Source: an optimization exercise on an open RTL-to-GDS flow (aim: a short achievable clock period and few clock cycles). Production flows keep margins and buffers that such runs may drop. Where RTL was checked, it was by simulation tests only, not by an equivalence proof against the original. Not every run is shown, and edits may drop behaviour that the tests do not exercise. Only the layout flow was run in runs 6, 7 and 13; the RTL was not checked for function there.

Run 1, floorplan with the power grid:
Scale: 1 px per um. Pins as bars on the die edge.
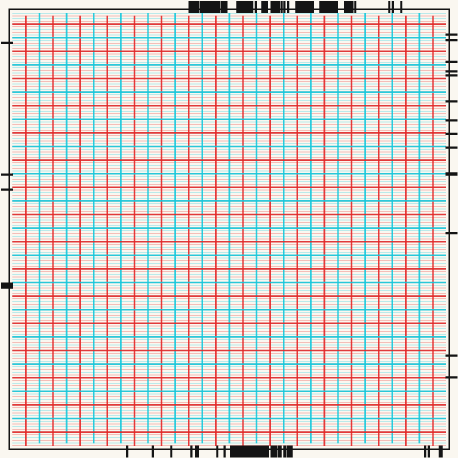
Run 1, placed cells, one color a class:
Scale: 1 px per um. Fill, decap, tap and diode cells in gray.
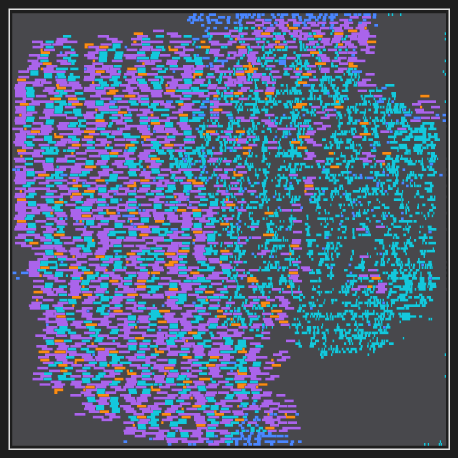
Run 1, clock network drawn from the DEF:
Scale: 1 px per um.
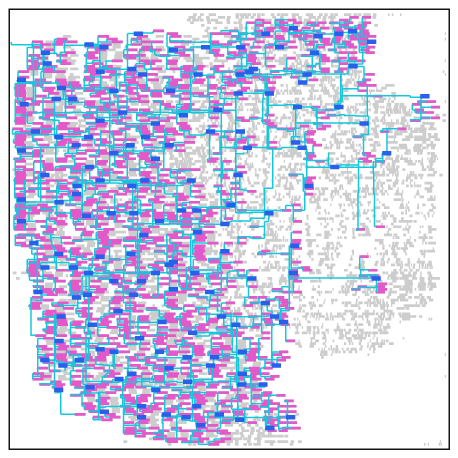
Run 1, metal layers overlaid:
Scale: 1 px per um. Only two layers are drawn.
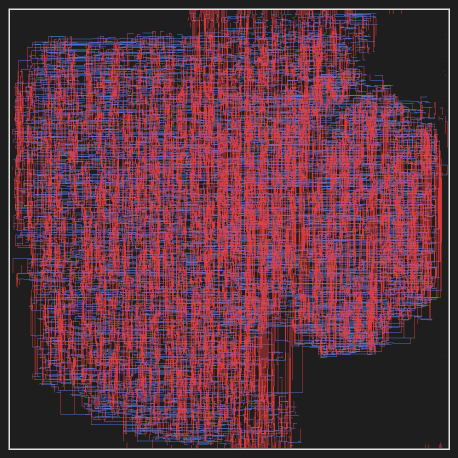
$ cat design/flow/run.sh
#!/bin/bash
# synth_recipe.tcl (not shown) runs the flow's synth.tcl, then flattens the netlist and writes it again
# the make line also repeats each setting of config.mk as NAME=value (left out here)
make -C /OpenROAD-flow-scripts/flow DESIGN_CONFIG=/design/flow/config.mk WORK_HOME=/design/flow/orfs CLKGATE_MAP_FILE= SYNTH_SCRIPT=/design/flow/synth_recipe.tcl finish
$ cat design/flow/config.mk
export PLATFORM = sky130hd
export DESIGN_NAME = miniRV
export DESIGN_NICKNAME = miniRV
export VERILOG_FILES = /design/flow/design.v
export SDC_FILE = /design/flow/constraint.sdc
export NUM_CORES = 4
export LEC_CHECK = 0
export CAP_MARGIN = 20
export CORE_MARGIN = 2
export CORE_UTILIZATION = 40
export SLEW_MARGIN = 20
$ cat design/flow/constraint.sdc
create_clock -name core_clock -period 9.5 [get_ports {clk}]
set_input_delay 1.9000 -clock core_clock [delete_from_list [all_inputs] [get_ports {clk}]]
set_output_delay 1.9000 -clock core_clock [all_outputs]
set_load 0.01 [all_outputs]
$ cat design/flow/design.v
module pc (
    input   wire                clk,
    input   wire                rst,
    input   wire                pause_i,
    input   wire                sel_i,
    input   wire[15:0]  br_addr_i,
    output  wire[15:0]  pc4_o,
    output  reg[15:0]   pc_o
);
assign pc4_o = pc_o + 4;
always @(posedge clk or posedge rst) begin
    if(rst) begin
        pc_o <= 16'h0000;
    end else if (pause_i == 1'b1) begin
        pc_o <= pc_o;
    end else if (sel_i == 1'b1)begin
        pc_o <= br_addr_i;
    end else begin
        pc_o <= pc_o + 4;
    end
end
endmodule  
module if_id (
    input   wire                clk,
    input   wire                rst,
    input   wire                pause_i,
    input   wire[15:0]  pc_i,
    input   wire[15:0]  pc4_i,
    input   wire[31:0]      inst_i,
    input   wire                flush_i,
    output  reg[15:0]   pc_o,
    output  reg[15:0]   pc4_o,
    output  reg[31:0]       inst_o
);
always @(posedge clk or posedge rst) begin
    if(rst) begin
        pc_o   <= 16'b0;
        pc4_o  <= 16'b0;
        inst_o <= 32'b0;
    end else if(flush_i) begin
        pc_o   <= 16'b0;
        pc4_o  <= 16'b0;
        inst_o <= 32'b0;
    end else if(pause_i == 1'b1) begin
        pc_o   <= pc_o;
        pc4_o  <= pc4_o;
        inst_o <= inst_o;
    end else begin
        pc_o   <= pc_i;
        pc4_o  <= pc4_i;
        inst_o <= inst_i;
    end
end
endmodule  
module regfile (
    input   wire                clk,
    input   wire                wen,
    input   wire[4:0]   waddr,
    input   wire[4:0]   raddr1,
    input   wire[4:0]   raddr2,
    input   wire[31:0]      wdata,
    output  wire[31:0]      data1_o,     
    output  wire[31:0]      data2_o      
);
reg [31:0]  regs[0:31];
assign  data1_o = (raddr1 == 5'b00000) ? 32'h0000_0000 
                  : (wen && raddr1 == waddr) ?  wdata
                  : regs[raddr1];
assign  data2_o = (raddr2 == 5'b00000) ? 32'h0000_0000 
                  : (wen && raddr2 == waddr) ?  wdata
                  : regs[raddr2];
always @(posedge clk) begin
    if(wen) begin
        regs[waddr] <= wdata;
    end else begin
        regs[0] <= 32'h0000_0000; 
    end
end
endmodule  
module ctrl (
    input   wire        rst,
    input   wire[6:0]   opcode,
    input   wire[2:0]   func3,
    input   wire[6:0]   func7,
    output  reg         inst_valid,
    output  reg[2:0]    imm_sel,
    output  reg         reg_wen,
    output  reg         op1_sel,
    output  reg         op2_sel,
    output  reg[1:0]    alu_sel,
    output  reg[3:0]    alu_op,
    output  reg         mem_wen,
    output  reg[1:0]    wb_sel,
    output  reg[2:0]    br_sel,
    output  wire        is_jalr_o
);
assign is_jalr_o = (opcode == 7'b1100111) && (func3 == 3'b000);
always @(*) begin
    if(rst) begin
        inst_valid = 1'b0;
        imm_sel    = 3'b000;
        reg_wen    = 1'b0;
        op1_sel    = 1'b0;
        op2_sel    = 1'b1;
        alu_sel    = 2'b00;
        alu_op     = 4'b0000;
        mem_wen    = 1'b0;
        wb_sel     = 2'b00;
        br_sel     = 3'b000;
    end
    else begin
        case (opcode)
            7'b0110011: begin
                case (func7[5]) 
                    1'b0: begin
                        case (func3)
                            3'b000: begin        
                                inst_valid = 1'b1;             
                                imm_sel    = 3'b000;
                                reg_wen    = 1'b1;
                                op1_sel    = 1'b1;
                                op2_sel    = 1'b0;
                                alu_sel    = 2'b01;
                                alu_op     = 4'b0001;
                                mem_wen    = 1'b0;
                                wb_sel     = 2'b10;
                                br_sel     = 3'b000;
                            end
                            3'b010: begin      
                                inst_valid = 1'b1;                 
                                imm_sel    = 3'b000;
                                reg_wen    = 1'b1;
                                op1_sel    = 1'b1;
                                op2_sel    = 1'b0;
                                alu_sel    = 2'b01;
                                alu_op     = 4'b1011;
                                mem_wen    = 1'b0;
                                wb_sel     = 2'b10;
                                br_sel     = 3'b000;
                            end
                            3'b011: begin     
                                inst_valid = 1'b1;                   
                                imm_sel    = 3'b000;
                                reg_wen    = 1'b1;
                                op1_sel    = 1'b1;
                                op2_sel    = 1'b0;
                                alu_sel    = 2'b01;
                                alu_op     = 4'b1100;
                                mem_wen    = 1'b0;
                                wb_sel     = 2'b10;
                                br_sel     = 3'b000;
                            end
                            3'b111: begin     
                                inst_valid = 1'b1;                  
                                imm_sel    = 3'b000;
                                reg_wen    = 1'b1;
                                op1_sel    = 1'b1;
                                op2_sel    = 1'b0;
                                alu_sel    = 2'b11;
                                alu_op     = 4'b1000;
                                mem_wen    = 1'b0;
                                wb_sel     = 2'b10;
                                br_sel     = 3'b000;
                            end
                            3'b110: begin    
                                inst_valid = 1'b1;               
                                imm_sel    = 3'b000;
                                reg_wen    = 1'b1;
                                op1_sel    = 1'b1;
                                op2_sel    = 1'b0;
                                alu_sel    = 2'b11;
                                alu_op     = 4'b1001;
                                mem_wen    = 1'b0;
                                wb_sel     = 2'b10;
                                br_sel     = 3'b000;
                            end
                            3'b100: begin     
                                inst_valid = 1'b1;                 
                                imm_sel    = 3'b000;
                                reg_wen    = 1'b1;
                                op1_sel    = 1'b1;
                                op2_sel    = 1'b0;
                                alu_sel    = 2'b11;
                                alu_op     = 4'b1010;
                                mem_wen    = 1'b0;
                                wb_sel     = 2'b10;
                                br_sel     = 3'b000;
                            end
                            3'b001: begin   
                                inst_valid = 1'b1;                    
                                imm_sel    = 3'b000;
                                reg_wen    = 1'b1;
                                op1_sel    = 1'b1;
                                op2_sel    = 1'b0;
                                alu_sel    = 2'b10;
                                alu_op     = 4'b0101;
                                mem_wen    = 1'b0;
                                wb_sel     = 2'b10;
                                br_sel     = 3'b000;
                            end
                            3'b101: begin    
                                inst_valid = 1'b1;                    
                                imm_sel    = 3'b000;
                                reg_wen    = 1'b1;
                                op1_sel    = 1'b1;
                                op2_sel    = 1'b0;
                                alu_sel    = 2'b10;
                                alu_op     = 4'b0110;
                                mem_wen    = 1'b0;
                                wb_sel     = 2'b10;
                                br_sel     = 3'b000;
                            end
                            default begin
                                inst_valid = 1'b0;
                                imm_sel    = 3'b000;
                                reg_wen    = 1'b0;
                                op1_sel    = 1'b0;
                                op2_sel    = 1'b1;
                                alu_sel    = 2'b00;
                                alu_op     = 4'b0000;
                                mem_wen    = 1'b0;
                                wb_sel     = 2'b00;
                                br_sel     = 3'b000;
                            end
                        endcase
                    end
                    1'b1: begin
                        case (func3)
                            3'b000: begin   
                                inst_valid = 1'b1;                    
                                imm_sel    = 3'b000;
                                reg_wen    = 1'b1;
                                op1_sel    = 1'b1;
                                op2_sel    = 1'b0;
                                alu_sel    = 2'b01;
                                alu_op     = 4'b0010;
                                mem_wen    = 1'b0;
                                wb_sel     = 2'b10;
                                br_sel     = 3'b000;
                            end
                            3'b101: begin
                                inst_valid = 1'b1;
                                imm_sel    = 3'b000;
                                reg_wen    = 1'b1;
                                op1_sel    = 1'b1;
                                op2_sel    = 1'b0;
                                alu_sel    = 2'b10;
                                alu_op     = 4'b0111;
                                mem_wen    = 1'b0;
                                wb_sel     = 2'b10;
                                br_sel     = 3'b000;
                            end
                            default begin
                                inst_valid = 1'b0;
                                imm_sel    = 3'b000;
                                reg_wen    = 1'b0;
                                op1_sel    = 1'b0;
                                op2_sel    = 1'b1;
                                alu_sel    = 2'b00;
                                alu_op     = 4'b0000;
                                mem_wen    = 1'b0;
                                wb_sel     = 2'b00;
                                br_sel     = 3'b000;
                            end
                        endcase
                    end
                    default begin
                        inst_valid = 1'b0;
                        imm_sel    = 3'b000;
                        reg_wen    = 1'b0;
                        op1_sel    = 1'b0;
                        op2_sel    = 1'b1;
                        alu_sel    = 2'b00;
                        alu_op     = 4'b0000;
                        mem_wen    = 1'b0;
                        wb_sel     = 2'b00;
                        br_sel     = 3'b000;
                    end
                endcase
            end
            7'b0010011: begin
                case (func3)
                    3'b000: begin       
                        inst_valid = 1'b1;                 
                        imm_sel    = 3'b001;
                        reg_wen    = 1'b1;
                        op1_sel    = 1'b1;
                        op2_sel    = 1'b1;
                        alu_sel    = 2'b01;
                        alu_op     = 4'b0001;
                        mem_wen    = 1'b0;
                        wb_sel     = 2'b10;
                        br_sel     = 3'b000;
                    end
                    3'b010: begin       
                        inst_valid = 1'b1;                
                        imm_sel    = 3'b001;
                        reg_wen    = 1'b1;
                        op1_sel    = 1'b1;
                        op2_sel    = 1'b1;
                        alu_sel    = 2'b01;
                        alu_op     = 4'b1011;
                        mem_wen    = 1'b0;
                        wb_sel     = 2'b10;
                        br_sel     = 3'b000;
                    end
                    3'b011: begin      
                        inst_valid = 1'b1;                  
                        imm_sel    = 3'b001;
                        reg_wen    = 1'b1;
                        op1_sel    = 1'b1;
                        op2_sel    = 1'b1;
                        alu_sel    = 2'b01;
                        alu_op     = 4'b1100;
                        mem_wen    = 1'b0;
                        wb_sel     = 2'b10;
                        br_sel     = 3'b000;
                    end
                    3'b111: begin     
                        inst_valid = 1'b1;                  
                        imm_sel    = 3'b001;
                        reg_wen    = 1'b1;
                        op1_sel    = 1'b1;
                        op2_sel    = 1'b1;
                        alu_sel    = 2'b11;
                        alu_op     = 4'b1000;
                        mem_wen    = 1'b0;
                        wb_sel     = 2'b10;
                        br_sel     = 3'b000;
                    end
                    3'b110: begin        
                        inst_valid = 1'b1;                
                        imm_sel    = 3'b001;
                        reg_wen    = 1'b1;
                        op1_sel    = 1'b1;
                        op2_sel    = 1'b1;
                        alu_sel    = 2'b11;
                        alu_op     = 4'b1001;
                        mem_wen    = 1'b0;
                        wb_sel     = 2'b10;
                        br_sel     = 3'b000;
                    end 
                    3'b100: begin     
                        inst_valid = 1'b1;                  
                        imm_sel    = 3'b001;
                        reg_wen    = 1'b1;
                        op1_sel    = 1'b1;
                        op2_sel    = 1'b1;
                        alu_sel    = 2'b11;
                        alu_op     = 4'b1010;
                        mem_wen    = 1'b0;
                        wb_sel     = 2'b10;
                        br_sel     = 3'b000;
                    end
                    3'b001: begin     
                        inst_valid = 1'b1;                  
                        imm_sel    = 3'b001;
                        reg_wen    = 1'b1;
                        op1_sel    = 1'b1;
                        op2_sel    = 1'b1;
                        alu_sel    = 2'b10;
                        alu_op     = 4'b0101;
                        mem_wen    = 1'b0;
                        wb_sel     = 2'b10;
                        br_sel     = 3'b000;
                    end
                    3'b101: begin   
                        inst_valid = 1'b1;                    
                        imm_sel    = 3'b001;
                        reg_wen    = 1'b1;
                        op1_sel    = 1'b1;
                        op2_sel    = 1'b1;
                        alu_sel    = 2'b10;
                        mem_wen    = 1'b0;
                        wb_sel     = 2'b10;
                        br_sel     = 3'b000;
                        if(func7[5]) begin
                            alu_op = 4'b0111;
                        end else begin
                            alu_op = 4'b0110;
                        end
                    end
                    default begin
                        inst_valid = 1'b0;
                        imm_sel    = 3'b000;
                        reg_wen    = 1'b0;
                        op1_sel    = 1'b0;
                        op2_sel    = 1'b1;
                        alu_sel    = 2'b00;
                        alu_op     = 4'b0000;
                        mem_wen    = 1'b0;
                        wb_sel     = 2'b00;
                        br_sel     = 3'b000;
                    end
                endcase
            end
            7'b0000011: begin
                case (func3)
                    3'b010: begin
                        inst_valid = 1'b1;
                        imm_sel    = 3'b001;
                        reg_wen    = 1'b1;
                        op1_sel    = 1'b1;
                        op2_sel    = 1'b1;
                        alu_sel    = 2'b01;
                        alu_op     = 4'b0001;
                        mem_wen    = 1'b0;
                        wb_sel     = 2'b11;
                        br_sel     = 3'b000;
                    end
                    default begin
                        inst_valid = 1'b0;
                        imm_sel    = 3'b000;
                        reg_wen    = 1'b0;
                        op1_sel    = 1'b0;
                        op2_sel    = 1'b1;
                        alu_sel    = 2'b00;
                        alu_op     = 4'b0000;
                        mem_wen    = 1'b0;
                        wb_sel     = 2'b00;
                        br_sel     = 3'b000;
                    end
                endcase
            end
            7'b1100111: begin
                if(func3 == 3'b000) begin
                        inst_valid = 1'b1;                       
                        imm_sel    = 3'b001;
                        reg_wen    = 1'b1;
                        op1_sel    = 1'b0;
                        op2_sel    = 1'b1;
                        alu_sel    = 2'b00;
                        alu_op     = 4'b0000;
                        mem_wen    = 1'b0;
                        wb_sel     = 2'b01;
                        br_sel     = 3'b111;
                end else begin     
                    inst_valid = 1'b0;
                    imm_sel    = 3'b000;
                    reg_wen    = 1'b0;
                    op1_sel    = 1'b0;
                    op2_sel    = 1'b1;
                    alu_sel    = 2'b00;
                    alu_op     = 4'b0000;
                    mem_wen    = 1'b0;
                    wb_sel     = 2'b00;
                    br_sel     = 3'b000;
                end
            end
            7'b0100011: begin
                case (func3)
                    3'b010: begin
                        inst_valid = 1'b1;
                        imm_sel    = 3'b010;
                        reg_wen    = 1'b0;
                        op1_sel    = 1'b1;
                        op2_sel    = 1'b1;
                        alu_sel    = 2'b01;
                        alu_op     = 4'b0001;
                        mem_wen    = 1'b1;
                        wb_sel     = 2'b00;
                        br_sel     = 3'b000;
                    end
                    default begin     
                        inst_valid = 1'b0;
                        imm_sel    = 3'b000;
                        reg_wen    = 1'b0;
                        op1_sel    = 1'b0;
                        op2_sel    = 1'b1;
                        alu_sel    = 2'b00;
                        alu_op     = 4'b0000;
                        mem_wen    = 1'b0;
                        wb_sel     = 2'b00;
                        br_sel     = 3'b000;
                    end
                endcase
            end
            7'b1100011: begin
                case (func3)
                    3'b000: begin
                        inst_valid = 1'b1;
                        imm_sel    = 3'b011;
                        reg_wen    = 1'b0;
                        op1_sel    = 1'b0;
                        op2_sel    = 1'b1;
                        alu_sel    = 2'b01;
                        alu_op     = 4'b0001;
                        mem_wen    = 1'b0;
                        wb_sel     = 2'b00;
                        br_sel     = 3'b001;
                    end
                    3'b001: begin
                        inst_valid = 1'b1;
                        imm_sel    = 3'b011;
                        reg_wen    = 1'b0;
                        op1_sel    = 1'b0;
                        op2_sel    = 1'b1;
                        alu_sel    = 2'b01;
                        alu_op     = 4'b0001;
                        mem_wen    = 1'b0;
                        wb_sel     = 2'b00;
                        br_sel     = 3'b010;
                    end
                    3'b100: begin
                        inst_valid = 1'b1;
                        imm_sel    = 3'b011;
                        reg_wen    = 1'b0;
                        op1_sel    = 1'b0;
                        op2_sel    = 1'b1;
                        alu_sel    = 2'b01;
                        alu_op     = 4'b0001;
                        mem_wen    = 1'b0;
                        wb_sel     = 2'b00;
                        br_sel     = 3'b011;
                    end
                    3'b110: begin
                        inst_valid = 1'b1;
                        imm_sel    = 3'b011;
                        reg_wen    = 1'b0;
                        op1_sel    = 1'b0;
                        op2_sel    = 1'b1;
                        alu_sel    = 2'b01;
                        alu_op     = 4'b0001;
                        mem_wen    = 1'b0;
                        wb_sel     = 2'b00;
                        br_sel     = 3'b100;
                    end
                    3'b101: begin
                        inst_valid = 1'b1;
                        imm_sel    = 3'b011;
                        reg_wen    = 1'b0;
                        op1_sel    = 1'b0;
                        op2_sel    = 1'b1;
                        alu_sel    = 2'b01;
                        alu_op     = 4'b0001;
                        mem_wen    = 1'b0;
                        wb_sel     = 2'b00;
                        br_sel     = 3'b101;
                    end
                    3'b111: begin 
                        inst_valid = 1'b1;   
                        imm_sel    = 3'b011;
                        reg_wen    = 1'b0;
                        op1_sel    = 1'b0;
                        op2_sel    = 1'b1;
                        alu_sel    = 2'b01;
                        alu_op     = 4'b0001;
                        mem_wen    = 1'b0;
                        wb_sel     = 2'b00;
                        br_sel     = 3'b110;
                    end
                    default begin   
                        inst_valid = 1'b0;
                        imm_sel    = 3'b000;
                        reg_wen    = 1'b0;
                        op1_sel    = 1'b0;
                        op2_sel    = 1'b1;
                        alu_sel    = 2'b00;
                        alu_op     = 4'b0000;
                        mem_wen    = 1'b0;
                        wb_sel     = 2'b00;
                        br_sel     = 3'b000;
                    end
                endcase
            end
            7'b0110111: begin
                inst_valid = 1'b1;
                imm_sel    = 3'b100;
                reg_wen    = 1'b1;
                op1_sel    = 1'b1;
                op2_sel    = 1'b1;
                alu_sel    = 2'b01;
                alu_op     = 4'b0011;
                mem_wen    = 1'b0;
                wb_sel     = 2'b10;
                br_sel     = 3'b000;
            end
            7'b0010111: begin       
                inst_valid = 1'b1;      
                imm_sel    = 3'b100;
                reg_wen    = 1'b1;
                op1_sel    = 1'b0;
                op2_sel    = 1'b1;
                alu_sel    = 2'b01;
                alu_op     = 4'b0001;
                mem_wen    = 1'b0;
                wb_sel     = 2'b10;
                br_sel     = 3'b000;
            end
            7'b1101111: begin
                inst_valid = 1'b1;
                imm_sel    = 3'b101;
                reg_wen    = 1'b1;
                op1_sel    = 1'b0;
                op2_sel    = 1'b1;
                alu_sel    = 2'b01;
                alu_op     = 4'b0001;
                mem_wen    = 1'b0;
                wb_sel     = 2'b01;
                br_sel     = 3'b111;
            end
            default begin
                inst_valid = 1'b0;
                imm_sel    = 3'b000;
                reg_wen    = 1'b0;
                op1_sel    = 1'b0;
                op2_sel    = 1'b1;
                alu_sel    = 2'b00;
                alu_op     = 4'b0000;
                mem_wen    = 1'b0;
                wb_sel     = 2'b00;
                br_sel     = 3'b000;
            end
        endcase
    end
end
endmodule  
module imm_gen (
    input   wire            rst,
    input   wire[2:0]       sel_i,
    input   wire[31:7]      data_i,
    output  reg[31:0]   imm_o
);
always @(*) begin
    if(rst) begin
        imm_o = 32'h0000_0000;
    end else begin
        case (sel_i)
            3'b001: begin
                imm_o = { { 20{data_i[31]} }, data_i[31:20]};
            end
            3'b010: begin
                imm_o = { { 20{data_i[31]} } , data_i[31:25], data_i[11:7]};
            end
            3'b011: begin
                imm_o = { { 20{data_i[31]} } , data_i[7], data_i[30:25], data_i[11:8], 1'b0};
            end
            3'b100: begin
                imm_o = { data_i[31:12], 12'b0};
            end
            3'b101: begin
                imm_o = {  { 12{data_i[31]} }, data_i[19:12], data_i[20], data_i[30:21], 1'b0 };
            end
            default begin
                imm_o = 32'h0000_0000;
            end
        endcase
    end
end
endmodule  
module branch (
    input   wire            rst,
    input   wire[2:0]       sel_i,
    input   wire[31:0]  data1_i,
    input   wire[31:0]  data2_i,
    input   wire[15:0]      pc_i,
    input   wire[15:0]      imm_i,
    input   wire            is_jalr_i,
    output  wire[15:0]      br_addr_o,
    output  reg             pc_sel_o
);
assign br_addr_o = (is_jalr_i) ? (data1_i + imm_i) : pc_i + imm_i;
wire[31:0] data_sub = data1_i + ( ~data2_i + 1 );
wire data1_eq_data2 = (data1_i == data2_i);
wire data1_lt_data2 = ( (sel_i == 3'b011) || (sel_i == 3'b101) ) ?
                            (  ( data1_i[31] && !data2_i[31])
                            || ( data1_i[31] &&  data2_i[31] && data_sub[31])
                            || (!data1_i[31] && !data2_i[31] && data_sub[31]) )
                            :  ( data1_i < data2_i );
always @(*) begin
    if(rst) begin
        pc_sel_o = 1'b0;
    end else begin
        case (sel_i)
            3'b001: begin
                pc_sel_o = data1_eq_data2;
            end
            3'b010: begin
                pc_sel_o = ~data1_eq_data2;
            end          
            3'b011,3'b100: begin
                pc_sel_o = data1_lt_data2;
            end     
            3'b101,3'b110: begin
                pc_sel_o = ~data1_lt_data2;
            end
            3'b111: begin
                pc_sel_o = 1'b1;
            end
            default begin
                pc_sel_o = 1'b0;
            end
        endcase
    end
end
endmodule  
module id (
    input   wire                rst,
    input   wire[31:0]      inst_i,
    input   wire[31:0]      rdata1_i,
    input   wire[31:0]      rdata2_i,
    input   wire[15:0]          pc_i,
    output  wire                inst_valid_o,
    output  wire                pc_sel_o,
    output  wire[15:0]          br_addr_o,
    output  wire                reg_wen_o,
    output  wire[4:0]   reg_waddr_o,
    output  wire[31:0]      op1_o,
    output  wire[31:0]      op2_o,
    output  wire[1:0]           alu_sel_o,
    output  wire[3:0]           alu_op_o,
    output  wire                mem_wen_o,
    output  wire[31:0]      mem_wdata_o,
    output  wire[1:0]           wb_sel_o,
    input   wire                ex_wen_i,
    input   wire[4:0]   ex_waddr_i,
    input   wire[31:0]      ex_wdata_i,
    input   wire                mem_wen_i,
    input   wire[4:0]   mem_waddr_i,
    input   wire[31:0]      mem_wdata_i,
    output  wire                op1_sel_o,
    output  wire[4:0]   raddr1_o,
    output  wire                op2_sel_o,
    output  wire[4:0]   raddr2_o
);
wire[2:0]    ctrl_imm_sel_o;
wire         ctrl_op1_sel_o;
wire         ctrl_op2_sel_o;
wire[2:0]    ctrl_br_sel_o;
wire         ctrl_is_jalr_o;
wire[31:0]  immgen_imm_o;
wire    reg1_ex_forward = (ex_wen_i == 1'b1) && (ex_waddr_i == inst_i[19:15]);
wire    reg1_mem_forward = (mem_wen_i == 1'b1) && (mem_waddr_i == inst_i[19:15]);
wire    reg2_ex_forward = (ex_wen_i == 1'b1) && (ex_waddr_i == inst_i[24:20]);
wire    reg2_mem_forward = (mem_wen_i == 1'b1) && (mem_waddr_i == inst_i[24:20]);
wire[31:0]    reg1_data = (inst_i[19:15] == 5'b00000) ? 32'h0000_0000 
                                : (reg1_ex_forward == 1'b1) ? ex_wdata_i
                                : (reg1_mem_forward == 1'b1) ? mem_wdata_i
                                : rdata1_i ;
wire[31:0]    reg2_data = (inst_i[24:20] == 5'b00000) ? 32'h0000_0000
                                : (reg2_ex_forward == 1'b1) ? ex_wdata_i
                                : (reg2_mem_forward == 1'b1) ? mem_wdata_i
                                : rdata2_i ;
assign op1_o = (ctrl_op1_sel_o == 1'b0) ? {16'b0,pc_i} 
                : reg1_data;
assign op2_o = (ctrl_op2_sel_o == 1'b1) ? immgen_imm_o 
                : reg2_data;
ctrl u_ctrl(
    .rst(rst),
    .opcode(inst_i[6:0]),
    .func3(inst_i[14:12]),
    .func7(inst_i[31:25]),
    .inst_valid(inst_valid_o),
    .imm_sel(ctrl_imm_sel_o),
    .reg_wen(reg_wen_o),
    .op1_sel(ctrl_op1_sel_o),
    .op2_sel(ctrl_op2_sel_o),
    .alu_sel(alu_sel_o),
    .alu_op(alu_op_o),
    .mem_wen(mem_wen_o),
    .wb_sel(wb_sel_o),
    .br_sel(ctrl_br_sel_o),
    .is_jalr_o(ctrl_is_jalr_o)
);
imm_gen u_imm_gen(
    .rst(rst),
    .sel_i(ctrl_imm_sel_o),
    .data_i(inst_i[31:7]),
    .imm_o(immgen_imm_o)
);
branch u_branch(
    .rst(rst),
    .sel_i(ctrl_br_sel_o),
    .data1_i(reg1_data),
    .data2_i(reg2_data),
    .pc_i(pc_i),
    .imm_i(immgen_imm_o[15:0]),
    .is_jalr_i(ctrl_is_jalr_o),
    .pc_sel_o(pc_sel_o),
    .br_addr_o(br_addr_o)
);
assign reg_waddr_o = inst_i[11:7];
assign mem_wdata_o = reg2_data;
wire uses_rs1 = (inst_i[6:0] == 7'b0110011)  || (inst_i[6:0] == 7'b0010011) ||
                (inst_i[6:0] == 7'b0000011) || (inst_i[6:0] == 7'b1100111) ||
                (inst_i[6:0] == 7'b0100011)  || (inst_i[6:0] == 7'b1100011);
wire uses_rs2 = (inst_i[6:0] == 7'b0110011)  || (inst_i[6:0] == 7'b0100011)  ||
                (inst_i[6:0] == 7'b1100011);
assign op1_sel_o = uses_rs1 ? 1'b1 : 1'b0;
assign raddr1_o  = inst_i[19:15];
assign op2_sel_o = uses_rs2 ? 1'b0 : 1'b1;
assign raddr2_o  = inst_i[24:20]; 
endmodule  
module id_ex (
    input   wire                clk,
    input   wire                rst,
    input   wire                pause_i,
    input   wire                inst_valid_i,
    input   wire[31:0]      op1_i,
    input   wire[31:0]      op2_i,
    input   wire[1:0]           alu_sel_i,
    input   wire[3:0]           alu_op_i,
    input   wire                reg_wen_i,
    input   wire[4:0]   reg_waddr_i,
    input   wire[1:0]           wb_sel_i,
    input   wire[15:0]  pc_i,
    input   wire[15:0]  pc4_i,
    input   wire                mem_wen_i,
    input   wire[31:0]      mem_wdata_i,
    output  reg                 inst_valid_o,
    output  reg[31:0]       op1_o,
    output  reg[31:0]       op2_o,
    output  reg[1:0]            alu_sel_o,
    output  reg[3:0]            alu_op_o,
    output  reg                 reg_wen_o,
    output  reg[4:0]    reg_waddr_o,
    output  reg[1:0]            wb_sel_o,
    output  reg[15:0]   pc_o,
    output  reg[15:0]   pc4_o,
    output  reg                 mem_wen_o,
    output  reg[31:0]       mem_wdata_o
);
always @(posedge clk or posedge rst) begin
    if(rst) begin
        inst_valid_o <= 1'b0;
        op1_o        <= 32'h0000_0000;
        op2_o        <= 32'h0000_0000;
        alu_sel_o    <= 2'b00;
        alu_op_o     <= 4'b0000;
        reg_wen_o    <= 1'b0;
        reg_waddr_o  <= 5'b00000;
        wb_sel_o     <= 2'b00;
        pc_o         <= 16'h0000;
        pc4_o        <= 16'h0000;
        mem_wen_o    <= 1'b0;
        mem_wdata_o  <= 1'b0;
    end else if(pause_i == 1'b1) begin
        inst_valid_o <= 1'b0;
        op1_o        <= 32'h0000_0000;
        op2_o        <= 32'h0000_0000;
        alu_sel_o    <= 2'b00;
        alu_op_o     <= 4'b0000;
        reg_wen_o    <= 1'b0;
        reg_waddr_o  <= 5'b00000;
        wb_sel_o     <= 2'b00;
        pc_o         <= 16'h0000;
        pc4_o        <= 16'h0000;
        mem_wen_o    <= 1'b0;
        mem_wdata_o  <= 1'b0;
    end else begin
        inst_valid_o <= inst_valid_i;
        op1_o        <= op1_i;
        op2_o        <= op2_i;
        alu_sel_o    <= alu_sel_i;
        alu_op_o     <= alu_op_i;
        reg_wen_o    <= reg_wen_i;
        reg_waddr_o  <= reg_waddr_i;
        wb_sel_o     <= wb_sel_i;
        pc_o         <= pc_i;
        pc4_o        <= pc4_i;
        mem_wen_o    <= mem_wen_i;
        mem_wdata_o  <= mem_wdata_i;
    end
end
endmodule  
module alu (
    input   wire            rst,
    input   wire[31:0]  num1_i,
    input   wire[31:0]  num2_i,
    input   wire[1:0]       sel,    
    input   wire[3:0]       op,     
    output  reg[31:0]       result_o
);
reg[31:0]   result_arith;
reg[31:0]   result_shift;
reg[31:0]   result_logic;
wire[31:0] num_add = num1_i + num2_i;
wire[31:0] num_sub = num1_i + ( ~num2_i + 1 );
wire num1_eq_num2 = (num1_i == num2_i);
wire num1_lt_num2 = ( op == 4'b1011) ?
                            (  ( num1_i[31] && !num2_i[31])
                            || ( num1_i[31] &&  num2_i[31] && num_sub[31])
                            || (!num1_i[31] && !num2_i[31] && num_sub[31]) )
                            :  ( num1_i < num2_i );
always @(*) begin
    if(rst) begin
        result_arith = 32'h0000_0000;
    end else begin
        case (op)
            4'b0001: begin
                result_arith = num_add;
            end
            4'b0010: begin
                result_arith = num_sub;
            end
            4'b0011: begin
                result_arith = num2_i;
            end
            4'b1011,4'b1100: begin
                result_arith = num1_lt_num2;
            end
            default begin
                result_arith = 32'h0000_0000;
            end        
        endcase
    end
end
always @(*) begin
    if(rst) begin
        result_shift = 32'h0000_0000;
    end else begin
        case (op)
            4'b0101: begin
                result_shift = num1_i << num2_i[4:0];
            end
            4'b0110: begin
                result_shift = num1_i >> num2_i[4:0];
            end
            4'b0111: begin
                result_shift = $signed( num1_i ) >>> num2_i[4:0];
            end
            default begin
                result_shift = 32'h0000_0000;
            end
        endcase
    end
end
always @(*) begin
    if(rst) begin
        result_logic = 32'h0000_0000;
    end else begin
        case (op)
            4'b1000: begin
                result_logic = num1_i & num2_i;
            end
            4'b1001: begin
                result_logic = num1_i | num2_i;
            end
            4'b1010: begin
                result_logic = num1_i ^ num2_i;
            end
            default begin
                result_logic = 32'h0000_0000;
            end
        endcase
    end 
end
always @(*) begin
    case (sel)
        2'b01: begin
            result_o = result_arith;
        end
        2'b11: begin
            result_o = result_logic;
        end
        2'b10: begin
            result_o = result_shift;
        end
        default begin
            result_o = 32'h0000_0000;
        end
    endcase
end
endmodule  
module ex (      
    input  wire                 rst,
    input  wire                 inst_valid_i,
    input  wire[31:0]       op1_i,
    input  wire[31:0]       op2_i,
    input  wire[1:0]            alu_sel_i,
    input  wire[3:0]            alu_op_i,
    input  wire                 reg_wen_i,
    input  wire[4:0]    reg_waddr_i,
    input  wire[1:0]            wb_sel_i,
    input  wire[15:0]   pc_i,
    input  wire[15:0]   pc4_i,
    input  wire                 mem_wen_i,
    input  wire[31:0]       mem_wdata_i, 
    output wire                 inst_valid_o,
    output wire                 mem_wen_o,
    output wire[31:0]       mem_wdata_o,
    output wire                 reg_wen_o,
    output wire[4:0]    reg_waddr_o,
    output wire[31:0]       alu_result_o,
    output wire[1:0]            wb_sel_o,
    output wire[15:0]           pc_o,
    output wire[15:0]           pc4_o,
    output wire[31:0]       data_forward_o
);
assign inst_valid_o = inst_valid_i;
assign mem_wen_o = mem_wen_i;
assign mem_wdata_o = mem_wdata_i;
assign reg_wen_o = reg_wen_i;
assign reg_waddr_o = reg_waddr_i;
assign wb_sel_o = wb_sel_i;
assign pc_o  = pc_i;
assign pc4_o = pc4_i;
alu u_alu(
    .rst(rst),
    .num1_i(op1_i),
    .num2_i(op2_i),
    .sel(alu_sel_i),
    .op(alu_op_i),
    .result_o(alu_result_o)
);
assign data_forward_o = wb_sel_i == (2'b01) ? {16'b0,pc4_i} : alu_result_o;
endmodule  
module ex_mem (
    input   wire                clk,
    input   wire                rst,
    input   wire                pause_i, 
    input   wire                inst_valid_i,
    input   wire                mem_wen_i,
    input   wire[31:0]      mem_wdata_i,
    input   wire                reg_wen_i,
    input   wire[4:0]   reg_waddr_i,
    input   wire[31:0]      alu_result_i,
    input   wire[1:0]           wb_sel_i, 
    input   wire[15:0]          pc_i,
    input   wire[15:0]          pc4_i,
    output   reg                inst_valid_o,
    output   reg                mem_wen_o,
    output   reg[31:0]      mem_wdata_o,
    output   reg                reg_wen_o,
    output   reg[4:0]   reg_waddr_o,
    output   reg[31:0]      alu_result_o,
    output   reg[1:0]           wb_sel_o,
    output   reg[15:0]          pc_o,
    output   reg[15:0]          pc4_o
);
always @(posedge clk or posedge rst) begin
    if(rst) begin
        inst_valid_o <= 1'b0;
        mem_wen_o    <= 1'b0;
        mem_wdata_o  <= 32'h0000_0000;
        reg_wen_o    <= 1'b0;
        reg_waddr_o  <= 5'b00000;
        alu_result_o <= 32'h0000_0000;
        wb_sel_o     <= 2'b00;
        pc_o         <= 16'h0000;
        pc4_o        <= 16'h0000;
    end else if(pause_i == 1'b1) begin
        inst_valid_o <= 1'b0;
        mem_wen_o    <= 1'b0;
        mem_wdata_o  <= 32'h0000_0000;
        reg_wen_o    <= 1'b0;
        reg_waddr_o  <= 5'b00000;
        alu_result_o <= 32'h0000_0000;
        wb_sel_o     <= 2'b00;
        pc_o         <= 16'h0000;
        pc4_o        <= 16'h0000;
    end else begin
        inst_valid_o <= inst_valid_i;
        mem_wen_o    <= mem_wen_i;
        mem_wdata_o  <= mem_wdata_i;
        reg_wen_o    <= reg_wen_i;
        reg_waddr_o  <= reg_waddr_i;
        alu_result_o <= alu_result_i;
        wb_sel_o     <= wb_sel_i;
        pc_o         <= pc_i;
        pc4_o        <= pc4_i;
    end
end
endmodule  
module mem (
    input   wire[31:0]      alu_result_i,
    input   wire[1:0]           wb_sel_i,
    input   wire[15:0]          pc4_i,
    input   wire[31:0]      dm_data_i,
    output  wire[31:0]      reg_wdata_o
);
assign  reg_wdata_o = (wb_sel_i == 2'b10) ? alu_result_i
                        : (wb_sel_i == 2'b01) ? pc4_i
                        : (wb_sel_i == 2'b11) ? dm_data_i
                        : 32'h0000_0000;
endmodule  
module mem_wb (
    input   wire                clk,
    input   wire                rst,
    input   wire                pause_i, 
    input   wire                inst_valid_i,
    input   wire                reg_wen_i,
    input   wire[4:0]   reg_waddr_i,
    input   wire[31:0]      reg_wdata_i,
    input   wire[15:0]          pc_i,
    output  reg                 inst_valid_o,
    output  reg                 reg_wen_o,
    output  reg[4:0]    reg_waddr_o,
    output  reg[31:0]       reg_wdata_o,
    output  reg[15:0]           pc_o
);
always @(posedge clk or posedge rst) begin
    if(rst) begin
        inst_valid_o <= 1'b0;
        reg_wen_o    <= 1'b0;
        reg_waddr_o  <= 5'b00000;
        reg_wdata_o  <= 32'h0000_0000;
        pc_o         <= 16'h0000;
    end else if(pause_i == 1'b1) begin
        inst_valid_o <= 1'b0;
        reg_wen_o    <= 1'b0;
        reg_waddr_o  <= 5'b00000;
        reg_wdata_o  <= 32'h0000_0000;
        pc_o         <= 16'h0000;
    end else begin
        inst_valid_o <= inst_valid_i;
        reg_wen_o    <= reg_wen_i;
        reg_waddr_o  <= reg_waddr_i;
        reg_wdata_o  <= reg_wdata_i;
        pc_o         <= pc_i;
    end
end
endmodule  
module bubble (
    input   wire                rst,
    input   wire                ex_wen_i,
    input   wire[1:0]           ex_wb_sel_i,
    input   wire[4:0]   ex_reg_waddr_i,
    input   wire                id_op1_sel_i,
    input   wire[4:0]   id_raddr1_i,
    input   wire                id_op2_sel_i,
    input   wire[4:0]   id_raddr2_i,
    output  reg                 pc_pause_o,
    output  reg                 ifid_pause_o,
    output  reg                 idex_pause_o,
    output  reg                 exmem_pause_o,
    output  reg                 memwb_pause_o
);
wire    lu_pause = (ex_wen_i == 1'b1) && ( ex_wb_sel_i == 2'b11 ) 
                && ( ( id_op1_sel_i == 1'b1 && id_raddr1_i == ex_reg_waddr_i)
                    || (id_op2_sel_i == 1'b0 && id_raddr2_i == ex_reg_waddr_i) );
always @(*) begin
    if(rst) begin
        pc_pause_o    = 1'b0; 
        ifid_pause_o  = 1'b0;
        idex_pause_o  = 1'b0;
        exmem_pause_o = 1'b0;
        memwb_pause_o = 1'b0;
    end else if(lu_pause) begin
        pc_pause_o    = 1'b1; 
        ifid_pause_o  = 1'b1;
        idex_pause_o  = 1'b1;
        exmem_pause_o = 1'b0;
        memwb_pause_o = 1'b0;
    end else begin
        pc_pause_o    = 1'b0; 
        ifid_pause_o  = 1'b0;
        idex_pause_o  = 1'b0;
        exmem_pause_o = 1'b0;
        memwb_pause_o = 1'b0;
    end
end
endmodule  
module miniRV (
    input   wire                clk,
    input   wire                rst,
    input   wire[31:0]      inst_i,
    input   wire[31:0]      mem_rdata_i,
    output  wire[13:0]   inst_addr_o,
    output  wire[15:0]          mem_addr_o,
    output  wire                mem_wen_o,
    output  wire[31:0]      mem_wdata_o,
    output          debug_wb_have_inst,    
    output [31:0]   debug_wb_pc,           
    output          debug_wb_ena,          
    output [4:0]    debug_wb_reg,          
    output [31:0]   debug_wb_value         
);
wire                pc_sel_i;
wire                id_pc_sel_o;
wire[15:0]          pc_br_addr_i;
wire[15:0]  pc_pc_o;
wire[15:0]  pc_pc4_o;
assign inst_addr_o = pc_pc_o[15:2];
wire[15:0]          ifid_pc_o;
wire[15:0]          ifid_pc4_o;
wire[31:0]      ifid_inst_o;
wire                idex_inst_valid_i;
wire[31:0]      idex_op1_i;
wire[31:0]      idex_op2_i;
wire[1:0]           idex_alu_sel_i;
wire[3:0]           idex_alu_op_i;
wire                idex_reg_wen_i;
wire[4:0]   idex_reg_waddr_i;
wire[1:0]           idex_wb_sel_i;
wire                idex_mem_wen_i;
wire[31:0]      idex_mem_wdata_i;
wire[31:0]      idex_op1_o;
wire[31:0]      idex_op2_o;
wire[1:0]           idex_alu_sel_o;
wire[3:0]           idex_alu_op_o;
wire                idex_reg_wen_o;
wire[4:0]   idex_reg_waddr_o;
wire[1:0]           idex_wb_sel_o;
wire[15:0]  idex_pc_o;
wire[15:0]  idex_pc4_o;
wire                idex_mem_wen_o;
wire[31:0]      idex_mem_wdata_o;
wire[31:0]      ex_data_forward_o;
wire                exmem_inst_valid_i;
wire                exmem_mem_wen_i;
wire[31:0]      exmem_mem_wdata_i;
wire                exmem_reg_wen_i;
wire[4:0]   exmem_reg_waddr_i;
wire[31:0]      exmem_alu_result_i;
wire[1:0]           exmem_wb_sel_i;
wire[15:0]          exmem_pc4_i;
wire                exmem_inst_valid_o;
wire                exmem_reg_wen_o;
wire[4:0]   exmem_reg_waddr_o;
wire[31:0]      exmem_alu_result_o;
wire[1:0]           exmem_wb_sel_o;
wire[15:0]          exmem_pc4_o;
wire[15:0]          exmem_pc_i;
wire[15:0]          exmem_pc_o;
wire                memwb_reg_wen_i;
wire[4:0]   memwb_reg_waddr_i;
wire[31:0]      memwb_reg_wdata_i;
wire[15:0]          trace_pc; 
wire                regfile_wen_i;
wire[31:0]      regfile_wdata_i;
wire[4:0]   regfile_waddr_i;
wire[4:0]   regfile_raddr1_i;
wire[4:0]   regfile_raddr2_i;
wire[31:0]      regfile_data1_o;
wire[31:0]      regfile_data2_o;
wire[31:0]      alu_num1_i;
wire[31:0]      alu_num2_i;
wire[1:0]           alu_sel_i;    
wire[5:0]           alu_op_i;     
wire                bubble_id_op1_sel_i;
wire[4:0]   bubble_id_raddr1_i;
wire                bubble_id_op2_sel_i;
wire[4:0]   bubble_id_raddr2_i;
wire                bubble_pc_pause_o;
wire                bubble_ifid_pause_o;
wire                bubble_idex_pause_o;
wire                bubble_exmem_pause_o;
wire                bubble_memwb_pause_o;
pc u_pc(
    .clk(clk),
    .rst(rst),
    .pause_i(bubble_pc_pause_o),
    .sel_i(pc_sel_i),
    .br_addr_i(pc_br_addr_i),
    .pc4_o(pc_pc4_o),
    .pc_o(pc_pc_o)
);
if_id u_if_id(
    .clk(clk),
    .rst(rst),
    .pause_i(bubble_ifid_pause_o),
    .pc_i(pc_pc_o),
    .pc4_i(pc_pc4_o),
    .inst_i(inst_i),
    .flush_i(pc_sel_i),
    .pc_o(ifid_pc_o),
    .pc4_o(ifid_pc4_o),
    .inst_o(ifid_inst_o)
);
regfile u_regfile(
    .clk(clk),
    .wen(regfile_wen_i),
    .waddr(regfile_waddr_i),
    .raddr1(ifid_inst_o[19:15]),
    .raddr2(ifid_inst_o[24:20]),
    .wdata(regfile_wdata_i),
    .data1_o(regfile_data1_o),
    .data2_o(regfile_data2_o)
);
id u_id(
    .rst(rst),
    .inst_i(ifid_inst_o),
    .rdata1_i(regfile_data1_o),
    .rdata2_i(regfile_data2_o),
    .pc_i(ifid_pc_o),
    .pc_sel_o(id_pc_sel_o),
    .br_addr_o(pc_br_addr_i),
    .reg_wen_o(idex_reg_wen_i),
    .reg_waddr_o(idex_reg_waddr_i),
    .inst_valid_o(idex_inst_valid_i),
    .op1_o(idex_op1_i),
    .op2_o(idex_op2_i),
    .alu_sel_o(idex_alu_sel_i),
    .alu_op_o(idex_alu_op_i),
    .mem_wen_o(idex_mem_wen_i),
    .mem_wdata_o(idex_mem_wdata_i),
    .wb_sel_o(idex_wb_sel_i),
    .ex_wen_i(exmem_reg_wen_i),
    .ex_waddr_i(exmem_reg_waddr_i),
    .ex_wdata_i(ex_data_forward_o),
    .mem_wen_i(exmem_reg_wen_o),
    .mem_waddr_i(exmem_reg_waddr_o),
    .mem_wdata_i(memwb_reg_wdata_i),
    .op1_sel_o(bubble_id_op1_sel_i),
    .raddr1_o(bubble_id_raddr1_i),
    .op2_sel_o(bubble_id_op2_sel_i),
    .raddr2_o(bubble_id_raddr2_i)
);
wire idex_inst_valid_o;
id_ex u_id_ex(
    .clk(clk),
    .rst(rst),
    .pause_i(bubble_idex_pause_o),
    .inst_valid_i(idex_inst_valid_i),
    .op1_i(idex_op1_i),
    .op2_i(idex_op2_i),
    .alu_sel_i(idex_alu_sel_i),
    .alu_op_i(idex_alu_op_i),
    .reg_wen_i(idex_reg_wen_i),
    .reg_waddr_i(idex_reg_waddr_i),
    .wb_sel_i(idex_wb_sel_i),
    .pc_i(ifid_pc_o),
    .pc4_i(ifid_pc4_o),
    .mem_wen_i(idex_mem_wen_i),
    .mem_wdata_i(idex_mem_wdata_i),
    .inst_valid_o(idex_inst_valid_o),
    .op1_o(idex_op1_o),
    .op2_o(idex_op2_o),
    .alu_sel_o(idex_alu_sel_o),
    .alu_op_o(idex_alu_op_o),
    .reg_wen_o(idex_reg_wen_o),
    .reg_waddr_o(idex_reg_waddr_o),
    .wb_sel_o(idex_wb_sel_o),
    .pc_o(idex_pc_o),
    .pc4_o(idex_pc4_o),
    .mem_wen_o(idex_mem_wen_o),
    .mem_wdata_o(idex_mem_wdata_o)
);
ex u_ex(
    .rst(rst),
    .inst_valid_i(idex_inst_valid_o),
    .op1_i(idex_op1_o),
    .op2_i(idex_op2_o),
    .alu_sel_i(idex_alu_sel_o),
    .alu_op_i(idex_alu_op_o),
    .reg_wen_i(idex_reg_wen_o),
    .reg_waddr_i(idex_reg_waddr_o),
    .wb_sel_i(idex_wb_sel_o),
    .pc_i(idex_pc_o),
    .pc4_i(idex_pc4_o),
    .mem_wen_i(idex_mem_wen_o),
    .mem_wdata_i(idex_mem_wdata_o),
    .inst_valid_o(exmem_inst_valid_i),
    .mem_wen_o(exmem_mem_wen_i),
    .mem_wdata_o(exmem_mem_wdata_i),
    .reg_wen_o(exmem_reg_wen_i),
    .reg_waddr_o(exmem_reg_waddr_i),
    .alu_result_o(exmem_alu_result_i),
    .wb_sel_o(exmem_wb_sel_i),
    .pc_o(exmem_pc_i),
    .pc4_o(exmem_pc4_i),
    .data_forward_o(ex_data_forward_o)
);
ex_mem u_ex_mem(
    .clk(clk),
    .rst(rst),
    .pause_i(bubble_exmem_pause_o),
    .inst_valid_i(exmem_inst_valid_i),
    .mem_wen_i(exmem_mem_wen_i),
    .mem_wdata_i(exmem_mem_wdata_i),
    .reg_wen_i(exmem_reg_wen_i),
    .reg_waddr_i(exmem_reg_waddr_i),
    .alu_result_i(exmem_alu_result_i),
    .wb_sel_i(exmem_wb_sel_i), 
    .pc4_i(exmem_pc4_i),
    .inst_valid_o(exmem_inst_valid_o),
    .mem_wen_o(mem_wen_o),
    .mem_wdata_o(mem_wdata_o),
    .reg_wen_o(exmem_reg_wen_o),
    .reg_waddr_o(exmem_reg_waddr_o),
    .alu_result_o(exmem_alu_result_o),
    .wb_sel_o(exmem_wb_sel_o), 
    .pc4_o(exmem_pc4_o),
    .pc_i(exmem_pc_i),
    .pc_o(exmem_pc_o)
);
mem u_mem(
    .alu_result_i(exmem_alu_result_o),
    .wb_sel_i(exmem_wb_sel_o),
    .pc4_i(exmem_pc4_o),
    .dm_data_i(mem_rdata_i),
    .reg_wdata_o(memwb_reg_wdata_i)
);
mem_wb u_mem_wb(
    .clk(clk),
    .rst(rst),
    .pause_i(bubble_memwb_pause_o),
    .inst_valid_i(exmem_inst_valid_o),
    .reg_wen_i(exmem_reg_wen_o),
    .reg_waddr_i(exmem_reg_waddr_o),
    .reg_wdata_i(memwb_reg_wdata_i),
    .inst_valid_o(debug_wb_have_inst),
    .reg_wen_o(regfile_wen_i),
    .reg_waddr_o(regfile_waddr_i),
    .reg_wdata_o(regfile_wdata_i),
    .pc_i(exmem_pc_o),
    .pc_o(trace_pc)
);
bubble u_bubble(
    .rst(rst),
    .ex_wen_i(idex_reg_wen_o),
    .ex_wb_sel_i(idex_wb_sel_o),
    .ex_reg_waddr_i(idex_reg_waddr_o),
    .id_op1_sel_i(bubble_id_op1_sel_i),
    .id_raddr1_i(bubble_id_raddr1_i),
    .id_op2_sel_i(bubble_id_op2_sel_i),
    .id_raddr2_i(bubble_id_raddr2_i),
    .pc_pause_o(bubble_pc_pause_o),
    .ifid_pause_o(bubble_ifid_pause_o),
    .idex_pause_o(bubble_idex_pause_o),
    .exmem_pause_o(bubble_exmem_pause_o),
    .memwb_pause_o(bubble_memwb_pause_o)
);
assign mem_addr_o = exmem_alu_result_o[15:0];
assign pc_sel_i = id_pc_sel_o & ~bubble_pc_pause_o;
assign debug_wb_pc        = {16'b0,trace_pc};
assign debug_wb_ena       = regfile_wen_i;
assign debug_wb_reg       = regfile_waddr_i;
assign debug_wb_value     = regfile_wdata_i;
endmodule  
==> results list, run 1 <==
- After clock tree synthesis, the clock-pin slew on the worst setup and hold paths is 0.06 ns.
* Status: no timing/DRC/antenna violations
- Remaining DRCs: 0
* Die Footprint: 0.192 mm^2
- The number of antenna violations at the first check in global routing was 21.
- In this design, the critical path's most frequently occurring cell is sky130_fd_sc_hd__nor2_1.
* Vias in the first global route: 52000
* Starting density of the core: 40.2%
- EDFF count, synth: 1024
* Post-route antenna net violation count: 0
- Relative to the synthesized area, the layout overhead comes to 13.8%.
- In the detailed route, the total length drawn on met2 is 143 mm.
- Mapped cell area: 0.0755 mm^2
- The number of clock buffers added by TritonCTS is 153.
* Die Ht: 438 um
- Dividing the detail-routed via count by the number of cells gives 6.54.
* Final Hold Violating Endpoints: 0
- Final #Nets: 5603
- Setup slack after placement: 0.564 ns
- # resized after CTS: 0
- Setup repair after global routing left no endpoint under its margin.
- Startpoint of the most critical setup path: u_id_ex.op1_o[6]$_DFF_PP0_
- Distinct cell type count after synthesis: 101
- After layout, the worst path uses 91.8% of the clock period.
* Final setup violating endpoints: 0
- Fin. max-slew vios: 0
- The congestion estimate from routability-driven global placement came to 1.04.
* Endpoint type of the worst setup path: register
* Detailed Routing Iterations Pass 1: 7
- The critical path ends at u_pc.pc_o[4]$_DFFE_PP0N_.
* I/O Buffers: 183
* Slowest stage cell, crit path: sky130_fd_sc_hd__a221oi_1
* Dpl hpwl: 200 mm
- The worst setup path is launched from a register.
- After detailed routing, the wire length on met1 is 105 mm.
- At the pin with the least slew margin, the transition time is 1.12 ns.
* Slowest stage delay, CP: 0.68 ns
- Max capacitance violation total: 0
* Highest metal used: met5
* Endpoint of the most critical register-to-register path: u_pc.pc_o[4]$_DFFE_PP0N_
- Counting flops with an async set or reset pin after synthesis yields a share of 27.0%.
- Global-route wire length before repair: 411 mm
- The detailed router finished its first iteration with 7160 violations.
- Each instance of the synthesized netlist takes up on average 14.3 um^2.
* Deepest level of the CTS H-tree: 4
* Ys flop type: sky130_fd_sc_hd__edfxtp_1
- Worst R2R Path Depth: 41
* Reg-to-reg slack, setup: 0.77 ns
* Layout cells sized above 1: 23.5%
* Most common cell after layout, fill and taps aside: sky130_fd_sc_hd__edfxtp_1
- Post-CTS setup-driven buffer insertion count: 0
- In this run the worst path has a maximum fanout of 39.
- For this block, the routed nets add up to 295 mm of wire.
* Fin Setup TNS: 0 ns
* Grt total ovfl: 0
- Entering global routing, the biggest net connects 197 pins.
- Counting along the longest clock path gives a buffer depth of 3.
- Root buf cell: sky130_fd_sc_hd__clkbuf_16
- The synthesized design contains 1403 register bits.
- YS warnings: 11
* Total I/O pin count: 200
- TritonCTS built the clock tree.
- The floorplan step set the die width to 438 um.
* Fill cell total of the finished layout: 16300
- Based on the critical path, the design can be clocked at up to 0.115 GHz.
* Critical path required time: 10.19 ns
- Fraction of the yosys area taken by sequential cells: 53.3%
- The library cells used most frequently in the layout, excluding fill and tap cells, are 1024 x sky130_fd_sc_hd__edfxtp_1, 695 x sky130_fd_sc_hd__mux4_2, 362 x sky130_fd_sc_hd__dfrtp_1.
* Metal3 WL: 23.0 mm
- Setup slack of the critical path after layout: 0.774 ns
* CTS hold repair buffers: 0
- Clock tree synthesis found a total of 1403 sinks.
* Type of the worst min-delay path: register to register
* Mapped Cells: 5273
- The worst setup path is of the register to register kind.
- After layout, the minimum clock period comes to 8.73 ns.
* Critical register-to-register path startpoint: u_id_ex.op1_o[6]$_DFF_PP0_
- Worst rel slew slack: 24.6%
- Critical path arrival: 9.42 ns
About 'floorplan with the power grid':
net	color
VSS	red
VDD	cyan
met1 rails	160
signal pins	200
rows	159
met4 straps	31

About 'placed cells, one color a class':
class	color	cells	share of their area
clock drivers and dummy loads	orange	285	6.3%
remaining logic cells	cyan	3448	41%
registers	purple	1403	49%
remaining buffers and delay cells	blue	381	4.3%
placeable core area: 0.188 mm^2
utilization after layout: 45.8%
Layout Cell Area excl Fill: 0.0859 mm^2
number of rows created at floorplan: 159
sequential fraction of total cell area: 46.9%

About 'clock network drawn from the DEF':
[clock-net drivers] blue | count: 153
[flip-flops] magenta | count: 1403
[clock wires] cyan | length: 18200 um
routed clock nets	154
later-pin clock latency in the skew report: 0.83 ns
clock tree skew after final layout: 0.0296 ns

About 'metal layers overlaid':
layer	color	wire length
M2	red	143 mm
M1	blue	105 mm
via total after detailed routing: 52400
global-route usage over all layers: 30.4%
final routed wire length divided by cell count: 36.8 um

==> run 1: cell usage after synthesis (77+ instances only) <==
cell / n / share of area (%)
sky130_fd_sc_hd__mux2i_1: 140 / 1.9
sky130_fd_sc_hd__nand2_1: 312 / 1.6
sky130_fd_sc_hd__inv_1: 119 / 0.59
sky130_fd_sc_hd__o21ai_0: 214 / 1.4
sky130_fd_sc_hd__buf_2: 109 / 0.72
sky130_fd_sc_hd__a22o_1: 80 / 0.93
sky130_fd_sc_hd__dfrtp_1: 379 / 13
sky130_fd_sc_hd__clkbuf_1: 211 / 1.0
sky130_fd_sc_hd__and2_1: 113 / 0.94
sky130_fd_sc_hd__nor2_1: 310 / 1.5
sky130_fd_sc_hd__edfxtp_1: 1024 / 41
sky130_fd_sc_hd__mux4_2: 695 / 21
sky130_fd_sc_hd__ha_1: 145 / 2.4
sky130_fd_sc_hd__nand3_1: 77 / 0.51
sky130_fd_sc_hd__a21oi_1: 258 / 1.7
==> run 1: through the flow <==
| step | cells | hold WS (ns) | util [%] | instance area (um^2) |
|---|---|---|---|---|
| 4_1_cts | 8010 | 0.337 | 45.8 | 85800 |
| 2_1_floorplan | 5288 | 0.331 | - | 75600 |
| 3_3_place_gp | 7725 | 0.332 | 43.0 | 80600 |
| 3_5_place_dp | 7725 | 0.335 | 43.0 | 80600 |
| 5_1_grt | 8016 | 0.350 | 45.8 | 85900 |
| 6_report | 8021 | 0.334 | 45.8 | 85900 |
==> run 1: metal layers <==
metal	GRT usage [%]	vias to the layer above
li1	-	21200
met1	36.9	27500
met2	49.9	2958
met3	5.35	742
met4	20.5	14
met5	0	-
==> run 1: critical path, delay by kind of cell, from the launching register on <==
family	cells	cell delay (ns)
AO/OA/AOI/OAI	22	4.52
adder cells (fa/ha/maj)	4	1.42
buffers and inverters	4	0.72
flip-flops	1	0.63
multiplexers	2	0.41
AND/OR/NAND/NOR	9	0.89
==> run 1: how the worst min path moves through the flow <==
stage | from | endpoint | slack [ns] | depth (start not counted)
after floorplan | u_id_ex.inst_valid_o$_DFF_PP0_ | u_ex_mem.inst_valid_o$_DFF_PP0_ | 0.33 | 0
after global routing | u_id_ex.pc_o[7]$_DFF_PP0_ | u_ex_mem.pc_o[7]$_DFF_PP0_ | 0.35 | 0
after global placement | u_id_ex.pc_o[15]$_DFF_PP0_ | u_ex_mem.pc_o[15]$_DFF_PP0_ | 0.33 | 0
after detailed placement | u_id_ex.mem_wdata_o[1]$_DFF_PP0_ | u_ex_mem.mem_wdata_o[1]$_DFF_PP0_ | 0.33 | 0
after CTS | u_id_ex.mem_wdata_o[1]$_DFF_PP0_ | u_ex_mem.mem_wdata_o[1]$_DFF_PP0_ | 0.34 | 0
final | u_id_ex.mem_wdata_o[1]$_DFF_PP0_ | u_ex_mem.mem_wdata_o[1]$_DFF_PP0_ | 0.33 | 0
==> run 1: final cells by class <==
cell class / instances / area [um^2] / share of cell area (%)
Sequential cell: 1403 / 40300 / 46.9
Multi-Input combinational cell: 3323 / 33200 / 38.6
Clock buffer: 191 / 4130 / 4.80
Timing Repair Buffer: 381 / 3580 / 4.16
Tap cell: 2495 / 3120 / 3.63
Clock inverter: 94 / 1090 / 1.27
Inverter: 125 / 495 / 0.577
Antenna cell: 9 / 22.5 / 0.0262
==> run 1: state kept, by name, indices dropped and copies added, names as in the netlist, 32 cells and up <==
register and count:
u_id_ex.mem_wdata_o 32, u_id_ex.op1_o 32, u_ex_mem.mem_wdata_o 32, u_ex_mem.alu_result_o 32, u_mem_wb.reg_wdata_o 32, u_id_ex.op2_o 32
u_if_id.inst_o 32, u_regfile.regs 1024
==> run 1: cell families after synthesis <==
logic type	Yosys count	synth area share [%]
muxes	892	23.5
and+or+nand+nor	1135	7.28
adders and majority gates	151	2.55
AOI/OAI and AO/OA	1053	9.29
DFF	1403	53.3
other	1	0.00497
buffers and inverters	562	3.25
xor gates and xnor gates	76	0.882
Run 1, clock routing:
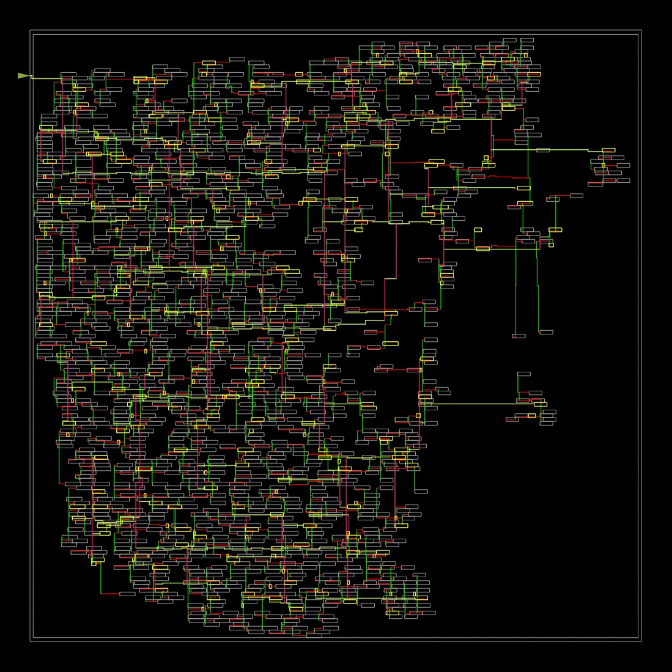

## Run 2: files that changed since run 1, shown whole
==> design/flow/design.v <==
module miniRV (
    input  wire        clk,
    input  wire        rst,
    input  wire [31:0] inst_i,
    input  wire [31:0] mem_rdata_i,
    output wire [13:0] inst_addr_o,
    output wire [15:0] mem_addr_o,
    output wire        mem_wen_o,
    output wire [31:0] mem_wdata_o,
    output wire        debug_wb_have_inst,
    output wire [31:0] debug_wb_pc,
    output wire        debug_wb_ena,
    output wire [4:0]  debug_wb_reg,
    output wire [31:0] debug_wb_value
);
reg  [13:0] pc_q;                  
reg  [15:0] btb_v;
reg  [9:0]  btb_tag [0:15];
reg  [13:0] btb_tgt [0:15];
reg         bu_en;
reg         bu_set;
reg  [13:0] bu_pc;
reg  [13:0] bu_tgt;
reg         d_valid;
reg  [31:0] d_inst;
reg  [13:0] d_pc;
reg         d_pred;
reg  [13:0] d_ptgt;
reg         e_valid;
reg  [31:0] e_a;
reg  [31:0] e_b;
reg  [31:0] e_c;                   
reg  [15:0] e_t;                   
reg  [13:0] e_pc;
reg         e_pred;
reg         e_tmis;                
reg  [13:0] e_ptgt;
reg         e_br, e_jal, e_jalr;
reg  [2:0]  e_f3;
reg         e_uns;
reg         e_ld, e_st, e_wr;
reg  [4:0]  e_rd;
reg         e_c_ld;                
reg         e_sub;
reg         e_s_add, e_s_slt, e_s_xor, e_s_or, e_s_and, e_s_sll, e_s_sr;
reg         e_sra;
reg         m_valid;
reg  [31:0] m_res;
reg  [31:0] m_wdata;
reg         m_wen;
reg         m_ld;
reg         m_wr;
reg  [4:0]  m_rd;
reg  [13:0] m_pc;
reg         w_valid;
reg  [13:0] w_pc;
reg         w_ena;
reg  [4:0]  w_rd;
reg  [31:0] w_val;
reg  [31:0] rf [1:31];
wire [3:0]  f_idx  = pc_q[3:0];
wire        f_hit  = btb_v[f_idx] && (btb_tag[f_idx] == pc_q[13:4]);
wire [13:0] f_ptgt = btb_tgt[f_idx];
wire        stall;
wire        e_mis;
wire [13:0] e_redirect;
always @(posedge clk or posedge rst) begin
    if (rst)
        pc_q <= 14'd0;
    else if (e_mis)
        pc_q <= e_redirect;
    else if (!stall)
        pc_q <= f_hit ? f_ptgt : pc_q + 14'd1;
end
assign inst_addr_o = pc_q;
always @(posedge clk or posedge rst) begin
    if (rst)
        btb_v <= 16'd0;
    else if (bu_en)
        btb_v[bu_pc[3:0]] <= bu_set;
end
always @(posedge clk) begin
    if (bu_en && bu_set) begin
        btb_tag[bu_pc[3:0]] <= bu_pc[13:4];
        btb_tgt[bu_pc[3:0]] <= bu_tgt;
    end
end
always @(posedge clk or posedge rst) begin
    if (rst)
        d_valid <= 1'b0;
    else if (e_mis)
        d_valid <= 1'b0;
    else if (!stall)
        d_valid <= 1'b1;
end
always @(posedge clk) begin
    if (!stall) begin
        d_inst <= inst_i;
        d_pc   <= pc_q;
        d_pred <= f_hit;
        d_ptgt <= f_ptgt;
    end
end
wire [4:0]  opc = d_inst[6:2];
wire [4:0]  rd  = d_inst[11:7];
wire [2:0]  f3  = d_inst[14:12];
wire [4:0]  rs1 = d_inst[19:15];
wire [4:0]  rs2 = d_inst[24:20];
wire i_lui   = (opc == 5'b01101);
wire i_auipc = (opc == 5'b00101);
wire i_jal   = (opc == 5'b11011);
wire i_jalr  = (opc == 5'b11001);
wire i_br    = (opc == 5'b11000);
wire i_ld    = (opc == 5'b00000);
wire i_st    = (opc == 5'b01000);
wire i_opi   = (opc == 5'b00100);
wire i_op    = (opc == 5'b01100);
wire use1 = i_op | i_opi | i_ld | i_st | i_br | i_jalr;
wire use2 = i_op | i_st | i_br;
wire wr   = (i_op | i_opi | i_ld | i_lui | i_auipc | i_jal | i_jalr) && (rd != 5'd0);
wire [31:0] imm_i = {{20{d_inst[31]}}, d_inst[31:20]};
wire [31:0] imm_s = {{20{d_inst[31]}}, d_inst[31:25], d_inst[11:7]};
wire [31:0] imm_b = {{20{d_inst[31]}}, d_inst[7], d_inst[30:25], d_inst[11:8], 1'b0};
wire [31:0] imm_u = {d_inst[31:12], 12'd0};
wire [31:0] imm_j = {{12{d_inst[31]}}, d_inst[19:12], d_inst[20], d_inst[30:21], 1'b0};
wire [31:0] imm = i_st ? imm_s :
                  (i_lui | i_auipc) ? imm_u :
                  imm_i;
wire [15:0] pc_b   = {d_pc, 2'b00};
wire [15:0] tgt_pc = pc_b + (i_jal ? imm_j[15:0] : imm_b[15:0]);
wire [31:0] rf1 = (rs1 == 5'd0) ? 32'd0 : rf[rs1];
wire [31:0] rf2 = (rs2 == 5'd0) ? 32'd0 : rf[rs2];
wire [31:0] e_res;
wire [31:0] m_val = m_ld ? mem_rdata_i : m_res;
wire m_fwd1 = m_valid && m_wr && (m_rd == rs1);
wire m_fwd2 = m_valid && m_wr && (m_rd == rs2);
wire x_fwd1 = e_valid && e_wr && (e_rd == rs1);
wire x_fwd2 = e_valid && e_wr && (e_rd == rs2);
wire [31:0] r1_old = m_fwd1 ? m_val : rf1;
wire [31:0] r2_old = m_fwd2 ? m_val : rf2;
wire        a_pc    = i_auipc | i_jal | i_jalr;
wire        a_x     = x_fwd1 && !(a_pc | i_lui);
wire [31:0] a_old   = a_pc ? {16'd0, pc_b} : i_lui ? 32'd0 : r1_old;
wire        b_reg   = i_op | i_br;
wire        b_x     = x_fwd2 && b_reg;
wire [31:0] b_old   = b_reg ? r2_old : (i_jal | i_jalr) ? 32'd4 : imm;
wire        c_x     = i_st ? x_fwd2 : x_fwd1;
wire [31:0] c_old   = i_st ? r2_old : r1_old;
wire [31:0] a_next  = a_x ? e_res : a_old;
wire [31:0] b_next  = b_x ? e_res : b_old;
wire [31:0] c_next  = c_x ? e_res : c_old;
assign stall = d_valid && e_valid && e_ld && e_wr &&
               ((use1 && (rs1 == e_rd)) || (use2 && !i_st && (rs2 == e_rd)));
wire id_go = d_valid && !stall && !e_mis;
always @(posedge clk or posedge rst) begin
    if (rst)
        e_valid <= 1'b0;
    else
        e_valid <= id_go;
end
always @(posedge clk) begin
    e_a    <= a_next;
    e_b    <= b_next;
    e_c    <= c_next;
    e_t    <= i_jalr ? imm_i[15:0] : tgt_pc;
    e_pc   <= d_pc;
    e_pred <= d_pred;
    e_tmis <= (tgt_pc[15:2] != d_ptgt);
    e_ptgt <= d_ptgt;
    e_br   <= i_br;
    e_jal  <= i_jal;
    e_jalr <= i_jalr;
    e_f3   <= f3;
    e_uns  <= i_br ? f3[1] : f3[0];
    e_ld   <= i_ld;
    e_st   <= i_st;
    e_wr   <= wr;
    e_rd   <= rd;
    e_c_ld <= i_st && e_valid && e_ld && e_wr && (rs2 == e_rd);
    e_sub  <= i_op && d_inst[30] && (f3 == 3'b000);
    e_s_add <= !(i_op | i_opi) || (f3 == 3'b000);
    e_s_slt <= (i_op | i_opi) && (f3[2:1] == 2'b01);
    e_s_xor <= (i_op | i_opi) && (f3 == 3'b100);
    e_s_or  <= (i_op | i_opi) && (f3 == 3'b110);
    e_s_and <= (i_op | i_opi) && (f3 == 3'b111);
    e_s_sll <= (i_op | i_opi) && (f3 == 3'b001);
    e_s_sr  <= (i_op | i_opi) && (f3 == 3'b101);
    e_sra   <= d_inst[30];
end
wire [31:0] sum = e_a + (e_b ^ {32{e_sub}}) + {31'd0, e_sub};
wire        eq  = (e_a == e_b);
wire        ltu = (e_a < e_b);
wire        lts = (e_a[31] != e_b[31]) ? e_a[31] : ltu;
wire        lt  = e_uns ? ltu : lts;
wire [4:0]  sh  = e_b[4:0];
wire [31:0] sll = e_a << sh;
wire [31:0] srx = $signed({e_sra & e_a[31], e_a}) >>> sh;
assign e_res = ({32{e_s_add}} & sum)
             | ({32{e_s_slt}} & {31'd0, lt})
             | ({32{e_s_xor}} & (e_a ^ e_b))
             | ({32{e_s_or }} & (e_a | e_b))
             | ({32{e_s_and}} & (e_a & e_b))
             | ({32{e_s_sll}} & sll)
             | ({32{e_s_sr }} & srx);
wire        cond    = (e_f3[2] ? lt : eq) ^ e_f3[0];
wire        e_taken = e_jal | e_jalr | (e_br & cond);
wire [15:0] jtgt    = e_c[15:0] + e_t;
wire [13:0] tgt     = e_jalr ? jtgt[15:2] : e_t[15:2];
wire        tmis    = e_jalr ? (jtgt[15:2] != e_ptgt) : e_tmis;
assign e_mis      = e_valid && (e_taken ? (!e_pred || tmis) : e_pred);
assign e_redirect = e_taken ? tgt : e_pc + 14'd1;
always @(posedge clk or posedge rst) begin
    if (rst) begin
        bu_en <= 1'b0;
    end else begin
        bu_en <= e_valid && (e_taken || e_pred);
    end
end
always @(posedge clk) begin
    bu_set <= e_taken;
    bu_pc  <= e_pc;
    bu_tgt <= tgt;
end
always @(posedge clk or posedge rst) begin
    if (rst) begin
        m_valid <= 1'b0;
        m_wen   <= 1'b0;
    end else begin
        m_valid <= e_valid;
        m_wen   <= e_valid && e_st;
    end
end
always @(posedge clk) begin
    m_res   <= e_res;
    m_wdata <= e_c_ld ? mem_rdata_i : e_c;
    m_ld    <= e_ld;
    m_wr    <= e_wr;
    m_rd    <= e_rd;
    m_pc    <= e_pc;
end
assign mem_addr_o  = m_res[15:0];
assign mem_wen_o   = m_wen;
assign mem_wdata_o = m_wdata;
always @(posedge clk) begin
    if (m_valid && m_wr)
        rf[m_rd] <= m_val;
end
always @(posedge clk or posedge rst) begin
    if (rst)
        w_valid <= 1'b0;
    else
        w_valid <= m_valid;
end
always @(posedge clk) begin
    w_pc  <= m_pc;
    w_ena <= m_wr;
    w_rd  <= m_rd;
    w_val <= m_val;
end
assign debug_wb_have_inst = w_valid;
assign debug_wb_pc        = {16'd0, w_pc, 2'b00};
assign debug_wb_ena       = w_ena;
assign debug_wb_reg       = w_rd;
assign debug_wb_value     = w_val;
endmodule
==> design/flow/config.mk <==
export PLATFORM = sky130hd
export DESIGN_NAME = miniRV
export DESIGN_NICKNAME = miniRV
export VERILOG_FILES = /design/flow/design.v
export SDC_FILE = /design/flow/constraint.sdc
export NUM_CORES = 4
export LEC_CHECK = 0
export ABC_CLOCK_PERIOD_IN_PS = 2500
export CAP_MARGIN = 20
export CORE_MARGIN = 2
export CORE_UTILIZATION = 40
export SETUP_SLACK_MARGIN = 5
export SLEW_MARGIN = 20
Run 2, clock routing:
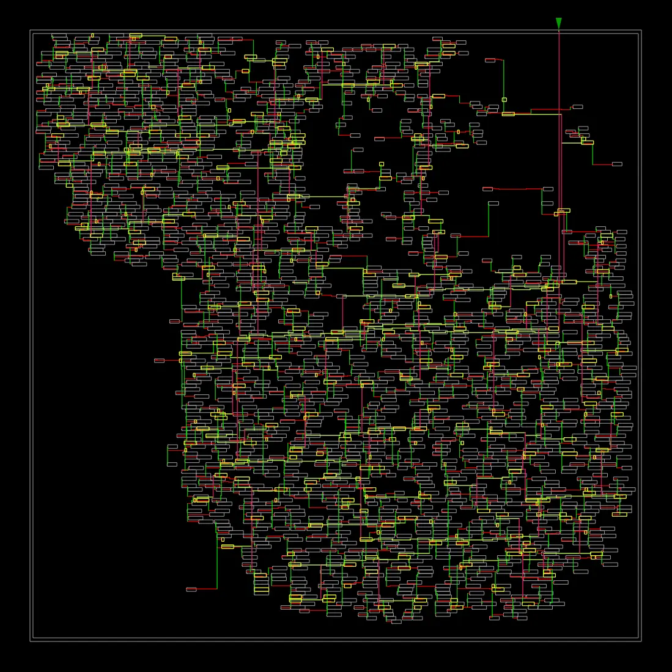
FF+latch count: 1799
CTS buffer count: 191

Run 2, clock network drawn from the DEF:
Scale: 1 px per um.
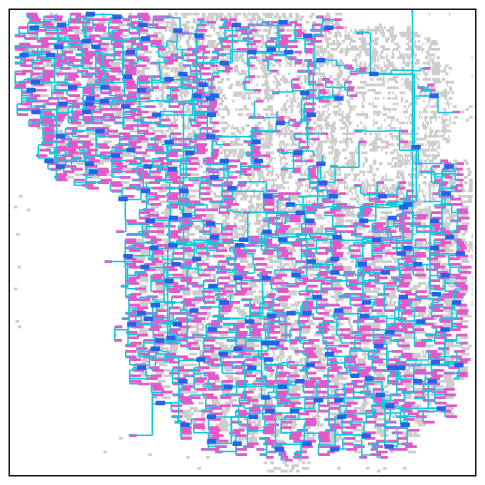
[clock wires] cyan | length: 22.2 mm
[flip-flops] magenta | count: 1799
[clock-net drivers] blue | count: 191
routed clock nets	192
clock tree skew after final layout: 0.0760 ns

Run 2, top view of the die:
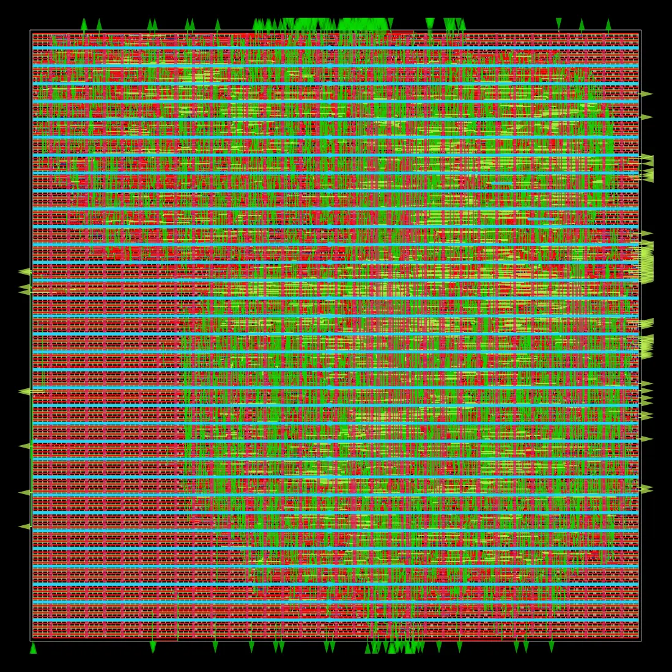
total I/O pin count: 200
number of standard cells in the layout, taps in and fillers out: 8469
Layout Cell Area excl Fill: 0.0970 mm^2

==> results list, run 2 <==
* Endpoint type of the worst setup path: register
* Die Footprint: 0.216 mm^2
- The most common cell in the synthesized netlist is sky130_fd_sc_hd__edfxtp_1.
* Worst-path maximum fanout: 54
- Slowest stage delay, CP: 0.75 ns
- Per-instance average area after synthesis: 15.9 um^2
- After floorplanning, the core was divided into 169 placement rows.
- Initial antenna violation count: 12
- Distinct cell type count after synthesis: 88
* Proportion of register bits with asynchronous set or reset after synthesis: 2.00%
* Clock Pin Slew Worst Setup and Hold Paths: 0.06 ns
- Final Cycle Share: 46.8%
- Final routed wire length divided by cell count: 32.6 um
- Most flops, register: rf
- The final hold violation count came to 0.
- Final setup violating endpoints: 0
- CTS placed an instance of sky130_fd_sc_hd__clkbuf_16 at the clock tree root.
- For this run, the number of Yosys warnings is 1.
* Dpl hpwl: 169 mm
* Clock tree from TritonCTS: built
- Grt total ovfl: 0
* Setup slack after placement: 4.23 ns
- Detailed-route wire length: 276 mm
- Fin. max-slew vios: 0
* Largest register FFs: 992
- The net count of the finished layout is 5712.
- I/O Buffers: 179
- Post-route antenna net violation count: 0
* Buffers & Inverters on Critical Path: 2
* Yosys reg bits: 1799
* Setup crit start kind: register
- Yosys mapped a number of flops with a built-in enable equal to 1435.
- In this run the worst setup path begins at e_b[1]$_DFF_P_.
- Detailed Routing Iterations Pass 1: 5
- Relative to the synthesized area, the layout overhead comes to 14.0%.
- The min-delay analysis places its worst path in the category register to register.
- Mapped Cells: 5338
- sky130_fd_sc_hd__edfxtp_1 takes more of the synthesized area than any other cell.
- Per-cell via count in the routed design: 6.15
- The H-tree generated during clock tree synthesis spans 4 levels.
- The worst register-to-register path begins at e_b[1]$_DFF_P_.
- Critical Path Stages: 12
- Global-route usage over all layers: 25.1%
- Max capacitance violation total: 0
- Final RePlAce weighted congestion: 0.964
- Cells taking the most area after synthesis: sky130_fd_sc_hd__edfxtp_1 51%, sky130_fd_sc_hd__mux4_2 19%, sky130_fd_sc_hd__dfxtp_1 7.7%
* Ys flop type: sky130_fd_sc_hd__edfxtp_1
* Worst rel slew slack: 25.6%
- Unrepaired setup endpoints after global routing: yes
- Critical path required time: 10.20 ns
- Slew at the pin with the worst max-slew slack: 1.12 ns
- The run finished with no timing, DRC or antenna violations.
- The share of synthesized area in the top cell type comes to 50.7%.
* Starting density of the core: 40.2%
* Pin count of the biggest net entering global routing: 115
- Worst path top cell family by delay: compound AO/OA/AOI/OAI gates
- CTS hold repair buffers: 0
- Summing the sequential cell areas from Yosys gives 59.4% of the chip area.
* Later-pin clock latency in the skew report: 0.86 ns
- Crit Path Class: register to register
* Worst R2R Path Depth: 12
* Setup slack of the critical path after layout: 5.06 ns
* Vias in the first global route: 52100
* Commonest non-fill, non-tap cells in the layout: 1435 x sky130_fd_sc_hd__edfxtp_1, 733 x sky130_fd_sc_hd__mux4_2, 311 x sky130_fd_sc_hd__dfxtp_1
* Mapped cell area: 0.0851 mm^2
- In this run, the number of DRC markers left after iteration 0 of detailed routing was 5992.
* Most common cell after layout, fill and taps aside: sky130_fd_sc_hd__edfxtp_1
- The clock passes through at most 3 buffers.
- Remaining DRCs: 0
- Data arrives at the worst endpoint at 5.14 ns.
* Fin Setup TNS: 0 ns
- Min-Delay Startpoint: d_pred$_DFFE_PN_
- Critical-path cell list: buf_4 > mux2_2 > a22oi_1 > a21oi_1 > nand2_1 > o21ai_0 > o21ai_0 > o2111ai_1 > a221oi_1 > buf_4 > nand2_1 > and3_1
- Ranked by instance count, the synthesized netlist is headed by 1435 x sky130_fd_sc_hd__edfxtp_1, 733 x sky130_fd_sc_hd__mux4_2, 348 x sky130_fd_sc_hd__nor2_1.
* Slowest stage cell, crit path: sky130_fd_sc_hd__o21ai_0
- The total area inside the core boundary comes to 0.212 mm^2.
- Worst Hold Depth: 0
- Horizontal die dimension: 465 um
- The first global-routing pass estimated 389 mm of wire.
* Layout cells sized above 1: 24.5%
* Die Ht: 465 um
- Max Freq: 0.225 GHz
* Sinks on the clock net: 1799
- Via total after detailed routing: 52100
- Counting I/O delays and the setup requirement, the final critical path takes 4.44 ns.
Testbench counts for the RTL of run 2, summed over its fixed seeds: cycles 82,570.
-- run 2: changes by cell type after synthesis, sizes merged, moves of 38 or more --
cell | before | now
a22o | 80 | 5
and2 | 114 | 17
buf | 223 | 163
dfrtp | 379 | 36
dfxtp | 0 | 328
edfxtp | 1024 | 1435
mux2 | 57 | 107
mux2i | 140 | 235
mux4 | 695 | 733
nand2 | 312 | 200
nor2 | 310 | 348
o21ai | 235 | 181
xor2 | 30 | 78
-- run 2: per-stage QoR --
stage / util, % / hold slack, ns / area [um^2] / instances
after floorplan: - / 0.323 / 85100 / 5355
after global placement: 42.6 / 0.342 / 90200 / 8097
after detailed placement: 42.6 / 0.334 / 90300 / 8098
after CTS: 45.7 / 0.342 / 96800 / 8459
after global routing: 45.8 / 0.346 / 97000 / 8465
final: 45.8 / 0.338 / 97000 / 8469
-- run 2: cell type report --
type | count | area [um^2]
fill | 18100 | 115000
sequential | 1799 | 50600
multi-input combinational | 3012 | 32700
clock buffer | 280 | 5530
tap | 2821 | 3530
timing repair buffer | 317 | 3070
clock inverter | 74 | 861
inverter | 161 | 608
antenna | 5 | 12.5
-- run 2: final timing paths --
kind | endpoint | slack, ns
max | e_a[18]$_DFF_P_ | 5.06
min | e_pred$_DFF_P_ | 0.34
max reg2reg | e_a[18]$_DFF_P_ | 5.06
min reg2reg | e_pred$_DFF_P_ | 0.34
max in group asynchronous | pc_q[0]$_DFFE_PP0P_ | 7.53
min in group asynchronous | m_valid$_DFF_PP0_ | 1.49
-- run 2: repair_timing --
action / 4_1_cts / 5_1_grt
gates cloned: 1 / 0
setup buffers: 6 / 4
pin swaps: 2 / 1
endpoints found under the setup margin: 46 / 41
resized for setup: 16 / 17
-- run 2: cells by family after synthesis --
| kind of cell | after synthesis | synth area share (%) |
|---|---|---|
| mux | 1075 | 23.6 |
| compound gates | 819 | 6.16 |
| flops | 1799 | 59.4 |
| xor+xnor | 151 | 1.57 |
| buf+inv | 545 | 2.68 |
| simple gates | 784 | 4.13 |
| other cells | 1 | 0.00441 |
| fa+ha+maj | 164 | 2.43 |
-- run 2: metal layers --
metal	GRT usage, %	routed length [um]
met1	33.6	110000
met2	40.7	132000
met3	4.12	20900
met4	10.9	13300
met5	0	32
==> run 2 -> run 3 <==
--- a/design/flow/config.mk
+++ b/design/flow/config.mk
@@ -5,7 +5,7 @@
 export SDC_FILE = /design/flow/constraint.sdc
 export NUM_CORES = 4
 export LEC_CHECK = 0
-export ABC_CLOCK_PERIOD_IN_PS = 2500
+export ABC_CLOCK_PERIOD_IN_PS = 4000
 export CAP_MARGIN = 20
 export CORE_MARGIN = 2
 export CORE_UTILIZATION = 40
Run 3, metal layers overlaid:
Scale: 1 px per um. Only two layers are drawn.
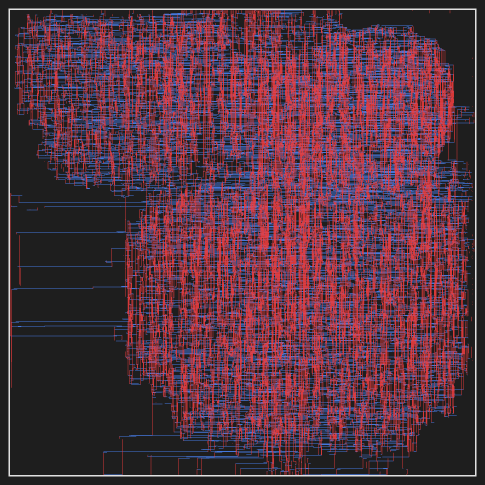
via total after detailed routing: 52100
global-route usage over all layers: 25.1%
final routed wire length divided by cell count: 32.6 um
detailed-route wire length: 276 mm

Run 3, floorplan with the power grid:
Scale: 1 px per um. Pins as bars on the die edge.
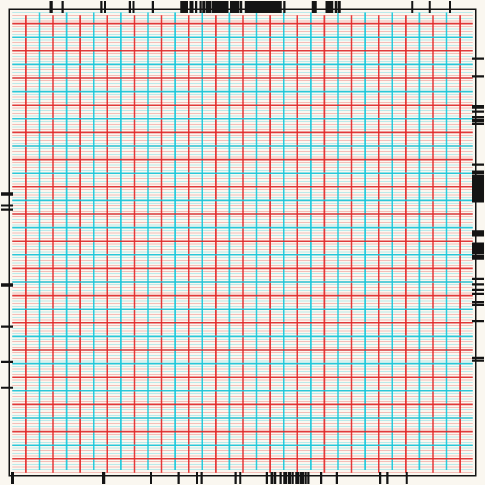
net	color
VSS	red
VDD	cyan
met5 straps	33
signal pins	200
rows	169
met1 rails	170
met4 straps	33

==> results list, run 3 <==
- Leaving out fill and tap cells, the most frequent cell in the layout is sky130_fd_sc_hd__edfxtp_1.
- The tightest min-delay check is of the register to register type.
* Layout cells sized above 1: 24.5%
- Global-route wire length before repair: 389 mm
- At the end of routability-driven placement, the weighted congestion stood at 0.964.
* Fin. max-slew vios: 0
- In the routed design, unresolved DRC markers number 0.
- Clock Pin Slew Worst Setup and Hold Paths: 0.06 ns
- Fill cell total of the finished layout: 18100
- Placeable core area: 0.212 mm^2
- The synthesized design contains 1799 register bits.
- At the end of the flow, the number of nets in the layout was 5712.
- The clock passes through at most 3 buffers.
- Clock tree from TritonCTS: built
- During placement, the flow inserted port buffers numbering 179.
* Termination of the worst setup path: e_a[18]$_DFF_P_
- Tracing the worst setup path back leads to its startpoint at e_b[1]$_DFF_P_.
* Mapped cell area: 0.0851 mm^2
* Critical register-to-register path startpoint: e_b[1]$_DFF_P_
* Distinct cell type count after synthesis: 88
* CTS buffer count: 191
- The run finished with no timing, DRC or antenna violations.
- Final setup violating endpoints: 0
* Largest area contributor in the netlist: sky130_fd_sc_hd__edfxtp_1
- Relative to the synthesized area, the layout overhead comes to 14.0%.
- Once placement finished, the instance area stood at 0.0903 mm^2.
- Once detail routing completed, the nets flagged for antenna violations numbered 0.
- The root buffer cell chosen for the clock tree is sky130_fd_sc_hd__clkbuf_16.
* Proportion of register bits with asynchronous set or reset after synthesis: 2.00%
* Critical path arrival: 5.14 ns
- Initial antenna violation count: 12
* Most flops, register: rf
- Headroom to the max-slew limit came out at 25.6%.
- The worst hold path begins at d_pred$_DFFE_PN_.
- Per-instance average area after synthesis: 15.9 um^2
- Total I/O pin count: 200
- For the pin with the worst max-slew slack, the measured transition is 1.12 ns.
- Pin count of the biggest net entering global routing: 115
- Commonest cells in the netlist: 1435 x sky130_fd_sc_hd__edfxtp_1, 733 x sky130_fd_sc_hd__mux4_2, 348 x sky130_fd_sc_hd__nor2_1
- The H-tree generated during clock tree synthesis spans 4 levels.
- Grt total ovfl: 0
- sky130_fd_sc_hd__edfxtp_1 is the most common cell in the netlist.
- EDFF count, synth: 1435
- Ys flop type: sky130_fd_sc_hd__edfxtp_1
- Starting density of the core: 40.2%
- Commonest non-fill, non-tap cells in the layout: 1435 x sky130_fd_sc_hd__edfxtp_1, 733 x sky130_fd_sc_hd__mux4_2, 311 x sky130_fd_sc_hd__dfxtp_1
* Crit Path Class: register to register
- Post-route minimum period: 4.44 ns
- Area used by multi-input combinational logic: 0.0327 mm^2
* Share of the synthesized area in the top cell type: 50.7%
- Fin Setup TNS: 0 ns
* Endpoint type of the worst setup path: register
- Synthesis produced 5338 cells.
- Based on the critical path, the design can be clocked at up to 0.225 GHz.
* Sinks on the clock net: 1799
* Vias in the first global route: 52100
* Endpoint of the most critical register-to-register path: e_a[18]$_DFF_P_
- Detailed Routing Iterations Pass 1: 5
- The final hold violation count was 0.
- The worst register-to-register path has a depth of 12.
- Cells taking the most area after synthesis: sky130_fd_sc_hd__edfxtp_1 51%, sky130_fd_sc_hd__mux4_2 19%, sky130_fd_sc_hd__dfxtp_1 7.7%
- Horizontal die dimension: 465 um
- Clock tree skew after final layout: 0.0760 ns
- Fraction of the yosys area taken by sequential cells: 59.4%
- Setup crit start kind: register
- YS warnings: 1
- Number of DRC markers in iteration 0: 5992
- Largest register FFs: 992
- Along the worst path, the maximum fanout reaches 54.
- In this run the vertical extent of the chip is 465 um.
* Reg-to-reg slack, setup: 5.06 ns
- Layout Cell Area excl Fill: 0.0970 mm^2
Run 3, placed cells, one color a class:
Scale: 1 px per um. Fill, decap, tap and diode cells in gray.
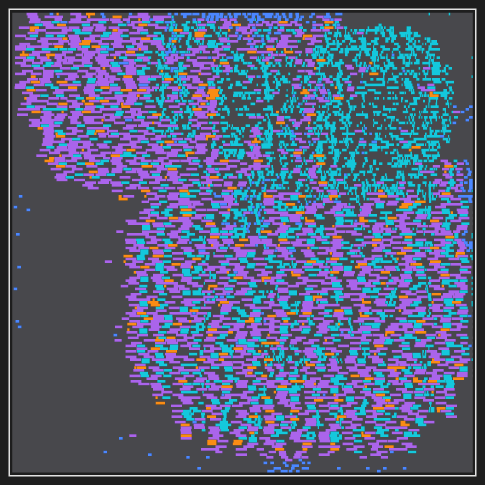
class	color	cells	share of their area
remaining buffers and delay cells	blue	317	3.3%
remaining logic cells	cyan	3173	36%
clock drivers and dummy loads	orange	354	6.8%
registers	purple	1799	54%
number of rows created at floorplan: 169
utilization after layout: 45.8%

[run 3: how the worst min path moves through the flow]
stage | endpoint | cells past startpoint | slack, ns
finish | e_pred$_DFF_P_ | 0 | 0.34
floorplan | e_pred$_DFF_P_ | 0 | 0.32
global placement | e_pred$_DFF_P_ | 0 | 0.34
detailed placement | e_pred$_DFF_P_ | 0 | 0.33
global route | e_pred$_DFF_P_ | 0 | 0.35
CTS | e_pred$_DFF_P_ | 0 | 0.34
[run 3: final cells by class]
type | instances | share of cell area, %
sequential | 1799 | 52.2
multi-input combinational | 3012 | 33.8
clock buffer | 280 | 5.70
tap | 2821 | 3.64
timing repair buffer | 317 | 3.17
clock inverter | 74 | 0.888
inverter | 161 | 0.627
antenna | 5 | 0.0129
[run 3: cell families after synthesis]
group                      Yosys count  share of synthesized area [%]
xor gates and xnor gates           151                           1.57
other                                1                        0.00441
and+or+nand+nor                    784                           4.13
buffers and inverters              545                           2.68
DFF                               1799                           59.4
AOI/OAI and AO/OA                  819                           6.16
adders and majority gates          164                           2.43
muxes                             1075                           23.6
[run 3: through the flow]
stage | worst slack [ns] | hold WS, ns | std cells | utilization, %
2_1_floorplan | 5.42 | 0.323 | 5355 | -
3_3_place_gp | 4.26 | 0.342 | 8097 | 42.6
3_5_place_dp | 4.23 | 0.334 | 8098 | 42.6
4_1_cts | 5.01 | 0.342 | 8459 | 45.7
5_1_grt | 4.87 | 0.346 | 8465 | 45.8
6_report | 5.06 | 0.338 | 8469 | 45.8
[run 3: what timing repair did]
action,4_1_cts,5_1_grt
buffers inserted,6,4
endpoints found under the setup margin,46,41
gates resized for setup,16,17
pin swaps,2,1
gates cloned,1,0
[run 3: metal layers]
metal	vias up	track usage, %	wire length [um]
li1	21600	-	-
met4	4	10.9	13300
met3	516	4.12	20900
met5	-	0	32
met2	2449	40.7	132000
met1	27500	33.6	110000
[run 3: critical path, cell delays in order, from the launching register on]
cell and delay, ns:
sky130_fd_sc_hd__dfxtp_2 0.60, sky130_fd_sc_hd__buf_4 0.68, sky130_fd_sc_hd__mux2_2 0.41, sky130_fd_sc_hd__a22oi_1 0.19
sky130_fd_sc_hd__a21oi_1 0.15, sky130_fd_sc_hd__nand2_1 0.09, sky130_fd_sc_hd__o21ai_0 0.17, sky130_fd_sc_hd__o21ai_0 0.75
sky130_fd_sc_hd__o2111ai_1 0.25, sky130_fd_sc_hd__a221oi_1 0.47, sky130_fd_sc_hd__buf_4 0.29, sky130_fd_sc_hd__nand2_1 0.06
sky130_fd_sc_hd__and3_1 0.19
==> run 3 -> run 4 <==
==> design/flow/config.mk (replaced) <==
export PLATFORM = sky130hd
export DESIGN_NAME = miniRV
export DESIGN_NICKNAME = miniRV
export VERILOG_FILES = /design/flow/design.v
export SDC_FILE = /design/flow/constraint.sdc
export NUM_CORES = 4
export LEC_CHECK = 0
export CAP_MARGIN = 20
export CORE_MARGIN = 2
export CORE_UTILIZATION = 40
export SLEW_MARGIN = 20
Run 4, clock routing:
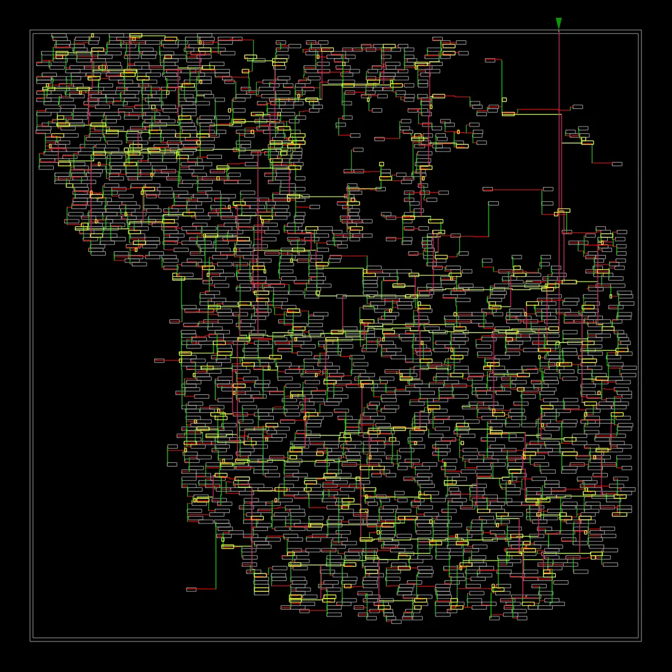
later-pin clock latency in the skew report: 0.86 ns
count of clock buffers in the final design: 280
sinks on the clock net: 1799

Run 4, placed cells, one color a class:
Scale: 1 px per um. Fill, decap, tap and diode cells in gray.
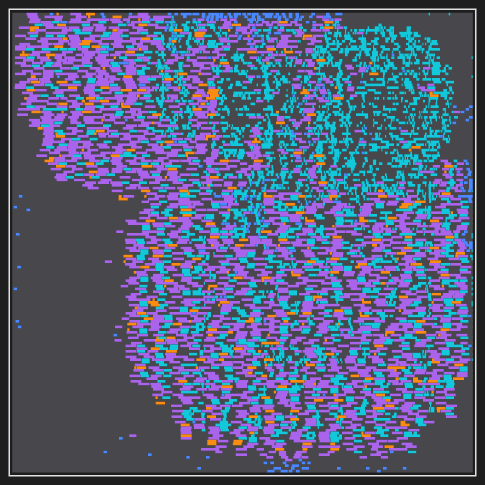
sequential fraction of total cell area: 52.3%
placeable core area: 0.212 mm^2
Layout Cell Area excl Fill: 0.0967 mm^2
utilization after layout: 45.7%

Run 4, metal layers overlaid:
Scale: 1 px per um. Only two layers are drawn.
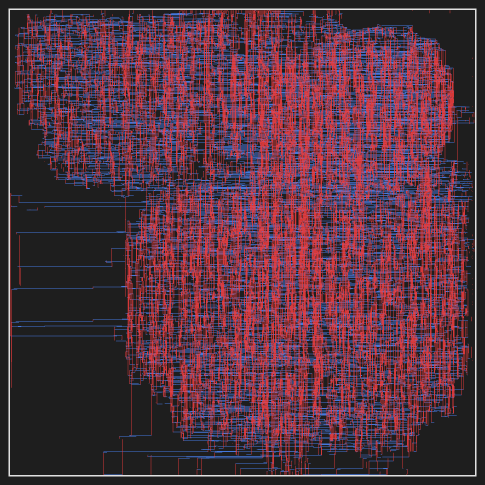
layer	color	wire length
M1	blue	110 mm
M2	red	132 mm

==> results list, run 4 <==
- The run finished with no timing, DRC or antenna violations.
* Worst rel slew slack: 23.8%
* Slowest stage cell, crit path: sky130_fd_sc_hd__a31oi_4
* I/O Buffers: 179
- Critical-path cell list: buf_4 > inv_1 > ha_1 > or4_1 > nor4_1 > a21oi_1 > nand4_1 > nand3_2 > a31oi_4 > mux2_1
- Slew at the pin with the worst max-slew slack: 1.14 ns
* Hold Slack: 0.338 ns
- Once placement finished, the instance area stood at 0.0903 mm^2.
- Global routing consumed, over all layers together, 25.1% of the routing resources.
* Crit Path Class: register to register
- CTS hold repair buffers: 0
* Worst-path maximum fanout: 43
- Setup slack after placement: 4.23 ns
- Per-instance average area after synthesis: 15.9 um^2
- For this run, the leading register cell type out of synthesis is sky130_fd_sc_hd__edfxtp_1.
- The biggest area contributor in the post-synthesis netlist is sky130_fd_sc_hd__edfxtp_1.
- Synthesis produced 5338 cells.
- In the final layout, the share of cells above drive strength 1 is 24.2%.
* Fin Setup TNS: 0 ns
* Setup slack of the critical path after layout: 4.20 ns
- After clock tree synthesis, the setup repair step added 0 buffers.
- The library cell used most frequently in the layout, excluding fill and tap cells, is sky130_fd_sc_hd__edfxtp_1.
- Final Cycle Share: 55.8%
- Total I/O pin count: 200
- Final setup violating endpoints: 0
- Distinct cell type count after synthesis: 88
- TritonCTS built the clock tree.
* Area added between synthesis and finish: 13.7%
- Reg-to-reg slack, setup: 4.20 ns
- Deepest level of the CTS H-tree: 4
* Max Freq: 0.189 GHz
- Grt total ovfl: 0
- The first routing iteration left 6021 violations.
* Startpoint of the most critical setup path: e_b[0]$_DFF_P_
- The die is 465 um wide.
* Yosys reg bits: 1799
- In this run, synthesis inferred 1435 flip-flops with an integrated enable.
* Post-route minimum period: 5.30 ns
- The die covers 0.216 mm^2.
* Endpoint of the most critical register-to-register path: pc_q[10]$_DFFE_PP0P_
* Max capacitance violation total: 0
- For this run, the slowest stage of the critical path takes 0.98 ns.
* Most flops, register: rf
- Critical register-to-register path startpoint: e_b[0]$_DFF_P_
- The final route contains 52100 vias.
- Detailed-route wire length: 275 mm
* Dpl hpwl: 169 mm
* Proportion of register bits with asynchronous set or reset after synthesis: 2.00%
- Entering global routing, the biggest net connects 115 pins.
- STA puts the critical path data required time at 10.20 ns.
- # resized after CTS: 0
* Share of the synthesized area in the top cell type: 50.7%
- Termination of the worst setup path: pc_q[10]$_DFFE_PP0P_
- Remaining DRCs: 0
- Final #Nets: 5702
* Worst path top cell family by delay: simple AND/OR/NAND/NOR gates
- Most frequent cell after synthesis: sky130_fd_sc_hd__edfxtp_1
- Setup repair after global routing left no endpoint under its margin.
* Final Hold Violating Endpoints: 0
* Critical path arrival: 6.00 ns
- Fin. max-slew vios: 0
- Leaving out fill and tap cells, the most frequent cells in the layout are 1435 x sky130_fd_sc_hd__edfxtp_1, 733 x sky130_fd_sc_hd__mux4_2, 312 x sky130_fd_sc_hd__dfxtp_1.
* Die Ht: 465 um
- Fill cell total of the finished layout: 18200
- For this run, the number of Yosys warnings is 1.
- The via count of the first global-routing pass came to 52000.
- Worst R2R Path Depth: 10
- The mapped netlist covers 0.0851 mm^2.
- In this run the core area contains 169 standard-cell rows.
* CTS buffer count: 191
- Final routed wire length divided by cell count: 32.6 um
- The path class of the tightest hold or removal check is register to register.
* Final RePlAce weighted congestion: 0.964
* Global-route wire length before repair: 388 mm
* Post-route antenna net violation count: 0
- In the post-synthesis netlist, the biggest area contributors are sky130_fd_sc_hd__edfxtp_1 51%, sky130_fd_sc_hd__mux4_2 19%, sky130_fd_sc_hd__dfxtp_1 7.7%.
- Worst Hold Depth: 0
- The worst setup path is launched from a register.
- Endpoint type of the worst setup path: register
- Per-cell via count in the routed design: 6.16
- Clock Pin Slew Worst Setup and Hold Paths: 0.06 ns
* Largest register FFs: 992
- Root buf cell: sky130_fd_sc_hd__clkbuf_16
- The first TritonRoute pass finished after 6 iterations.
* Buffers & Inverters on Critical Path: 2
- Summing the sequential cell areas from Yosys gives 59.4% of the chip area.
- By count the netlist is led by 1435 x sky130_fd_sc_hd__edfxtp_1, 733 x sky130_fd_sc_hd__mux4_2, 348 x sky130_fd_sc_hd__nor2_1.
- Initial antenna violation count: 13
- Starting density of the core: 40.2%
- The clock arrives with 0.0772 ns of skew.
- Number of buffers between clock root and the deepest sink: 3
- Counting buffers and inverters, the worst setup path is 10 cells deep.
run 4: cell count changes in the layout (fill, tap and decap cells not counted), moves of 2 or more:
| cell | change |
|---|---|
| sky130_fd_sc_hd__buf_12 | -5 |
| sky130_fd_sc_hd__a21oi_1 | +2 |
| sky130_fd_sc_hd__buf_6 | -6 |
| sky130_fd_sc_hd__diode_2 | -2 |
| sky130_fd_sc_hd__a221oi_1 | +4 |
| sky130_fd_sc_hd__buf_4 | +3 |
| sky130_fd_sc_hd__a21oi_2 | -2 |
| sky130_fd_sc_hd__a221oi_2 | -3 |
run 4: how the worst min path moves through the flow:
stage	startpoint	end	slack (ns)
global placement	d_pred$_DFFE_PN_	e_pred$_DFF_P_	0.34
finish	d_pred$_DFFE_PN_	e_pred$_DFF_P_	0.34
global route	d_pred$_DFFE_PN_	e_pred$_DFF_P_	0.35
floorplan	d_pred$_DFFE_PN_	e_pred$_DFF_P_	0.32
detailed placement	d_pred$_DFFE_PN_	e_pred$_DFF_P_	0.33
CTS	d_pred$_DFFE_PN_	e_pred$_DFF_P_	0.34
run 4: kinds of logic (layout without fill, tap and decap cells):
| group | after synthesis | in the layout | synth area share, % |
|---|---|---|---|
| adders and majority gates | 164 | 164 | 2.43 |
| xor gates and xnor gates | 151 | 151 | 1.57 |
| buffers and inverters | 545 | 823 | 2.68 |
| muxes | 1075 | 1075 | 23.6 |
| AOI/OAI and AO/OA | 819 | 819 | 6.16 |
| DFF | 1799 | 1799 | 59.4 |
| and+or+nand+nor | 784 | 784 | 4.13 |
| other | 1 | 21 | 0.00441 |
run 4: final cells by class:
class	instances	area (um^2)	area share, %
flip-flops and latches	1799	50600	52.3
multi-input cells	3011	32700	33.8
diodes	3	7.51	0.00776
clock buffers	280	5530	5.71
repair buffers	308	2900	3.00
well taps	2821	3530	3.65
inverters	161	604	0.625
clock inverters	74	861	0.890
run 4: routing by layer:
metal  global-route usage (%)  up-vias  wire length [um]
li1                         -    21600                 -
met1                     33.6    27500            110000
met2                     40.6     2496            132000
met3                     4.02      497             21100
met4                     10.9        2             13000
met5                        0        -                 6
run 4: through the flow:
step / cells
after floorplan: 5355
after global placement: 8097
after detailed placement: 8098
after CTS: 8452
after global routing: 8455
final: 8457
run 4: worst reg2reg max path, stage by stage (launching register included):
cell and delay (ns):
sky130_fd_sc_hd__dfxtp_4 0.67, sky130_fd_sc_hd__buf_4 0.70, sky130_fd_sc_hd__inv_1 0.34, sky130_fd_sc_hd__ha_1 0.37, sky130_fd_sc_hd__or4_1 0.46, sky130_fd_sc_hd__nor4_1 0.25
sky130_fd_sc_hd__a21oi_1 0.15, sky130_fd_sc_hd__nand4_1 0.24, sky130_fd_sc_hd__nand3_2 0.58, sky130_fd_sc_hd__a31oi_4 0.99, sky130_fd_sc_hd__mux2_1 0.40
Run 4, clock network drawn from the DEF:
Scale: 1 px per um.
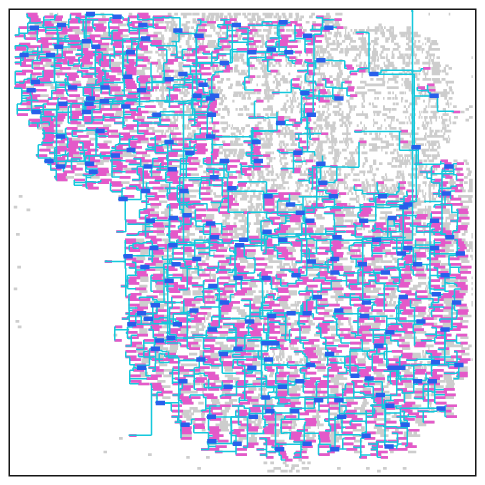

==> run 4 -> run 5 <==
--- a/design/flow/design.v
+++ b/design/flow/design.v
@@ -41,6 +41,7 @@
 reg         e_ld, e_st, e_wr;
 reg  [4:0]  e_rd;
 reg         e_c_ld;                
+reg         e_a_ld, e_b_ld;        
 reg         e_sub;
 reg         e_s_add, e_s_slt, e_s_xor, e_s_or, e_s_and, e_s_sll, e_s_sr;
 reg         e_sra;
@@ -149,8 +150,9 @@
 wire [31:0] a_next  = a_x ? e_res : a_old;
 wire [31:0] b_next  = b_x ? e_res : b_old;
 wire [31:0] c_next  = c_x ? e_res : c_old;
-assign stall = d_valid && e_valid && e_ld && e_wr &&
-               ((use1 && (rs1 == e_rd)) || (use2 && !i_st && (rs2 == e_rd)));
+wire   ld1 = e_valid && e_ld && e_wr && (rs1 == e_rd);
+wire   ld2 = e_valid && e_ld && e_wr && (rs2 == e_rd);
+assign stall = d_valid && ((use1 && !i_br && ld1) || (use2 && !i_st && !i_br && ld2));
 wire id_go = d_valid && !stall && !e_mis;
 always @(posedge clk or posedge rst) begin
     if (rst)
@@ -176,7 +178,9 @@
     e_st   <= i_st;
     e_wr   <= wr;
     e_rd   <= rd;
-    e_c_ld <= i_st && e_valid && e_ld && e_wr && (rs2 == e_rd);
+    e_c_ld <= i_st && ld2;
+    e_a_ld <= ld1;
+    e_b_ld <= ld2;
     e_sub  <= i_op && d_inst[30] && (f3 == 3'b000);
     e_s_add <= !(i_op | i_opi) || (f3 == 3'b000);
     e_s_slt <= (i_op | i_opi) && (f3[2:1] == 2'b01);
@@ -202,7 +206,13 @@
              | ({32{e_s_and}} & (e_a & e_b))
              | ({32{e_s_sll}} & sll)
              | ({32{e_s_sr }} & srx);
-wire        cond    = (e_f3[2] ? lt : eq) ^ e_f3[0];
+wire [31:0] ba      = e_a_ld ? mem_rdata_i : e_a;
+wire [31:0] bb      = e_b_ld ? mem_rdata_i : e_b;
+wire        beq_    = (ba == bb);
+wire        bltu_   = (ba < bb);
+wire        blts_   = (ba[31] != bb[31]) ? ba[31] : bltu_;
+wire        blt_    = e_f3[1] ? bltu_ : blts_;
+wire        cond    = (e_f3[2] ? blt_ : beq_) ^ e_f3[0];
 wire        e_taken = e_jal | e_jalr | (e_br & cond);
 wire [15:0] jtgt    = e_c[15:0] + e_t;
 wire [13:0] tgt     = e_jalr ? jtgt[15:2] : e_t[15:2];
--- a/design/flow/config.mk
+++ b/design/flow/config.mk
@@ -8,4 +8,5 @@
 export CAP_MARGIN = 20
 export CORE_MARGIN = 2
 export CORE_UTILIZATION = 40
+export SETUP_SLACK_MARGIN = 5
 export SLEW_MARGIN = 20
Run 5, clock network drawn from the DEF:
Scale: 1 px per um.
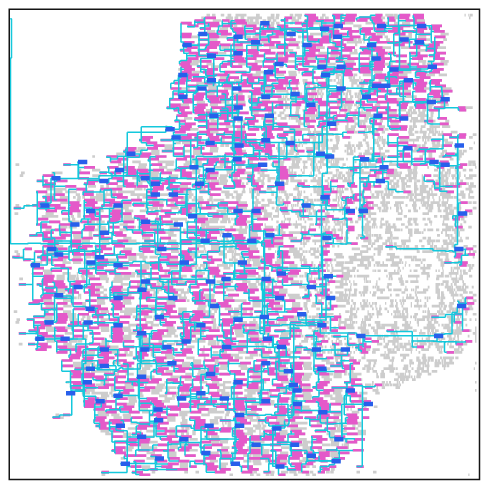
[clock-net drivers] blue | count: 189
[clock wires] cyan | length: 22.3 mm
[flip-flops] magenta | count: 1802
routed clock nets	190

Run 5, top view of the die:
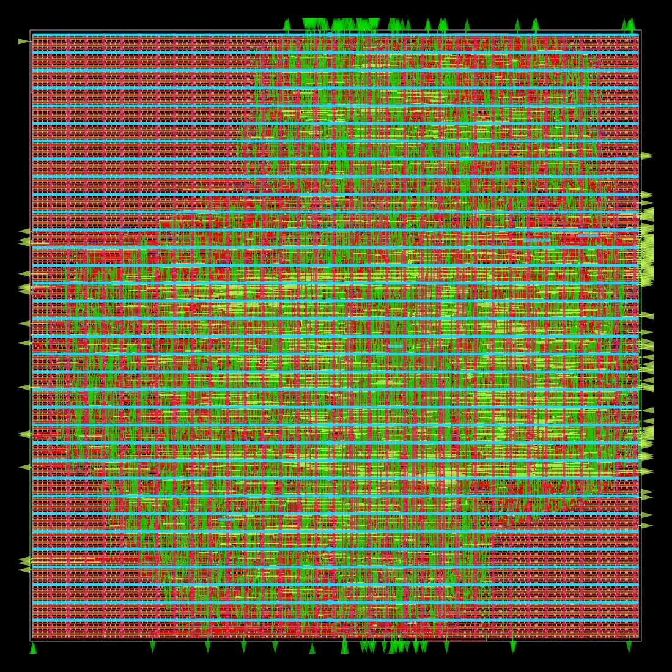
utilization after layout: 46.1%
detailed-route wire length: 286 mm
horizontal die dimension: 469 um
Die Ht: 469 um
Die Footprint: 0.220 mm^2

==> results list, run 5 <==
- Status: no timing/DRC/antenna violations
- Most common cell on crit path: sky130_fd_sc_hd__buf_12
* Post-route antenna net violation count: 0
- In this run the number of H-tree levels came out at 4.
* Dpl hpwl: 180 mm
- The top cell types in the final layout, fill and taps aside, are 1435 x sky130_fd_sc_hd__edfxtp_1, 737 x sky130_fd_sc_hd__mux4_2, 368 x sky130_fd_sc_hd__nor2_1.
- Cells taking the most area after synthesis: sky130_fd_sc_hd__edfxtp_1 50%, sky130_fd_sc_hd__mux4_2 19%, sky130_fd_sc_hd__dfxtp_1 7.7%
- Number of buffers between clock root and the deepest sink: 3
* Most frequent cell after synthesis: sky130_fd_sc_hd__edfxtp_1
- Final Hold Violating Endpoints: 0
- In the routed design, unresolved DRC markers number 0.
- By count the netlist is led by 1435 x sky130_fd_sc_hd__edfxtp_1, 737 x sky130_fd_sc_hd__mux4_2, 414 x sky130_fd_sc_hd__nor2_1.
- Type of the worst min-delay path: register to register
- Counting flops per register, the top entry is rf.
- Final Cycle Share: 47.6%
- Grouping stages by cell kind, the critical path spends the most delay in simple AND/OR/NAND/NOR gates.
* Final routed wire length divided by cell count: 32.7 um
* Setup crit start kind: input pin
* Critical path arrival: 5.31 ns
* Buffers & Inverters on Critical Path: 5
* Layout cells sized above 1: 24.9%
* Fin Setup TNS: 0 ns
- Clock tree from TritonCTS: built
- Per-instance average area after synthesis: 15.6 um^2
- Max Freq: 0.221 GHz
- Clock-pin slew was measured on the worst setup and hold paths at 0.06 ns.
- The number of antenna violations at the first check in global routing was 20.
- Mapped cell area: 0.0864 mm^2
- Starting density of the core: 40.3%
- Pin count of the biggest net entering global routing: 134
* Fin. max-slew vios: 0
- Global-route wire length before repair: 398 mm
* EDFF count, synth: 1435
* Area used by multi-input combinational logic: 0.0342 mm^2
* Number of DRC markers in iteration 0: 7520
- The clock period could shrink to 4.52 ns.
* Later-pin clock latency in the skew report: 0.89 ns
- STA classifies the critical path endpoint as a register.
- Relative to the synthesized area, the layout overhead comes to 14.6%.
- For this run, the post-layout net count is 5993.
* Ys flop type: sky130_fd_sc_hd__edfxtp_1
* Share of the synthesized area in the top cell type: 49.9%
- Using the TritonRoute via totals, the vias-per-cell ratio works out to 6.26.
- In this run the worst path has a maximum fanout of 8.
* Register area: 0.0507 mm^2
* Final RePlAce weighted congestion: 0.954
- Fill cell total of the finished layout: 18400
* Mapped Cells: 5557
* Fraction of the yosys area taken by sequential cells: 58.6%
- Root buf cell: sky130_fd_sc_hd__clkbuf_16
* Distinct cell type count after synthesis: 87
- During placement, the flow inserted port buffers numbering 179.
* Slew at the pin with the worst max-slew slack: 1.18 ns
* Placeable core area: 0.215 mm^2
- Crit Path Class: input pin to register
- Global-route usage over all layers: 25.5%
- For this run, the number of Yosys warnings is 1.
- Max capacitance violation total: 0
- Critical-path cell list: buf_12 > mux2_4 > ha_4 > nand4_1 > buf_4 > nor4_4 > and3_4 > and3_1 > a211o_1 > a311o_2 > buf_12 > nand3_2 > or4_4 > o21ai_4 > buf_12 > buf_16 > mux2i_1
* Vias in the first global route: 52700
- The largest single stage delay on the critical path is 0.43 ns.
* Most common cell after layout, fill and taps aside: sky130_fd_sc_hd__edfxtp_1
- At the worst endpoint, the required time is 10.29 ns.
Testbench counts for the RTL of run 5, summed over its fixed seeds: cycles 79,097.
Run 5, clock routing:
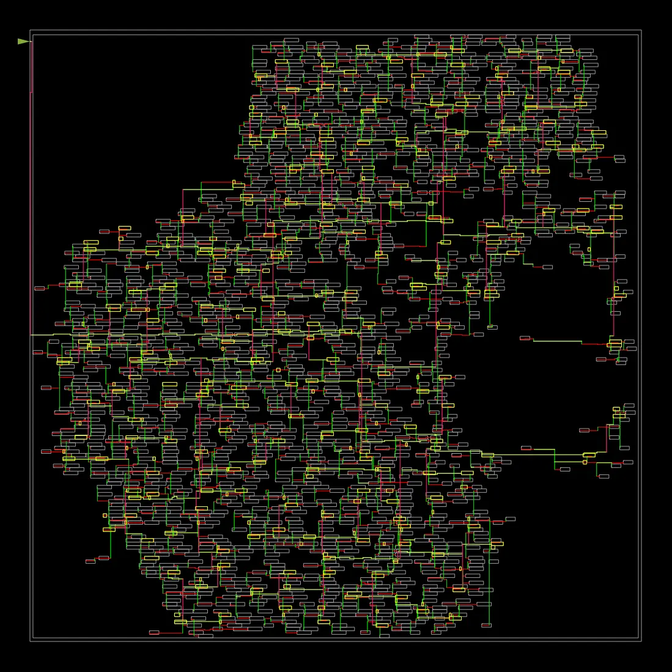
clock tree skew after final layout: 0.0864 ns
count of clock buffers in the final design: 257

## run 5: cell type report
cell class / count / area share (%)
Antenna cell: 2 / 0.00506
Clock buffer: 257 / 5.38
Clock inverter: 95 / 1.14
Inverter: 155 / 0.600
Multi-Input combinational cell: 3214 / 34.5
Sequential cell: 1802 / 51.2
Tap cell: 2838 / 3.59
Timing Repair Buffer: 369 / 3.57
## run 5: metal layers
layer / vias up / track usage (%) / share of wire (%)
met5: - / 0 / 0.018
met1: 28700 / 35.5 / 41
li1: 22500 / - / -
met2: 2942 / 39.4 / 46
met3: 505 / 5.66 / 9.7
met4: 8 / 9.26 / 3.9
## run 5: worst paths after layout
path	from	end	cells after the start
setup / recovery	mem_rdata_i[31]	pc_q[3]$_DFFE_PP0P_	17
hold / removal	d_ptgt[0]$_DFFE_PN_	e_ptgt[0]$_DFF_P_	0
setup reg to reg	e_a_ld$_DFF_P_	pc_q[3]$_DFFE_PP0P_	17
hold reg to reg	d_ptgt[0]$_DFFE_PN_	e_ptgt[0]$_DFF_P_	0
max in group asynchronous	rst	pc_q[0]$_DFFE_PP0P_	2
min in group asynchronous	rst	btb_v[2]$_DFFE_PP0P_	2
## run 5: kinds of logic (layout without fill, tap and decap cells)
logic type / Yosys count / count (layout) / share of synthesized area [%]
XOR/XNOR: 152 / 152 / 1.56
adder cells (fa/ha/maj): 196 / 196 / 2.86
buffers and inverters: 558 / 876 / 2.68
other: 1 / 20 / 0.00434
AND/OR/NAND/NOR: 874 / 874 / 4.48
multiplexers: 1100 / 1100 / 23.5
AO/OA/AOI/OAI: 874 / 874 / 6.32
flip-flops: 1802 / 1802 / 58.6
## run 5: what timing repair did
item | 4_1_cts | 5_1_grt
setup buffers | 23 | 15
gates resized for setup | 142 | 93
endpoints found under the setup margin | 85 | 45
gates cloned | 4 | 1
pin swaps | 26 | 33
## run 5: stage by stage
| step | utilization [%] | instance area [um^2] | setup WS, ns | instances | hold slack, ns |
|---|---|---|---|---|---|
| 2_1_floorplan | - | 86500 | 4.55 | 5574 | 0.323 |
| 3_3_place_gp | 42.7 | 91700 | 2.71 | 8329 | 0.332 |
| 3_5_place_dp | 42.7 | 91700 | 2.59 | 8331 | 0.329 |
| 4_1_cts | 46.0 | 98600 | 5.00 | 8710 | 0.324 |
| 5_1_grt | 46.1 | 99000 | 4.84 | 8732 | 0.339 |
| 6_report | 46.1 | 99000 | 4.98 | 8732 | 0.325 |
Run 5, placed cells, one color a class:
Scale: 1 px per um. Fill, decap, tap and diode cells in gray.
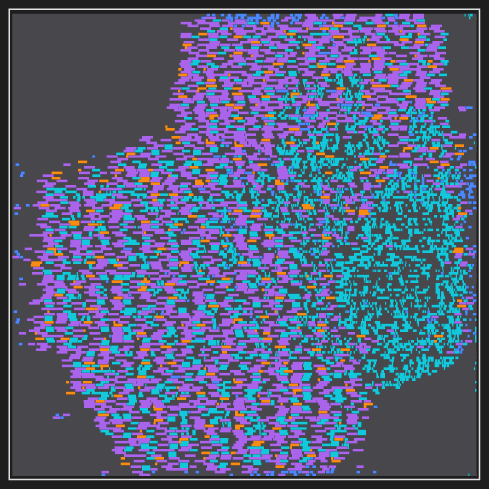

--- run 6 (changed files replaced; the others as in run 5) ---
==> design/flow/design.v <==
module miniRV (
    input  wire        clk,
    input  wire        rst,
    input  wire [31:0] inst_i,
    input  wire [31:0] mem_rdata_i,
    output wire [13:0] inst_addr_o,
    output wire [15:0] mem_addr_o,
    output wire        mem_wen_o,
    output wire [31:0] mem_wdata_o,
    output wire        debug_wb_have_inst,
    output wire [31:0] debug_wb_pc,
    output wire        debug_wb_ena,
    output wire [4:0]  debug_wb_reg,
    output wire [31:0] debug_wb_value
);
reg  [13:0] pc_q;                  
reg  [15:0] btb_v;
reg  [9:0]  btb_tag [0:15];
reg  [13:0] btb_tgt [0:15];
reg         bu_en;
reg         bu_set;
reg  [13:0] bu_pc;
reg  [13:0] bu_tgt;
reg         d_valid;
reg  [31:0] d_inst;
reg  [13:0] d_pc;
reg         d_pred;
reg  [13:0] d_ptgt;
reg         e_valid;
reg  [31:0] e_a;                   
reg  [31:0] e_b;
reg  [4:0]  e_sh;                  
reg  [31:0] e_r1;                  
reg  [31:0] e_r2;                  
reg  [13:0] e_t;                   
reg  [15:0] e_jb;                  
reg  [15:0] e_ji;                  
reg  [13:0] e_pc;
reg  [13:0] e_pc1;
reg         e_jalr;
reg         e_mt;                  
reg         e_mn;                  
reg         e_pred;
reg         e_c_eq, e_c_ltu, e_c_lts, e_c_inv;    
reg         e_uns;
reg         e_ld, e_st, e_wr;
reg  [4:0]  e_rd;
reg         e_r1_ld, e_r2_ld;      
reg         e_sub;
reg         e_s_add, e_s_slt, e_s_xor, e_s_or, e_s_and, e_s_sll, e_s_sr;
reg         e_sra;
reg         m_valid;
reg  [31:0] m_res;
reg  [31:0] m_wdata;
reg         m_wen;
reg         m_ld;
reg         m_wr;
reg  [4:0]  m_rd;
reg  [13:0] m_pc;
reg         w_valid;
reg  [13:0] w_pc;
reg         w_ena;
reg  [4:0]  w_rd;
reg  [31:0] w_val;
reg  [31:0] rf [1:31];
wire [3:0]  f_idx  = pc_q[3:0];
wire        f_hit  = btb_v[f_idx] && (btb_tag[f_idx] == pc_q[13:4]);
wire [13:0] f_ptgt = btb_tgt[f_idx];
wire        stall;
wire        cond;
wire [13:0] pc_t;                  
wire [13:0] pc_n;                  
wire        mis_t, mis_n;
always @(posedge clk or posedge rst) begin
    if (rst)
        pc_q <= 14'd0;
    else
        pc_q <= cond ? pc_t : pc_n;
end
assign inst_addr_o = pc_q;
always @(posedge clk or posedge rst) begin
    if (rst)
        btb_v <= 16'd0;
    else if (bu_en)
        btb_v[bu_pc[3:0]] <= bu_set;
end
always @(posedge clk) begin
    if (bu_en && bu_set) begin
        btb_tag[bu_pc[3:0]] <= bu_pc[13:4];
        btb_tgt[bu_pc[3:0]] <= bu_tgt;
    end
end
wire e_mis = cond ? mis_t : mis_n;
always @(posedge clk or posedge rst) begin
    if (rst)
        d_valid <= 1'b0;
    else if (e_mis)
        d_valid <= 1'b0;
    else if (!stall)
        d_valid <= 1'b1;
end
always @(posedge clk) begin
    if (!stall) begin
        d_inst <= inst_i;
        d_pc   <= pc_q;
        d_pred <= f_hit;
        d_ptgt <= f_ptgt;
    end
end
wire [4:0]  opc = d_inst[6:2];
wire [4:0]  rd  = d_inst[11:7];
wire [2:0]  f3  = d_inst[14:12];
wire [4:0]  rs1 = d_inst[19:15];
wire [4:0]  rs2 = d_inst[24:20];
wire i_lui   = (opc == 5'b01101);
wire i_auipc = (opc == 5'b00101);
wire i_jal   = (opc == 5'b11011);
wire i_jalr  = (opc == 5'b11001);
wire i_br    = (opc == 5'b11000);
wire i_ld    = (opc == 5'b00000);
wire i_st    = (opc == 5'b01000);
wire i_opi   = (opc == 5'b00100);
wire i_op    = (opc == 5'b01100);
wire i_alu   = i_op | i_opi;
wire use1 = i_op | i_opi | i_ld | i_st | i_br | i_jalr;
wire use2 = i_op | i_st | i_br;
wire wr   = (i_op | i_opi | i_ld | i_lui | i_auipc | i_jal | i_jalr) && (rd != 5'd0);
wire [31:0] imm_i = {{20{d_inst[31]}}, d_inst[31:20]};
wire [31:0] imm_s = {{20{d_inst[31]}}, d_inst[31:25], d_inst[11:7]};
wire [31:0] imm_b = {{20{d_inst[31]}}, d_inst[7], d_inst[30:25], d_inst[11:8], 1'b0};
wire [31:0] imm_u = {d_inst[31:12], 12'd0};
wire [31:0] imm_j = {{12{d_inst[31]}}, d_inst[19:12], d_inst[20], d_inst[30:21], 1'b0};
wire [31:0] imm = i_st ? imm_s :
                  (i_lui | i_auipc) ? imm_u :
                  imm_i;
wire [15:0] pc_b   = {d_pc, 2'b00};
wire [15:0] tgt_pc = pc_b + (i_jal ? imm_j[15:0] : imm_b[15:0]);
wire [31:0] rf1 = (rs1 == 5'd0) ? 32'd0 : rf[rs1];
wire [31:0] rf2 = (rs2 == 5'd0) ? 32'd0 : rf[rs2];
wire [31:0] e_res;
wire [31:0] m_val = m_ld ? mem_rdata_i : m_res;
wire m_fwd1 = m_valid && m_wr && (m_rd == rs1);
wire m_fwd2 = m_valid && m_wr && (m_rd == rs2);
wire x_fwd1 = e_valid && e_wr && (e_rd == rs1);
wire x_fwd2 = e_valid && e_wr && (e_rd == rs2);
wire [31:0] r1_old = m_fwd1 ? m_val : rf1;
wire [31:0] r2_old = m_fwd2 ? m_val : rf2;
wire        a_pc    = i_auipc | i_jal | i_jalr;
wire        a_x     = x_fwd1 && !(a_pc | i_lui);
wire [31:0] a_old   = a_pc ? {16'd0, pc_b} : i_lui ? 32'd0 : r1_old;
wire        b_reg   = i_op;
wire        b_x     = x_fwd2 && b_reg;
wire [31:0] b_old   = b_reg ? r2_old : (i_jal | i_jalr) ? 32'd4 : imm;
wire [31:0] a_next  = a_x    ? e_res : a_old;
wire [31:0] b_next  = b_x    ? e_res : b_old;
wire [31:0] r1_next = x_fwd1 ? e_res : r1_old;
wire [31:0] r2_next = x_fwd2 ? e_res : r2_old;
wire        i_sh    = i_alu && (f3[1:0] == 2'b01);
wire [4:0]  sh_next = !i_sh ? 5'd0 : !i_op ? imm_i[4:0] : x_fwd2 ? e_res[4:0] : r2_old[4:0];
wire   ld1 = e_valid && e_ld && e_wr && (rs1 == e_rd);
wire   ld2 = e_valid && e_ld && e_wr && (rs2 == e_rd);
assign stall = d_valid && ((use1 && !i_br && ld1) || (use2 && !i_st && !i_br && ld2));
wire mis_t_id = !d_pred || (tgt_pc[15:2] != d_ptgt);    
wire id_go    = d_valid && !stall && !e_mis;
always @(posedge clk or posedge rst) begin
    if (rst)
        e_valid <= 1'b0;
    else
        e_valid <= id_go;
end
always @(posedge clk) begin
    e_a     <= a_next;
    e_b     <= b_next;
    e_sh    <= sh_next;
    e_r1    <= r1_next;
    e_r2    <= r2_next;
    e_t     <= tgt_pc[15:2];
    e_jb    <= {d_ptgt, 2'b00} - imm_i[15:0];
    e_ji    <= imm_i[15:0];
    e_pc    <= d_pc;
    e_pc1   <= d_pc + 14'd1;
    e_jalr  <= i_jalr;
    e_mt    <= id_go && mis_t_id;
    e_mn    <= id_go && d_pred;
    e_pred  <= d_pred;
    e_c_eq  <= i_br && !f3[2];
    e_c_ltu <= i_br && f3[2] && f3[1];
    e_c_lts <= i_br && f3[2] && !f3[1];
    e_c_inv <= (i_br && f3[0]) || i_jal || i_jalr;
    e_uns   <= f3[0];
    e_ld    <= i_ld;
    e_st    <= i_st;
    e_wr    <= wr;
    e_rd    <= rd;
    e_r1_ld <= i_br && ld1;
    e_r2_ld <= (i_br || i_st) && ld2;
    e_sub   <= (i_op && d_inst[30] && (f3 == 3'b000)) || (i_alu && (f3[2:1] == 2'b01));
    e_s_add <= !i_alu || (f3 == 3'b000);
    e_s_slt <= i_alu && (f3[2:1] == 2'b01);
    e_s_xor <= i_alu && (f3 == 3'b100);
    e_s_or  <= i_alu && (f3 == 3'b110);
    e_s_and <= i_alu && (f3 == 3'b111);
    e_s_sll <= i_alu && (f3 == 3'b001);
    e_s_sr  <= i_alu && (f3 == 3'b101);
    e_sra   <= d_inst[30];
end
wire [31:0] bx = e_b ^ {32{e_sub}};
wire [31:0] g0 = e_a & bx;
wire [31:0] p0 = e_a ^ bx;
reg  [31:0] kg, kp;
integer     lv, bi;
always @(*) begin
    kg = {g0[31:1], g0[0] | (p0[0] & e_sub)};
    kp = p0;
    for (lv = 1; lv < 32; lv = lv * 2) begin
        for (bi = 31; bi >= lv; bi = bi - 1) begin
            kg[bi] = kg[bi] | (kp[bi] & kg[bi - lv]);
            kp[bi] = kp[bi] & kp[bi - lv];
        end
    end
end
wire [32:0] cy  = {kg, e_sub};           
wire [31:0] sum = p0 ^ cy[31:0];
wire        a_ltu = !cy[32];
wire        a_lt  = e_uns ? a_ltu : (a_ltu ^ e_a[31] ^ e_b[31]);
wire [31:0] sll = e_a << e_sh;
wire [32:0] srx_w = $signed({e_sra & e_a[31], e_a}) >>> e_sh;
wire [31:0] srx = srx_w[31:0];
assign e_res = ({32{e_s_add}} & sum)
             | ({32{e_s_slt}} & {31'd0, a_lt})
             | ({32{e_s_xor}} & (e_a ^ e_b))
             | ({32{e_s_or }} & (e_a | e_b))
             | ({32{e_s_and}} & (e_a & e_b))
             | ({32{e_s_sll}} & sll)
             | ({32{e_s_sr }} & srx);
wire [31:0] ca  = e_r1_ld ? mem_rdata_i : e_r1;
wire [31:0] cb  = e_r2_ld ? mem_rdata_i : e_r2;
wire        ceq = (ca == cb);
wire [31:0] cg0 = ca & ~cb;
wire [31:0] cp0 = ~(ca ^ cb);
reg  [31:0] tg, tp;
integer     cl, cb_;
always @(*) begin
    tg = {cg0[31:1], cg0[0] | cp0[0]};
    tp = cp0;
    for (cl = 1; cl < 32; cl = cl * 2) begin
        for (cb_ = 0; cb_ < 32; cb_ = cb_ + 2 * cl) begin
            tg[cb_ + 2 * cl - 1] = tg[cb_ + 2 * cl - 1] | (tp[cb_ + 2 * cl - 1] & tg[cb_ + cl - 1]);
            tp[cb_ + 2 * cl - 1] = tp[cb_ + 2 * cl - 1] & tp[cb_ + cl - 1];
        end
    end
end
wire        cltu = !tg[31];
wire        clts = cltu ^ ca[31] ^ cb[31];
assign cond = e_c_inv ^ ((e_c_eq & ceq) | (e_c_ltu & cltu) | (e_c_lts & clts));
wire [15:0] jtgt   = e_r1[15:0] + e_ji;
wire        jmis   = (e_r1[15:0] != e_jb);
wire [13:0] nomis  = stall ? pc_q : f_hit ? f_ptgt : pc_q + 14'd1;
assign mis_t = e_valid && (e_jalr ? (!e_pred || jmis) : e_mt);
assign mis_n = e_mn;
assign pc_t  = !mis_t ? nomis : e_jalr ? jtgt[15:2] : e_t;
assign pc_n  = !mis_n ? nomis : e_pc1;
always @(posedge clk or posedge rst) begin
    if (rst) begin
        bu_en <= 1'b0;
    end else begin
        bu_en <= e_valid && (cond || e_pred);
    end
end
always @(posedge clk) begin
    bu_set <= cond;
    bu_pc  <= e_pc;
    bu_tgt <= e_jalr ? jtgt[15:2] : e_t;
end
always @(posedge clk or posedge rst) begin
    if (rst) begin
        m_valid <= 1'b0;
        m_wen   <= 1'b0;
    end else begin
        m_valid <= e_valid;
        m_wen   <= e_valid && e_st;
    end
end
always @(posedge clk) begin
    m_res   <= e_res;
    m_wdata <= cb;
    m_ld    <= e_ld;
    m_wr    <= e_wr;
    m_rd    <= e_rd;
    m_pc    <= e_pc;
end
assign mem_addr_o  = m_res[15:0];
assign mem_wen_o   = m_wen;
assign mem_wdata_o = m_wdata;
always @(posedge clk) begin
    if (m_valid && m_wr)
        rf[m_rd] <= m_val;
end
always @(posedge clk or posedge rst) begin
    if (rst)
        w_valid <= 1'b0;
    else
        w_valid <= m_valid;
end
always @(posedge clk) begin
    w_pc  <= m_pc;
    w_ena <= m_wr;
    w_rd  <= m_rd;
    w_val <= m_val;
end
assign debug_wb_have_inst = w_valid;
assign debug_wb_pc        = {16'd0, w_pc, 2'b00};
assign debug_wb_ena       = w_ena;
assign debug_wb_reg       = w_rd;
assign debug_wb_value     = w_val;
endmodule
Run 6, placed cells, one color a class:
Scale: 1 px per um. Fill, decap, tap and diode cells in gray.
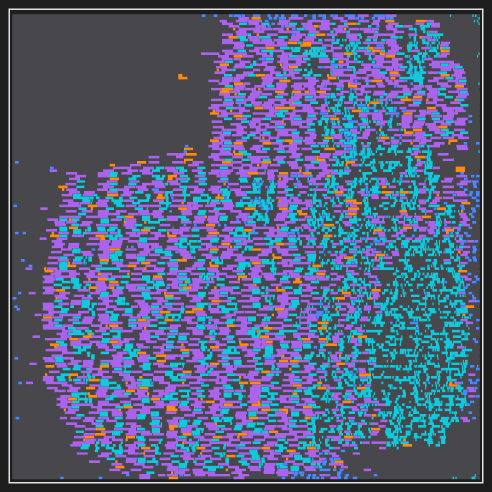
class	color	cells	share of their area
clock drivers and dummy loads	orange	364	6.7%
registers	purple	1862	54%
remaining logic cells	cyan	3443	36%
remaining buffers and delay cells	blue	341	3.4%
placeable core area: 0.217 mm^2
utilization after layout: 46.0%
sequential fraction of total cell area: 51.9%
number of rows created at floorplan: 171
Layout Cell Area excl Fill: 0.100 mm^2

Run 6, floorplan with the power grid:
Scale: 1 px per um. Pins as bars on the die edge.
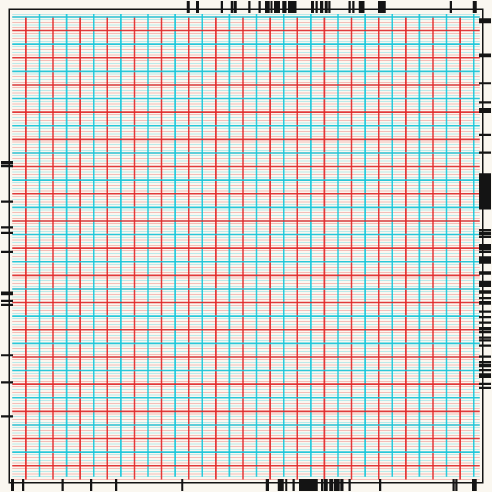
net	color
VSS	red
VDD	cyan
rows	171
met5 straps	34
signal pins	200
met1 rails	172
met4 straps	34
horizontal die dimension: 472 um

==> results list, run 6 <==
* Status: no timing/DRC/antenna violations
- Fin Setup TNS: 0 ns
- Dividing the detail-routed wire length by the instance count gives 31.7 um.
- Yosys reg bits: 1862
* Type of the worst min-delay path: register to register
* Buffers & Inverters on Critical Path: 4
- Leaving out fill and tap cells, the most frequent cell in the layout is sky130_fd_sc_hd__edfxtp_1.
* Fin. max-slew vios: 0
* Final Cycle Share: 47.2%
- The synthesized design devotes to its leading area cell type 49.2% of total area.
- Setup violations remaining at the end of the flow were counted as 0.
* Max Freq: 0.223 GHz
* Clock Pin Slew Worst Setup and Hold Paths: 0.06 ns
* Number of DRC markers in iteration 0: 6860
* Final #Nets: 6088
* Most flops, register: rf
- Number of buffers between clock root and the deepest sink: 3
* Most frequent cell after synthesis: sky130_fd_sc_hd__edfxtp_1
- Proportion of register bits with asynchronous set or reset after synthesis: 1.93%
- For this configuration, the core starts out at a cell density of 40.3%.
- After synthesis, the netlist uses 93 different library cells.
- Per-cell via count in the routed design: 6.18
- The library cells used most frequently in the layout, excluding fill and tap cells, are 1435 x sky130_fd_sc_hd__edfxtp_1, 705 x sky130_fd_sc_hd__mux4_2, 374 x sky130_fd_sc_hd__dfxtp_1.
* CTS buffer count: 195
- Setup crit start kind: input pin
- The cell that appears most often on the critical path is sky130_fd_sc_hd__buf_6.
* YS warnings: 1
* Mapped Cells: 5695
* Total I/O pin count: 200
- Ys flop type: sky130_fd_sc_hd__edfxtp_1
- For the finished layout, the period the worst path requires is 4.48 ns.
- Dpl hpwl: 178 mm
* Final RePlAce weighted congestion: 0.933
* Critical-path cell list: dlygate4sd2_1 > mux2_2 > ha_1 > nor2b_1 > o211ai_1 > a21oi_4 > a211o_4 > a41oi_4 > mux2i_4 > buf_6 > nor3_4 > buf_6 > nor2_4 > buf_12 > a21oi_1 > a22o_1
* Critical path required time: 10.25 ns
- STA classifies the critical path endpoint as a register.
* Worst-path maximum fanout: 5
- The slowest stage of the critical path is the sky130_fd_sc_hd__dlygate4sd2_1 cell.
- EDFF count, synth: 1435
* Deepest level of the CTS H-tree: 4
* Initial antenna violation count: 25
- Clock tree from TritonCTS: built
- A synthesized cell averages 15.4 um^2.
- The first global-routing pass estimated 397 mm of wire.
* Clock tree skew after final layout: 0.0614 ns
- Worst R2R Path Depth: 7
- Slowest stage delay, CP: 0.51 ns
* I/O Buffers: 179
* Crit Path Class: input pin to register
- Setup slack after placement: 2.63 ns
* Detailed Routing Iterations Pass 1: 6
* Later-pin clock latency in the skew report: 0.86 ns
- Post-route antenna net violation count: 0
- The mapped netlist covers 0.0876 mm^2.
- The via count of the first global-routing pass came to 53800.
* Pin count of the biggest net entering global routing: 132
- In this run the number of cells on the critical path is 16.
- Fraction of the yosys area taken by sequential cells: 59.1%
* Max capacitance violation total: 0
* Worst path top cell family by delay: compound AO/OA/AOI/OAI gates
- Setup repair after global routing left no endpoint under its margin.
* Sinks on the clock net: 1862
- The die covers 0.223 mm^2.
- The worst hold path was traced through 0 stages.
* Root buf cell: sky130_fd_sc_hd__clkbuf_16
* Critical path arrival: 5.23 ns
* Final Hold Violating Endpoints: 0
- The largest total area in the synthesized netlist belongs to sky130_fd_sc_hd__edfxtp_1.
- Relative to the synthesized area, the layout overhead comes to 14.1%.
- Headroom to the max-slew limit came out at 25.3%.
- Slew at the pin with the worst max-slew slack: 1.12 ns
- In the global route stage, overall resource usage came out at 24.9%.
- Grt total ovfl: 0
- Setup slack of the critical path after layout: 5.02 ns
- Commonest cells in the netlist: 1435 x sky130_fd_sc_hd__edfxtp_1, 705 x sky130_fd_sc_hd__mux4_2, 391 x sky130_fd_sc_hd__dfxtp_1
- Cells taking the most area after synthesis: sky130_fd_sc_hd__edfxtp_1 49%, sky130_fd_sc_hd__mux4_2 18%, sky130_fd_sc_hd__dfxtp_1 8.9%
* Layout cells sized above 1: 23.1%
- The register with the most flip-flops in the layout has 992 of them.
- Remaining DRCs: 0
Run 6, metal layers overlaid:
Scale: 1 px per um. Only two layers are drawn.
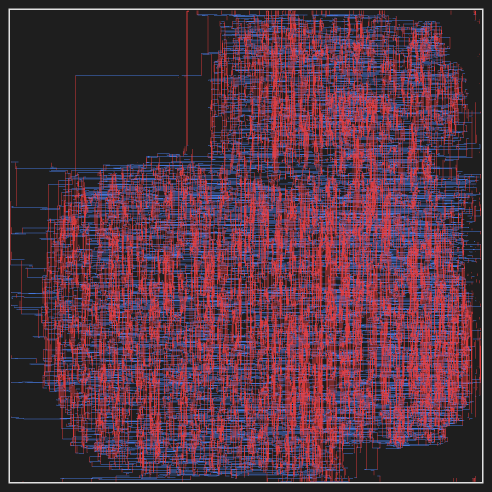
layer	color	wire length
M1	blue	115 mm
M2	red	132 mm
detailed-route wire length: 282 mm
via total after detailed routing: 54800

run 6: per-layer routing:
| layer | wire [um] | vias to the layer above | track usage, % |
|---|---|---|---|
| met4 | 10700 | 2 | 9.17 |
| met2 | 132000 | 2706 | 39.1 |
| met1 | 115000 | 28700 | 34.7 |
| met5 | 13 | - | 0 |
| met3 | 23800 | 492 | 4.30 |
| li1 | - | 22900 | - |
run 6: kinds of logic after synthesis:
| kind of cell | Yosys count | synth area share, % |
|---|---|---|
| muxes | 1053 | 22.3 |
| DFF | 1862 | 59.1 |
| buffers and inverters | 599 | 2.90 |
| other | 1 | 0.00428 |
| xor gates and xnor gates | 153 | 1.53 |
| and+or+nand+nor | 916 | 4.79 |
| adders and majority gates | 179 | 2.57 |
| AOI/OAI and AO/OA | 932 | 6.82 |
run 6: repair_timing:
action                     4_1_cts  5_1_grt
cloned                           0        3
hold buffers                     0        0
setup endpoints to repair       78       49
gates resized for setup         48       55
pin swaps                       11       16
buffers inserted                18       14
run 6: worst register-to-register path, delay by kind of cell, from the launching register on:
kind	cells	cell delay [ns]
mux	3	1.88
compound gates	3	0.94
flops	1	0.87
buf+inv	1	0.59
run 6: path summary, 6_finish.rpt:
kind,end,start,slack (ns)
worst min register to register,m_pc[5]$_DFF_P_,e_pc[5]$_DFF_P_,0.33
min in group asynchronous,pc_q[7]$_DFF_PP0_,rst,1.51
worst max-delay path,pc_q[3]$_DFF_PP0_,mem_rdata_i[0],5.02
worst max register to register,e_b[27]$_DFF_P_,register,5.05
worst min-delay path,m_pc[5]$_DFF_P_,e_pc[5]$_DFF_P_,0.33
max in group asynchronous,pc_q[0]$_DFF_PP0_,rst,7.50
run 6: layout make-up:
class | instances | area [um^2]
Fill cell | 18700 | 117000
Sequential cell | 1862 | 51900
Multi-Input combinational cell | 3251 | 34000
Clock buffer | 270 | 5420
Tap cell | 2854 | 3570
Timing Repair Buffer | 341 | 3330
Clock inverter | 94 | 1080
Inverter | 192 | 723
Antenna cell | 5 | 12.5
run 6: per-stage QoR:
stage / hold WS (ns) / area [um^2] / cells
3_3_place_gp: 0.313 / 92700 / 8463
5_1_grt: 0.336 / 100000 / 8868
6_report: 0.326 / 100000 / 8869
4_1_cts: 0.327 / 99600 / 8846
3_5_place_dp: 0.314 / 92800 / 8464
2_1_floorplan: 0.310 / 87700 / 5712
Run 6, clock network drawn from the DEF:
Scale: 1 px per um.
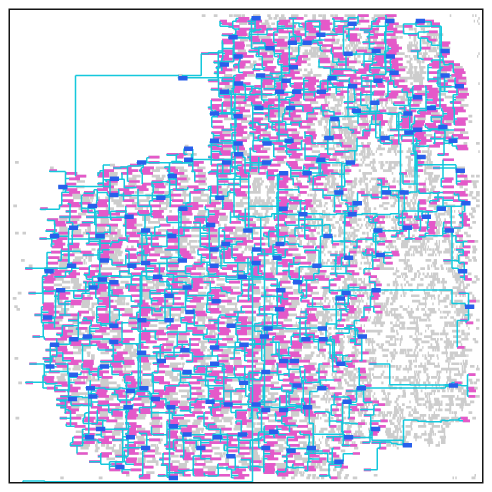

==> run 6 -> run 7 <==
==> design/flow/flow/run.sh (new file) <==
#!/bin/bash
set -euo pipefail
MARGIN=${MARGIN:-6.5}
bash standard.sh SETUP_SLACK_MARGIN=$MARGIN finish > standard.log 2>&1
==> design/flow/standard.sh (new file) <==
#!/bin/bash
# synth_recipe.tcl (not shown) runs the flow's synth.tcl, then flattens the netlist and writes it again
# the make line also repeats each setting of config.mk as NAME=value (left out here)
make -C /OpenROAD-flow-scripts/flow DESIGN_CONFIG=/design/flow/config.mk WORK_HOME=/design/flow/orfs CLKGATE_MAP_FILE= SYNTH_SCRIPT=/design/flow/synth_recipe.tcl "${@:-finish}"
removed: design/flow/run.sh
Run 7, clock network drawn from the DEF:
Scale: 1 px per um.
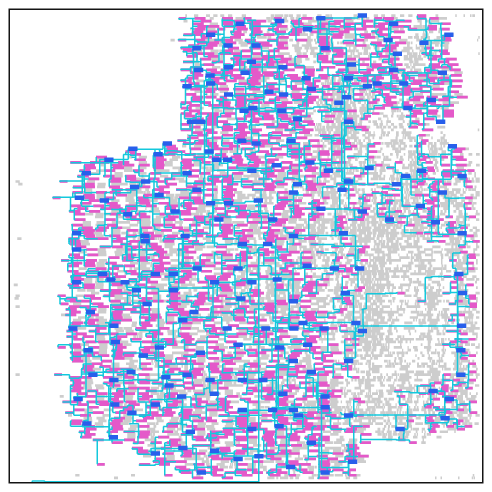
later-pin clock latency in the skew report: 0.88 ns
clock tree skew after final layout: 0.0577 ns

Run 7, top view of the die:
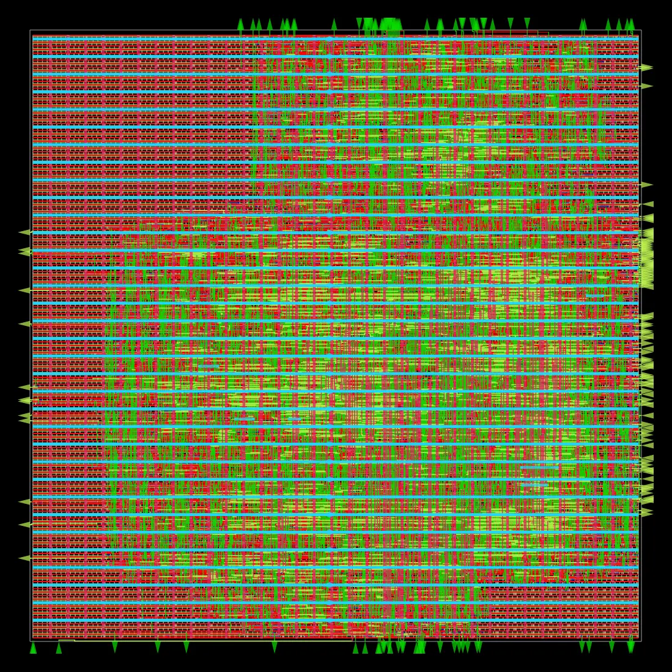
number of standard cells in the layout, taps in and fillers out: 9239
Die Footprint: 0.223 mm^2
detailed-route wire length: 305 mm

==> results list, run 7 <==
- The flow ran to the end and the layout has no timing, DRC or antenna violations.
- Mapped cell area: 0.0876 mm^2
- At the end of routability-driven placement, the weighted congestion stood at 1.01.
- In this run the tightest slew margin relative to its limit is 22.2%.
* Global-route usage over all layers: 26.8%
- Counting flops with a built-in enable in the synthesized netlist gives 1435.
* Endpoint type of the worst setup path: register
- From bottom edge to top edge, the die measures 472 um.
- Slowest stage cell, crit path: sky130_fd_sc_hd__nor3_4
* Area used by multi-input combinational logic: 0.0367 mm^2
- Mapped Cells: 5695
- Of all nets on the critical path, the largest fanout is 11.
- Setup repair after global routing could not meet its margin everywhere.
* Final setup violating endpoints: 0
- Largest register FFs: 992
* Post-route antenna net violation count: 0
* Largest area contributor in the netlist: sky130_fd_sc_hd__edfxtp_1
- The share of synthesized area in the top cell type comes to 49.2%.
- Measured along the x axis, the die boundary spans 472 um.
- Final routed wire length divided by cell count: 33.0 um
- Fraction of the yosys area taken by sequential cells: 59.1%
- The routed design could run at a clock period as short as 4.13 ns.
* Critical path arrival: 4.90 ns
- The tree built by TritonCTS fans out to 1862 sinks.
* Setup slack of the critical path after layout: 5.37 ns
- No sink is reached through more buffers than the 3 on the longest clock path.
- Of the available clock period, the critical path in the final layout requires 43.5%.
- Detailed placement ended at an HPWL of 181 mm.
* Clock tree from TritonCTS: built
- After detailed routing, the number of remaining DRC violations is 0.
- Detailed routing inserted a total of 58300 vias.
* CTS buffer count: 192
* Cells taking the most area after synthesis: sky130_fd_sc_hd__edfxtp_1 49%, sky130_fd_sc_hd__mux4_2 18%, sky130_fd_sc_hd__dfxtp_1 8.9%
- Vias in the first global route: 56500
- Most common cell after layout, fill and taps aside: sky130_fd_sc_hd__edfxtp_1
- The area growth from synthesis to layout is 22.5%.
* Root buf cell: sky130_fd_sc_hd__clkbuf_16
- Detailed Routing Iterations Pass 1: 6
- Crit Path Class: input pin to register
* Per-instance average area after synthesis: 15.4 um^2
* Commonest non-fill, non-tap cells in the layout: 1435 x sky130_fd_sc_hd__edfxtp_1, 705 x sky130_fd_sc_hd__mux4_2, 315 x sky130_fd_sc_hd__nor2_1
- For this run, asynchronously set or reset flops after synthesis account for 1.93%.
- For this run, the post-layout net count is 6456.
* Slowest stage delay, CP: 0.30 ns
- The critical path goes through buf_8 > mux2_4 > ha_4 > nand4_1 > nor3_4 > buf_12 > a221o_1 > nor3_4 > buf_12 > buf_6 > a31o_4 > o21a_4 > o21ai_4 > nand2_8 > o221ai_2.
- Total I/O pin count: 200
- For this block, the initial DRC count from the detailed router was 7742.
* Initial antenna violation count: 28
- Global-route wire length before repair: 425 mm
- Per-cell via count in the routed design: 6.31
- The H-tree generated during clock tree synthesis spans 4 levels.
* Worst path top cell family by delay: compound AO/OA/AOI/OAI gates
- By instance count, the leading cell after synthesis is sky130_fd_sc_hd__edfxtp_1.
* Setup slack after placement: 3.48 ns
- Starting density of the core: 40.3%
- After synthesis the netlist holds a flip-flop and latch count of 1862.
- For the pin with the worst max-slew slack, the measured transition is 1.17 ns.
Run 7, placed cells, one color a class:
Scale: 1 px per um. Fill, decap, tap and diode cells in gray.
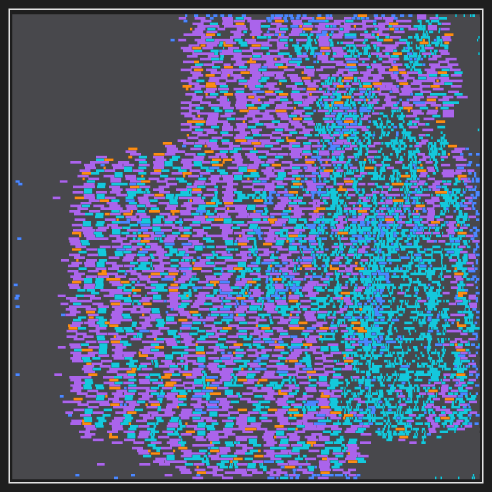
Layout Cell Area excl Fill: 0.107 mm^2
sequential fraction of total cell area: 48.5%
utilization after layout: 49.4%

## run 7: changes by cell type in the layout (fill, tap and decap cells not counted), moves of 37 or more
cell / before / now
sky130_fd_sc_hd__mux2i_1: 251 / 196
sky130_fd_sc_hd__a21oi_2: 4 / 54
sky130_fd_sc_hd__a21oi_1: 285 / 219
sky130_fd_sc_hd__buf_6: 11 / 199
sky130_fd_sc_hd__dfxtp_1: 374 / 285
sky130_fd_sc_hd__clkdlybuf4s50_1: 152 / 31
sky130_fd_sc_hd__dfxtp_2: 5 / 71
sky130_fd_sc_hd__buf_4: 131 / 305
sky130_fd_sc_hd__buf_16: 1 / 38
## run 7: cell type report
| class | count | area share [%] |
|---|---|---|
| antenna | 9 | 0.0210 |
| clock buffer | 267 | 4.97 |
| clock inverter | 92 | 0.745 |
| inverter | 192 | 0.705 |
| multi-input combinational | 3253 | 34.2 |
| sequential | 1862 | 48.5 |
| tap | 2854 | 3.33 |
| timing repair buffer | 708 | 7.51 |
| timing repair inverter | 2 | 0.0128 |
## run 7: path summary, 6_finish.rpt
kind                            cells after the start  slack [ns]              from               endpoint
max in group asynchronous                           3        7.49               rst      pc_q[1]$_DFF_PP0_
worst max register to register                     15        5.50   e_r2_ld$_DFF_P_      pc_q[6]$_DFF_PP0_
min in group asynchronous                           3        1.50               rst  btb_v[12]$_DFFE_PP0P_
worst min register to register                      0        0.32  e_pc[13]$_DFF_P_       m_pc[13]$_DFF_P_
worst max-delay path                               15        5.37   mem_rdata_i[30]      pc_q[6]$_DFF_PP0_
worst min-delay path                                0        0.32  e_pc[13]$_DFF_P_       m_pc[13]$_DFF_P_
## run 7: layer usage
layer  vias to the layer above  global-route usage, %  share of wire [%]
met5                         -                      0              0.031
met4                        12                   11.8                5.1
met3                       679                   6.35                 11
met2                      3513                   40.7                 45
met1                     30500                   36.8                 39
li1                      23700                      -                  -
## run 7: logic make-up (layout without fill, tap and decap cells)
group	Yosys count	count (layout)	share of synthesized area (%)
flip-flops	1862	1862	59.1
multiplexers	1053	1053	22.3
AO/OA/AOI/OAI	932	932	6.82
AND/OR/NAND/NOR	916	918	4.79
buffers and inverters	599	1261	2.90
adder cells (fa/ha/maj)	179	179	2.57
XOR/XNOR	153	153	1.53
other	1	27	0.00428
## run 7: what timing repair did
item / CTS / global route
resized for setup: 1291 / 241
setup buffers: 268 / 96
setup endpoints to repair: 1124 / 433
cloned: 35 / 10
hold endpoints to repair: 0 / 0
pin swaps: 144 / 115
hold buffers: 0 / 0
## run 7: metrics by stage
| stage | hold WS (ns) | cell area [um^2] | util, % | cells |
|---|---|---|---|---|
| 3_5_place_dp | 0.312 | 93200 | 42.9 | 8462 |
| 5_1_grt | 0.331 | 107000 | 49.4 | 9234 |
| 2_1_floorplan | 0.310 | 88300 | - | 5712 |
| 6_report | 0.319 | 107000 | 49.4 | 9239 |
| 3_3_place_gp | 0.313 | 93200 | 42.9 | 8462 |
| 4_1_cts | 0.320 | 105000 | 48.4 | 9124 |
Run 7, floorplan with the power grid:
Scale: 1 px per um. Pins as bars on the die edge.
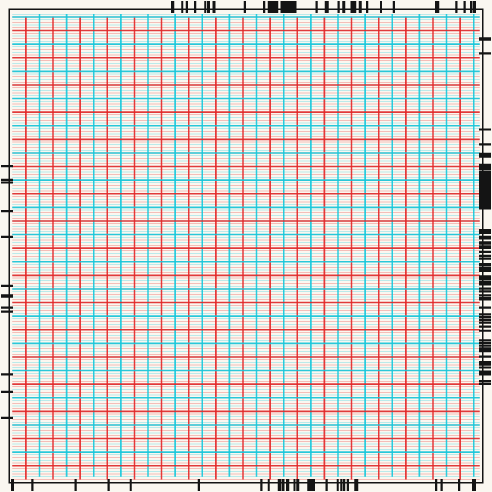

==> run 7 -> run 8 <==
--- a/design/flow/design.v
+++ b/design/flow/design.v
@@ -21,26 +21,18 @@
 reg         bu_set;
 reg  [13:0] bu_pc;
 reg  [13:0] bu_tgt;
-reg         d_valid;
-reg  [31:0] d_inst;
-reg  [13:0] d_pc;
-reg         d_pred;
-reg  [13:0] d_ptgt;
 reg         e_valid;
 reg  [31:0] e_a;                   
 reg  [31:0] e_b;
 reg  [4:0]  e_sh;                  
 reg  [31:0] e_r1;                  
 reg  [31:0] e_r2;                  
-reg  [13:0] e_t;                   
-reg  [15:0] e_jb;                  
 reg  [15:0] e_ji;                  
 reg  [13:0] e_pc;
 reg  [13:0] e_pc1;
 reg         e_jalr;
-reg         e_mt;                  
-reg         e_mn;                  
 reg         e_pred;
+reg  [13:0] e_ptgt;
 reg         e_c_eq, e_c_ltu, e_c_lts, e_c_inv;    
 reg         e_uns;
 reg         e_ld, e_st, e_wr;
@@ -91,22 +83,11 @@
     end
 end
 wire e_mis = cond ? mis_t : mis_n;
-always @(posedge clk or posedge rst) begin
-    if (rst)
-        d_valid <= 1'b0;
-    else if (e_mis)
-        d_valid <= 1'b0;
-    else if (!stall)
-        d_valid <= 1'b1;
-end
-always @(posedge clk) begin
-    if (!stall) begin
-        d_inst <= inst_i;
-        d_pc   <= pc_q;
-        d_pred <= f_hit;
-        d_ptgt <= f_ptgt;
-    end
-end
+wire        d_valid = 1'b1;
+wire [31:0] d_inst  = inst_i;
+wire [13:0] d_pc    = pc_q;
+wire        d_pred  = f_hit;
+wire [13:0] d_ptgt  = f_ptgt;
 wire [4:0]  opc = d_inst[6:2];
 wire [4:0]  rd  = d_inst[11:7];
 wire [2:0]  f3  = d_inst[14:12];
@@ -134,7 +115,6 @@
                   (i_lui | i_auipc) ? imm_u :
                   imm_i;
 wire [15:0] pc_b   = {d_pc, 2'b00};
-wire [15:0] tgt_pc = pc_b + (i_jal ? imm_j[15:0] : imm_b[15:0]);
 wire [31:0] rf1 = (rs1 == 5'd0) ? 32'd0 : rf[rs1];
 wire [31:0] rf2 = (rs2 == 5'd0) ? 32'd0 : rf[rs2];
 wire [31:0] e_res;
@@ -160,7 +140,6 @@
 wire   ld1 = e_valid && e_ld && e_wr && (rs1 == e_rd);
 wire   ld2 = e_valid && e_ld && e_wr && (rs2 == e_rd);
 assign stall = d_valid && ((use1 && !i_br && ld1) || (use2 && !i_st && !i_br && ld2));
-wire mis_t_id = !d_pred || (tgt_pc[15:2] != d_ptgt);    
 wire id_go    = d_valid && !stall && !e_mis;
 always @(posedge clk or posedge rst) begin
     if (rst)
@@ -174,15 +153,12 @@
     e_sh    <= sh_next;
     e_r1    <= r1_next;
     e_r2    <= r2_next;
-    e_t     <= tgt_pc[15:2];
-    e_jb    <= {d_ptgt, 2'b00} - imm_i[15:0];
-    e_ji    <= imm_i[15:0];
+    e_ji    <= i_jal ? imm_j[15:0] : i_br ? imm_b[15:0] : imm_i[15:0];
     e_pc    <= d_pc;
     e_pc1   <= d_pc + 14'd1;
     e_jalr  <= i_jalr;
-    e_mt    <= id_go && mis_t_id;
-    e_mn    <= id_go && d_pred;
     e_pred  <= d_pred;
+    e_ptgt  <= d_ptgt;
     e_c_eq  <= i_br && !f3[2];
     e_c_ltu <= i_br && f3[2] && f3[1];
     e_c_lts <= i_br && f3[2] && !f3[1];
@@ -204,6 +180,23 @@
     e_s_sr  <= i_alu && (f3 == 3'b101);
     e_sra   <= d_inst[30];
 end
+function [15:0] add16;
+    input [15:0] x;
+    input [15:0] y;
+    reg   [15:0] g, p, p0;
+    integer l, i;
+    begin
+        g  = x & y;
+        p0 = x ^ y;
+        p  = p0;
+        for (l = 1; l < 16; l = l * 2)
+            for (i = 15; i >= l; i = i - 1) begin
+                g[i] = g[i] | (p[i] & g[i - l]);
+                p[i] = p[i] & p[i - l];
+            end
+        add16 = p0 ^ {g[14:0], 1'b0};
+    end
+endfunction
 wire [31:0] bx = e_b ^ {32{e_sub}};
 wire [31:0] g0 = e_a & bx;
 wire [31:0] p0 = e_a ^ bx;
@@ -253,11 +246,14 @@
 wire        cltu = !tg[31];
 wire        clts = cltu ^ ca[31] ^ cb[31];
 assign cond = e_c_inv ^ ((e_c_eq & ceq) | (e_c_ltu & cltu) | (e_c_lts & clts));
-wire [15:0] jtgt   = e_r1[15:0] + e_ji;
-wire        jmis   = (e_r1[15:0] != e_jb);
+wire [15:0] jtgt   = add16(e_r1[15:0], e_ji);
+wire [15:0] btgt   = add16({e_pc, 2'b00}, e_ji);
+wire [13:0] e_t    = btgt[15:2];
+wire        jmis   = (jtgt[15:2] != e_ptgt);
 wire [13:0] nomis  = stall ? pc_q : f_hit ? f_ptgt : pc_q + 14'd1;
-assign mis_t = e_valid && (e_jalr ? (!e_pred || jmis) : e_mt);
-assign mis_n = e_mn;
+wire        tmis   = e_jalr ? jmis : (e_t != e_ptgt);
+assign mis_t = e_valid && (!e_pred || tmis);
+assign mis_n = e_valid && e_pred;
 assign pc_t  = !mis_t ? nomis : e_jalr ? jtgt[15:2] : e_t;
 assign pc_n  = !mis_n ? nomis : e_pc1;
 always @(posedge clk or posedge rst) begin
==> design/flow/run.sh (new file) <==
#!/bin/bash
# synth_recipe.tcl (not shown) runs the flow's synth.tcl, then flattens the netlist and writes it again
# the make line also repeats each setting of config.mk as NAME=value (left out here)
make -C /OpenROAD-flow-scripts/flow DESIGN_CONFIG=/design/flow/config.mk WORK_HOME=/design/flow/orfs CLKGATE_MAP_FILE= SYNTH_SCRIPT=/design/flow/synth_recipe.tcl finish
removed: design/flow/flow/run.sh
removed: design/flow/standard.sh
Run 8, floorplan with the power grid:
Scale: 1 px per um. Pins as bars on the die edge.
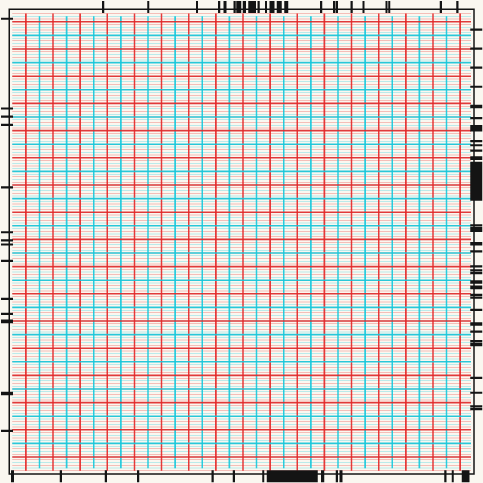
net	color
VSS	red
VDD	cyan
met4 straps	33
rows	168
met1 rails	169
met5 straps	33
signal pins	200

Run 8, clock routing:
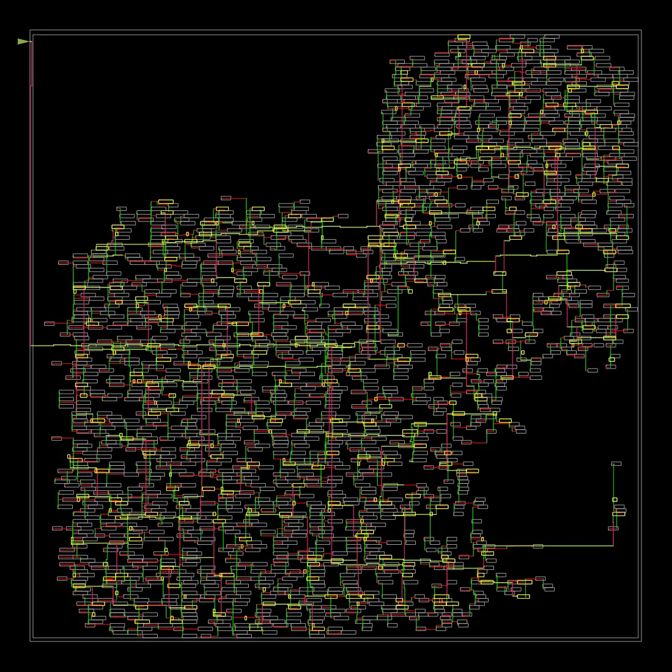
CTS buffer count: 190
count of clock buffers in the final design: 248

Run 8, metal layers overlaid:
Scale: 1 px per um. Only two layers are drawn.
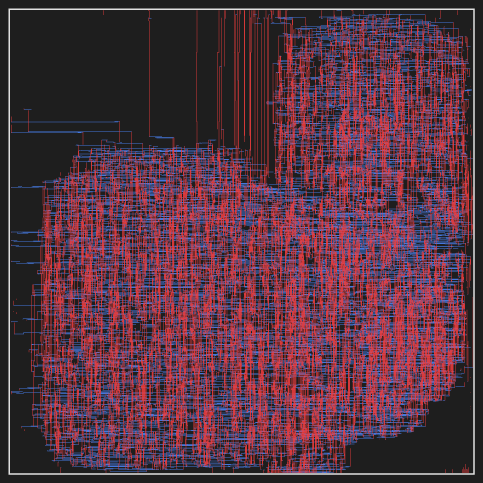
layer	color	wire length
M2	red	131 mm
M1	blue	111 mm
via total after detailed routing: 52900
final routed wire length divided by cell count: 32.3 um
global-route usage over all layers: 25.1%
detailed-route wire length: 276 mm

==> results list, run 8 <==
- Layout Cell Area excl Fill: 0.0968 mm^2
- The HPWL after detailed placement is 168 mm.
- Setup crit start kind: input pin
- Deepest level of the CTS H-tree: 4
* Largest register FFs: 992
* I/O Buffers: 179
- Setup repair after global routing could not meet its margin everywhere.
- Die Ht: 463 um
- In this run, the number of DRC markers left after iteration 0 of detailed routing was 7133.
- Ranked by flip-flop count, first place goes to rf.
- Clock skew on the completed layout was measured at 0.0702 ns.
* Root buf cell: sky130_fd_sc_hd__clkbuf_16
- The placed instances occupy a cell area of 0.0896 mm^2.
- The worst hold path passes through 0 cells.
* Vias in the first global route: 51600
- In the routed design, unresolved DRC markers number 0.
- Hold Slack: 0.368 ns
* Endpoint type of the worst setup path: register
- Fin Setup TNS: 0 ns
* Initial antenna violation count: 16
- Die Footprint: 0.215 mm^2
- Of the cells placed in the final design, the portion with a size suffix greater than 1 is 24.6%.
- In this run the worst path has a maximum fanout of 6.
- The final critical path takes up 47.2% of the cycle.
- EDFF count, synth: 1376
- Number of standard cells in the layout, taps in and fillers out: 8528
- Yosys reg bits: 1779
- In this run the cell area of the synthesized design comes to 0.0844 mm^2.
- Utilization after layout: 46.2%
- The startpoint identified for the worst hold timing path is e_pc[6]$_DFF_P_.
- The path class of the tightest hold or removal check is register to register.
* Worst R2R Path Depth: 12
* Later-pin clock latency in the skew report: 0.85 ns
- The tree built by TritonCTS fans out to 1779 sinks.
* Fin. max-slew vios: 0
* CTS hold repair buffers: 0
- Number of rows created at floorplan: 168
* Max capacitance violation total: 0
- Most common cell after layout, fill and taps aside: sky130_fd_sc_hd__edfxtp_1
- The worst pin sits at a relative slew slack of 16.1%.
- The first global-routing pass estimated 388 mm of wire.
- Measured along the x axis, the die boundary spans 463 um.
- Per-instance average area after synthesis: 15.6 um^2
* Mapped Cells: 5409
- The most used flip-flop cell after synthesis is sky130_fd_sc_hd__edfxtp_1.
- Most frequent cell after synthesis: sky130_fd_sc_hd__edfxtp_1
- Final #Nets: 5776
- The worst register-to-register path ends at e_b[0]$_DFF_P_.
- Entering global routing, the biggest net connects 129 pins.
- Compared with the post-synthesis result, the final layout area differs by 14.7%.
* Placed Cells: 8136
- Status: no timing/DRC/antenna violations
- Fill cell total of the finished layout: 18100
- After clock tree synthesis, the clock-pin slew on the worst setup and hold paths is 0.06 ns.
- Commonest non-fill, non-tap cells in the layout: 1376 x sky130_fd_sc_hd__edfxtp_1, 720 x sky130_fd_sc_hd__mux4_2, 361 x sky130_fd_sc_hd__dfxtp_1
- Reg-to-reg slack, setup: 5.15 ns
- Critical register-to-register path startpoint: e_sh[2]$_SDFF_PN0_
* Critical path arrival: 5.19 ns
- By area the synthesized netlist is led by sky130_fd_sc_hd__edfxtp_1 49%, sky130_fd_sc_hd__mux4_2 19%, sky130_fd_sc_hd__dfxtp_1 8.7%.
- For this run, the register share of the synthesized area comes to 58.7%.
- Largest area contributor in the netlist: sky130_fd_sc_hd__edfxtp_1
- Routability-driven placement finished with a final weighted congestion of 0.927.
- The critical path in this run is classified as input pin to register.
- The worst hold path terminates at m_pc[6]$_DFF_P_.
* Total I/O pin count: 200
- In this run the biggest area consumer among cell types represents 49.0% of the synthesized area.
- Final Hold Violating Endpoints: 0
- Detailed Routing Iterations Pass 1: 8
- Commonest cells in the netlist: 1376 x sky130_fd_sc_hd__edfxtp_1, 720 x sky130_fd_sc_hd__mux4_2, 368 x sky130_fd_sc_hd__dfxtp_1
- At the worst endpoint, the required time is 10.20 ns.
* Per-cell via count in the routed design: 6.20
Testbench counts for the RTL of run 8, summed over its fixed seeds: cycles 76,343.
==> run 8: cell types whose count changed after synthesis, moves of 14 or more <==
cell                       delta
sky130_fd_sc_hd__a211oi_1   -102
sky130_fd_sc_hd__a21o_1      -15
sky130_fd_sc_hd__dfxtp_1     -23
sky130_fd_sc_hd__edfxtp_1    -59
sky130_fd_sc_hd__ha_1        -16
sky130_fd_sc_hd__mux2_2      -20
sky130_fd_sc_hd__mux2i_1     +28
sky130_fd_sc_hd__mux4_2      +15
sky130_fd_sc_hd__nand2_1     -14
sky130_fd_sc_hd__nor2_1      -51
sky130_fd_sc_hd__o21ai_0     -28
sky130_fd_sc_hd__o221ai_1    +21
sky130_fd_sc_hd__o22ai_1     +34
==> run 8: worst max-delay path, stage by stage <==
cell                            delay [ns]
sky130_fd_sc_hd__dlygate4sd2_1        0.34
sky130_fd_sc_hd__mux2_2               0.32
sky130_fd_sc_hd__ha_1                 0.30
sky130_fd_sc_hd__nand3_1              0.16
sky130_fd_sc_hd__o21bai_1             0.13
sky130_fd_sc_hd__o211ai_1             0.15
sky130_fd_sc_hd__a221oi_4             0.48
sky130_fd_sc_hd__o21ai_4              0.12
sky130_fd_sc_hd__mux2i_4              0.29
sky130_fd_sc_hd__xor2_4               0.29
sky130_fd_sc_hd__and2_4               0.24
sky130_fd_sc_hd__a2bb2oi_4            0.19
sky130_fd_sc_hd__buf_6                0.15
sky130_fd_sc_hd__o221ai_1             0.10
==> run 8: kinds of logic after synthesis <==
group	Yosys count	share of synthesized area, %
flip-flops	1779	58.7
multiplexers	1075	23.5
AO/OA/AOI/OAI	859	6.66
AND/OR/NAND/NOR	798	4.25
buffers and inverters	599	2.94
adder cells (fa/ha/maj)	163	2.43
XOR/XNOR	135	1.45
other	1	0.00444
==> run 8: through the flow <==
step                      setup WS (ns)
after floorplan                    5.01
after global placement             2.83
after detailed placement           2.90
after CTS                          5.00
after global routing               4.96
final                              5.02
==> run 8: per-layer routing <==
| metal | wire (um) | global-route usage (%) |
|---|---|---|
| met1 | 111000 | 34.6 |
| met2 | 131000 | 40.1 |
| met3 | 24100 | 4.51 |
| met4 | 10500 | 8.97 |
| met5 | 0 | 0 |
==> run 8: worst max path at each step <==
| stage | end | cells after the start | slack [ns] | start |
|---|---|---|---|---|
| floorplan | pc_q[10]$_DFF_PP0_ | 13 | 5.01 | mem_rdata_i[12] |
| global placement | pc_q[10]$_DFF_PP0_ | 13 | 2.83 | mem_rdata_i[21] |
| detailed placement | pc_q[10]$_DFF_PP0_ | 13 | 2.90 | mem_rdata_i[18] |
| CTS | e_a[3]$_DFF_P_ | 10 | 5.00 | inst_i[15] |
| global route | pc_q[10]$_DFF_PP0_ | 12 | 4.96 | inst_i[15] |
| finish | pc_q[10]$_DFF_PP0_ | 14 | 5.02 | mem_rdata_i[21] |
==> run 8: cell type report <==
cell class / instances / area (um^2) / share of cell area (%)
Timing Repair Buffer: 324 / 3330 / 3.44
Antenna cell: 8 / 20.0 / 0.0207
Sequential cell: 1779 / 49600 / 51.2
Tap cell: 2805 / 3510 / 3.63
Inverter: 202 / 758 / 0.783
Multi-Input combinational cell: 3050 / 33200 / 34.3
Clock buffer: 248 / 5310 / 5.48
Clock inverter: 112 / 1100 / 1.14
==> run 8: timing repair <==
item,CTS,global route
setup buffers,13,3
cloned,6,2
gates resized for setup,69,64
endpoints found under the setup margin,134,78
pin swaps,9,5
Run 8, clock network drawn from the DEF:
Scale: 1 px per um.
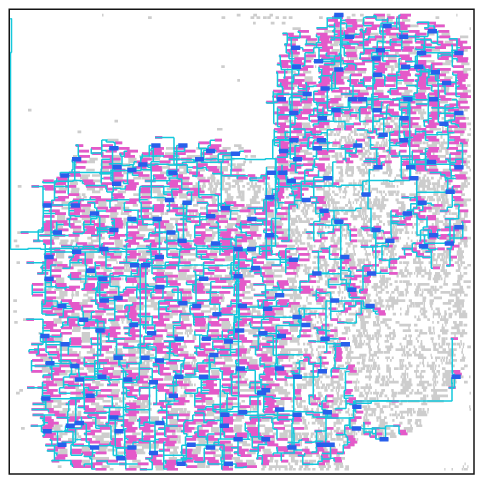

==> run 8 -> run 9 <==
--- a/design/flow/design.v
+++ b/design/flow/design.v
@@ -33,11 +33,12 @@
 reg         e_jalr;
 reg         e_pred;
 reg  [13:0] e_ptgt;
-reg         e_c_eq, e_c_ltu, e_c_lts, e_c_inv;    
+reg         e_c_eq, e_c_ne, e_c_lt, e_c_ge, e_c_ltu, e_c_geu, e_c_al;    
 reg         e_uns;
 reg         e_ld, e_st, e_wr;
 reg  [4:0]  e_rd;
-reg         e_r1_ld, e_r2_ld;      
+reg         e_r2_ld;               
+reg         e_s_rr, e_s_m1, e_s_m2, e_s_mm;    
 reg         e_sub;
 reg         e_s_add, e_s_slt, e_s_xor, e_s_or, e_s_and, e_s_sll, e_s_sr;
 reg         e_sra;
@@ -55,7 +56,8 @@
 reg  [4:0]  w_rd;
 reg  [31:0] w_val;
 reg  [31:0] rf [1:31];
-wire [3:0]  f_idx  = pc_q[3:0];
+reg  [3:0]  pcx_n;                 
+wire [3:0]  f_idx  = ~pcx_n;
 wire        f_hit  = btb_v[f_idx] && (btb_tag[f_idx] == pc_q[13:4]);
 wire [13:0] f_ptgt = btb_tgt[f_idx];
 wire        stall;
@@ -63,11 +65,15 @@
 wire [13:0] pc_t;                  
 wire [13:0] pc_n;                  
 wire        mis_t, mis_n;
+wire [13:0] pc_d = cond ? pc_t : pc_n;
 always @(posedge clk or posedge rst) begin
-    if (rst)
-        pc_q <= 14'd0;
-    else
-        pc_q <= cond ? pc_t : pc_n;
+    if (rst) begin
+        pc_q  <= 14'd0;
+        pcx_n <= 4'hf;
+    end else begin
+        pc_q  <= pc_d;
+        pcx_n <= ~pc_d[3:0];
+    end
 end
 assign inst_addr_o = pc_q;
 always @(posedge clk or posedge rst) begin
@@ -159,16 +165,22 @@
     e_jalr  <= i_jalr;
     e_pred  <= d_pred;
     e_ptgt  <= d_ptgt;
-    e_c_eq  <= i_br && !f3[2];
-    e_c_ltu <= i_br && f3[2] && f3[1];
-    e_c_lts <= i_br && f3[2] && !f3[1];
-    e_c_inv <= (i_br && f3[0]) || i_jal || i_jalr;
+    e_c_eq  <= i_br && (f3 == 3'b000);
+    e_c_ne  <= i_br && (f3 == 3'b001);
+    e_c_lt  <= i_br && (f3 == 3'b100);
+    e_c_ge  <= i_br && (f3 == 3'b101);
+    e_c_ltu <= i_br && (f3 == 3'b110);
+    e_c_geu <= i_br && (f3 == 3'b111);
+    e_c_al  <= i_jal || i_jalr;
+    e_s_rr  <= !(i_br && (ld1 || ld2));
+    e_s_m1  <= i_br && ld1 && !ld2;
+    e_s_m2  <= i_br && !ld1 && ld2;
+    e_s_mm  <= i_br && ld1 && ld2;
     e_uns   <= f3[0];
     e_ld    <= i_ld;
     e_st    <= i_st;
     e_wr    <= wr;
     e_rd    <= rd;
-    e_r1_ld <= i_br && ld1;
     e_r2_ld <= (i_br || i_st) && ld2;
     e_sub   <= (i_op && d_inst[30] && (f3 == 3'b000)) || (i_alu && (f3[2:1] == 2'b01));
     e_s_add <= !i_alu || (f3 == 3'b000);
@@ -226,26 +238,42 @@
              | ({32{e_s_and}} & (e_a & e_b))
              | ({32{e_s_sll}} & sll)
              | ({32{e_s_sr }} & srx);
-wire [31:0] ca  = e_r1_ld ? mem_rdata_i : e_r1;
-wire [31:0] cb  = e_r2_ld ? mem_rdata_i : e_r2;
-wire        ceq = (ca == cb);
-wire [31:0] cg0 = ca & ~cb;
-wire [31:0] cp0 = ~(ca ^ cb);
-reg  [31:0] tg, tp;
-integer     cl, cb_;
-always @(*) begin
-    tg = {cg0[31:1], cg0[0] | cp0[0]};
-    tp = cp0;
-    for (cl = 1; cl < 32; cl = cl * 2) begin
-        for (cb_ = 0; cb_ < 32; cb_ = cb_ + 2 * cl) begin
-            tg[cb_ + 2 * cl - 1] = tg[cb_ + 2 * cl - 1] | (tp[cb_ + 2 * cl - 1] & tg[cb_ + cl - 1]);
-            tp[cb_ + 2 * cl - 1] = tp[cb_ + 2 * cl - 1] & tp[cb_ + cl - 1];
-        end
+function [2:0] cmp;
+    input [31:0] a;
+    input [31:0] b;
+    reg   [31:0] e, l;
+    reg          s;
+    integer k, i;
+    begin
+        e = {1'b1, ~(a[30:0] ^ b[30:0])};
+        l = {1'b0, ~a[30:0] & b[30:0]};
+        for (k = 1; k < 32; k = k * 2)
+            for (i = 0; i + 2 * k <= 32; i = i + 2 * k) begin
+                l[i + 2 * k - 1] = l[i + 2 * k - 1] | (e[i + 2 * k - 1] & l[i + k - 1]);
+                e[i + 2 * k - 1] = e[i + 2 * k - 1] & e[i + k - 1];
+            end
+        s = ~(a[31] ^ b[31]);
+        cmp = {e[31] & s,
+               (~a[31] & b[31]) | (s & l[31]),
+               (a[31] & ~b[31]) | (s & l[31])};
     end
-end
-wire        cltu = !tg[31];
-wire        clts = cltu ^ ca[31] ^ cb[31];
-assign cond = e_c_inv ^ ((e_c_eq & ceq) | (e_c_ltu & cltu) | (e_c_lts & clts));
+endfunction
+wire [2:0]  c_rr = cmp(e_r1, e_r2);
+wire [2:0]  c_m1 = cmp(mem_rdata_i, e_r2);
+wire [2:0]  c_m2 = cmp(e_r1, mem_rdata_i);
+wire [5:0]  c_sel = {e_c_eq, e_c_ne, e_c_ltu, e_c_geu, e_c_lt, e_c_ge};
+function brc;
+    input [5:0] sel;
+    input [2:0] c;
+    begin
+        brc = (sel[5] & c[2]) | (sel[4] & ~c[2]) |
+              (sel[3] & c[1]) | (sel[2] & ~c[1]) |
+              (sel[1] & c[0]) | (sel[0] & ~c[0]);
+    end
+endfunction
+assign cond = e_c_al | (e_s_rr & brc(c_sel, c_rr)) | (e_s_m1 & brc(c_sel, c_m1)) |
+              (e_s_m2 & brc(c_sel, c_m2)) | (e_s_mm & (e_c_eq | e_c_ge | e_c_geu));
+wire [31:0] cb  = e_r2_ld ? mem_rdata_i : e_r2;
 wire [15:0] jtgt   = add16(e_r1[15:0], e_ji);
 wire [15:0] btgt   = add16({e_pc, 2'b00}, e_ji);
 wire [13:0] e_t    = btgt[15:2];
==> design/flow/flow/run.sh (new file) <==
#!/bin/bash
set -euo pipefail
MARGIN=${MARGIN:-6.5}
bash standard.sh SETUP_SLACK_MARGIN=$MARGIN finish > standard.log 2>&1
==> design/flow/standard.sh (new file) <==
#!/bin/bash
# synth_recipe.tcl (not shown) runs the flow's synth.tcl, then flattens the netlist and writes it again
# the make line also repeats each setting of config.mk as NAME=value (left out here)
make -C /OpenROAD-flow-scripts/flow DESIGN_CONFIG=/design/flow/config.mk WORK_HOME=/design/flow/orfs CLKGATE_MAP_FILE= SYNTH_SCRIPT=/design/flow/synth_recipe.tcl "${@:-finish}"
removed: design/flow/run.sh
Run 9, clock network drawn from the DEF:
Scale: 1 px per um.
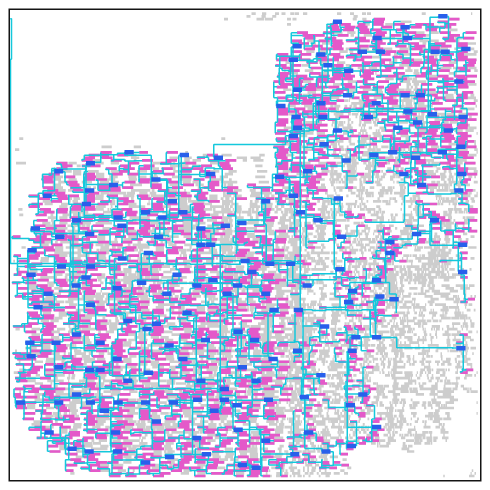
[flip-flops] magenta | count: 1789
[clock-net drivers] blue | count: 187
[clock wires] cyan | length: 22.1 mm
flops lie	spread over the die

Run 9, floorplan with the power grid:
Scale: 1 px per um. Pins as bars on the die edge.
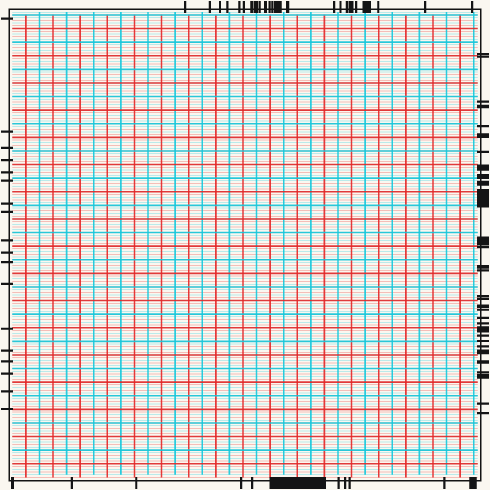
horizontal die dimension: 470 um
placeable core area: 0.217 mm^2
Die Ht: 470 um

==> results list, run 9 <==
- Clock Pin Slew Worst Setup and Hold Paths: 0.06 ns
* Grt total ovfl: 0
- The clock arrives with 0.0833 ns of skew.
- The flow ran to the end and the layout has no timing, DRC or antenna violations.
* Total I/O pin count: 200
- Critical path arrival: 4.96 ns
- CTS hold repair buffers: 0
- I/O Buffers: 179
- Most frequent cell after synthesis: sky130_fd_sc_hd__edfxtp_1
* Buffers & Inverters on Critical Path: 4
- Most flops, register: rf
* Share of the synthesized area in the top cell type: 47.6%
- Worst-path maximum fanout: 5
- Critical-path cell list: buf_8 > ha_4 > nand3_4 > nor4_4 > buf_4 > or4b_4 > o22ai_4 > nor3_4 > mux2i_1 > a31o_2 > o2111a_2 > clkinv_4 > a41oi_4 > clkbuf_16 > o221a_4
* Commonest non-fill, non-tap cells in the layout: 1376 x sky130_fd_sc_hd__edfxtp_1, 714 x sky130_fd_sc_hd__mux4_2, 312 x sky130_fd_sc_hd__buf_4
- STA classifies the critical path endpoint as a register.
- Commonest cells in the netlist: 1376 x sky130_fd_sc_hd__edfxtp_1, 714 x sky130_fd_sc_hd__mux4_2, 374 x sky130_fd_sc_hd__dfxtp_1
* Later-pin clock latency in the skew report: 0.88 ns
* Distinct cell type count after synthesis: 93
- Largest register FFs: 992
- Fraction of the yosys area taken by sequential cells: 57.3%
- The number of antenna violations at the first check in global routing came to 20.
* Mapped Cells: 5817
- Pin count of the biggest net entering global routing: 72
- Cells taking the most area after synthesis: sky130_fd_sc_hd__edfxtp_1 48%, sky130_fd_sc_hd__mux4_2 19%, sky130_fd_sc_hd__dfxtp_1 8.6%
- Global-route usage over all layers: 28.6%
- In the final layout, the share of cells above drive strength 1 is 37.4%.
- Number of buffers between clock root and the deepest sink: 3
- Final Hold Violating Endpoints: 0
- CTS built an H-tree with a depth of 4.
- Detailed Routing Iterations Pass 1: 6
- After synthesis, the share of flip-flops with an asynchronous set or reset is 2.18%.
- Post-route antenna net violation count: 0
- Leaving out fill and tap cells, the most frequent cell in the layout is sky130_fd_sc_hd__edfxtp_1.
* Utilization after layout: 50.5%
* Slowest stage cell, crit path: sky130_fd_sc_hd__or4b_4
* Max capacitance violation total: 0
- Post-route minimum period: 4.19 ns
- Critical path required time: 10.28 ns
- In the routed design, unresolved DRC markers number 0.
- For this run, the number of Yosys warnings is 1.
* Fin Setup TNS: 0 ns
- Routability-driven placement finished with a final weighted congestion of 0.952.
- Final #Nets: 6677
- The largest single stage delay on the critical path is 0.48 ns.
* Crit Path Class: input pin to register
- EDFF count, synth: 1376
- TritonCTS built the clock tree.
- Sinks on the clock net: 1789
- The via count of the first global-routing pass was 57600.
* Setup slack of the critical path after layout: 5.31 ns
- OpenSTA, run right after detailed placement, puts the worst setup slack at 3.06 ns.
- Dpl hpwl: 183 mm
* Largest area contributor in the netlist: sky130_fd_sc_hd__edfxtp_1
* Type of the worst min-delay path: register to register
* Area added between synthesis and finish: 25.8%
- The routed layout has 60000 vias.
- Ys flop type: sky130_fd_sc_hd__edfxtp_1
* Worst path top cell family by delay: compound AO/OA/AOI/OAI gates
- Once placement finished, the instance area stood at 0.0923 mm^2.
- In this run the core area contains 171 standard-cell rows.
* Worst rel slew slack: 23.5%
- Yosys reg bits: 1789
* Unrepaired setup endpoints after global routing: yes
- Final setup violating endpoints: 0
- Final routed wire length divided by cell count: 34.5 um
- Root buf cell: sky130_fd_sc_hd__clkbuf_16
- The first global-routing pass estimated 447 mm of wire.
- Max Freq: 0.239 GHz
- CTS buffer count: 187
* Per-instance average area after synthesis: 14.9 um^2
- The final max-slew violation count is 0.
- Setup crit start kind: input pin
- Slew at the pin with the worst max-slew slack: 1.14 ns
- The final critical path takes up 44.1% of the cycle.
* Mapped cell area: 0.0869 mm^2
* Per-cell via count in the routed design: 6.38
* Starting density of the core: 40.1%
- Number of DRC markers in iteration 0: 8228
Testbench counts for the RTL of run 9, summed over its fixed seeds: cycles 76,343.
Run 9, top view of the die:
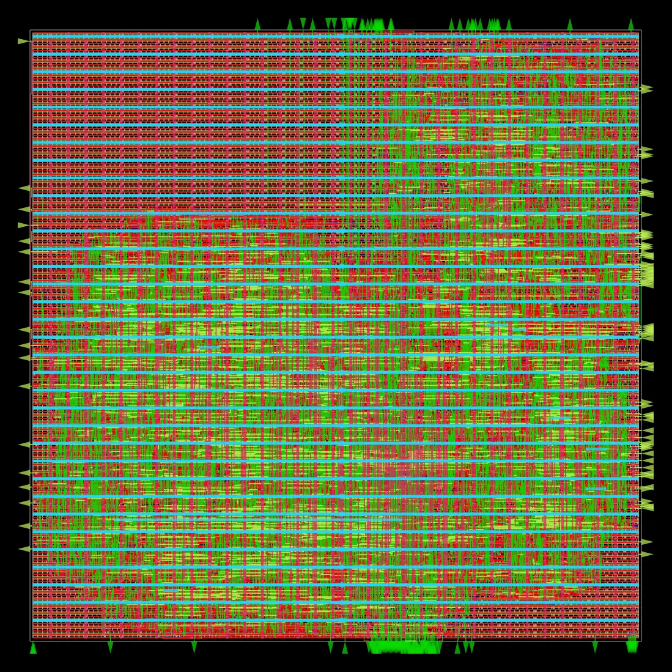
Layout Cell Area excl Fill: 0.109 mm^2
detailed-route wire length: 324 mm
Die Footprint: 0.221 mm^2

run 9: logic make-up after synthesis:
kind of cell | share of synthesized area, %
other | 0.00432
muxes | 22.6
adders and majority gates | 3.33
DFF | 57.3
and+or+nand+nor | 5.06
AOI/OAI and AO/OA | 7.29
buffers and inverters | 3.13
xor gates and xnor gates | 1.29
run 9: timing repair:
action / CTS / global route
setup endpoints to repair: 1305 / 661
pin swaps: 134 / 156
buffers inserted: 246 / 125
cloned: 82 / 11
resized for setup: 1464 / 351
run 9: worst reg2reg max path, delay by kind of cell, from the launching register on:
kind	cells	cell delay, ns
DFF	1	0.31
and+or+nand+nor	3	1.47
adders and majority gates	1	0.34
buffers and inverters	3	0.41
AOI/OAI and AO/OA	7	1.48
run 9: layer usage:
layer  GRT usage (%)  part of all wire (%)  up-vias
li1                -                     -    24200
met1            37.7                    38    31200
met2            44.6                    46     3710
met3            6.24                    10      782
met4            14.7                   5.8       16
met5               0                 0.094        -
run 9: path summary, 6_finish.rpt:
kind	from	to	slack, ns	depth (start not counted)
setup / recovery	mem_rdata_i[28]	pc_q[11]$_DFF_PP0_	5.31	15
hold / removal	e_pc[0]$_DFF_P_	m_pc[0]$_DFF_P_	0.36	0
setup reg to reg	e_r1[27]$_DFF_P_	pc_q[11]$_DFF_PP0_	5.45	14
hold reg to reg	e_pc[0]$_DFF_P_	m_pc[0]$_DFF_P_	0.36	0
max in group asynchronous	rst	w_valid$_DFF_PP0_	7.37	2
min in group asynchronous	rst	bu_en$_DFF_PP0_	1.53	2
run 9: metrics by stage:
stage	hold WS, ns	instances
finish	0.363	9399
global route	0.374	9395
floorplan	0.329	5834
global placement	0.346	8582
detailed placement	0.353	8582
CTS	0.362	9258
run 9: cell type report:
class                      instances  area [um^2]
fill                           17800       107000
sequential                      1789        50000
multi-input combinational       3373        38300
timing repair buffer             757         9730
clock buffer                     238         5060
tap                             2854         3570
clock inverter                   110         1510
inverter                         260         1040
timing repair inverter            13         95.1
antenna                            5         12.5
Run 9, clock routing:
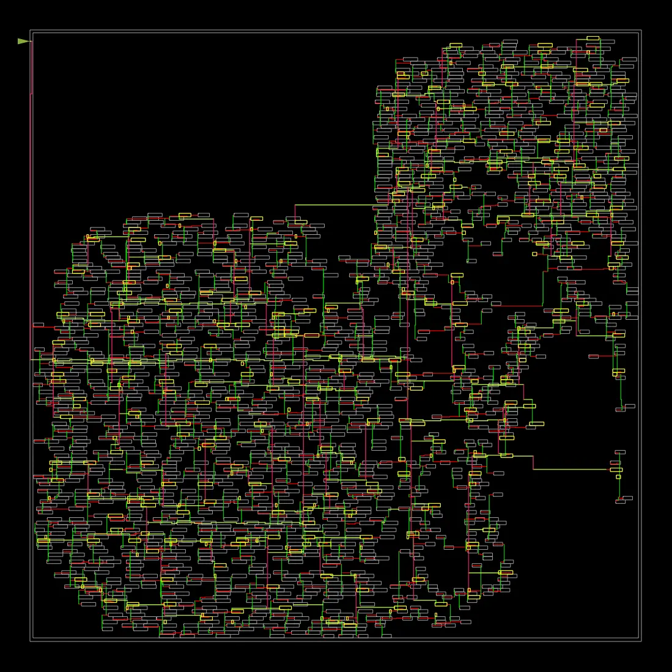

==> run 9 -> run 10 <==
--- a/design/flow/design.v
+++ b/design/flow/design.v
@@ -38,7 +38,6 @@
 reg         e_ld, e_st, e_wr;
 reg  [4:0]  e_rd;
 reg         e_r2_ld;               
-reg         e_s_rr, e_s_m1, e_s_m2, e_s_mm;    
 reg         e_sub;
 reg         e_s_add, e_s_slt, e_s_xor, e_s_or, e_s_and, e_s_sll, e_s_sr;
 reg         e_sra;
@@ -145,7 +144,7 @@
 wire [4:0]  sh_next = !i_sh ? 5'd0 : !i_op ? imm_i[4:0] : x_fwd2 ? e_res[4:0] : r2_old[4:0];
 wire   ld1 = e_valid && e_ld && e_wr && (rs1 == e_rd);
 wire   ld2 = e_valid && e_ld && e_wr && (rs2 == e_rd);
-assign stall = d_valid && ((use1 && !i_br && ld1) || (use2 && !i_st && !i_br && ld2));
+assign stall = d_valid && ((use1 && ld1) || (use2 && !i_st && ld2));
 wire id_go    = d_valid && !stall && !e_mis;
 always @(posedge clk or posedge rst) begin
     if (rst)
@@ -172,16 +171,12 @@
     e_c_ltu <= i_br && (f3 == 3'b110);
     e_c_geu <= i_br && (f3 == 3'b111);
     e_c_al  <= i_jal || i_jalr;
-    e_s_rr  <= !(i_br && (ld1 || ld2));
-    e_s_m1  <= i_br && ld1 && !ld2;
-    e_s_m2  <= i_br && !ld1 && ld2;
-    e_s_mm  <= i_br && ld1 && ld2;
     e_uns   <= f3[0];
     e_ld    <= i_ld;
     e_st    <= i_st;
     e_wr    <= wr;
     e_rd    <= rd;
-    e_r2_ld <= (i_br || i_st) && ld2;
+    e_r2_ld <= i_st && ld2;
     e_sub   <= (i_op && d_inst[30] && (f3 == 3'b000)) || (i_alu && (f3[2:1] == 2'b01));
     e_s_add <= !i_alu || (f3 == 3'b000);
     e_s_slt <= i_alu && (f3[2:1] == 2'b01);
@@ -259,8 +254,6 @@
     end
 endfunction
 wire [2:0]  c_rr = cmp(e_r1, e_r2);
-wire [2:0]  c_m1 = cmp(mem_rdata_i, e_r2);
-wire [2:0]  c_m2 = cmp(e_r1, mem_rdata_i);
 wire [5:0]  c_sel = {e_c_eq, e_c_ne, e_c_ltu, e_c_geu, e_c_lt, e_c_ge};
 function brc;
     input [5:0] sel;
@@ -271,8 +264,7 @@
               (sel[1] & c[0]) | (sel[0] & ~c[0]);
     end
 endfunction
-assign cond = e_c_al | (e_s_rr & brc(c_sel, c_rr)) | (e_s_m1 & brc(c_sel, c_m1)) |
-              (e_s_m2 & brc(c_sel, c_m2)) | (e_s_mm & (e_c_eq | e_c_ge | e_c_geu));
+assign cond = e_c_al | brc(c_sel, c_rr);
 wire [31:0] cb  = e_r2_ld ? mem_rdata_i : e_r2;
 wire [15:0] jtgt   = add16(e_r1[15:0], e_ji);
 wire [15:0] btgt   = add16({e_pc, 2'b00}, e_ji);
Run 10, clock routing:
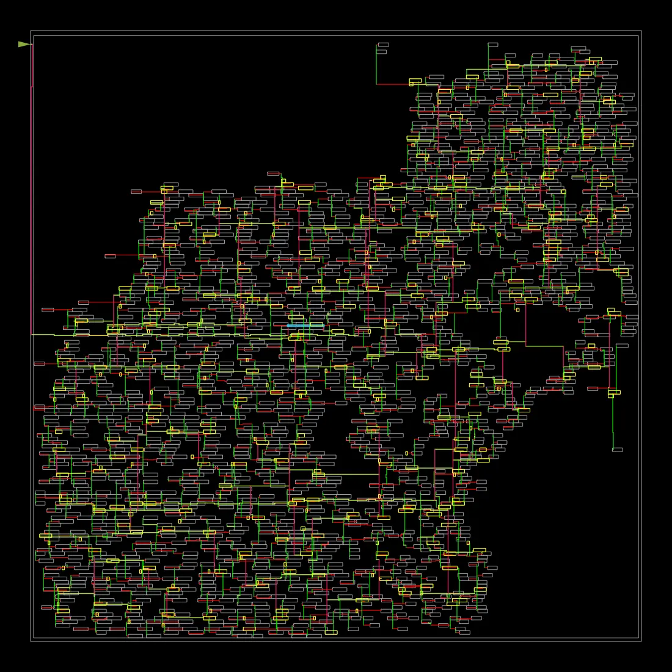
later-pin clock latency in the skew report: 0.87 ns
clock tree skew after final layout: 0.0895 ns
FF+latch count: 1785
CTS buffer count: 188

Run 10, top view of the die:
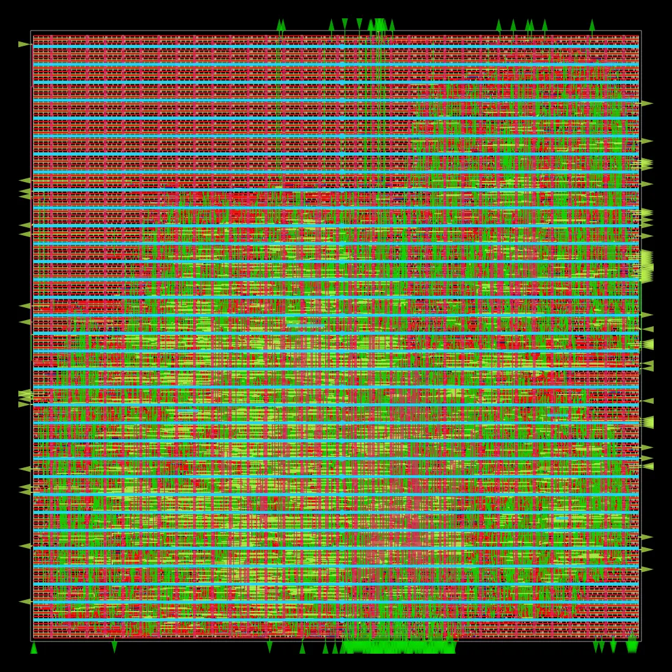
number of standard cells in the layout, taps in and fillers out: 9000
Die Ht: 464 um

Run 10, clock network drawn from the DEF:
Scale: 1 px per um.
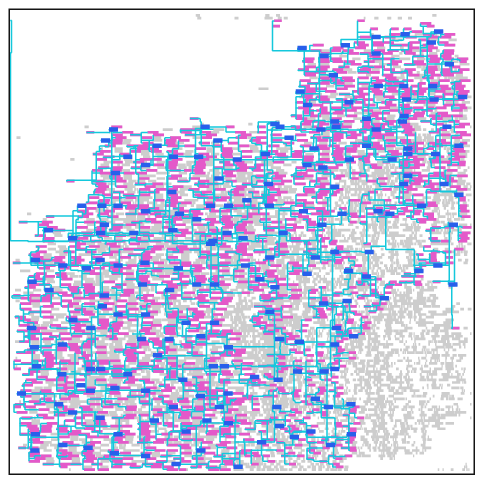
[clock-net drivers] blue | count: 188
[clock wires] cyan | length: 21.8 mm
[flip-flops] magenta | count: 1785
routed clock nets	189
flops lie	spread over the die

==> results list, run 10 <==
- Worst-path maximum fanout: 7
- Horizontal die dimension: 464 um
- The setup path with the least slack is of type register to register.
- Final Cycle Share: 40.8%
* Remaining DRCs: 0
* Most common cell after layout, fill and taps aside: sky130_fd_sc_hd__edfxtp_1
* Share of the synthesized area in the top cell type: 48.9%
- For this run, the slowest stage of the critical path takes 0.44 ns.
* Final setup violating endpoints: 0
- Summing all placed instances gives a cell area of 0.0896 mm^2.
* Largest area contributor in the netlist: sky130_fd_sc_hd__edfxtp_1
- Detailed Routing Iterations Pass 1: 8
- For this block, the initial DRC count from the detailed router was 7842.
* Sinks on the clock net: 1785
* Global-route wire length before repair: 424 mm
- Unrepaired setup endpoints after global routing: yes
- Detailed-route wire length: 309 mm
* Fin Setup TNS: 0 ns
- Distinct cell type count after synthesis: 98
* Mapped cell area: 0.0845 mm^2
* Cells taking the most area after synthesis: sky130_fd_sc_hd__edfxtp_1 49%, sky130_fd_sc_hd__mux4_2 20%, sky130_fd_sc_hd__dfxtp_1 8.8%
* Proportion of register bits with asynchronous set or reset after synthesis: 2.18%
- Final RePlAce weighted congestion: 0.935
- In the routed layout, each cell is associated on average with a via count of 6.35.
- Critical-path cell list: ha_4 > fa_2 > a211oi_4 > o21ai_0 > o21ai_0 > xor2_1 > o221ai_4 > xor2_1 > a21oi_1 > nand4_1 > or3b_4 > and2_4 > a221o_1
* EDFF count, synth: 1376
- In this run the worst hold path is classified as register to register.
- Relative to the synthesized area, the layout overhead comes to 27.6%.
- CTS hold repair buffers: 0
- The tool flagged a number of max-cap violations equal to 0.
- Endpoint type of the worst setup path: register
- The wire-length estimate of the detail-placed layout is 170 mm.
* Vias in the first global route: 55000
- The cell family contributing the most delay on the critical path is compound AO/OA/AOI/OAI gates.
* Max Freq: 0.258 GHz
* Largest register FFs: 992
- Setup crit start kind: register
- The detail route stage leaves a number of antenna-violating nets equal to 0.
- Ys flop type: sky130_fd_sc_hd__edfxtp_1
- The initialized floorplan defines 168 standard-cell rows.
* Slew at the pin with the worst max-slew slack: 1.06 ns
* Per-instance average area after synthesis: 15.6 um^2
* Critical path arrival: 4.59 ns
- The number of antenna violations at the first check in global routing is 12.
* Number of buffers between clock root and the deepest sink: 3
- For this run, the number of Yosys warnings is 1.
- In the synthesized netlist, the number of instances is 5409.
* Starting density of the core: 40.3%
* Worst rel slew slack: 29.4%
- Grt total ovfl: 0
* Post-route minimum period: 3.87 ns
* Hold Slack: 0.357 ns
- Status: no timing/DRC/antenna violations
- In the final layout, the multi-input gates occupy 0.0363 mm^2.
- The most common cell in the synthesized netlist is sky130_fd_sc_hd__edfxtp_1.
- Commonest cells in the netlist: 1376 x sky130_fd_sc_hd__edfxtp_1, 734 x sky130_fd_sc_hd__mux4_2, 370 x sky130_fd_sc_hd__dfxtp_1
- The register with the most flip-flops in the final layout is rf.
- Final Hold Violating Endpoints: 0
* Die Footprint: 0.215 mm^2
- Utilization after layout: 51.4%
- The final max-slew violation count is 0.
- Placeable core area: 0.210 mm^2
* Via total after detailed routing: 57200
- TritonCTS built the clock tree.
* Final #Nets: 6251
- Pin count of the biggest net entering global routing: 67
- Summing the sequential cell areas from Yosys gives 58.8% of the chip area.
- Clock Pin Slew Worst Setup and Hold Paths: 0.06 ns
- Critical path required time: 10.22 ns
- Yosys reg bits: 1785
- Clock tree synthesis selected as its root buffer the cell sky130_fd_sc_hd__clkbuf_16.
* Fill cell total of the finished layout: 16900
* Global-route usage over all layers: 27.8%
* Commonest non-fill, non-tap cells in the layout: 1376 x sky130_fd_sc_hd__edfxtp_1, 734 x sky130_fd_sc_hd__mux4_2, 284 x sky130_fd_sc_hd__buf_4
* Deepest level of the CTS H-tree: 4
- Setup slack of the critical path after layout: 5.63 ns
* Layout Cell Area excl Fill: 0.108 mm^2
- Across the whole layout, storage elements account for 0.0499 mm^2.
- At the placement stage, the worst setup path has a slack of 3.64 ns.
* Final routed wire length divided by cell count: 34.3 um
- I/O Buffers: 179
- Pin placement for this block handled 200 I/O pins.
* Slowest stage cell, crit path: sky130_fd_sc_hd__xor2_1
- Buffers & Inverters on Critical Path: 0
- Layout cells sized above 1: 40.9%
Testbench counts for the RTL of run 10, summed over its fixed seeds: cycles 79,816.
run 10: cell types whose count changed after synthesis, sizes merged, moves of 15 or more:
| cell | before | now |
|---|---|---|
| ha | 228 | 162 |
| inv | 259 | 198 |
| mux2i | 281 | 239 |
| a21oi | 339 | 298 |
| nand2 | 225 | 197 |
| o22ai | 68 | 43 |
| nand3 | 72 | 48 |
| nor2 | 368 | 345 |
| mux4 | 714 | 734 |
| o21ai | 200 | 183 |
| o221ai | 52 | 35 |
| nor3 | 65 | 49 |
| a211oi | 39 | 24 |
run 10: layer usage:
| layer | track usage, % | wire length [um] |
|---|---|---|
| met1 | 36.9 | 116000 |
| met2 | 43.5 | 143000 |
| met3 | 6.53 | 33200 |
| met4 | 12.8 | 17000 |
| met5 | 0 | 61 |
run 10: final timing paths:
kind                            startpoint              endpoint  slack [ns]  cells past startpoint
max                        e_ji[2]$_DFF_P_     pc_q[8]$_DFF_PP0_        5.63                     13
min reg2reg                e_rd[2]$_DFF_P_       m_rd[2]$_DFF_P_        0.36                      0
min in group asynchronous              rst  btb_v[2]$_DFFE_PP0P_        1.59                      2
max reg2reg                e_ji[2]$_DFF_P_     pc_q[8]$_DFF_PP0_        5.63                     13
max in group asynchronous              rst     pc_q[2]$_DFF_PP0_        7.18                      2
min                        e_rd[2]$_DFF_P_       m_rd[2]$_DFF_P_        0.36                      0
run 10: metrics by stage:
step                std cells
CTS                      8870
finish                   9000
global placement         8129
detailed placement       8129
global route             8996
floorplan                5426
run 10: repair_timing:
action	4_1_cts	5_1_grt
pin swaps	180	154
buffers inserted	276	108
endpoints found under the setup margin	1079	465
cloned	110	12
gates resized for setup	1435	312
run 10: cells by family after synthesis:
family / after synthesis / synth area share, %
adder cells (fa/ha/maj): 164 / 2.45
buffers and inverters: 598 / 2.97
XOR/XNOR: 139 / 1.46
multiplexers: 1048 / 23.4
flip-flops: 1785 / 58.8
AO/OA/AOI/OAI: 846 / 6.35
AND/OR/NAND/NOR: 828 / 4.54
other: 1 / 0.00444
run 10: layout make-up:
cell class	instances	share of cell area, %
sequential	1785	46.3
multi-input combinational	3045	33.7
timing repair buffer	786	9.88
clock buffer	239	4.72
tap	2805	3.26
clock inverter	116	1.20
inverter	200	0.780
timing repair inverter	15	0.104
antenna	9	0.0209
Run 10, placed cells, one color a class:
Scale: 1 px per um. Fill, decap, tap and diode cells in gray.
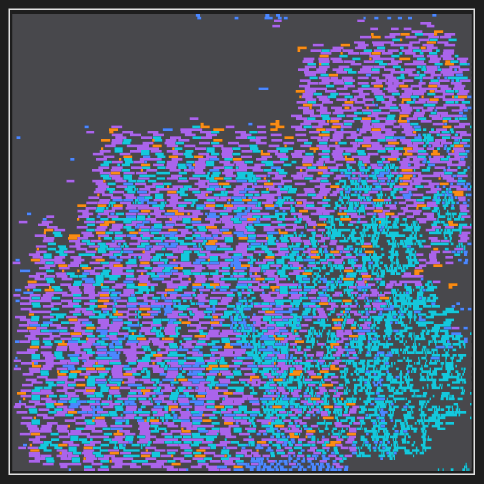

==> run 10 -> run 11 <==
--- a/design/flow/design.v
+++ b/design/flow/design.v
@@ -32,7 +32,6 @@
 reg  [13:0] e_pc1;
 reg         e_jalr;
 reg         e_pred;
-reg  [13:0] e_ptgt;
 reg         e_c_eq, e_c_ne, e_c_lt, e_c_ge, e_c_ltu, e_c_geu, e_c_al;    
 reg         e_uns;
 reg         e_ld, e_st, e_wr;
@@ -163,7 +162,6 @@
     e_pc1   <= d_pc + 14'd1;
     e_jalr  <= i_jalr;
     e_pred  <= d_pred;
-    e_ptgt  <= d_ptgt;
     e_c_eq  <= i_br && (f3 == 3'b000);
     e_c_ne  <= i_br && (f3 == 3'b001);
     e_c_lt  <= i_br && (f3 == 3'b100);
@@ -269,10 +267,8 @@
 wire [15:0] jtgt   = add16(e_r1[15:0], e_ji);
 wire [15:0] btgt   = add16({e_pc, 2'b00}, e_ji);
 wire [13:0] e_t    = btgt[15:2];
-wire        jmis   = (jtgt[15:2] != e_ptgt);
 wire [13:0] nomis  = stall ? pc_q : f_hit ? f_ptgt : pc_q + 14'd1;
-wire        tmis   = e_jalr ? jmis : (e_t != e_ptgt);
-assign mis_t = e_valid && (!e_pred || tmis);
+assign mis_t = e_valid && (!e_pred || e_jalr);
 assign mis_n = e_valid && e_pred;
 assign pc_t  = !mis_t ? nomis : e_jalr ? jtgt[15:2] : e_t;
 assign pc_n  = !mis_n ? nomis : e_pc1;
@@ -280,11 +276,11 @@
     if (rst) begin
         bu_en <= 1'b0;
     end else begin
-        bu_en <= e_valid && (cond || e_pred);
+        bu_en <= e_valid && ((cond && !e_jalr) || e_pred);
     end
 end
 always @(posedge clk) begin
-    bu_set <= cond;
+    bu_set <= cond && !e_jalr;
     bu_pc  <= e_pc;
     bu_tgt <= e_jalr ? jtgt[15:2] : e_t;
 end
Run 11, placed cells, one color a class:
Scale: 1 px per um. Fill, decap, tap and diode cells in gray.
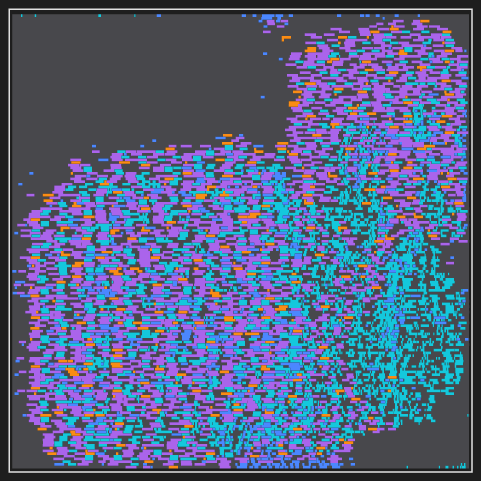
number of rows created at floorplan: 167
placeable core area: 0.207 mm^2
utilization after layout: 52.1%

Run 11, floorplan with the power grid:
Scale: 1 px per um. Pins as bars on the die edge.
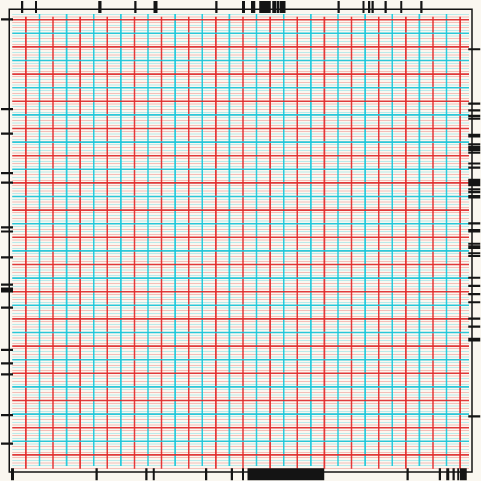
Die Ht: 461 um

Run 11, clock network drawn from the DEF:
Scale: 1 px per um.
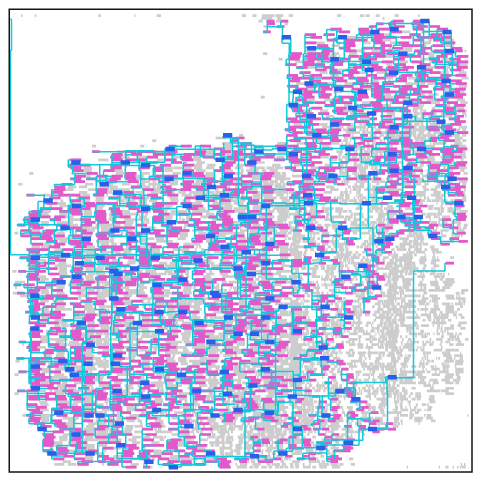
[clock-net drivers] blue | count: 185
[flip-flops] magenta | count: 1771
[clock wires] cyan | length: 21.9 mm
routed clock nets	186
flops lie	spread over the die

==> results list, run 11 <==
- Tracing the worst setup path back leads to its startpoint at pcx_n[2]$_DFF_PP1_.
- The finished cells cover 0.108 mm^2.
* Final routed wire length divided by cell count: 34.6 um
- The later pin in the worst-skew pair is clocked with a latency of 0.90 ns.
- Root buf cell: sky130_fd_sc_hd__clkbuf_16
- In this run the remaining antenna-violating nets after routing total 0.
- Most flops, register: rf
- After synthesis, the largest area contributor takes up 49.4% of total cell area.
* Layout cells sized above 1: 42.5%
- Grt total ovfl: 0
- In this run the most used layer during global routing was met2.
- The final max-slew violation count came to 0.
* Most common cell after layout, fill and taps aside: sky130_fd_sc_hd__edfxtp_1
- Clock tree skew after final layout: 0.108 ns
- Most frequent cell after synthesis: sky130_fd_sc_hd__edfxtp_1
* EDFF count, synth: 1376
- After detailed routing, the number of remaining DRC violations is 0.
* Final setup violating endpoints: 0
- The synthesized design contains 1771 register bits.
- In the routed layout, each cell is associated on average with a via count of 6.35.
- Compared with the post-synthesis result, the final layout area differs by 29.2%.
* Number of DRC markers in iteration 0: 7560
* Largest register FFs: 992
- The average instance in the mapped netlist occupies 15.9 um^2.
* Final #Nets: 6216
- Horizontal die dimension: 461 um
* Commonest non-fill, non-tap cells in the layout: 1376 x sky130_fd_sc_hd__edfxtp_1, 735 x sky130_fd_sc_hd__mux4_2, 340 x sky130_fd_sc_hd__buf_4
* Commonest cells in the netlist: 1376 x sky130_fd_sc_hd__edfxtp_1, 735 x sky130_fd_sc_hd__mux4_2, 356 x sky130_fd_sc_hd__dfxtp_1
* Final RePlAce weighted congestion: 0.953
- Counting along the longest clock path gives a buffer depth of 3.
- Starting density of the core: 40.3%
* Die Footprint: 0.213 mm^2
- Entering global routing, the biggest net connects 53 pins.
* CTS buffer count: 185
- Of the available clock period, the critical path in the final layout requires 41.5%.
* YS warnings: 1
* Distinct cell type count after synthesis: 83
* Fraction of the yosys area taken by sequential cells: 59.1%
- Critical path arrival: 4.64 ns
* Type of the worst min-delay path: register to register
- The count of buffers added on input and output ports is 179.
* Placed instance area: 0.0889 mm^2
- The flow ran to the end and the layout has no timing, DRC or antenna violations.
- Slew at the pin with the worst max-slew slack: 1.12 ns
* Met2 Track Usage GR: 45.6%
- Largest area contributor in the netlist: sky130_fd_sc_hd__edfxtp_1
- Global-route wire length before repair: 422 mm
- Ys flop type: sky130_fd_sc_hd__edfxtp_1
- Final hold analysis gives a worst-case slack of 0.389 ns.
- Endpoint type of the worst setup path: register
- Met3 layer usage reported by global route: 6.38%
- Summed over all nets, the half-perimeter wirelength after detailed placement is 166 mm.
- Setup crit start kind: register
- Min-Delay Startpoint: e_pc[10]$_DFF_P_
* Worst-path maximum fanout: 6
- Detailed-route wire length: 309 mm
* Proportion of register bits with asynchronous set or reset after synthesis: 2.20%
* Crit Path Class: register to register
* Initial antenna violation count: 17
- For this run, the top clock speed supported by timing is 0.254 GHz.
- Global routing used 28.3% of the available tracks.
* Unrepaired setup endpoints after global routing: yes
- Final Hold Violating Endpoints: 0
- Via total after detailed routing: 56800
* Vias in the first global route: 54500
- The first TritonRoute pass finished after 6 iterations.
- Critical register-to-register path startpoint: pcx_n[2]$_DFF_PP1_
* Fin Setup TNS: 0 ns
- Sinks on the clock net: 1771
- The number of cells on the worst reg-to-reg path is 12.
- Worst Hold Depth: 0
- After clock tree synthesis, the clock-pin slew on the worst setup and hold paths is 0.06 ns.
* Clock tree from TritonCTS: built
* Critical path required time: 10.20 ns
- Met1 GRT Util: 36.4%
- For the finished layout, the period the worst path requires is 3.94 ns.
- The H-tree generated during clock tree synthesis spans 4 levels.
- 200 I/O pins were placed.
- Summing every instance area after synthesis gives 0.0836 mm^2.
Testbench counts for the RTL of run 11, summed over its fixed seeds: cycles 80,576.
==> run 11: changes by cell type after synthesis, sizes merged, moves of 12 or more <==
cell	previous run	this run
a21boi	19	35
a21oi	298	245
a22oi	21	33
dfxtp	370	356
mux2i	239	264
nand2	197	184
nor2	345	296
o21ai	183	138
o22ai	43	62
xnor2	66	42
==> run 11: metal layers <==
metal	up-vias	routed length (um)
met3	877	32600
li1	22600	-
met2	3679	146000
met5	-	57
met4	10	18200
met1	29600	113000
==> run 11: logic make-up (layout without fill, tap and decap cells) <==
family / after synthesis / count (layout) / synth area share [%]
AOI/OAI and AO/OA: 817 / 819 / 6.36
xor gates and xnor gates: 106 / 106 / 1.11
adders and majority gates: 164 / 164 / 2.47
buffers and inverters: 600 / 1452 / 2.97
DFF: 1771 / 1771 / 59.1
muxes: 1066 / 1066 / 23.9
other: 1 / 25 / 0.00448
and+or+nand+nor: 746 / 748 / 4.10
==> run 11: worst paths after layout <==
kind | end
worst min register to register | m_pc[10]$_DFF_P_
worst max register to register | pc_q[2]$_DFF_PP0_
worst min-delay path | m_pc[10]$_DFF_P_
worst max-delay path | pc_q[2]$_DFF_PP0_
min in group asynchronous | m_valid$_DFF_PP0_
max in group asynchronous | pc_q[5]$_DFF_PP0_
==> run 11: what timing repair did <==
item | CTS | global route
resized for setup | 1475 | 357
hold buffers | 0 | 0
pin swaps | 170 | 181
endpoints found under the setup margin | 991 | 722
gates cloned | 121 | 20
buffers inserted | 319 | 138
==> run 11: stage by stage <==
| step | std cells | worst slack (ns) |
|---|---|---|
| after floorplan | 5288 | 5.49 |
| after global placement | 7985 | 3.30 |
| after detailed placement | 7988 | 3.25 |
| after CTS | 8773 | 5.51 |
| after global routing | 8933 | 5.52 |
| final | 8939 | 5.56 |
==> run 11: layout make-up <==
class	count	area [um^2]
Timing Repair Buffer	871	11600
Inverter	209	903
Fill cell	16400	99500
Antenna cell	7	17.5
Clock inverter	91	997
Clock buffer	254	5260
Multi-Input combinational cell	2921	35900
Timing Repair inverter	27	206
Tap cell	2788	3490
Sequential cell	1771	49600
==> run 11: critical path, stage by stage (launching register included) <==
cell and delay [ns]:
sky130_fd_sc_hd__dfstp_4 0.69, sky130_fd_sc_hd__buf_12 0.13, sky130_fd_sc_hd__buf_16 0.11, sky130_fd_sc_hd__buf_4 0.17, sky130_fd_sc_hd__mux2i_1 0.09, sky130_fd_sc_hd__a22o_1 0.26
sky130_fd_sc_hd__o21a_1 0.21, sky130_fd_sc_hd__o311ai_4 0.33, sky130_fd_sc_hd__or2b_4 0.32, sky130_fd_sc_hd__or4_4 0.61, sky130_fd_sc_hd__mux2_4 0.32, sky130_fd_sc_hd__o22a_1 0.22
sky130_fd_sc_hd__a221o_1 0.34
Run 11, metal layers overlaid:
Scale: 1 px per um. Only two layers are drawn.
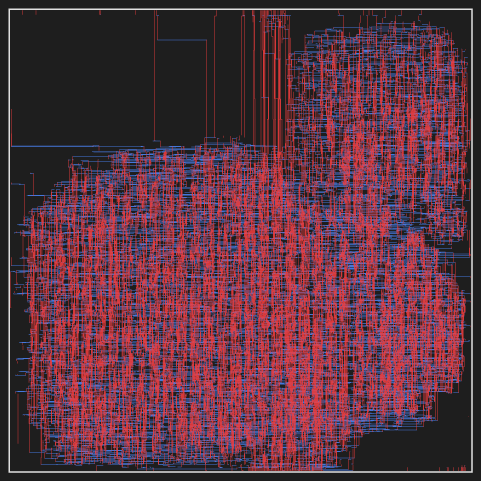

==> run 11 -> run 12 <==
--- a/design/flow/design.v
+++ b/design/flow/design.v
@@ -54,7 +54,7 @@
 reg  [4:0]  w_rd;
 reg  [31:0] w_val;
 reg  [31:0] rf [1:31];
-reg  [3:0]  pcx_n;                 
+reg  [3:0]  pcx_n;
 wire [3:0]  f_idx  = ~pcx_n;
 wire        f_hit  = btb_v[f_idx] && (btb_tag[f_idx] == pc_q[13:4]);
 wire [13:0] f_ptgt = btb_tgt[f_idx];
@@ -65,13 +65,16 @@
 wire        mis_t, mis_n;
 wire [13:0] pc_d = cond ? pc_t : pc_n;
 always @(posedge clk or posedge rst) begin
-    if (rst) begin
-        pc_q  <= 14'd0;
-        pcx_n <= 4'hf;
-    end else begin
-        pc_q  <= pc_d;
+    if (rst)
+        pc_q <= 14'd0;
+    else
+        pc_q <= pc_d;
+end
+always @(posedge clk or posedge rst) begin
+    if (rst)
+        pcx_n <= 4'h0;
+    else
         pcx_n <= ~pc_d[3:0];
-    end
 end
 assign inst_addr_o = pc_q;
 always @(posedge clk or posedge rst) begin
Run 12, metal layers overlaid:
Scale: 1 px per um. Only two layers are drawn.
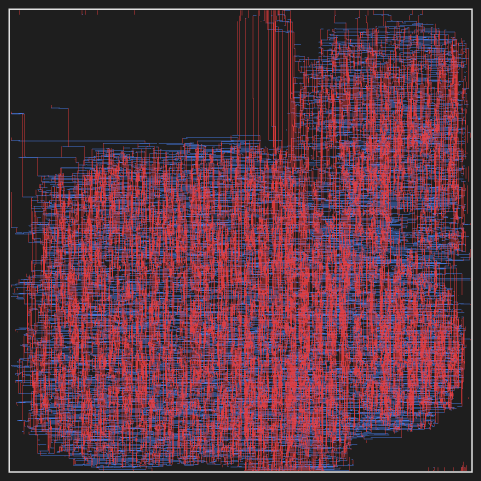
via total after detailed routing: 55700
detailed-route wire length: 302 mm
final routed wire length divided by cell count: 34.2 um
global-route usage over all layers: 27.8%

Run 12, clock routing:
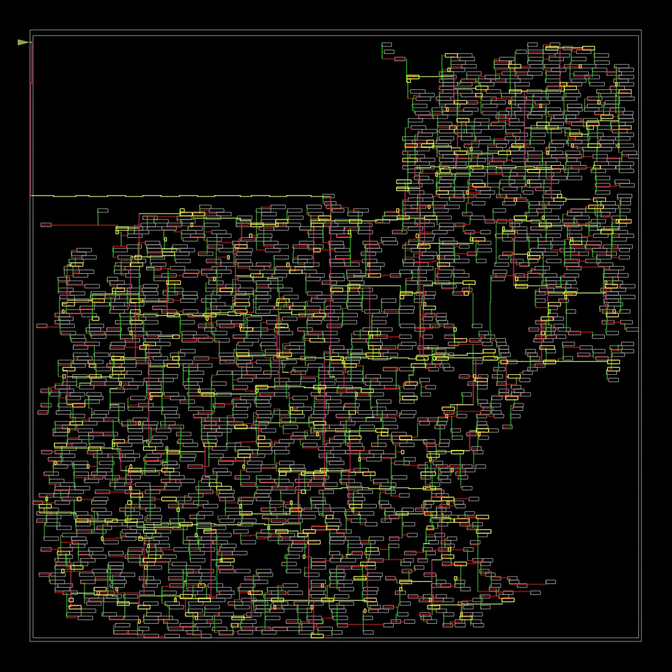
clock tree skew after final layout: 0.0711 ns
sinks on the clock net: 1771
later-pin clock latency in the skew report: 0.86 ns

==> results list, run 12 <==
- The tree is rooted in a sky130_fd_sc_hd__clkbuf_16.
- After detailed routing, the number of vias per cell comes to 6.30.
* Largest register FFs: 992
- At the pin with the least slew margin, the transition time is 1.07 ns.
- Area added between synthesis and finish: 27.2%
- Status: no timing/DRC/antenna violations
- In this run the worst setup path terminates at e_b[23]$_DFF_P_.
* Clock Pin Slew Worst Setup and Hold Paths: 0.06 ns
- YS warnings: 1
- Counting distinct cell types in the post-synthesis netlist gives 82.
- Reg-to-reg slack, setup: 5.69 ns
- After Yosys synthesis, and, or, nand and nor cells account for 4.10% of the synthesized area.
* Fin Setup TNS: 0 ns
- Detailed placement ended at an HPWL of 167 mm.
- Synthesized-area fraction occupied by ao, oa, aoi and oai cells: 6.36%
- After the last flow step, the layout net total stands at 6116.
* Unrepaired setup endpoints after global routing: yes
- The initial utilization of the core area, before any placement, comes to 40.3%.
- Entering global routing, the biggest net connects 74 pins.
- Final Cycle Share: 40.4%
- Total I/O pin count: 200
- In the synthesized netlist the async set-or-reset flop fraction comes to 2.20%.
- Max capacitance violation total: 0
- Global-route wire length before repair: 416 mm
- Grt total ovfl: 0
- Most common cell after layout, fill and taps aside: sky130_fd_sc_hd__edfxtp_1
* Fraction of the mapped netlist area in adder cells: 2.47%
- Vias in the first global route: 53900
- The die covers 0.213 mm^2.
- Layout cells sized above 1: 40.9%
- Summing all multi-input logic gate instances after layout gives 0.0357 mm^2.
* Endpoint of the most critical register-to-register path: pcx_n[2]$_DFF_PP0_
- Derived from the worst setup path, the maximum achievable clock frequency is 0.260 GHz.
- Endpoint type of the worst setup path: register
* Worst R2R Path Depth: 13
- Largest family of logic cells by synthesized area: multiplexers
- Of the synthesized area, sequential elements account for 59.1%.
- Commonest non-fill, non-tap cells in the layout: 1376 x sky130_fd_sc_hd__edfxtp_1, 735 x sky130_fd_sc_hd__mux4_2, 293 x sky130_fd_sc_hd__buf_4
- Yosys attributes the largest share of cell area to sky130_fd_sc_hd__edfxtp_1 49%, sky130_fd_sc_hd__mux4_2 20%, sky130_fd_sc_hd__dfxtp_1 8.5%.
- TritonCTS built the clock tree.
- I/O Buffers: 179
- For this block, the initial DRC count from the detailed router was 7886.
* Number of buffers between clock root and the deepest sink: 3
- Remaining DRCs: 0
- From left edge to right edge, the die measures 461 um.
- The commonest cells after synthesis are 1376 x sky130_fd_sc_hd__edfxtp_1, 735 x sky130_fd_sc_hd__mux4_2, 356 x sky130_fd_sc_hd__dfxtp_1.
- Initial antenna violation count: 12
- Measured against the total synthesized area, the mux share comes to 23.9%.
- Averaged over all synthesized cells, the footprint is 15.9 um^2.
* Critical path required time: 10.20 ns
- For this run, the leading register cell type out of synthesis is sky130_fd_sc_hd__edfxtp_1.
* Share of the synthesized area in the top cell type: 49.4%
* Fin. max-slew vios: 0
- The final hold violation count came to 0.
- Prior to clock tree synthesis, the placed netlist has a worst setup slack of 3.02 ns.
* Largest area contributor in the netlist: sky130_fd_sc_hd__edfxtp_1
* CTS buffer count: 184
* Setup slack of the critical path after layout: 5.66 ns
- Detailed Routing Iterations Pass 1: 5
- EDFF count, synth: 1376
- Worst rel slew slack: 28.6%
* Startpoint of the most critical setup path: inst_i[20]
- Number of rows created at floorplan: 167
* Worst-path maximum fanout: 6
- The worst setup path is of the input pin to register kind.
- Most frequent cell after synthesis: sky130_fd_sc_hd__edfxtp_1
- The H-tree generated during clock tree synthesis spans 4 levels.
- Post-Synth XOR/XNOR Area: 1.11%
- Yosys reg bits: 1771
- At the worst endpoint, the arrival time is 4.54 ns.
* Final RePlAce weighted congestion: 0.935
- STA classifies the critical path startpoint as an input pin.
* Most flops, register: rf
* Mapped Cells: 5271
- CTS hold repair buffers: 0
* Post-route antenna net violation count: 0
- In this run the critical register-to-register path is launched from pcx_n[1]$_DFF_PP0_.
- Across the whole layout, storage elements account for 0.0496 mm^2.
- Fill cell total of the finished layout: 16600
- Placeable core area: 0.207 mm^2
- Mapped cell area: 0.0836 mm^2
- Post-route minimum period: 3.84 ns
- The path class of the tightest hold or removal check is register to register.
* Final setup violating endpoints: 0
- Worst Hold Depth: 0
Testbench counts for the RTL of run 12, summed over its fixed seeds: cycles 80,576.
Run 12, top view of the die:
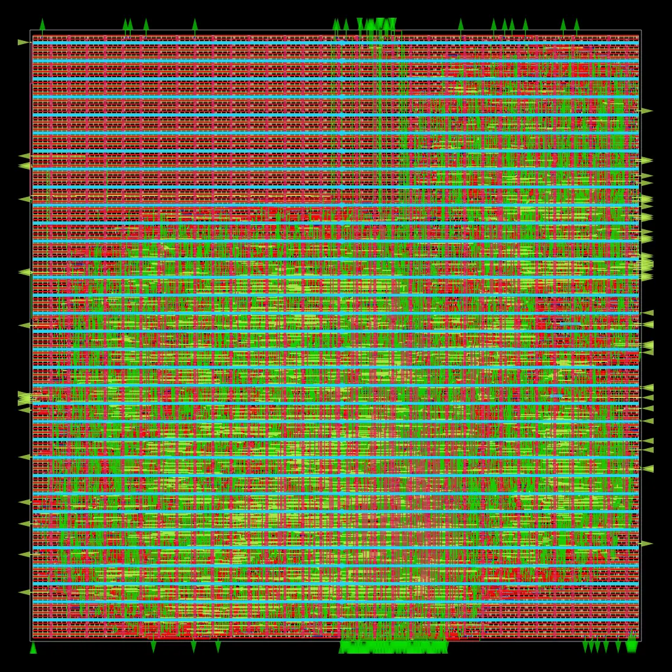
number of standard cells in the layout, taps in and fillers out: 8844
Die Ht: 461 um

## run 12: changes by cell type in the layout (fill, tap and decap cells not counted), moves of 9 or more
| cell | change |
|---|---|
| sky130_fd_sc_hd__clkbuf_1 | +27 |
| sky130_fd_sc_hd__o21ai_0 | +11 |
| sky130_fd_sc_hd__buf_16 | -15 |
| sky130_fd_sc_hd__nor2_1 | +9 |
| sky130_fd_sc_hd__ha_1 | +12 |
| sky130_fd_sc_hd__ha_2 | -10 |
| sky130_fd_sc_hd__buf_4 | -47 |
| sky130_fd_sc_hd__buf_12 | -28 |
## run 12: logic make-up after synthesis
kind of cell | after synthesis
flops | 1771
fa+ha+maj | 164
simple gates | 746
xor+xnor | 106
compound gates | 817
buf+inv | 600
other cells | 1
mux | 1066
## run 12: layout make-up
cell class                 count  area share (%)
antenna                        8          0.0188
clock buffer                 269            4.87
clock inverter                79           0.854
inverter                     209           0.863
multi-input combinational   2921            33.6
sequential                  1771            46.7
tap                         2788            3.28
timing repair buffer         771            9.62
timing repair inverter        28           0.191
## run 12: routing by layer
metal  routed length (um)  GRT usage [%]  part of all wire [%]
met2               144000           44.8                    48
met4                14400           11.3                   4.8
met3                31100           6.05                    10
met1               113000           36.5                    37
met5                   21              0                0.0069
## run 12: worst min-delay path by stage
stage | startpoint | to | slack, ns
3_5_place_dp | e_pc[13]$_DFF_P_ | m_pc[13]$_DFF_P_ | 0.38
3_3_place_gp | e_pc[13]$_DFF_P_ | m_pc[13]$_DFF_P_ | 0.37
5_1_grt | e_pc[13]$_DFF_P_ | m_pc[13]$_DFF_P_ | 0.40
6_report | e_pc[13]$_DFF_P_ | m_pc[13]$_DFF_P_ | 0.38
2_1_floorplan | m_pc[3]$_DFF_P_ | w_pc[3]$_DFF_P_ | 0.33
4_1_cts | e_pc[13]$_DFF_P_ | m_pc[13]$_DFF_P_ | 0.39
## run 12: timing repair
| item | in CTS | in global routing |
|---|---|---|
| setup endpoints to repair | 1163 | 741 |
| resized for setup | 1474 | 298 |
| pin swaps | 165 | 162 |
| cloned | 110 | 15 |
| setup buffers | 262 | 109 |
## run 12: worst max-delay path: stages
cell                      delay (ns)
sky130_fd_sc_hd__buf_16         0.11
sky130_fd_sc_hd__buf_12         0.11
sky130_fd_sc_hd__buf_16         0.14
sky130_fd_sc_hd__buf_6          0.12
sky130_fd_sc_hd__buf_12         0.10
sky130_fd_sc_hd__buf_16         0.13
sky130_fd_sc_hd__mux4_2         0.52
sky130_fd_sc_hd__mux4_2         0.52
sky130_fd_sc_hd__mux2i_4        0.28
sky130_fd_sc_hd__o22ai_2        0.16
sky130_fd_sc_hd__a21oi_2        0.18
sky130_fd_sc_hd__a21oi_2        0.06
sky130_fd_sc_hd__a21o_1         0.18
## run 12: per-stage QoR
stage	std cells	hold WS [ns]	area [um^2]	utilization, %
global placement	7989	0.371	88800	42.8
finish	8844	0.384	106000	51.2
detailed placement	7992	0.379	88900	42.8
global route	8840	0.396	106000	51.2
floorplan	5288	0.329	84900	-
CTS	8712	0.387	104000	50.1
Run 12, placed cells, one color a class:
Scale: 1 px per um. Fill, decap, tap and diode cells in gray.
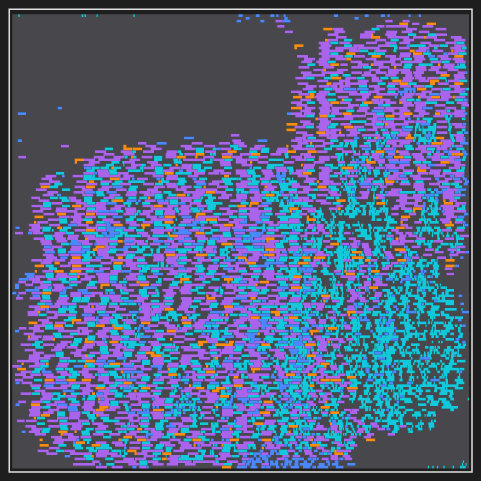

==> run 12 -> run 13 <==
--- a/design/flow/design.v
+++ b/design/flow/design.v
@@ -32,11 +32,13 @@
 reg  [13:0] e_pc1;
 reg         e_jalr;
 reg         e_pred;
+reg  [13:0] e_ptgt;
 reg         e_c_eq, e_c_ne, e_c_lt, e_c_ge, e_c_ltu, e_c_geu, e_c_al;    
 reg         e_uns;
 reg         e_ld, e_st, e_wr;
 reg  [4:0]  e_rd;
 reg         e_r2_ld;               
+reg         e_s_rr, e_s_m1, e_s_m2, e_s_mm;    
 reg         e_sub;
 reg         e_s_add, e_s_slt, e_s_xor, e_s_or, e_s_and, e_s_sll, e_s_sr;
 reg         e_sra;
@@ -54,27 +56,25 @@
 reg  [4:0]  w_rd;
 reg  [31:0] w_val;
 reg  [31:0] rf [1:31];
-reg  [3:0]  pcx_n;
+reg  [3:0]  pcx_n;                 
 wire [3:0]  f_idx  = ~pcx_n;
 wire        f_hit  = btb_v[f_idx] && (btb_tag[f_idx] == pc_q[13:4]);
 wire [13:0] f_ptgt = btb_tgt[f_idx];
 wire        stall;
 wire        cond;
-wire [13:0] pc_t;                  
-wire [13:0] pc_n;                  
 wire        mis_t, mis_n;
-wire [13:0] pc_d = cond ? pc_t : pc_n;
+reg         mis_q;                 
+reg  [13:0] rd_q;                  
+wire [13:0] nomis;
+wire [13:0] pc_d = mis_q ? rd_q : nomis;
 always @(posedge clk or posedge rst) begin
-    if (rst)
-        pc_q <= 14'd0;
-    else
-        pc_q <= pc_d;
-end
-always @(posedge clk or posedge rst) begin
-    if (rst)
-        pcx_n <= 4'h0;
-    else
+    if (rst) begin
+        pc_q  <= 14'd0;
+        pcx_n <= 4'hf;
+    end else begin
+        pc_q  <= pc_d;
         pcx_n <= ~pc_d[3:0];
+    end
 end
 assign inst_addr_o = pc_q;
 always @(posedge clk or posedge rst) begin
@@ -90,6 +90,16 @@
     end
 end
 wire e_mis = cond ? mis_t : mis_n;
+wire ev    = e_valid && !mis_q;    
+always @(posedge clk or posedge rst) begin
+    if (rst)
+        mis_q <= 1'b0;
+    else
+        mis_q <= e_mis;
+end
+always @(posedge clk) begin
+    rd_q <= cond ? (e_jalr ? jtgt[15:2] : e_t) : e_pc1;
+end
 wire        d_valid = 1'b1;
 wire [31:0] d_inst  = inst_i;
 wire [13:0] d_pc    = pc_q;
@@ -146,8 +156,8 @@
 wire [4:0]  sh_next = !i_sh ? 5'd0 : !i_op ? imm_i[4:0] : x_fwd2 ? e_res[4:0] : r2_old[4:0];
 wire   ld1 = e_valid && e_ld && e_wr && (rs1 == e_rd);
 wire   ld2 = e_valid && e_ld && e_wr && (rs2 == e_rd);
-assign stall = d_valid && ((use1 && ld1) || (use2 && !i_st && ld2));
-wire id_go    = d_valid && !stall && !e_mis;
+assign stall = d_valid && ((use1 && !i_br && ld1) || (use2 && !i_st && !i_br && ld2));
+wire id_go    = d_valid && !stall && !mis_q;
 always @(posedge clk or posedge rst) begin
     if (rst)
         e_valid <= 1'b0;
@@ -165,6 +175,7 @@
     e_pc1   <= d_pc + 14'd1;
     e_jalr  <= i_jalr;
     e_pred  <= d_pred;
+    e_ptgt  <= d_ptgt;
     e_c_eq  <= i_br && (f3 == 3'b000);
     e_c_ne  <= i_br && (f3 == 3'b001);
     e_c_lt  <= i_br && (f3 == 3'b100);
@@ -172,12 +183,16 @@
     e_c_ltu <= i_br && (f3 == 3'b110);
     e_c_geu <= i_br && (f3 == 3'b111);
     e_c_al  <= i_jal || i_jalr;
+    e_s_rr  <= !(i_br && (ld1 || ld2));
+    e_s_m1  <= i_br && ld1 && !ld2;
+    e_s_m2  <= i_br && !ld1 && ld2;
+    e_s_mm  <= i_br && ld1 && ld2;
     e_uns   <= f3[0];
     e_ld    <= i_ld;
     e_st    <= i_st;
     e_wr    <= wr;
     e_rd    <= rd;
-    e_r2_ld <= i_st && ld2;
+    e_r2_ld <= (i_br || i_st) && ld2;
     e_sub   <= (i_op && d_inst[30] && (f3 == 3'b000)) || (i_alu && (f3[2:1] == 2'b01));
     e_s_add <= !i_alu || (f3 == 3'b000);
     e_s_slt <= i_alu && (f3[2:1] == 2'b01);
@@ -255,6 +270,8 @@
     end
 endfunction
 wire [2:0]  c_rr = cmp(e_r1, e_r2);
+wire [2:0]  c_m1 = cmp(mem_rdata_i, e_r2);
+wire [2:0]  c_m2 = cmp(e_r1, mem_rdata_i);
 wire [5:0]  c_sel = {e_c_eq, e_c_ne, e_c_ltu, e_c_geu, e_c_lt, e_c_ge};
 function brc;
     input [5:0] sel;
@@ -265,25 +282,26 @@
               (sel[1] & c[0]) | (sel[0] & ~c[0]);
     end
 endfunction
-assign cond = e_c_al | brc(c_sel, c_rr);
+assign cond = e_c_al | (e_s_rr & brc(c_sel, c_rr)) | (e_s_m1 & brc(c_sel, c_m1)) |
+              (e_s_m2 & brc(c_sel, c_m2)) | (e_s_mm & (e_c_eq | e_c_ge | e_c_geu));
 wire [31:0] cb  = e_r2_ld ? mem_rdata_i : e_r2;
 wire [15:0] jtgt   = add16(e_r1[15:0], e_ji);
 wire [15:0] btgt   = add16({e_pc, 2'b00}, e_ji);
 wire [13:0] e_t    = btgt[15:2];
-wire [13:0] nomis  = stall ? pc_q : f_hit ? f_ptgt : pc_q + 14'd1;
-assign mis_t = e_valid && (!e_pred || e_jalr);
-assign mis_n = e_valid && e_pred;
-assign pc_t  = !mis_t ? nomis : e_jalr ? jtgt[15:2] : e_t;
-assign pc_n  = !mis_n ? nomis : e_pc1;
+wire        jmis   = (jtgt[15:2] != e_ptgt);
+assign nomis = stall ? pc_q : f_hit ? f_ptgt : pc_q + 14'd1;
+wire        tmis   = e_jalr ? jmis : (e_t != e_ptgt);
+assign mis_t = ev && (!e_pred || tmis);
+assign mis_n = ev && e_pred;
 always @(posedge clk or posedge rst) begin
     if (rst) begin
         bu_en <= 1'b0;
     end else begin
-        bu_en <= e_valid && ((cond && !e_jalr) || e_pred);
+        bu_en <= ev && (cond || e_pred);
     end
 end
 always @(posedge clk) begin
-    bu_set <= cond && !e_jalr;
+    bu_set <= cond;
     bu_pc  <= e_pc;
     bu_tgt <= e_jalr ? jtgt[15:2] : e_t;
 end
@@ -292,8 +310,8 @@
         m_valid <= 1'b0;
         m_wen   <= 1'b0;
     end else begin
-        m_valid <= e_valid;
-        m_wen   <= e_valid && e_st;
+        m_valid <= ev;
+        m_wen   <= ev && e_st;
     end
 end
 always @(posedge clk) begin
Run 13, placed cells, one color a class:
Scale: 1 px per um. Fill, decap, tap and diode cells in gray.
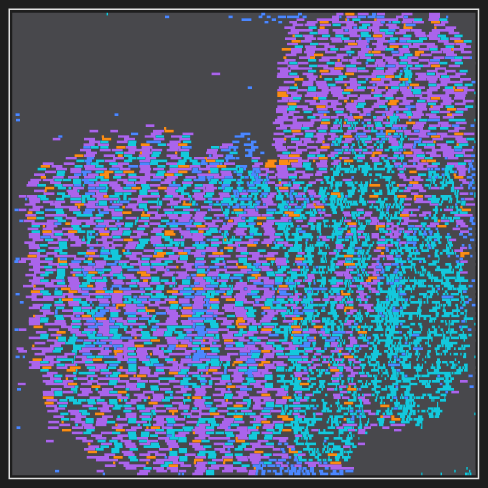
sequential fraction of total cell area: 46.3%
Layout Cell Area excl Fill: 0.109 mm^2

Run 13, top view of the die:
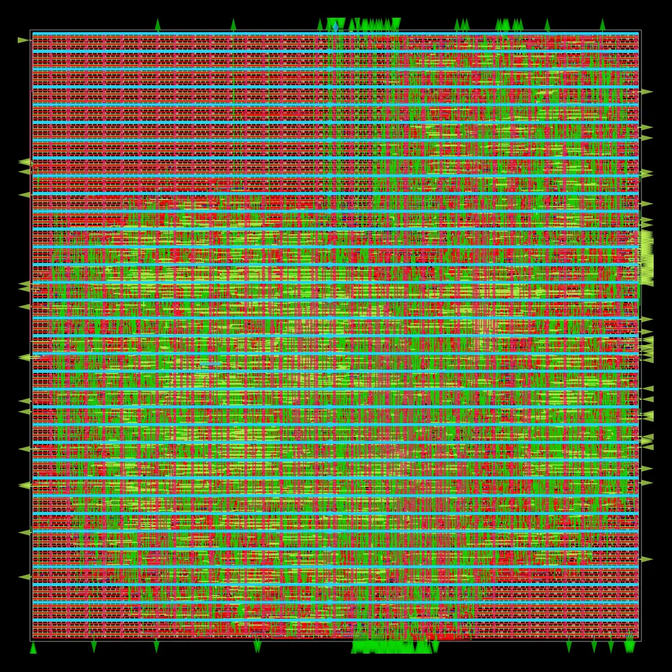
number of rows created at floorplan: 170
Die Ht: 468 um
horizontal die dimension: 468 um
utilization after layout: 50.8%
Die Footprint: 0.219 mm^2

==> results list, run 13 <==
- Setup slack of the critical path after layout: 5.40 ns
- Pin count of the biggest net entering global routing: 75
* Startpoint of the most critical setup path: mem_rdata_i[26]
- The startpoint identified for the worst register-to-register timing path is e_r2[3]$_DFF_P_.
* Max capacitance violation total: 0
- Hold Slack: 0.364 ns
* Unrepaired setup endpoints after global routing: yes
- A synthesized cell averages 15.5 um^2.
* Fin. max-slew vios: 0
- Fill cell total of the finished layout: 17300
- Critical path required time: 10.25 ns
- Status: no timing/DRC/antenna violations
- Once detail routing completed, the nets flagged for antenna violations numbered 0.
* Most common cell after layout, fill and taps aside: sky130_fd_sc_hd__edfxtp_1
- Reg-to-reg slack, setup: 5.56 ns
- Final #Nets: 6421
- Proportion of register bits with asynchronous set or reset after synthesis: 2.22%
- Compared with the post-synthesis result, the final layout area differs by 26.3%.
- CTS hold repair buffers: 0
- Fraction of the yosys area taken by sequential cells: 58.2%
- In the layout the commonest cells are 1376 x sky130_fd_sc_hd__edfxtp_1, 755 x sky130_fd_sc_hd__mux4_2, 300 x sky130_fd_sc_hd__dfxtp_1.
- Yosys reg bits: 1804
* Sinks on the clock net: 1804
- Initial antenna violation count: 15
* Global-route wire length before repair: 428 mm
* Vias in the first global route: 55200
- Measured against its own limit, the worst slew margin works out to 26.3%.
- Counting I/O delays and the setup requirement, the final critical path takes 4.10 ns.
- Dpl hpwl: 176 mm
- The core region is 0.214 mm^2.
* Placed instance area: 0.0916 mm^2
- The final hold violation count was 0.
* Remaining DRCs: 0
- Final RePlAce weighted congestion: 0.936
- Root buf cell: sky130_fd_sc_hd__clkbuf_16
- Using the TritonRoute via totals, the vias-per-cell ratio works out to 6.25.
- Before antenna repair, the detailed router went through 6 iterations.
* Layout cells sized above 1: 39.5%
* Mapped cell area: 0.0861 mm^2
- Endpoint type of the worst setup path: register
- OpenSTA, run right after detailed placement, puts the worst setup slack at 3.33 ns.
- Global routing consumed, over all layers together, 27.7% of the routing resources.
- Slew at the pin with the worst max-slew slack: 1.10 ns
* Fin Setup TNS: 0 ns
- Most flops, register: rf
* Type of the worst min-delay path: register to register
* Starting density of the core: 40.2%
* Total I/O pin count: 200
- Distinct cell type count after synthesis: 87
- After synthesis, the largest area contributor takes up 48.0% of total cell area.
- Deepest level of the CTS H-tree: 4
- sky130_fd_sc_hd__edfxtp_1 takes more of the synthesized area than any other cell.
- In the finished design, the share of the clock period the worst path needs comes to 43.2%.
- Endpoint of the most critical register-to-register path: rd_q[0]$_DFF_P_
- EDFF count, synth: 1376
- The critical path ends at rd_q[0]$_DFF_P_.
- In the final layout, the multi-input gates occupy 0.0376 mm^2.
- sky130_fd_sc_hd__edfxtp_1 is the most common cell in the netlist.
- The number of clock buffers added by TritonCTS is 188.
- For the worst flop-to-flop path, the logic depth is 11.
- By count the netlist is led by 1376 x sky130_fd_sc_hd__edfxtp_1, 755 x sky130_fd_sc_hd__mux4_2, 388 x sky130_fd_sc_hd__dfxtp_1.
Run 13, clock network drawn from the DEF:
Scale: 1 px per um.
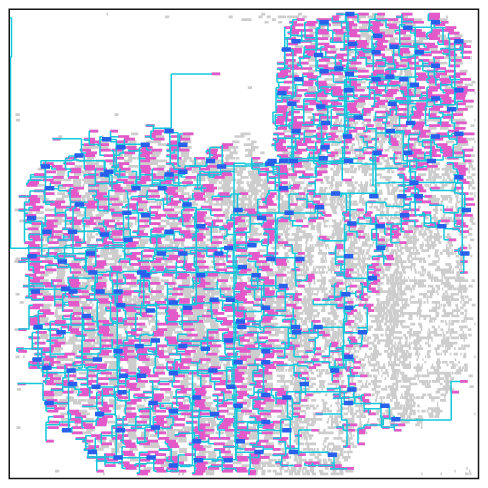
[clock-net drivers] blue | count: 188
[flip-flops] magenta | count: 1804
[clock wires] cyan | length: 22.1 mm
routed clock nets	189
flops lie	spread over the die
later-pin clock latency in the skew report: 0.87 ns

-- run 13: cell count changes in the layout (fill, tap and decap cells not counted), sizes merged, moves of 30 or more --
cell / change
ha: +66
nand2: +64
a21oi: +59
o21ai: +47
inv: +36
nor2: +36
mux2i: -33
dfxtp: +32
clkdlybuf4s50: -31
a21boi: -30
-- run 13: worst max-delay path, stage by stage --
cell	delay [ns]
sky130_fd_sc_hd__dlygate4sd2_1	0.32
sky130_fd_sc_hd__ha_1	0.33
sky130_fd_sc_hd__nand2_2	0.09
sky130_fd_sc_hd__nor4_4	0.36
sky130_fd_sc_hd__nand2_1	0.11
sky130_fd_sc_hd__a21boi_2	0.26
sky130_fd_sc_hd__nor3_2	0.09
sky130_fd_sc_hd__mux2_4	0.32
sky130_fd_sc_hd__o31ai_4	0.22
sky130_fd_sc_hd__buf_6	0.16
sky130_fd_sc_hd__nand3_4	0.17
sky130_fd_sc_hd__buf_12	0.22
sky130_fd_sc_hd__mux2_4	0.28
-- run 13: kinds of logic after synthesis --
family,Yosys count,share of synthesized area (%)
other cells,1,0.00436
simple gates,867,4.58
fa+ha+maj,230,3.36
buf+inv,618,2.95
mux,1058,23.4
xor+xnor,136,1.43
compound gates,835,6.08
flops,1804,58.2
-- run 13: worst min path at each step --
stage	slack, ns	to	from
after floorplan	0.33	w_pc[3]$_DFF_P_	m_pc[3]$_DFF_P_
after global placement	0.35	m_pc[8]$_DFF_P_	e_pc[8]$_DFF_P_
after detailed placement	0.36	m_pc[8]$_DFF_P_	e_pc[8]$_DFF_P_
after CTS	0.35	m_pc[0]$_DFF_P_	e_pc[0]$_DFF_P_
after global routing	0.37	m_pc[0]$_DFF_P_	e_pc[0]$_DFF_P_
final	0.36	m_pc[0]$_DFF_P_	e_pc[0]$_DFF_P_
-- run 13: timing repair --
action	4_1_cts	5_1_grt
setup buffers	247	106
gates resized for setup	1448	329
gates cloned	87	14
pin swaps	135	153
setup endpoints to repair	1460	800
-- run 13: cell type report --
| class | instances | share of cell area [%] |
|---|---|---|
| tap | 2838 | 3.27 |
| clock buffer | 244 | 4.73 |
| antenna | 11 | 0.0253 |
| timing repair buffer | 740 | 9.08 |
| clock inverter | 109 | 1.11 |
| inverter | 231 | 0.849 |
| timing repair inverter | 14 | 0.0944 |
| sequential | 1804 | 46.3 |
| multi-input combinational | 3146 | 34.6 |
-- run 13: metal layers --
metal  wire [um]  part of all wire (%)  vias up  track usage (%)
met5          13                0.0042        -                0
met4       16000                   5.2        2             12.5
met3       28400                   9.2      664             5.48
met2      148000                    48     3248             44.8
met1      117000                    38    29900             36.3
li1            -                     -    23300                -
-- run 13: through the flow --
stage / utilization [%] / instances
after detailed placement: 42.8 / 8319
after global routing: 50.8 / 9128
after global placement: 42.8 / 8317
after floorplan: - / 5566
final: 50.8 / 9137
after CTS: 49.5 / 9006

## re-timing with driven ports
How much do the figures lean on ideal ports? The routed layouts below were timed once more, with nothing changed but the port constraints.
Step 1, drivers: a clkbuf_16 drives clk and a buf_2 each remaining input, both assumed.
Step 2 moves the port delays by t, midway between the first and last clock arrival at a register: inputs arrive t later, outputs are due t later. That takes back most of the time a late clock gives input paths.
Slacks: ideal / step 1 / step 2; pairs: ideal / step 1.
| run | shift t [ns] | setup WS [ns] | worst register clock-pin slew, ns | cell pins on the clock port's net |
|---|---|---|---|---|
| run 1 | 0.909 | 0.774 / 0.774 / 0.394 | 0.07 / 0.07 | 1 |
| run 2 | 0.924 | 5.056 / 5.032 / 4.777 | 0.07 / 0.07 | 1 |
| run 3 | 0.924 | 5.056 / 5.032 / 4.777 | 0.07 / 0.07 | 1 |
| run 4 | 0.924 | 4.195 / 4.195 / 4.195 | 0.07 / 0.07 | 1 |
| run 5 | 0.937 | 4.977 / 5.003 / 4.082 | 0.07 / 0.07 | 1 |
| run 6 | 0.931 | 5.019 / 5.001 / 4.130 | 0.08 / 0.08 | 1 |
| run 7 | 0.941 | 5.372 / 5.418 / 4.478 | 0.07 / 0.07 | 1 |
| run 8 | 0.915 | 5.016 / 5.022 / 4.106 | 0.07 / 0.07 | 1 |
| run 9 | 0.933 | 5.310 / 5.239 / 4.306 | 0.07 / 0.07 | 1 |
| run 10 | 0.921 | 5.629 / 5.334 / 4.413 | 0.07 / 0.07 | 1 |
| run 11 | 0.935 | 5.562 / 5.463 / 4.528 | 0.09 / 0.09 | 1 |
| run 12 | 0.906 | 5.658 / 5.393 / 4.487 | 0.07 / 0.07 | 1 |
| run 13 | 0.918 | 5.396 / 5.344 / 4.426 | 0.07 / 0.07 | 1 |
After both steps every run listed still meets setup and hold. For run 10, which loses most, drivers alone change the setup slack by -0.295 ns; drivers and shift together by -1.216 ns.
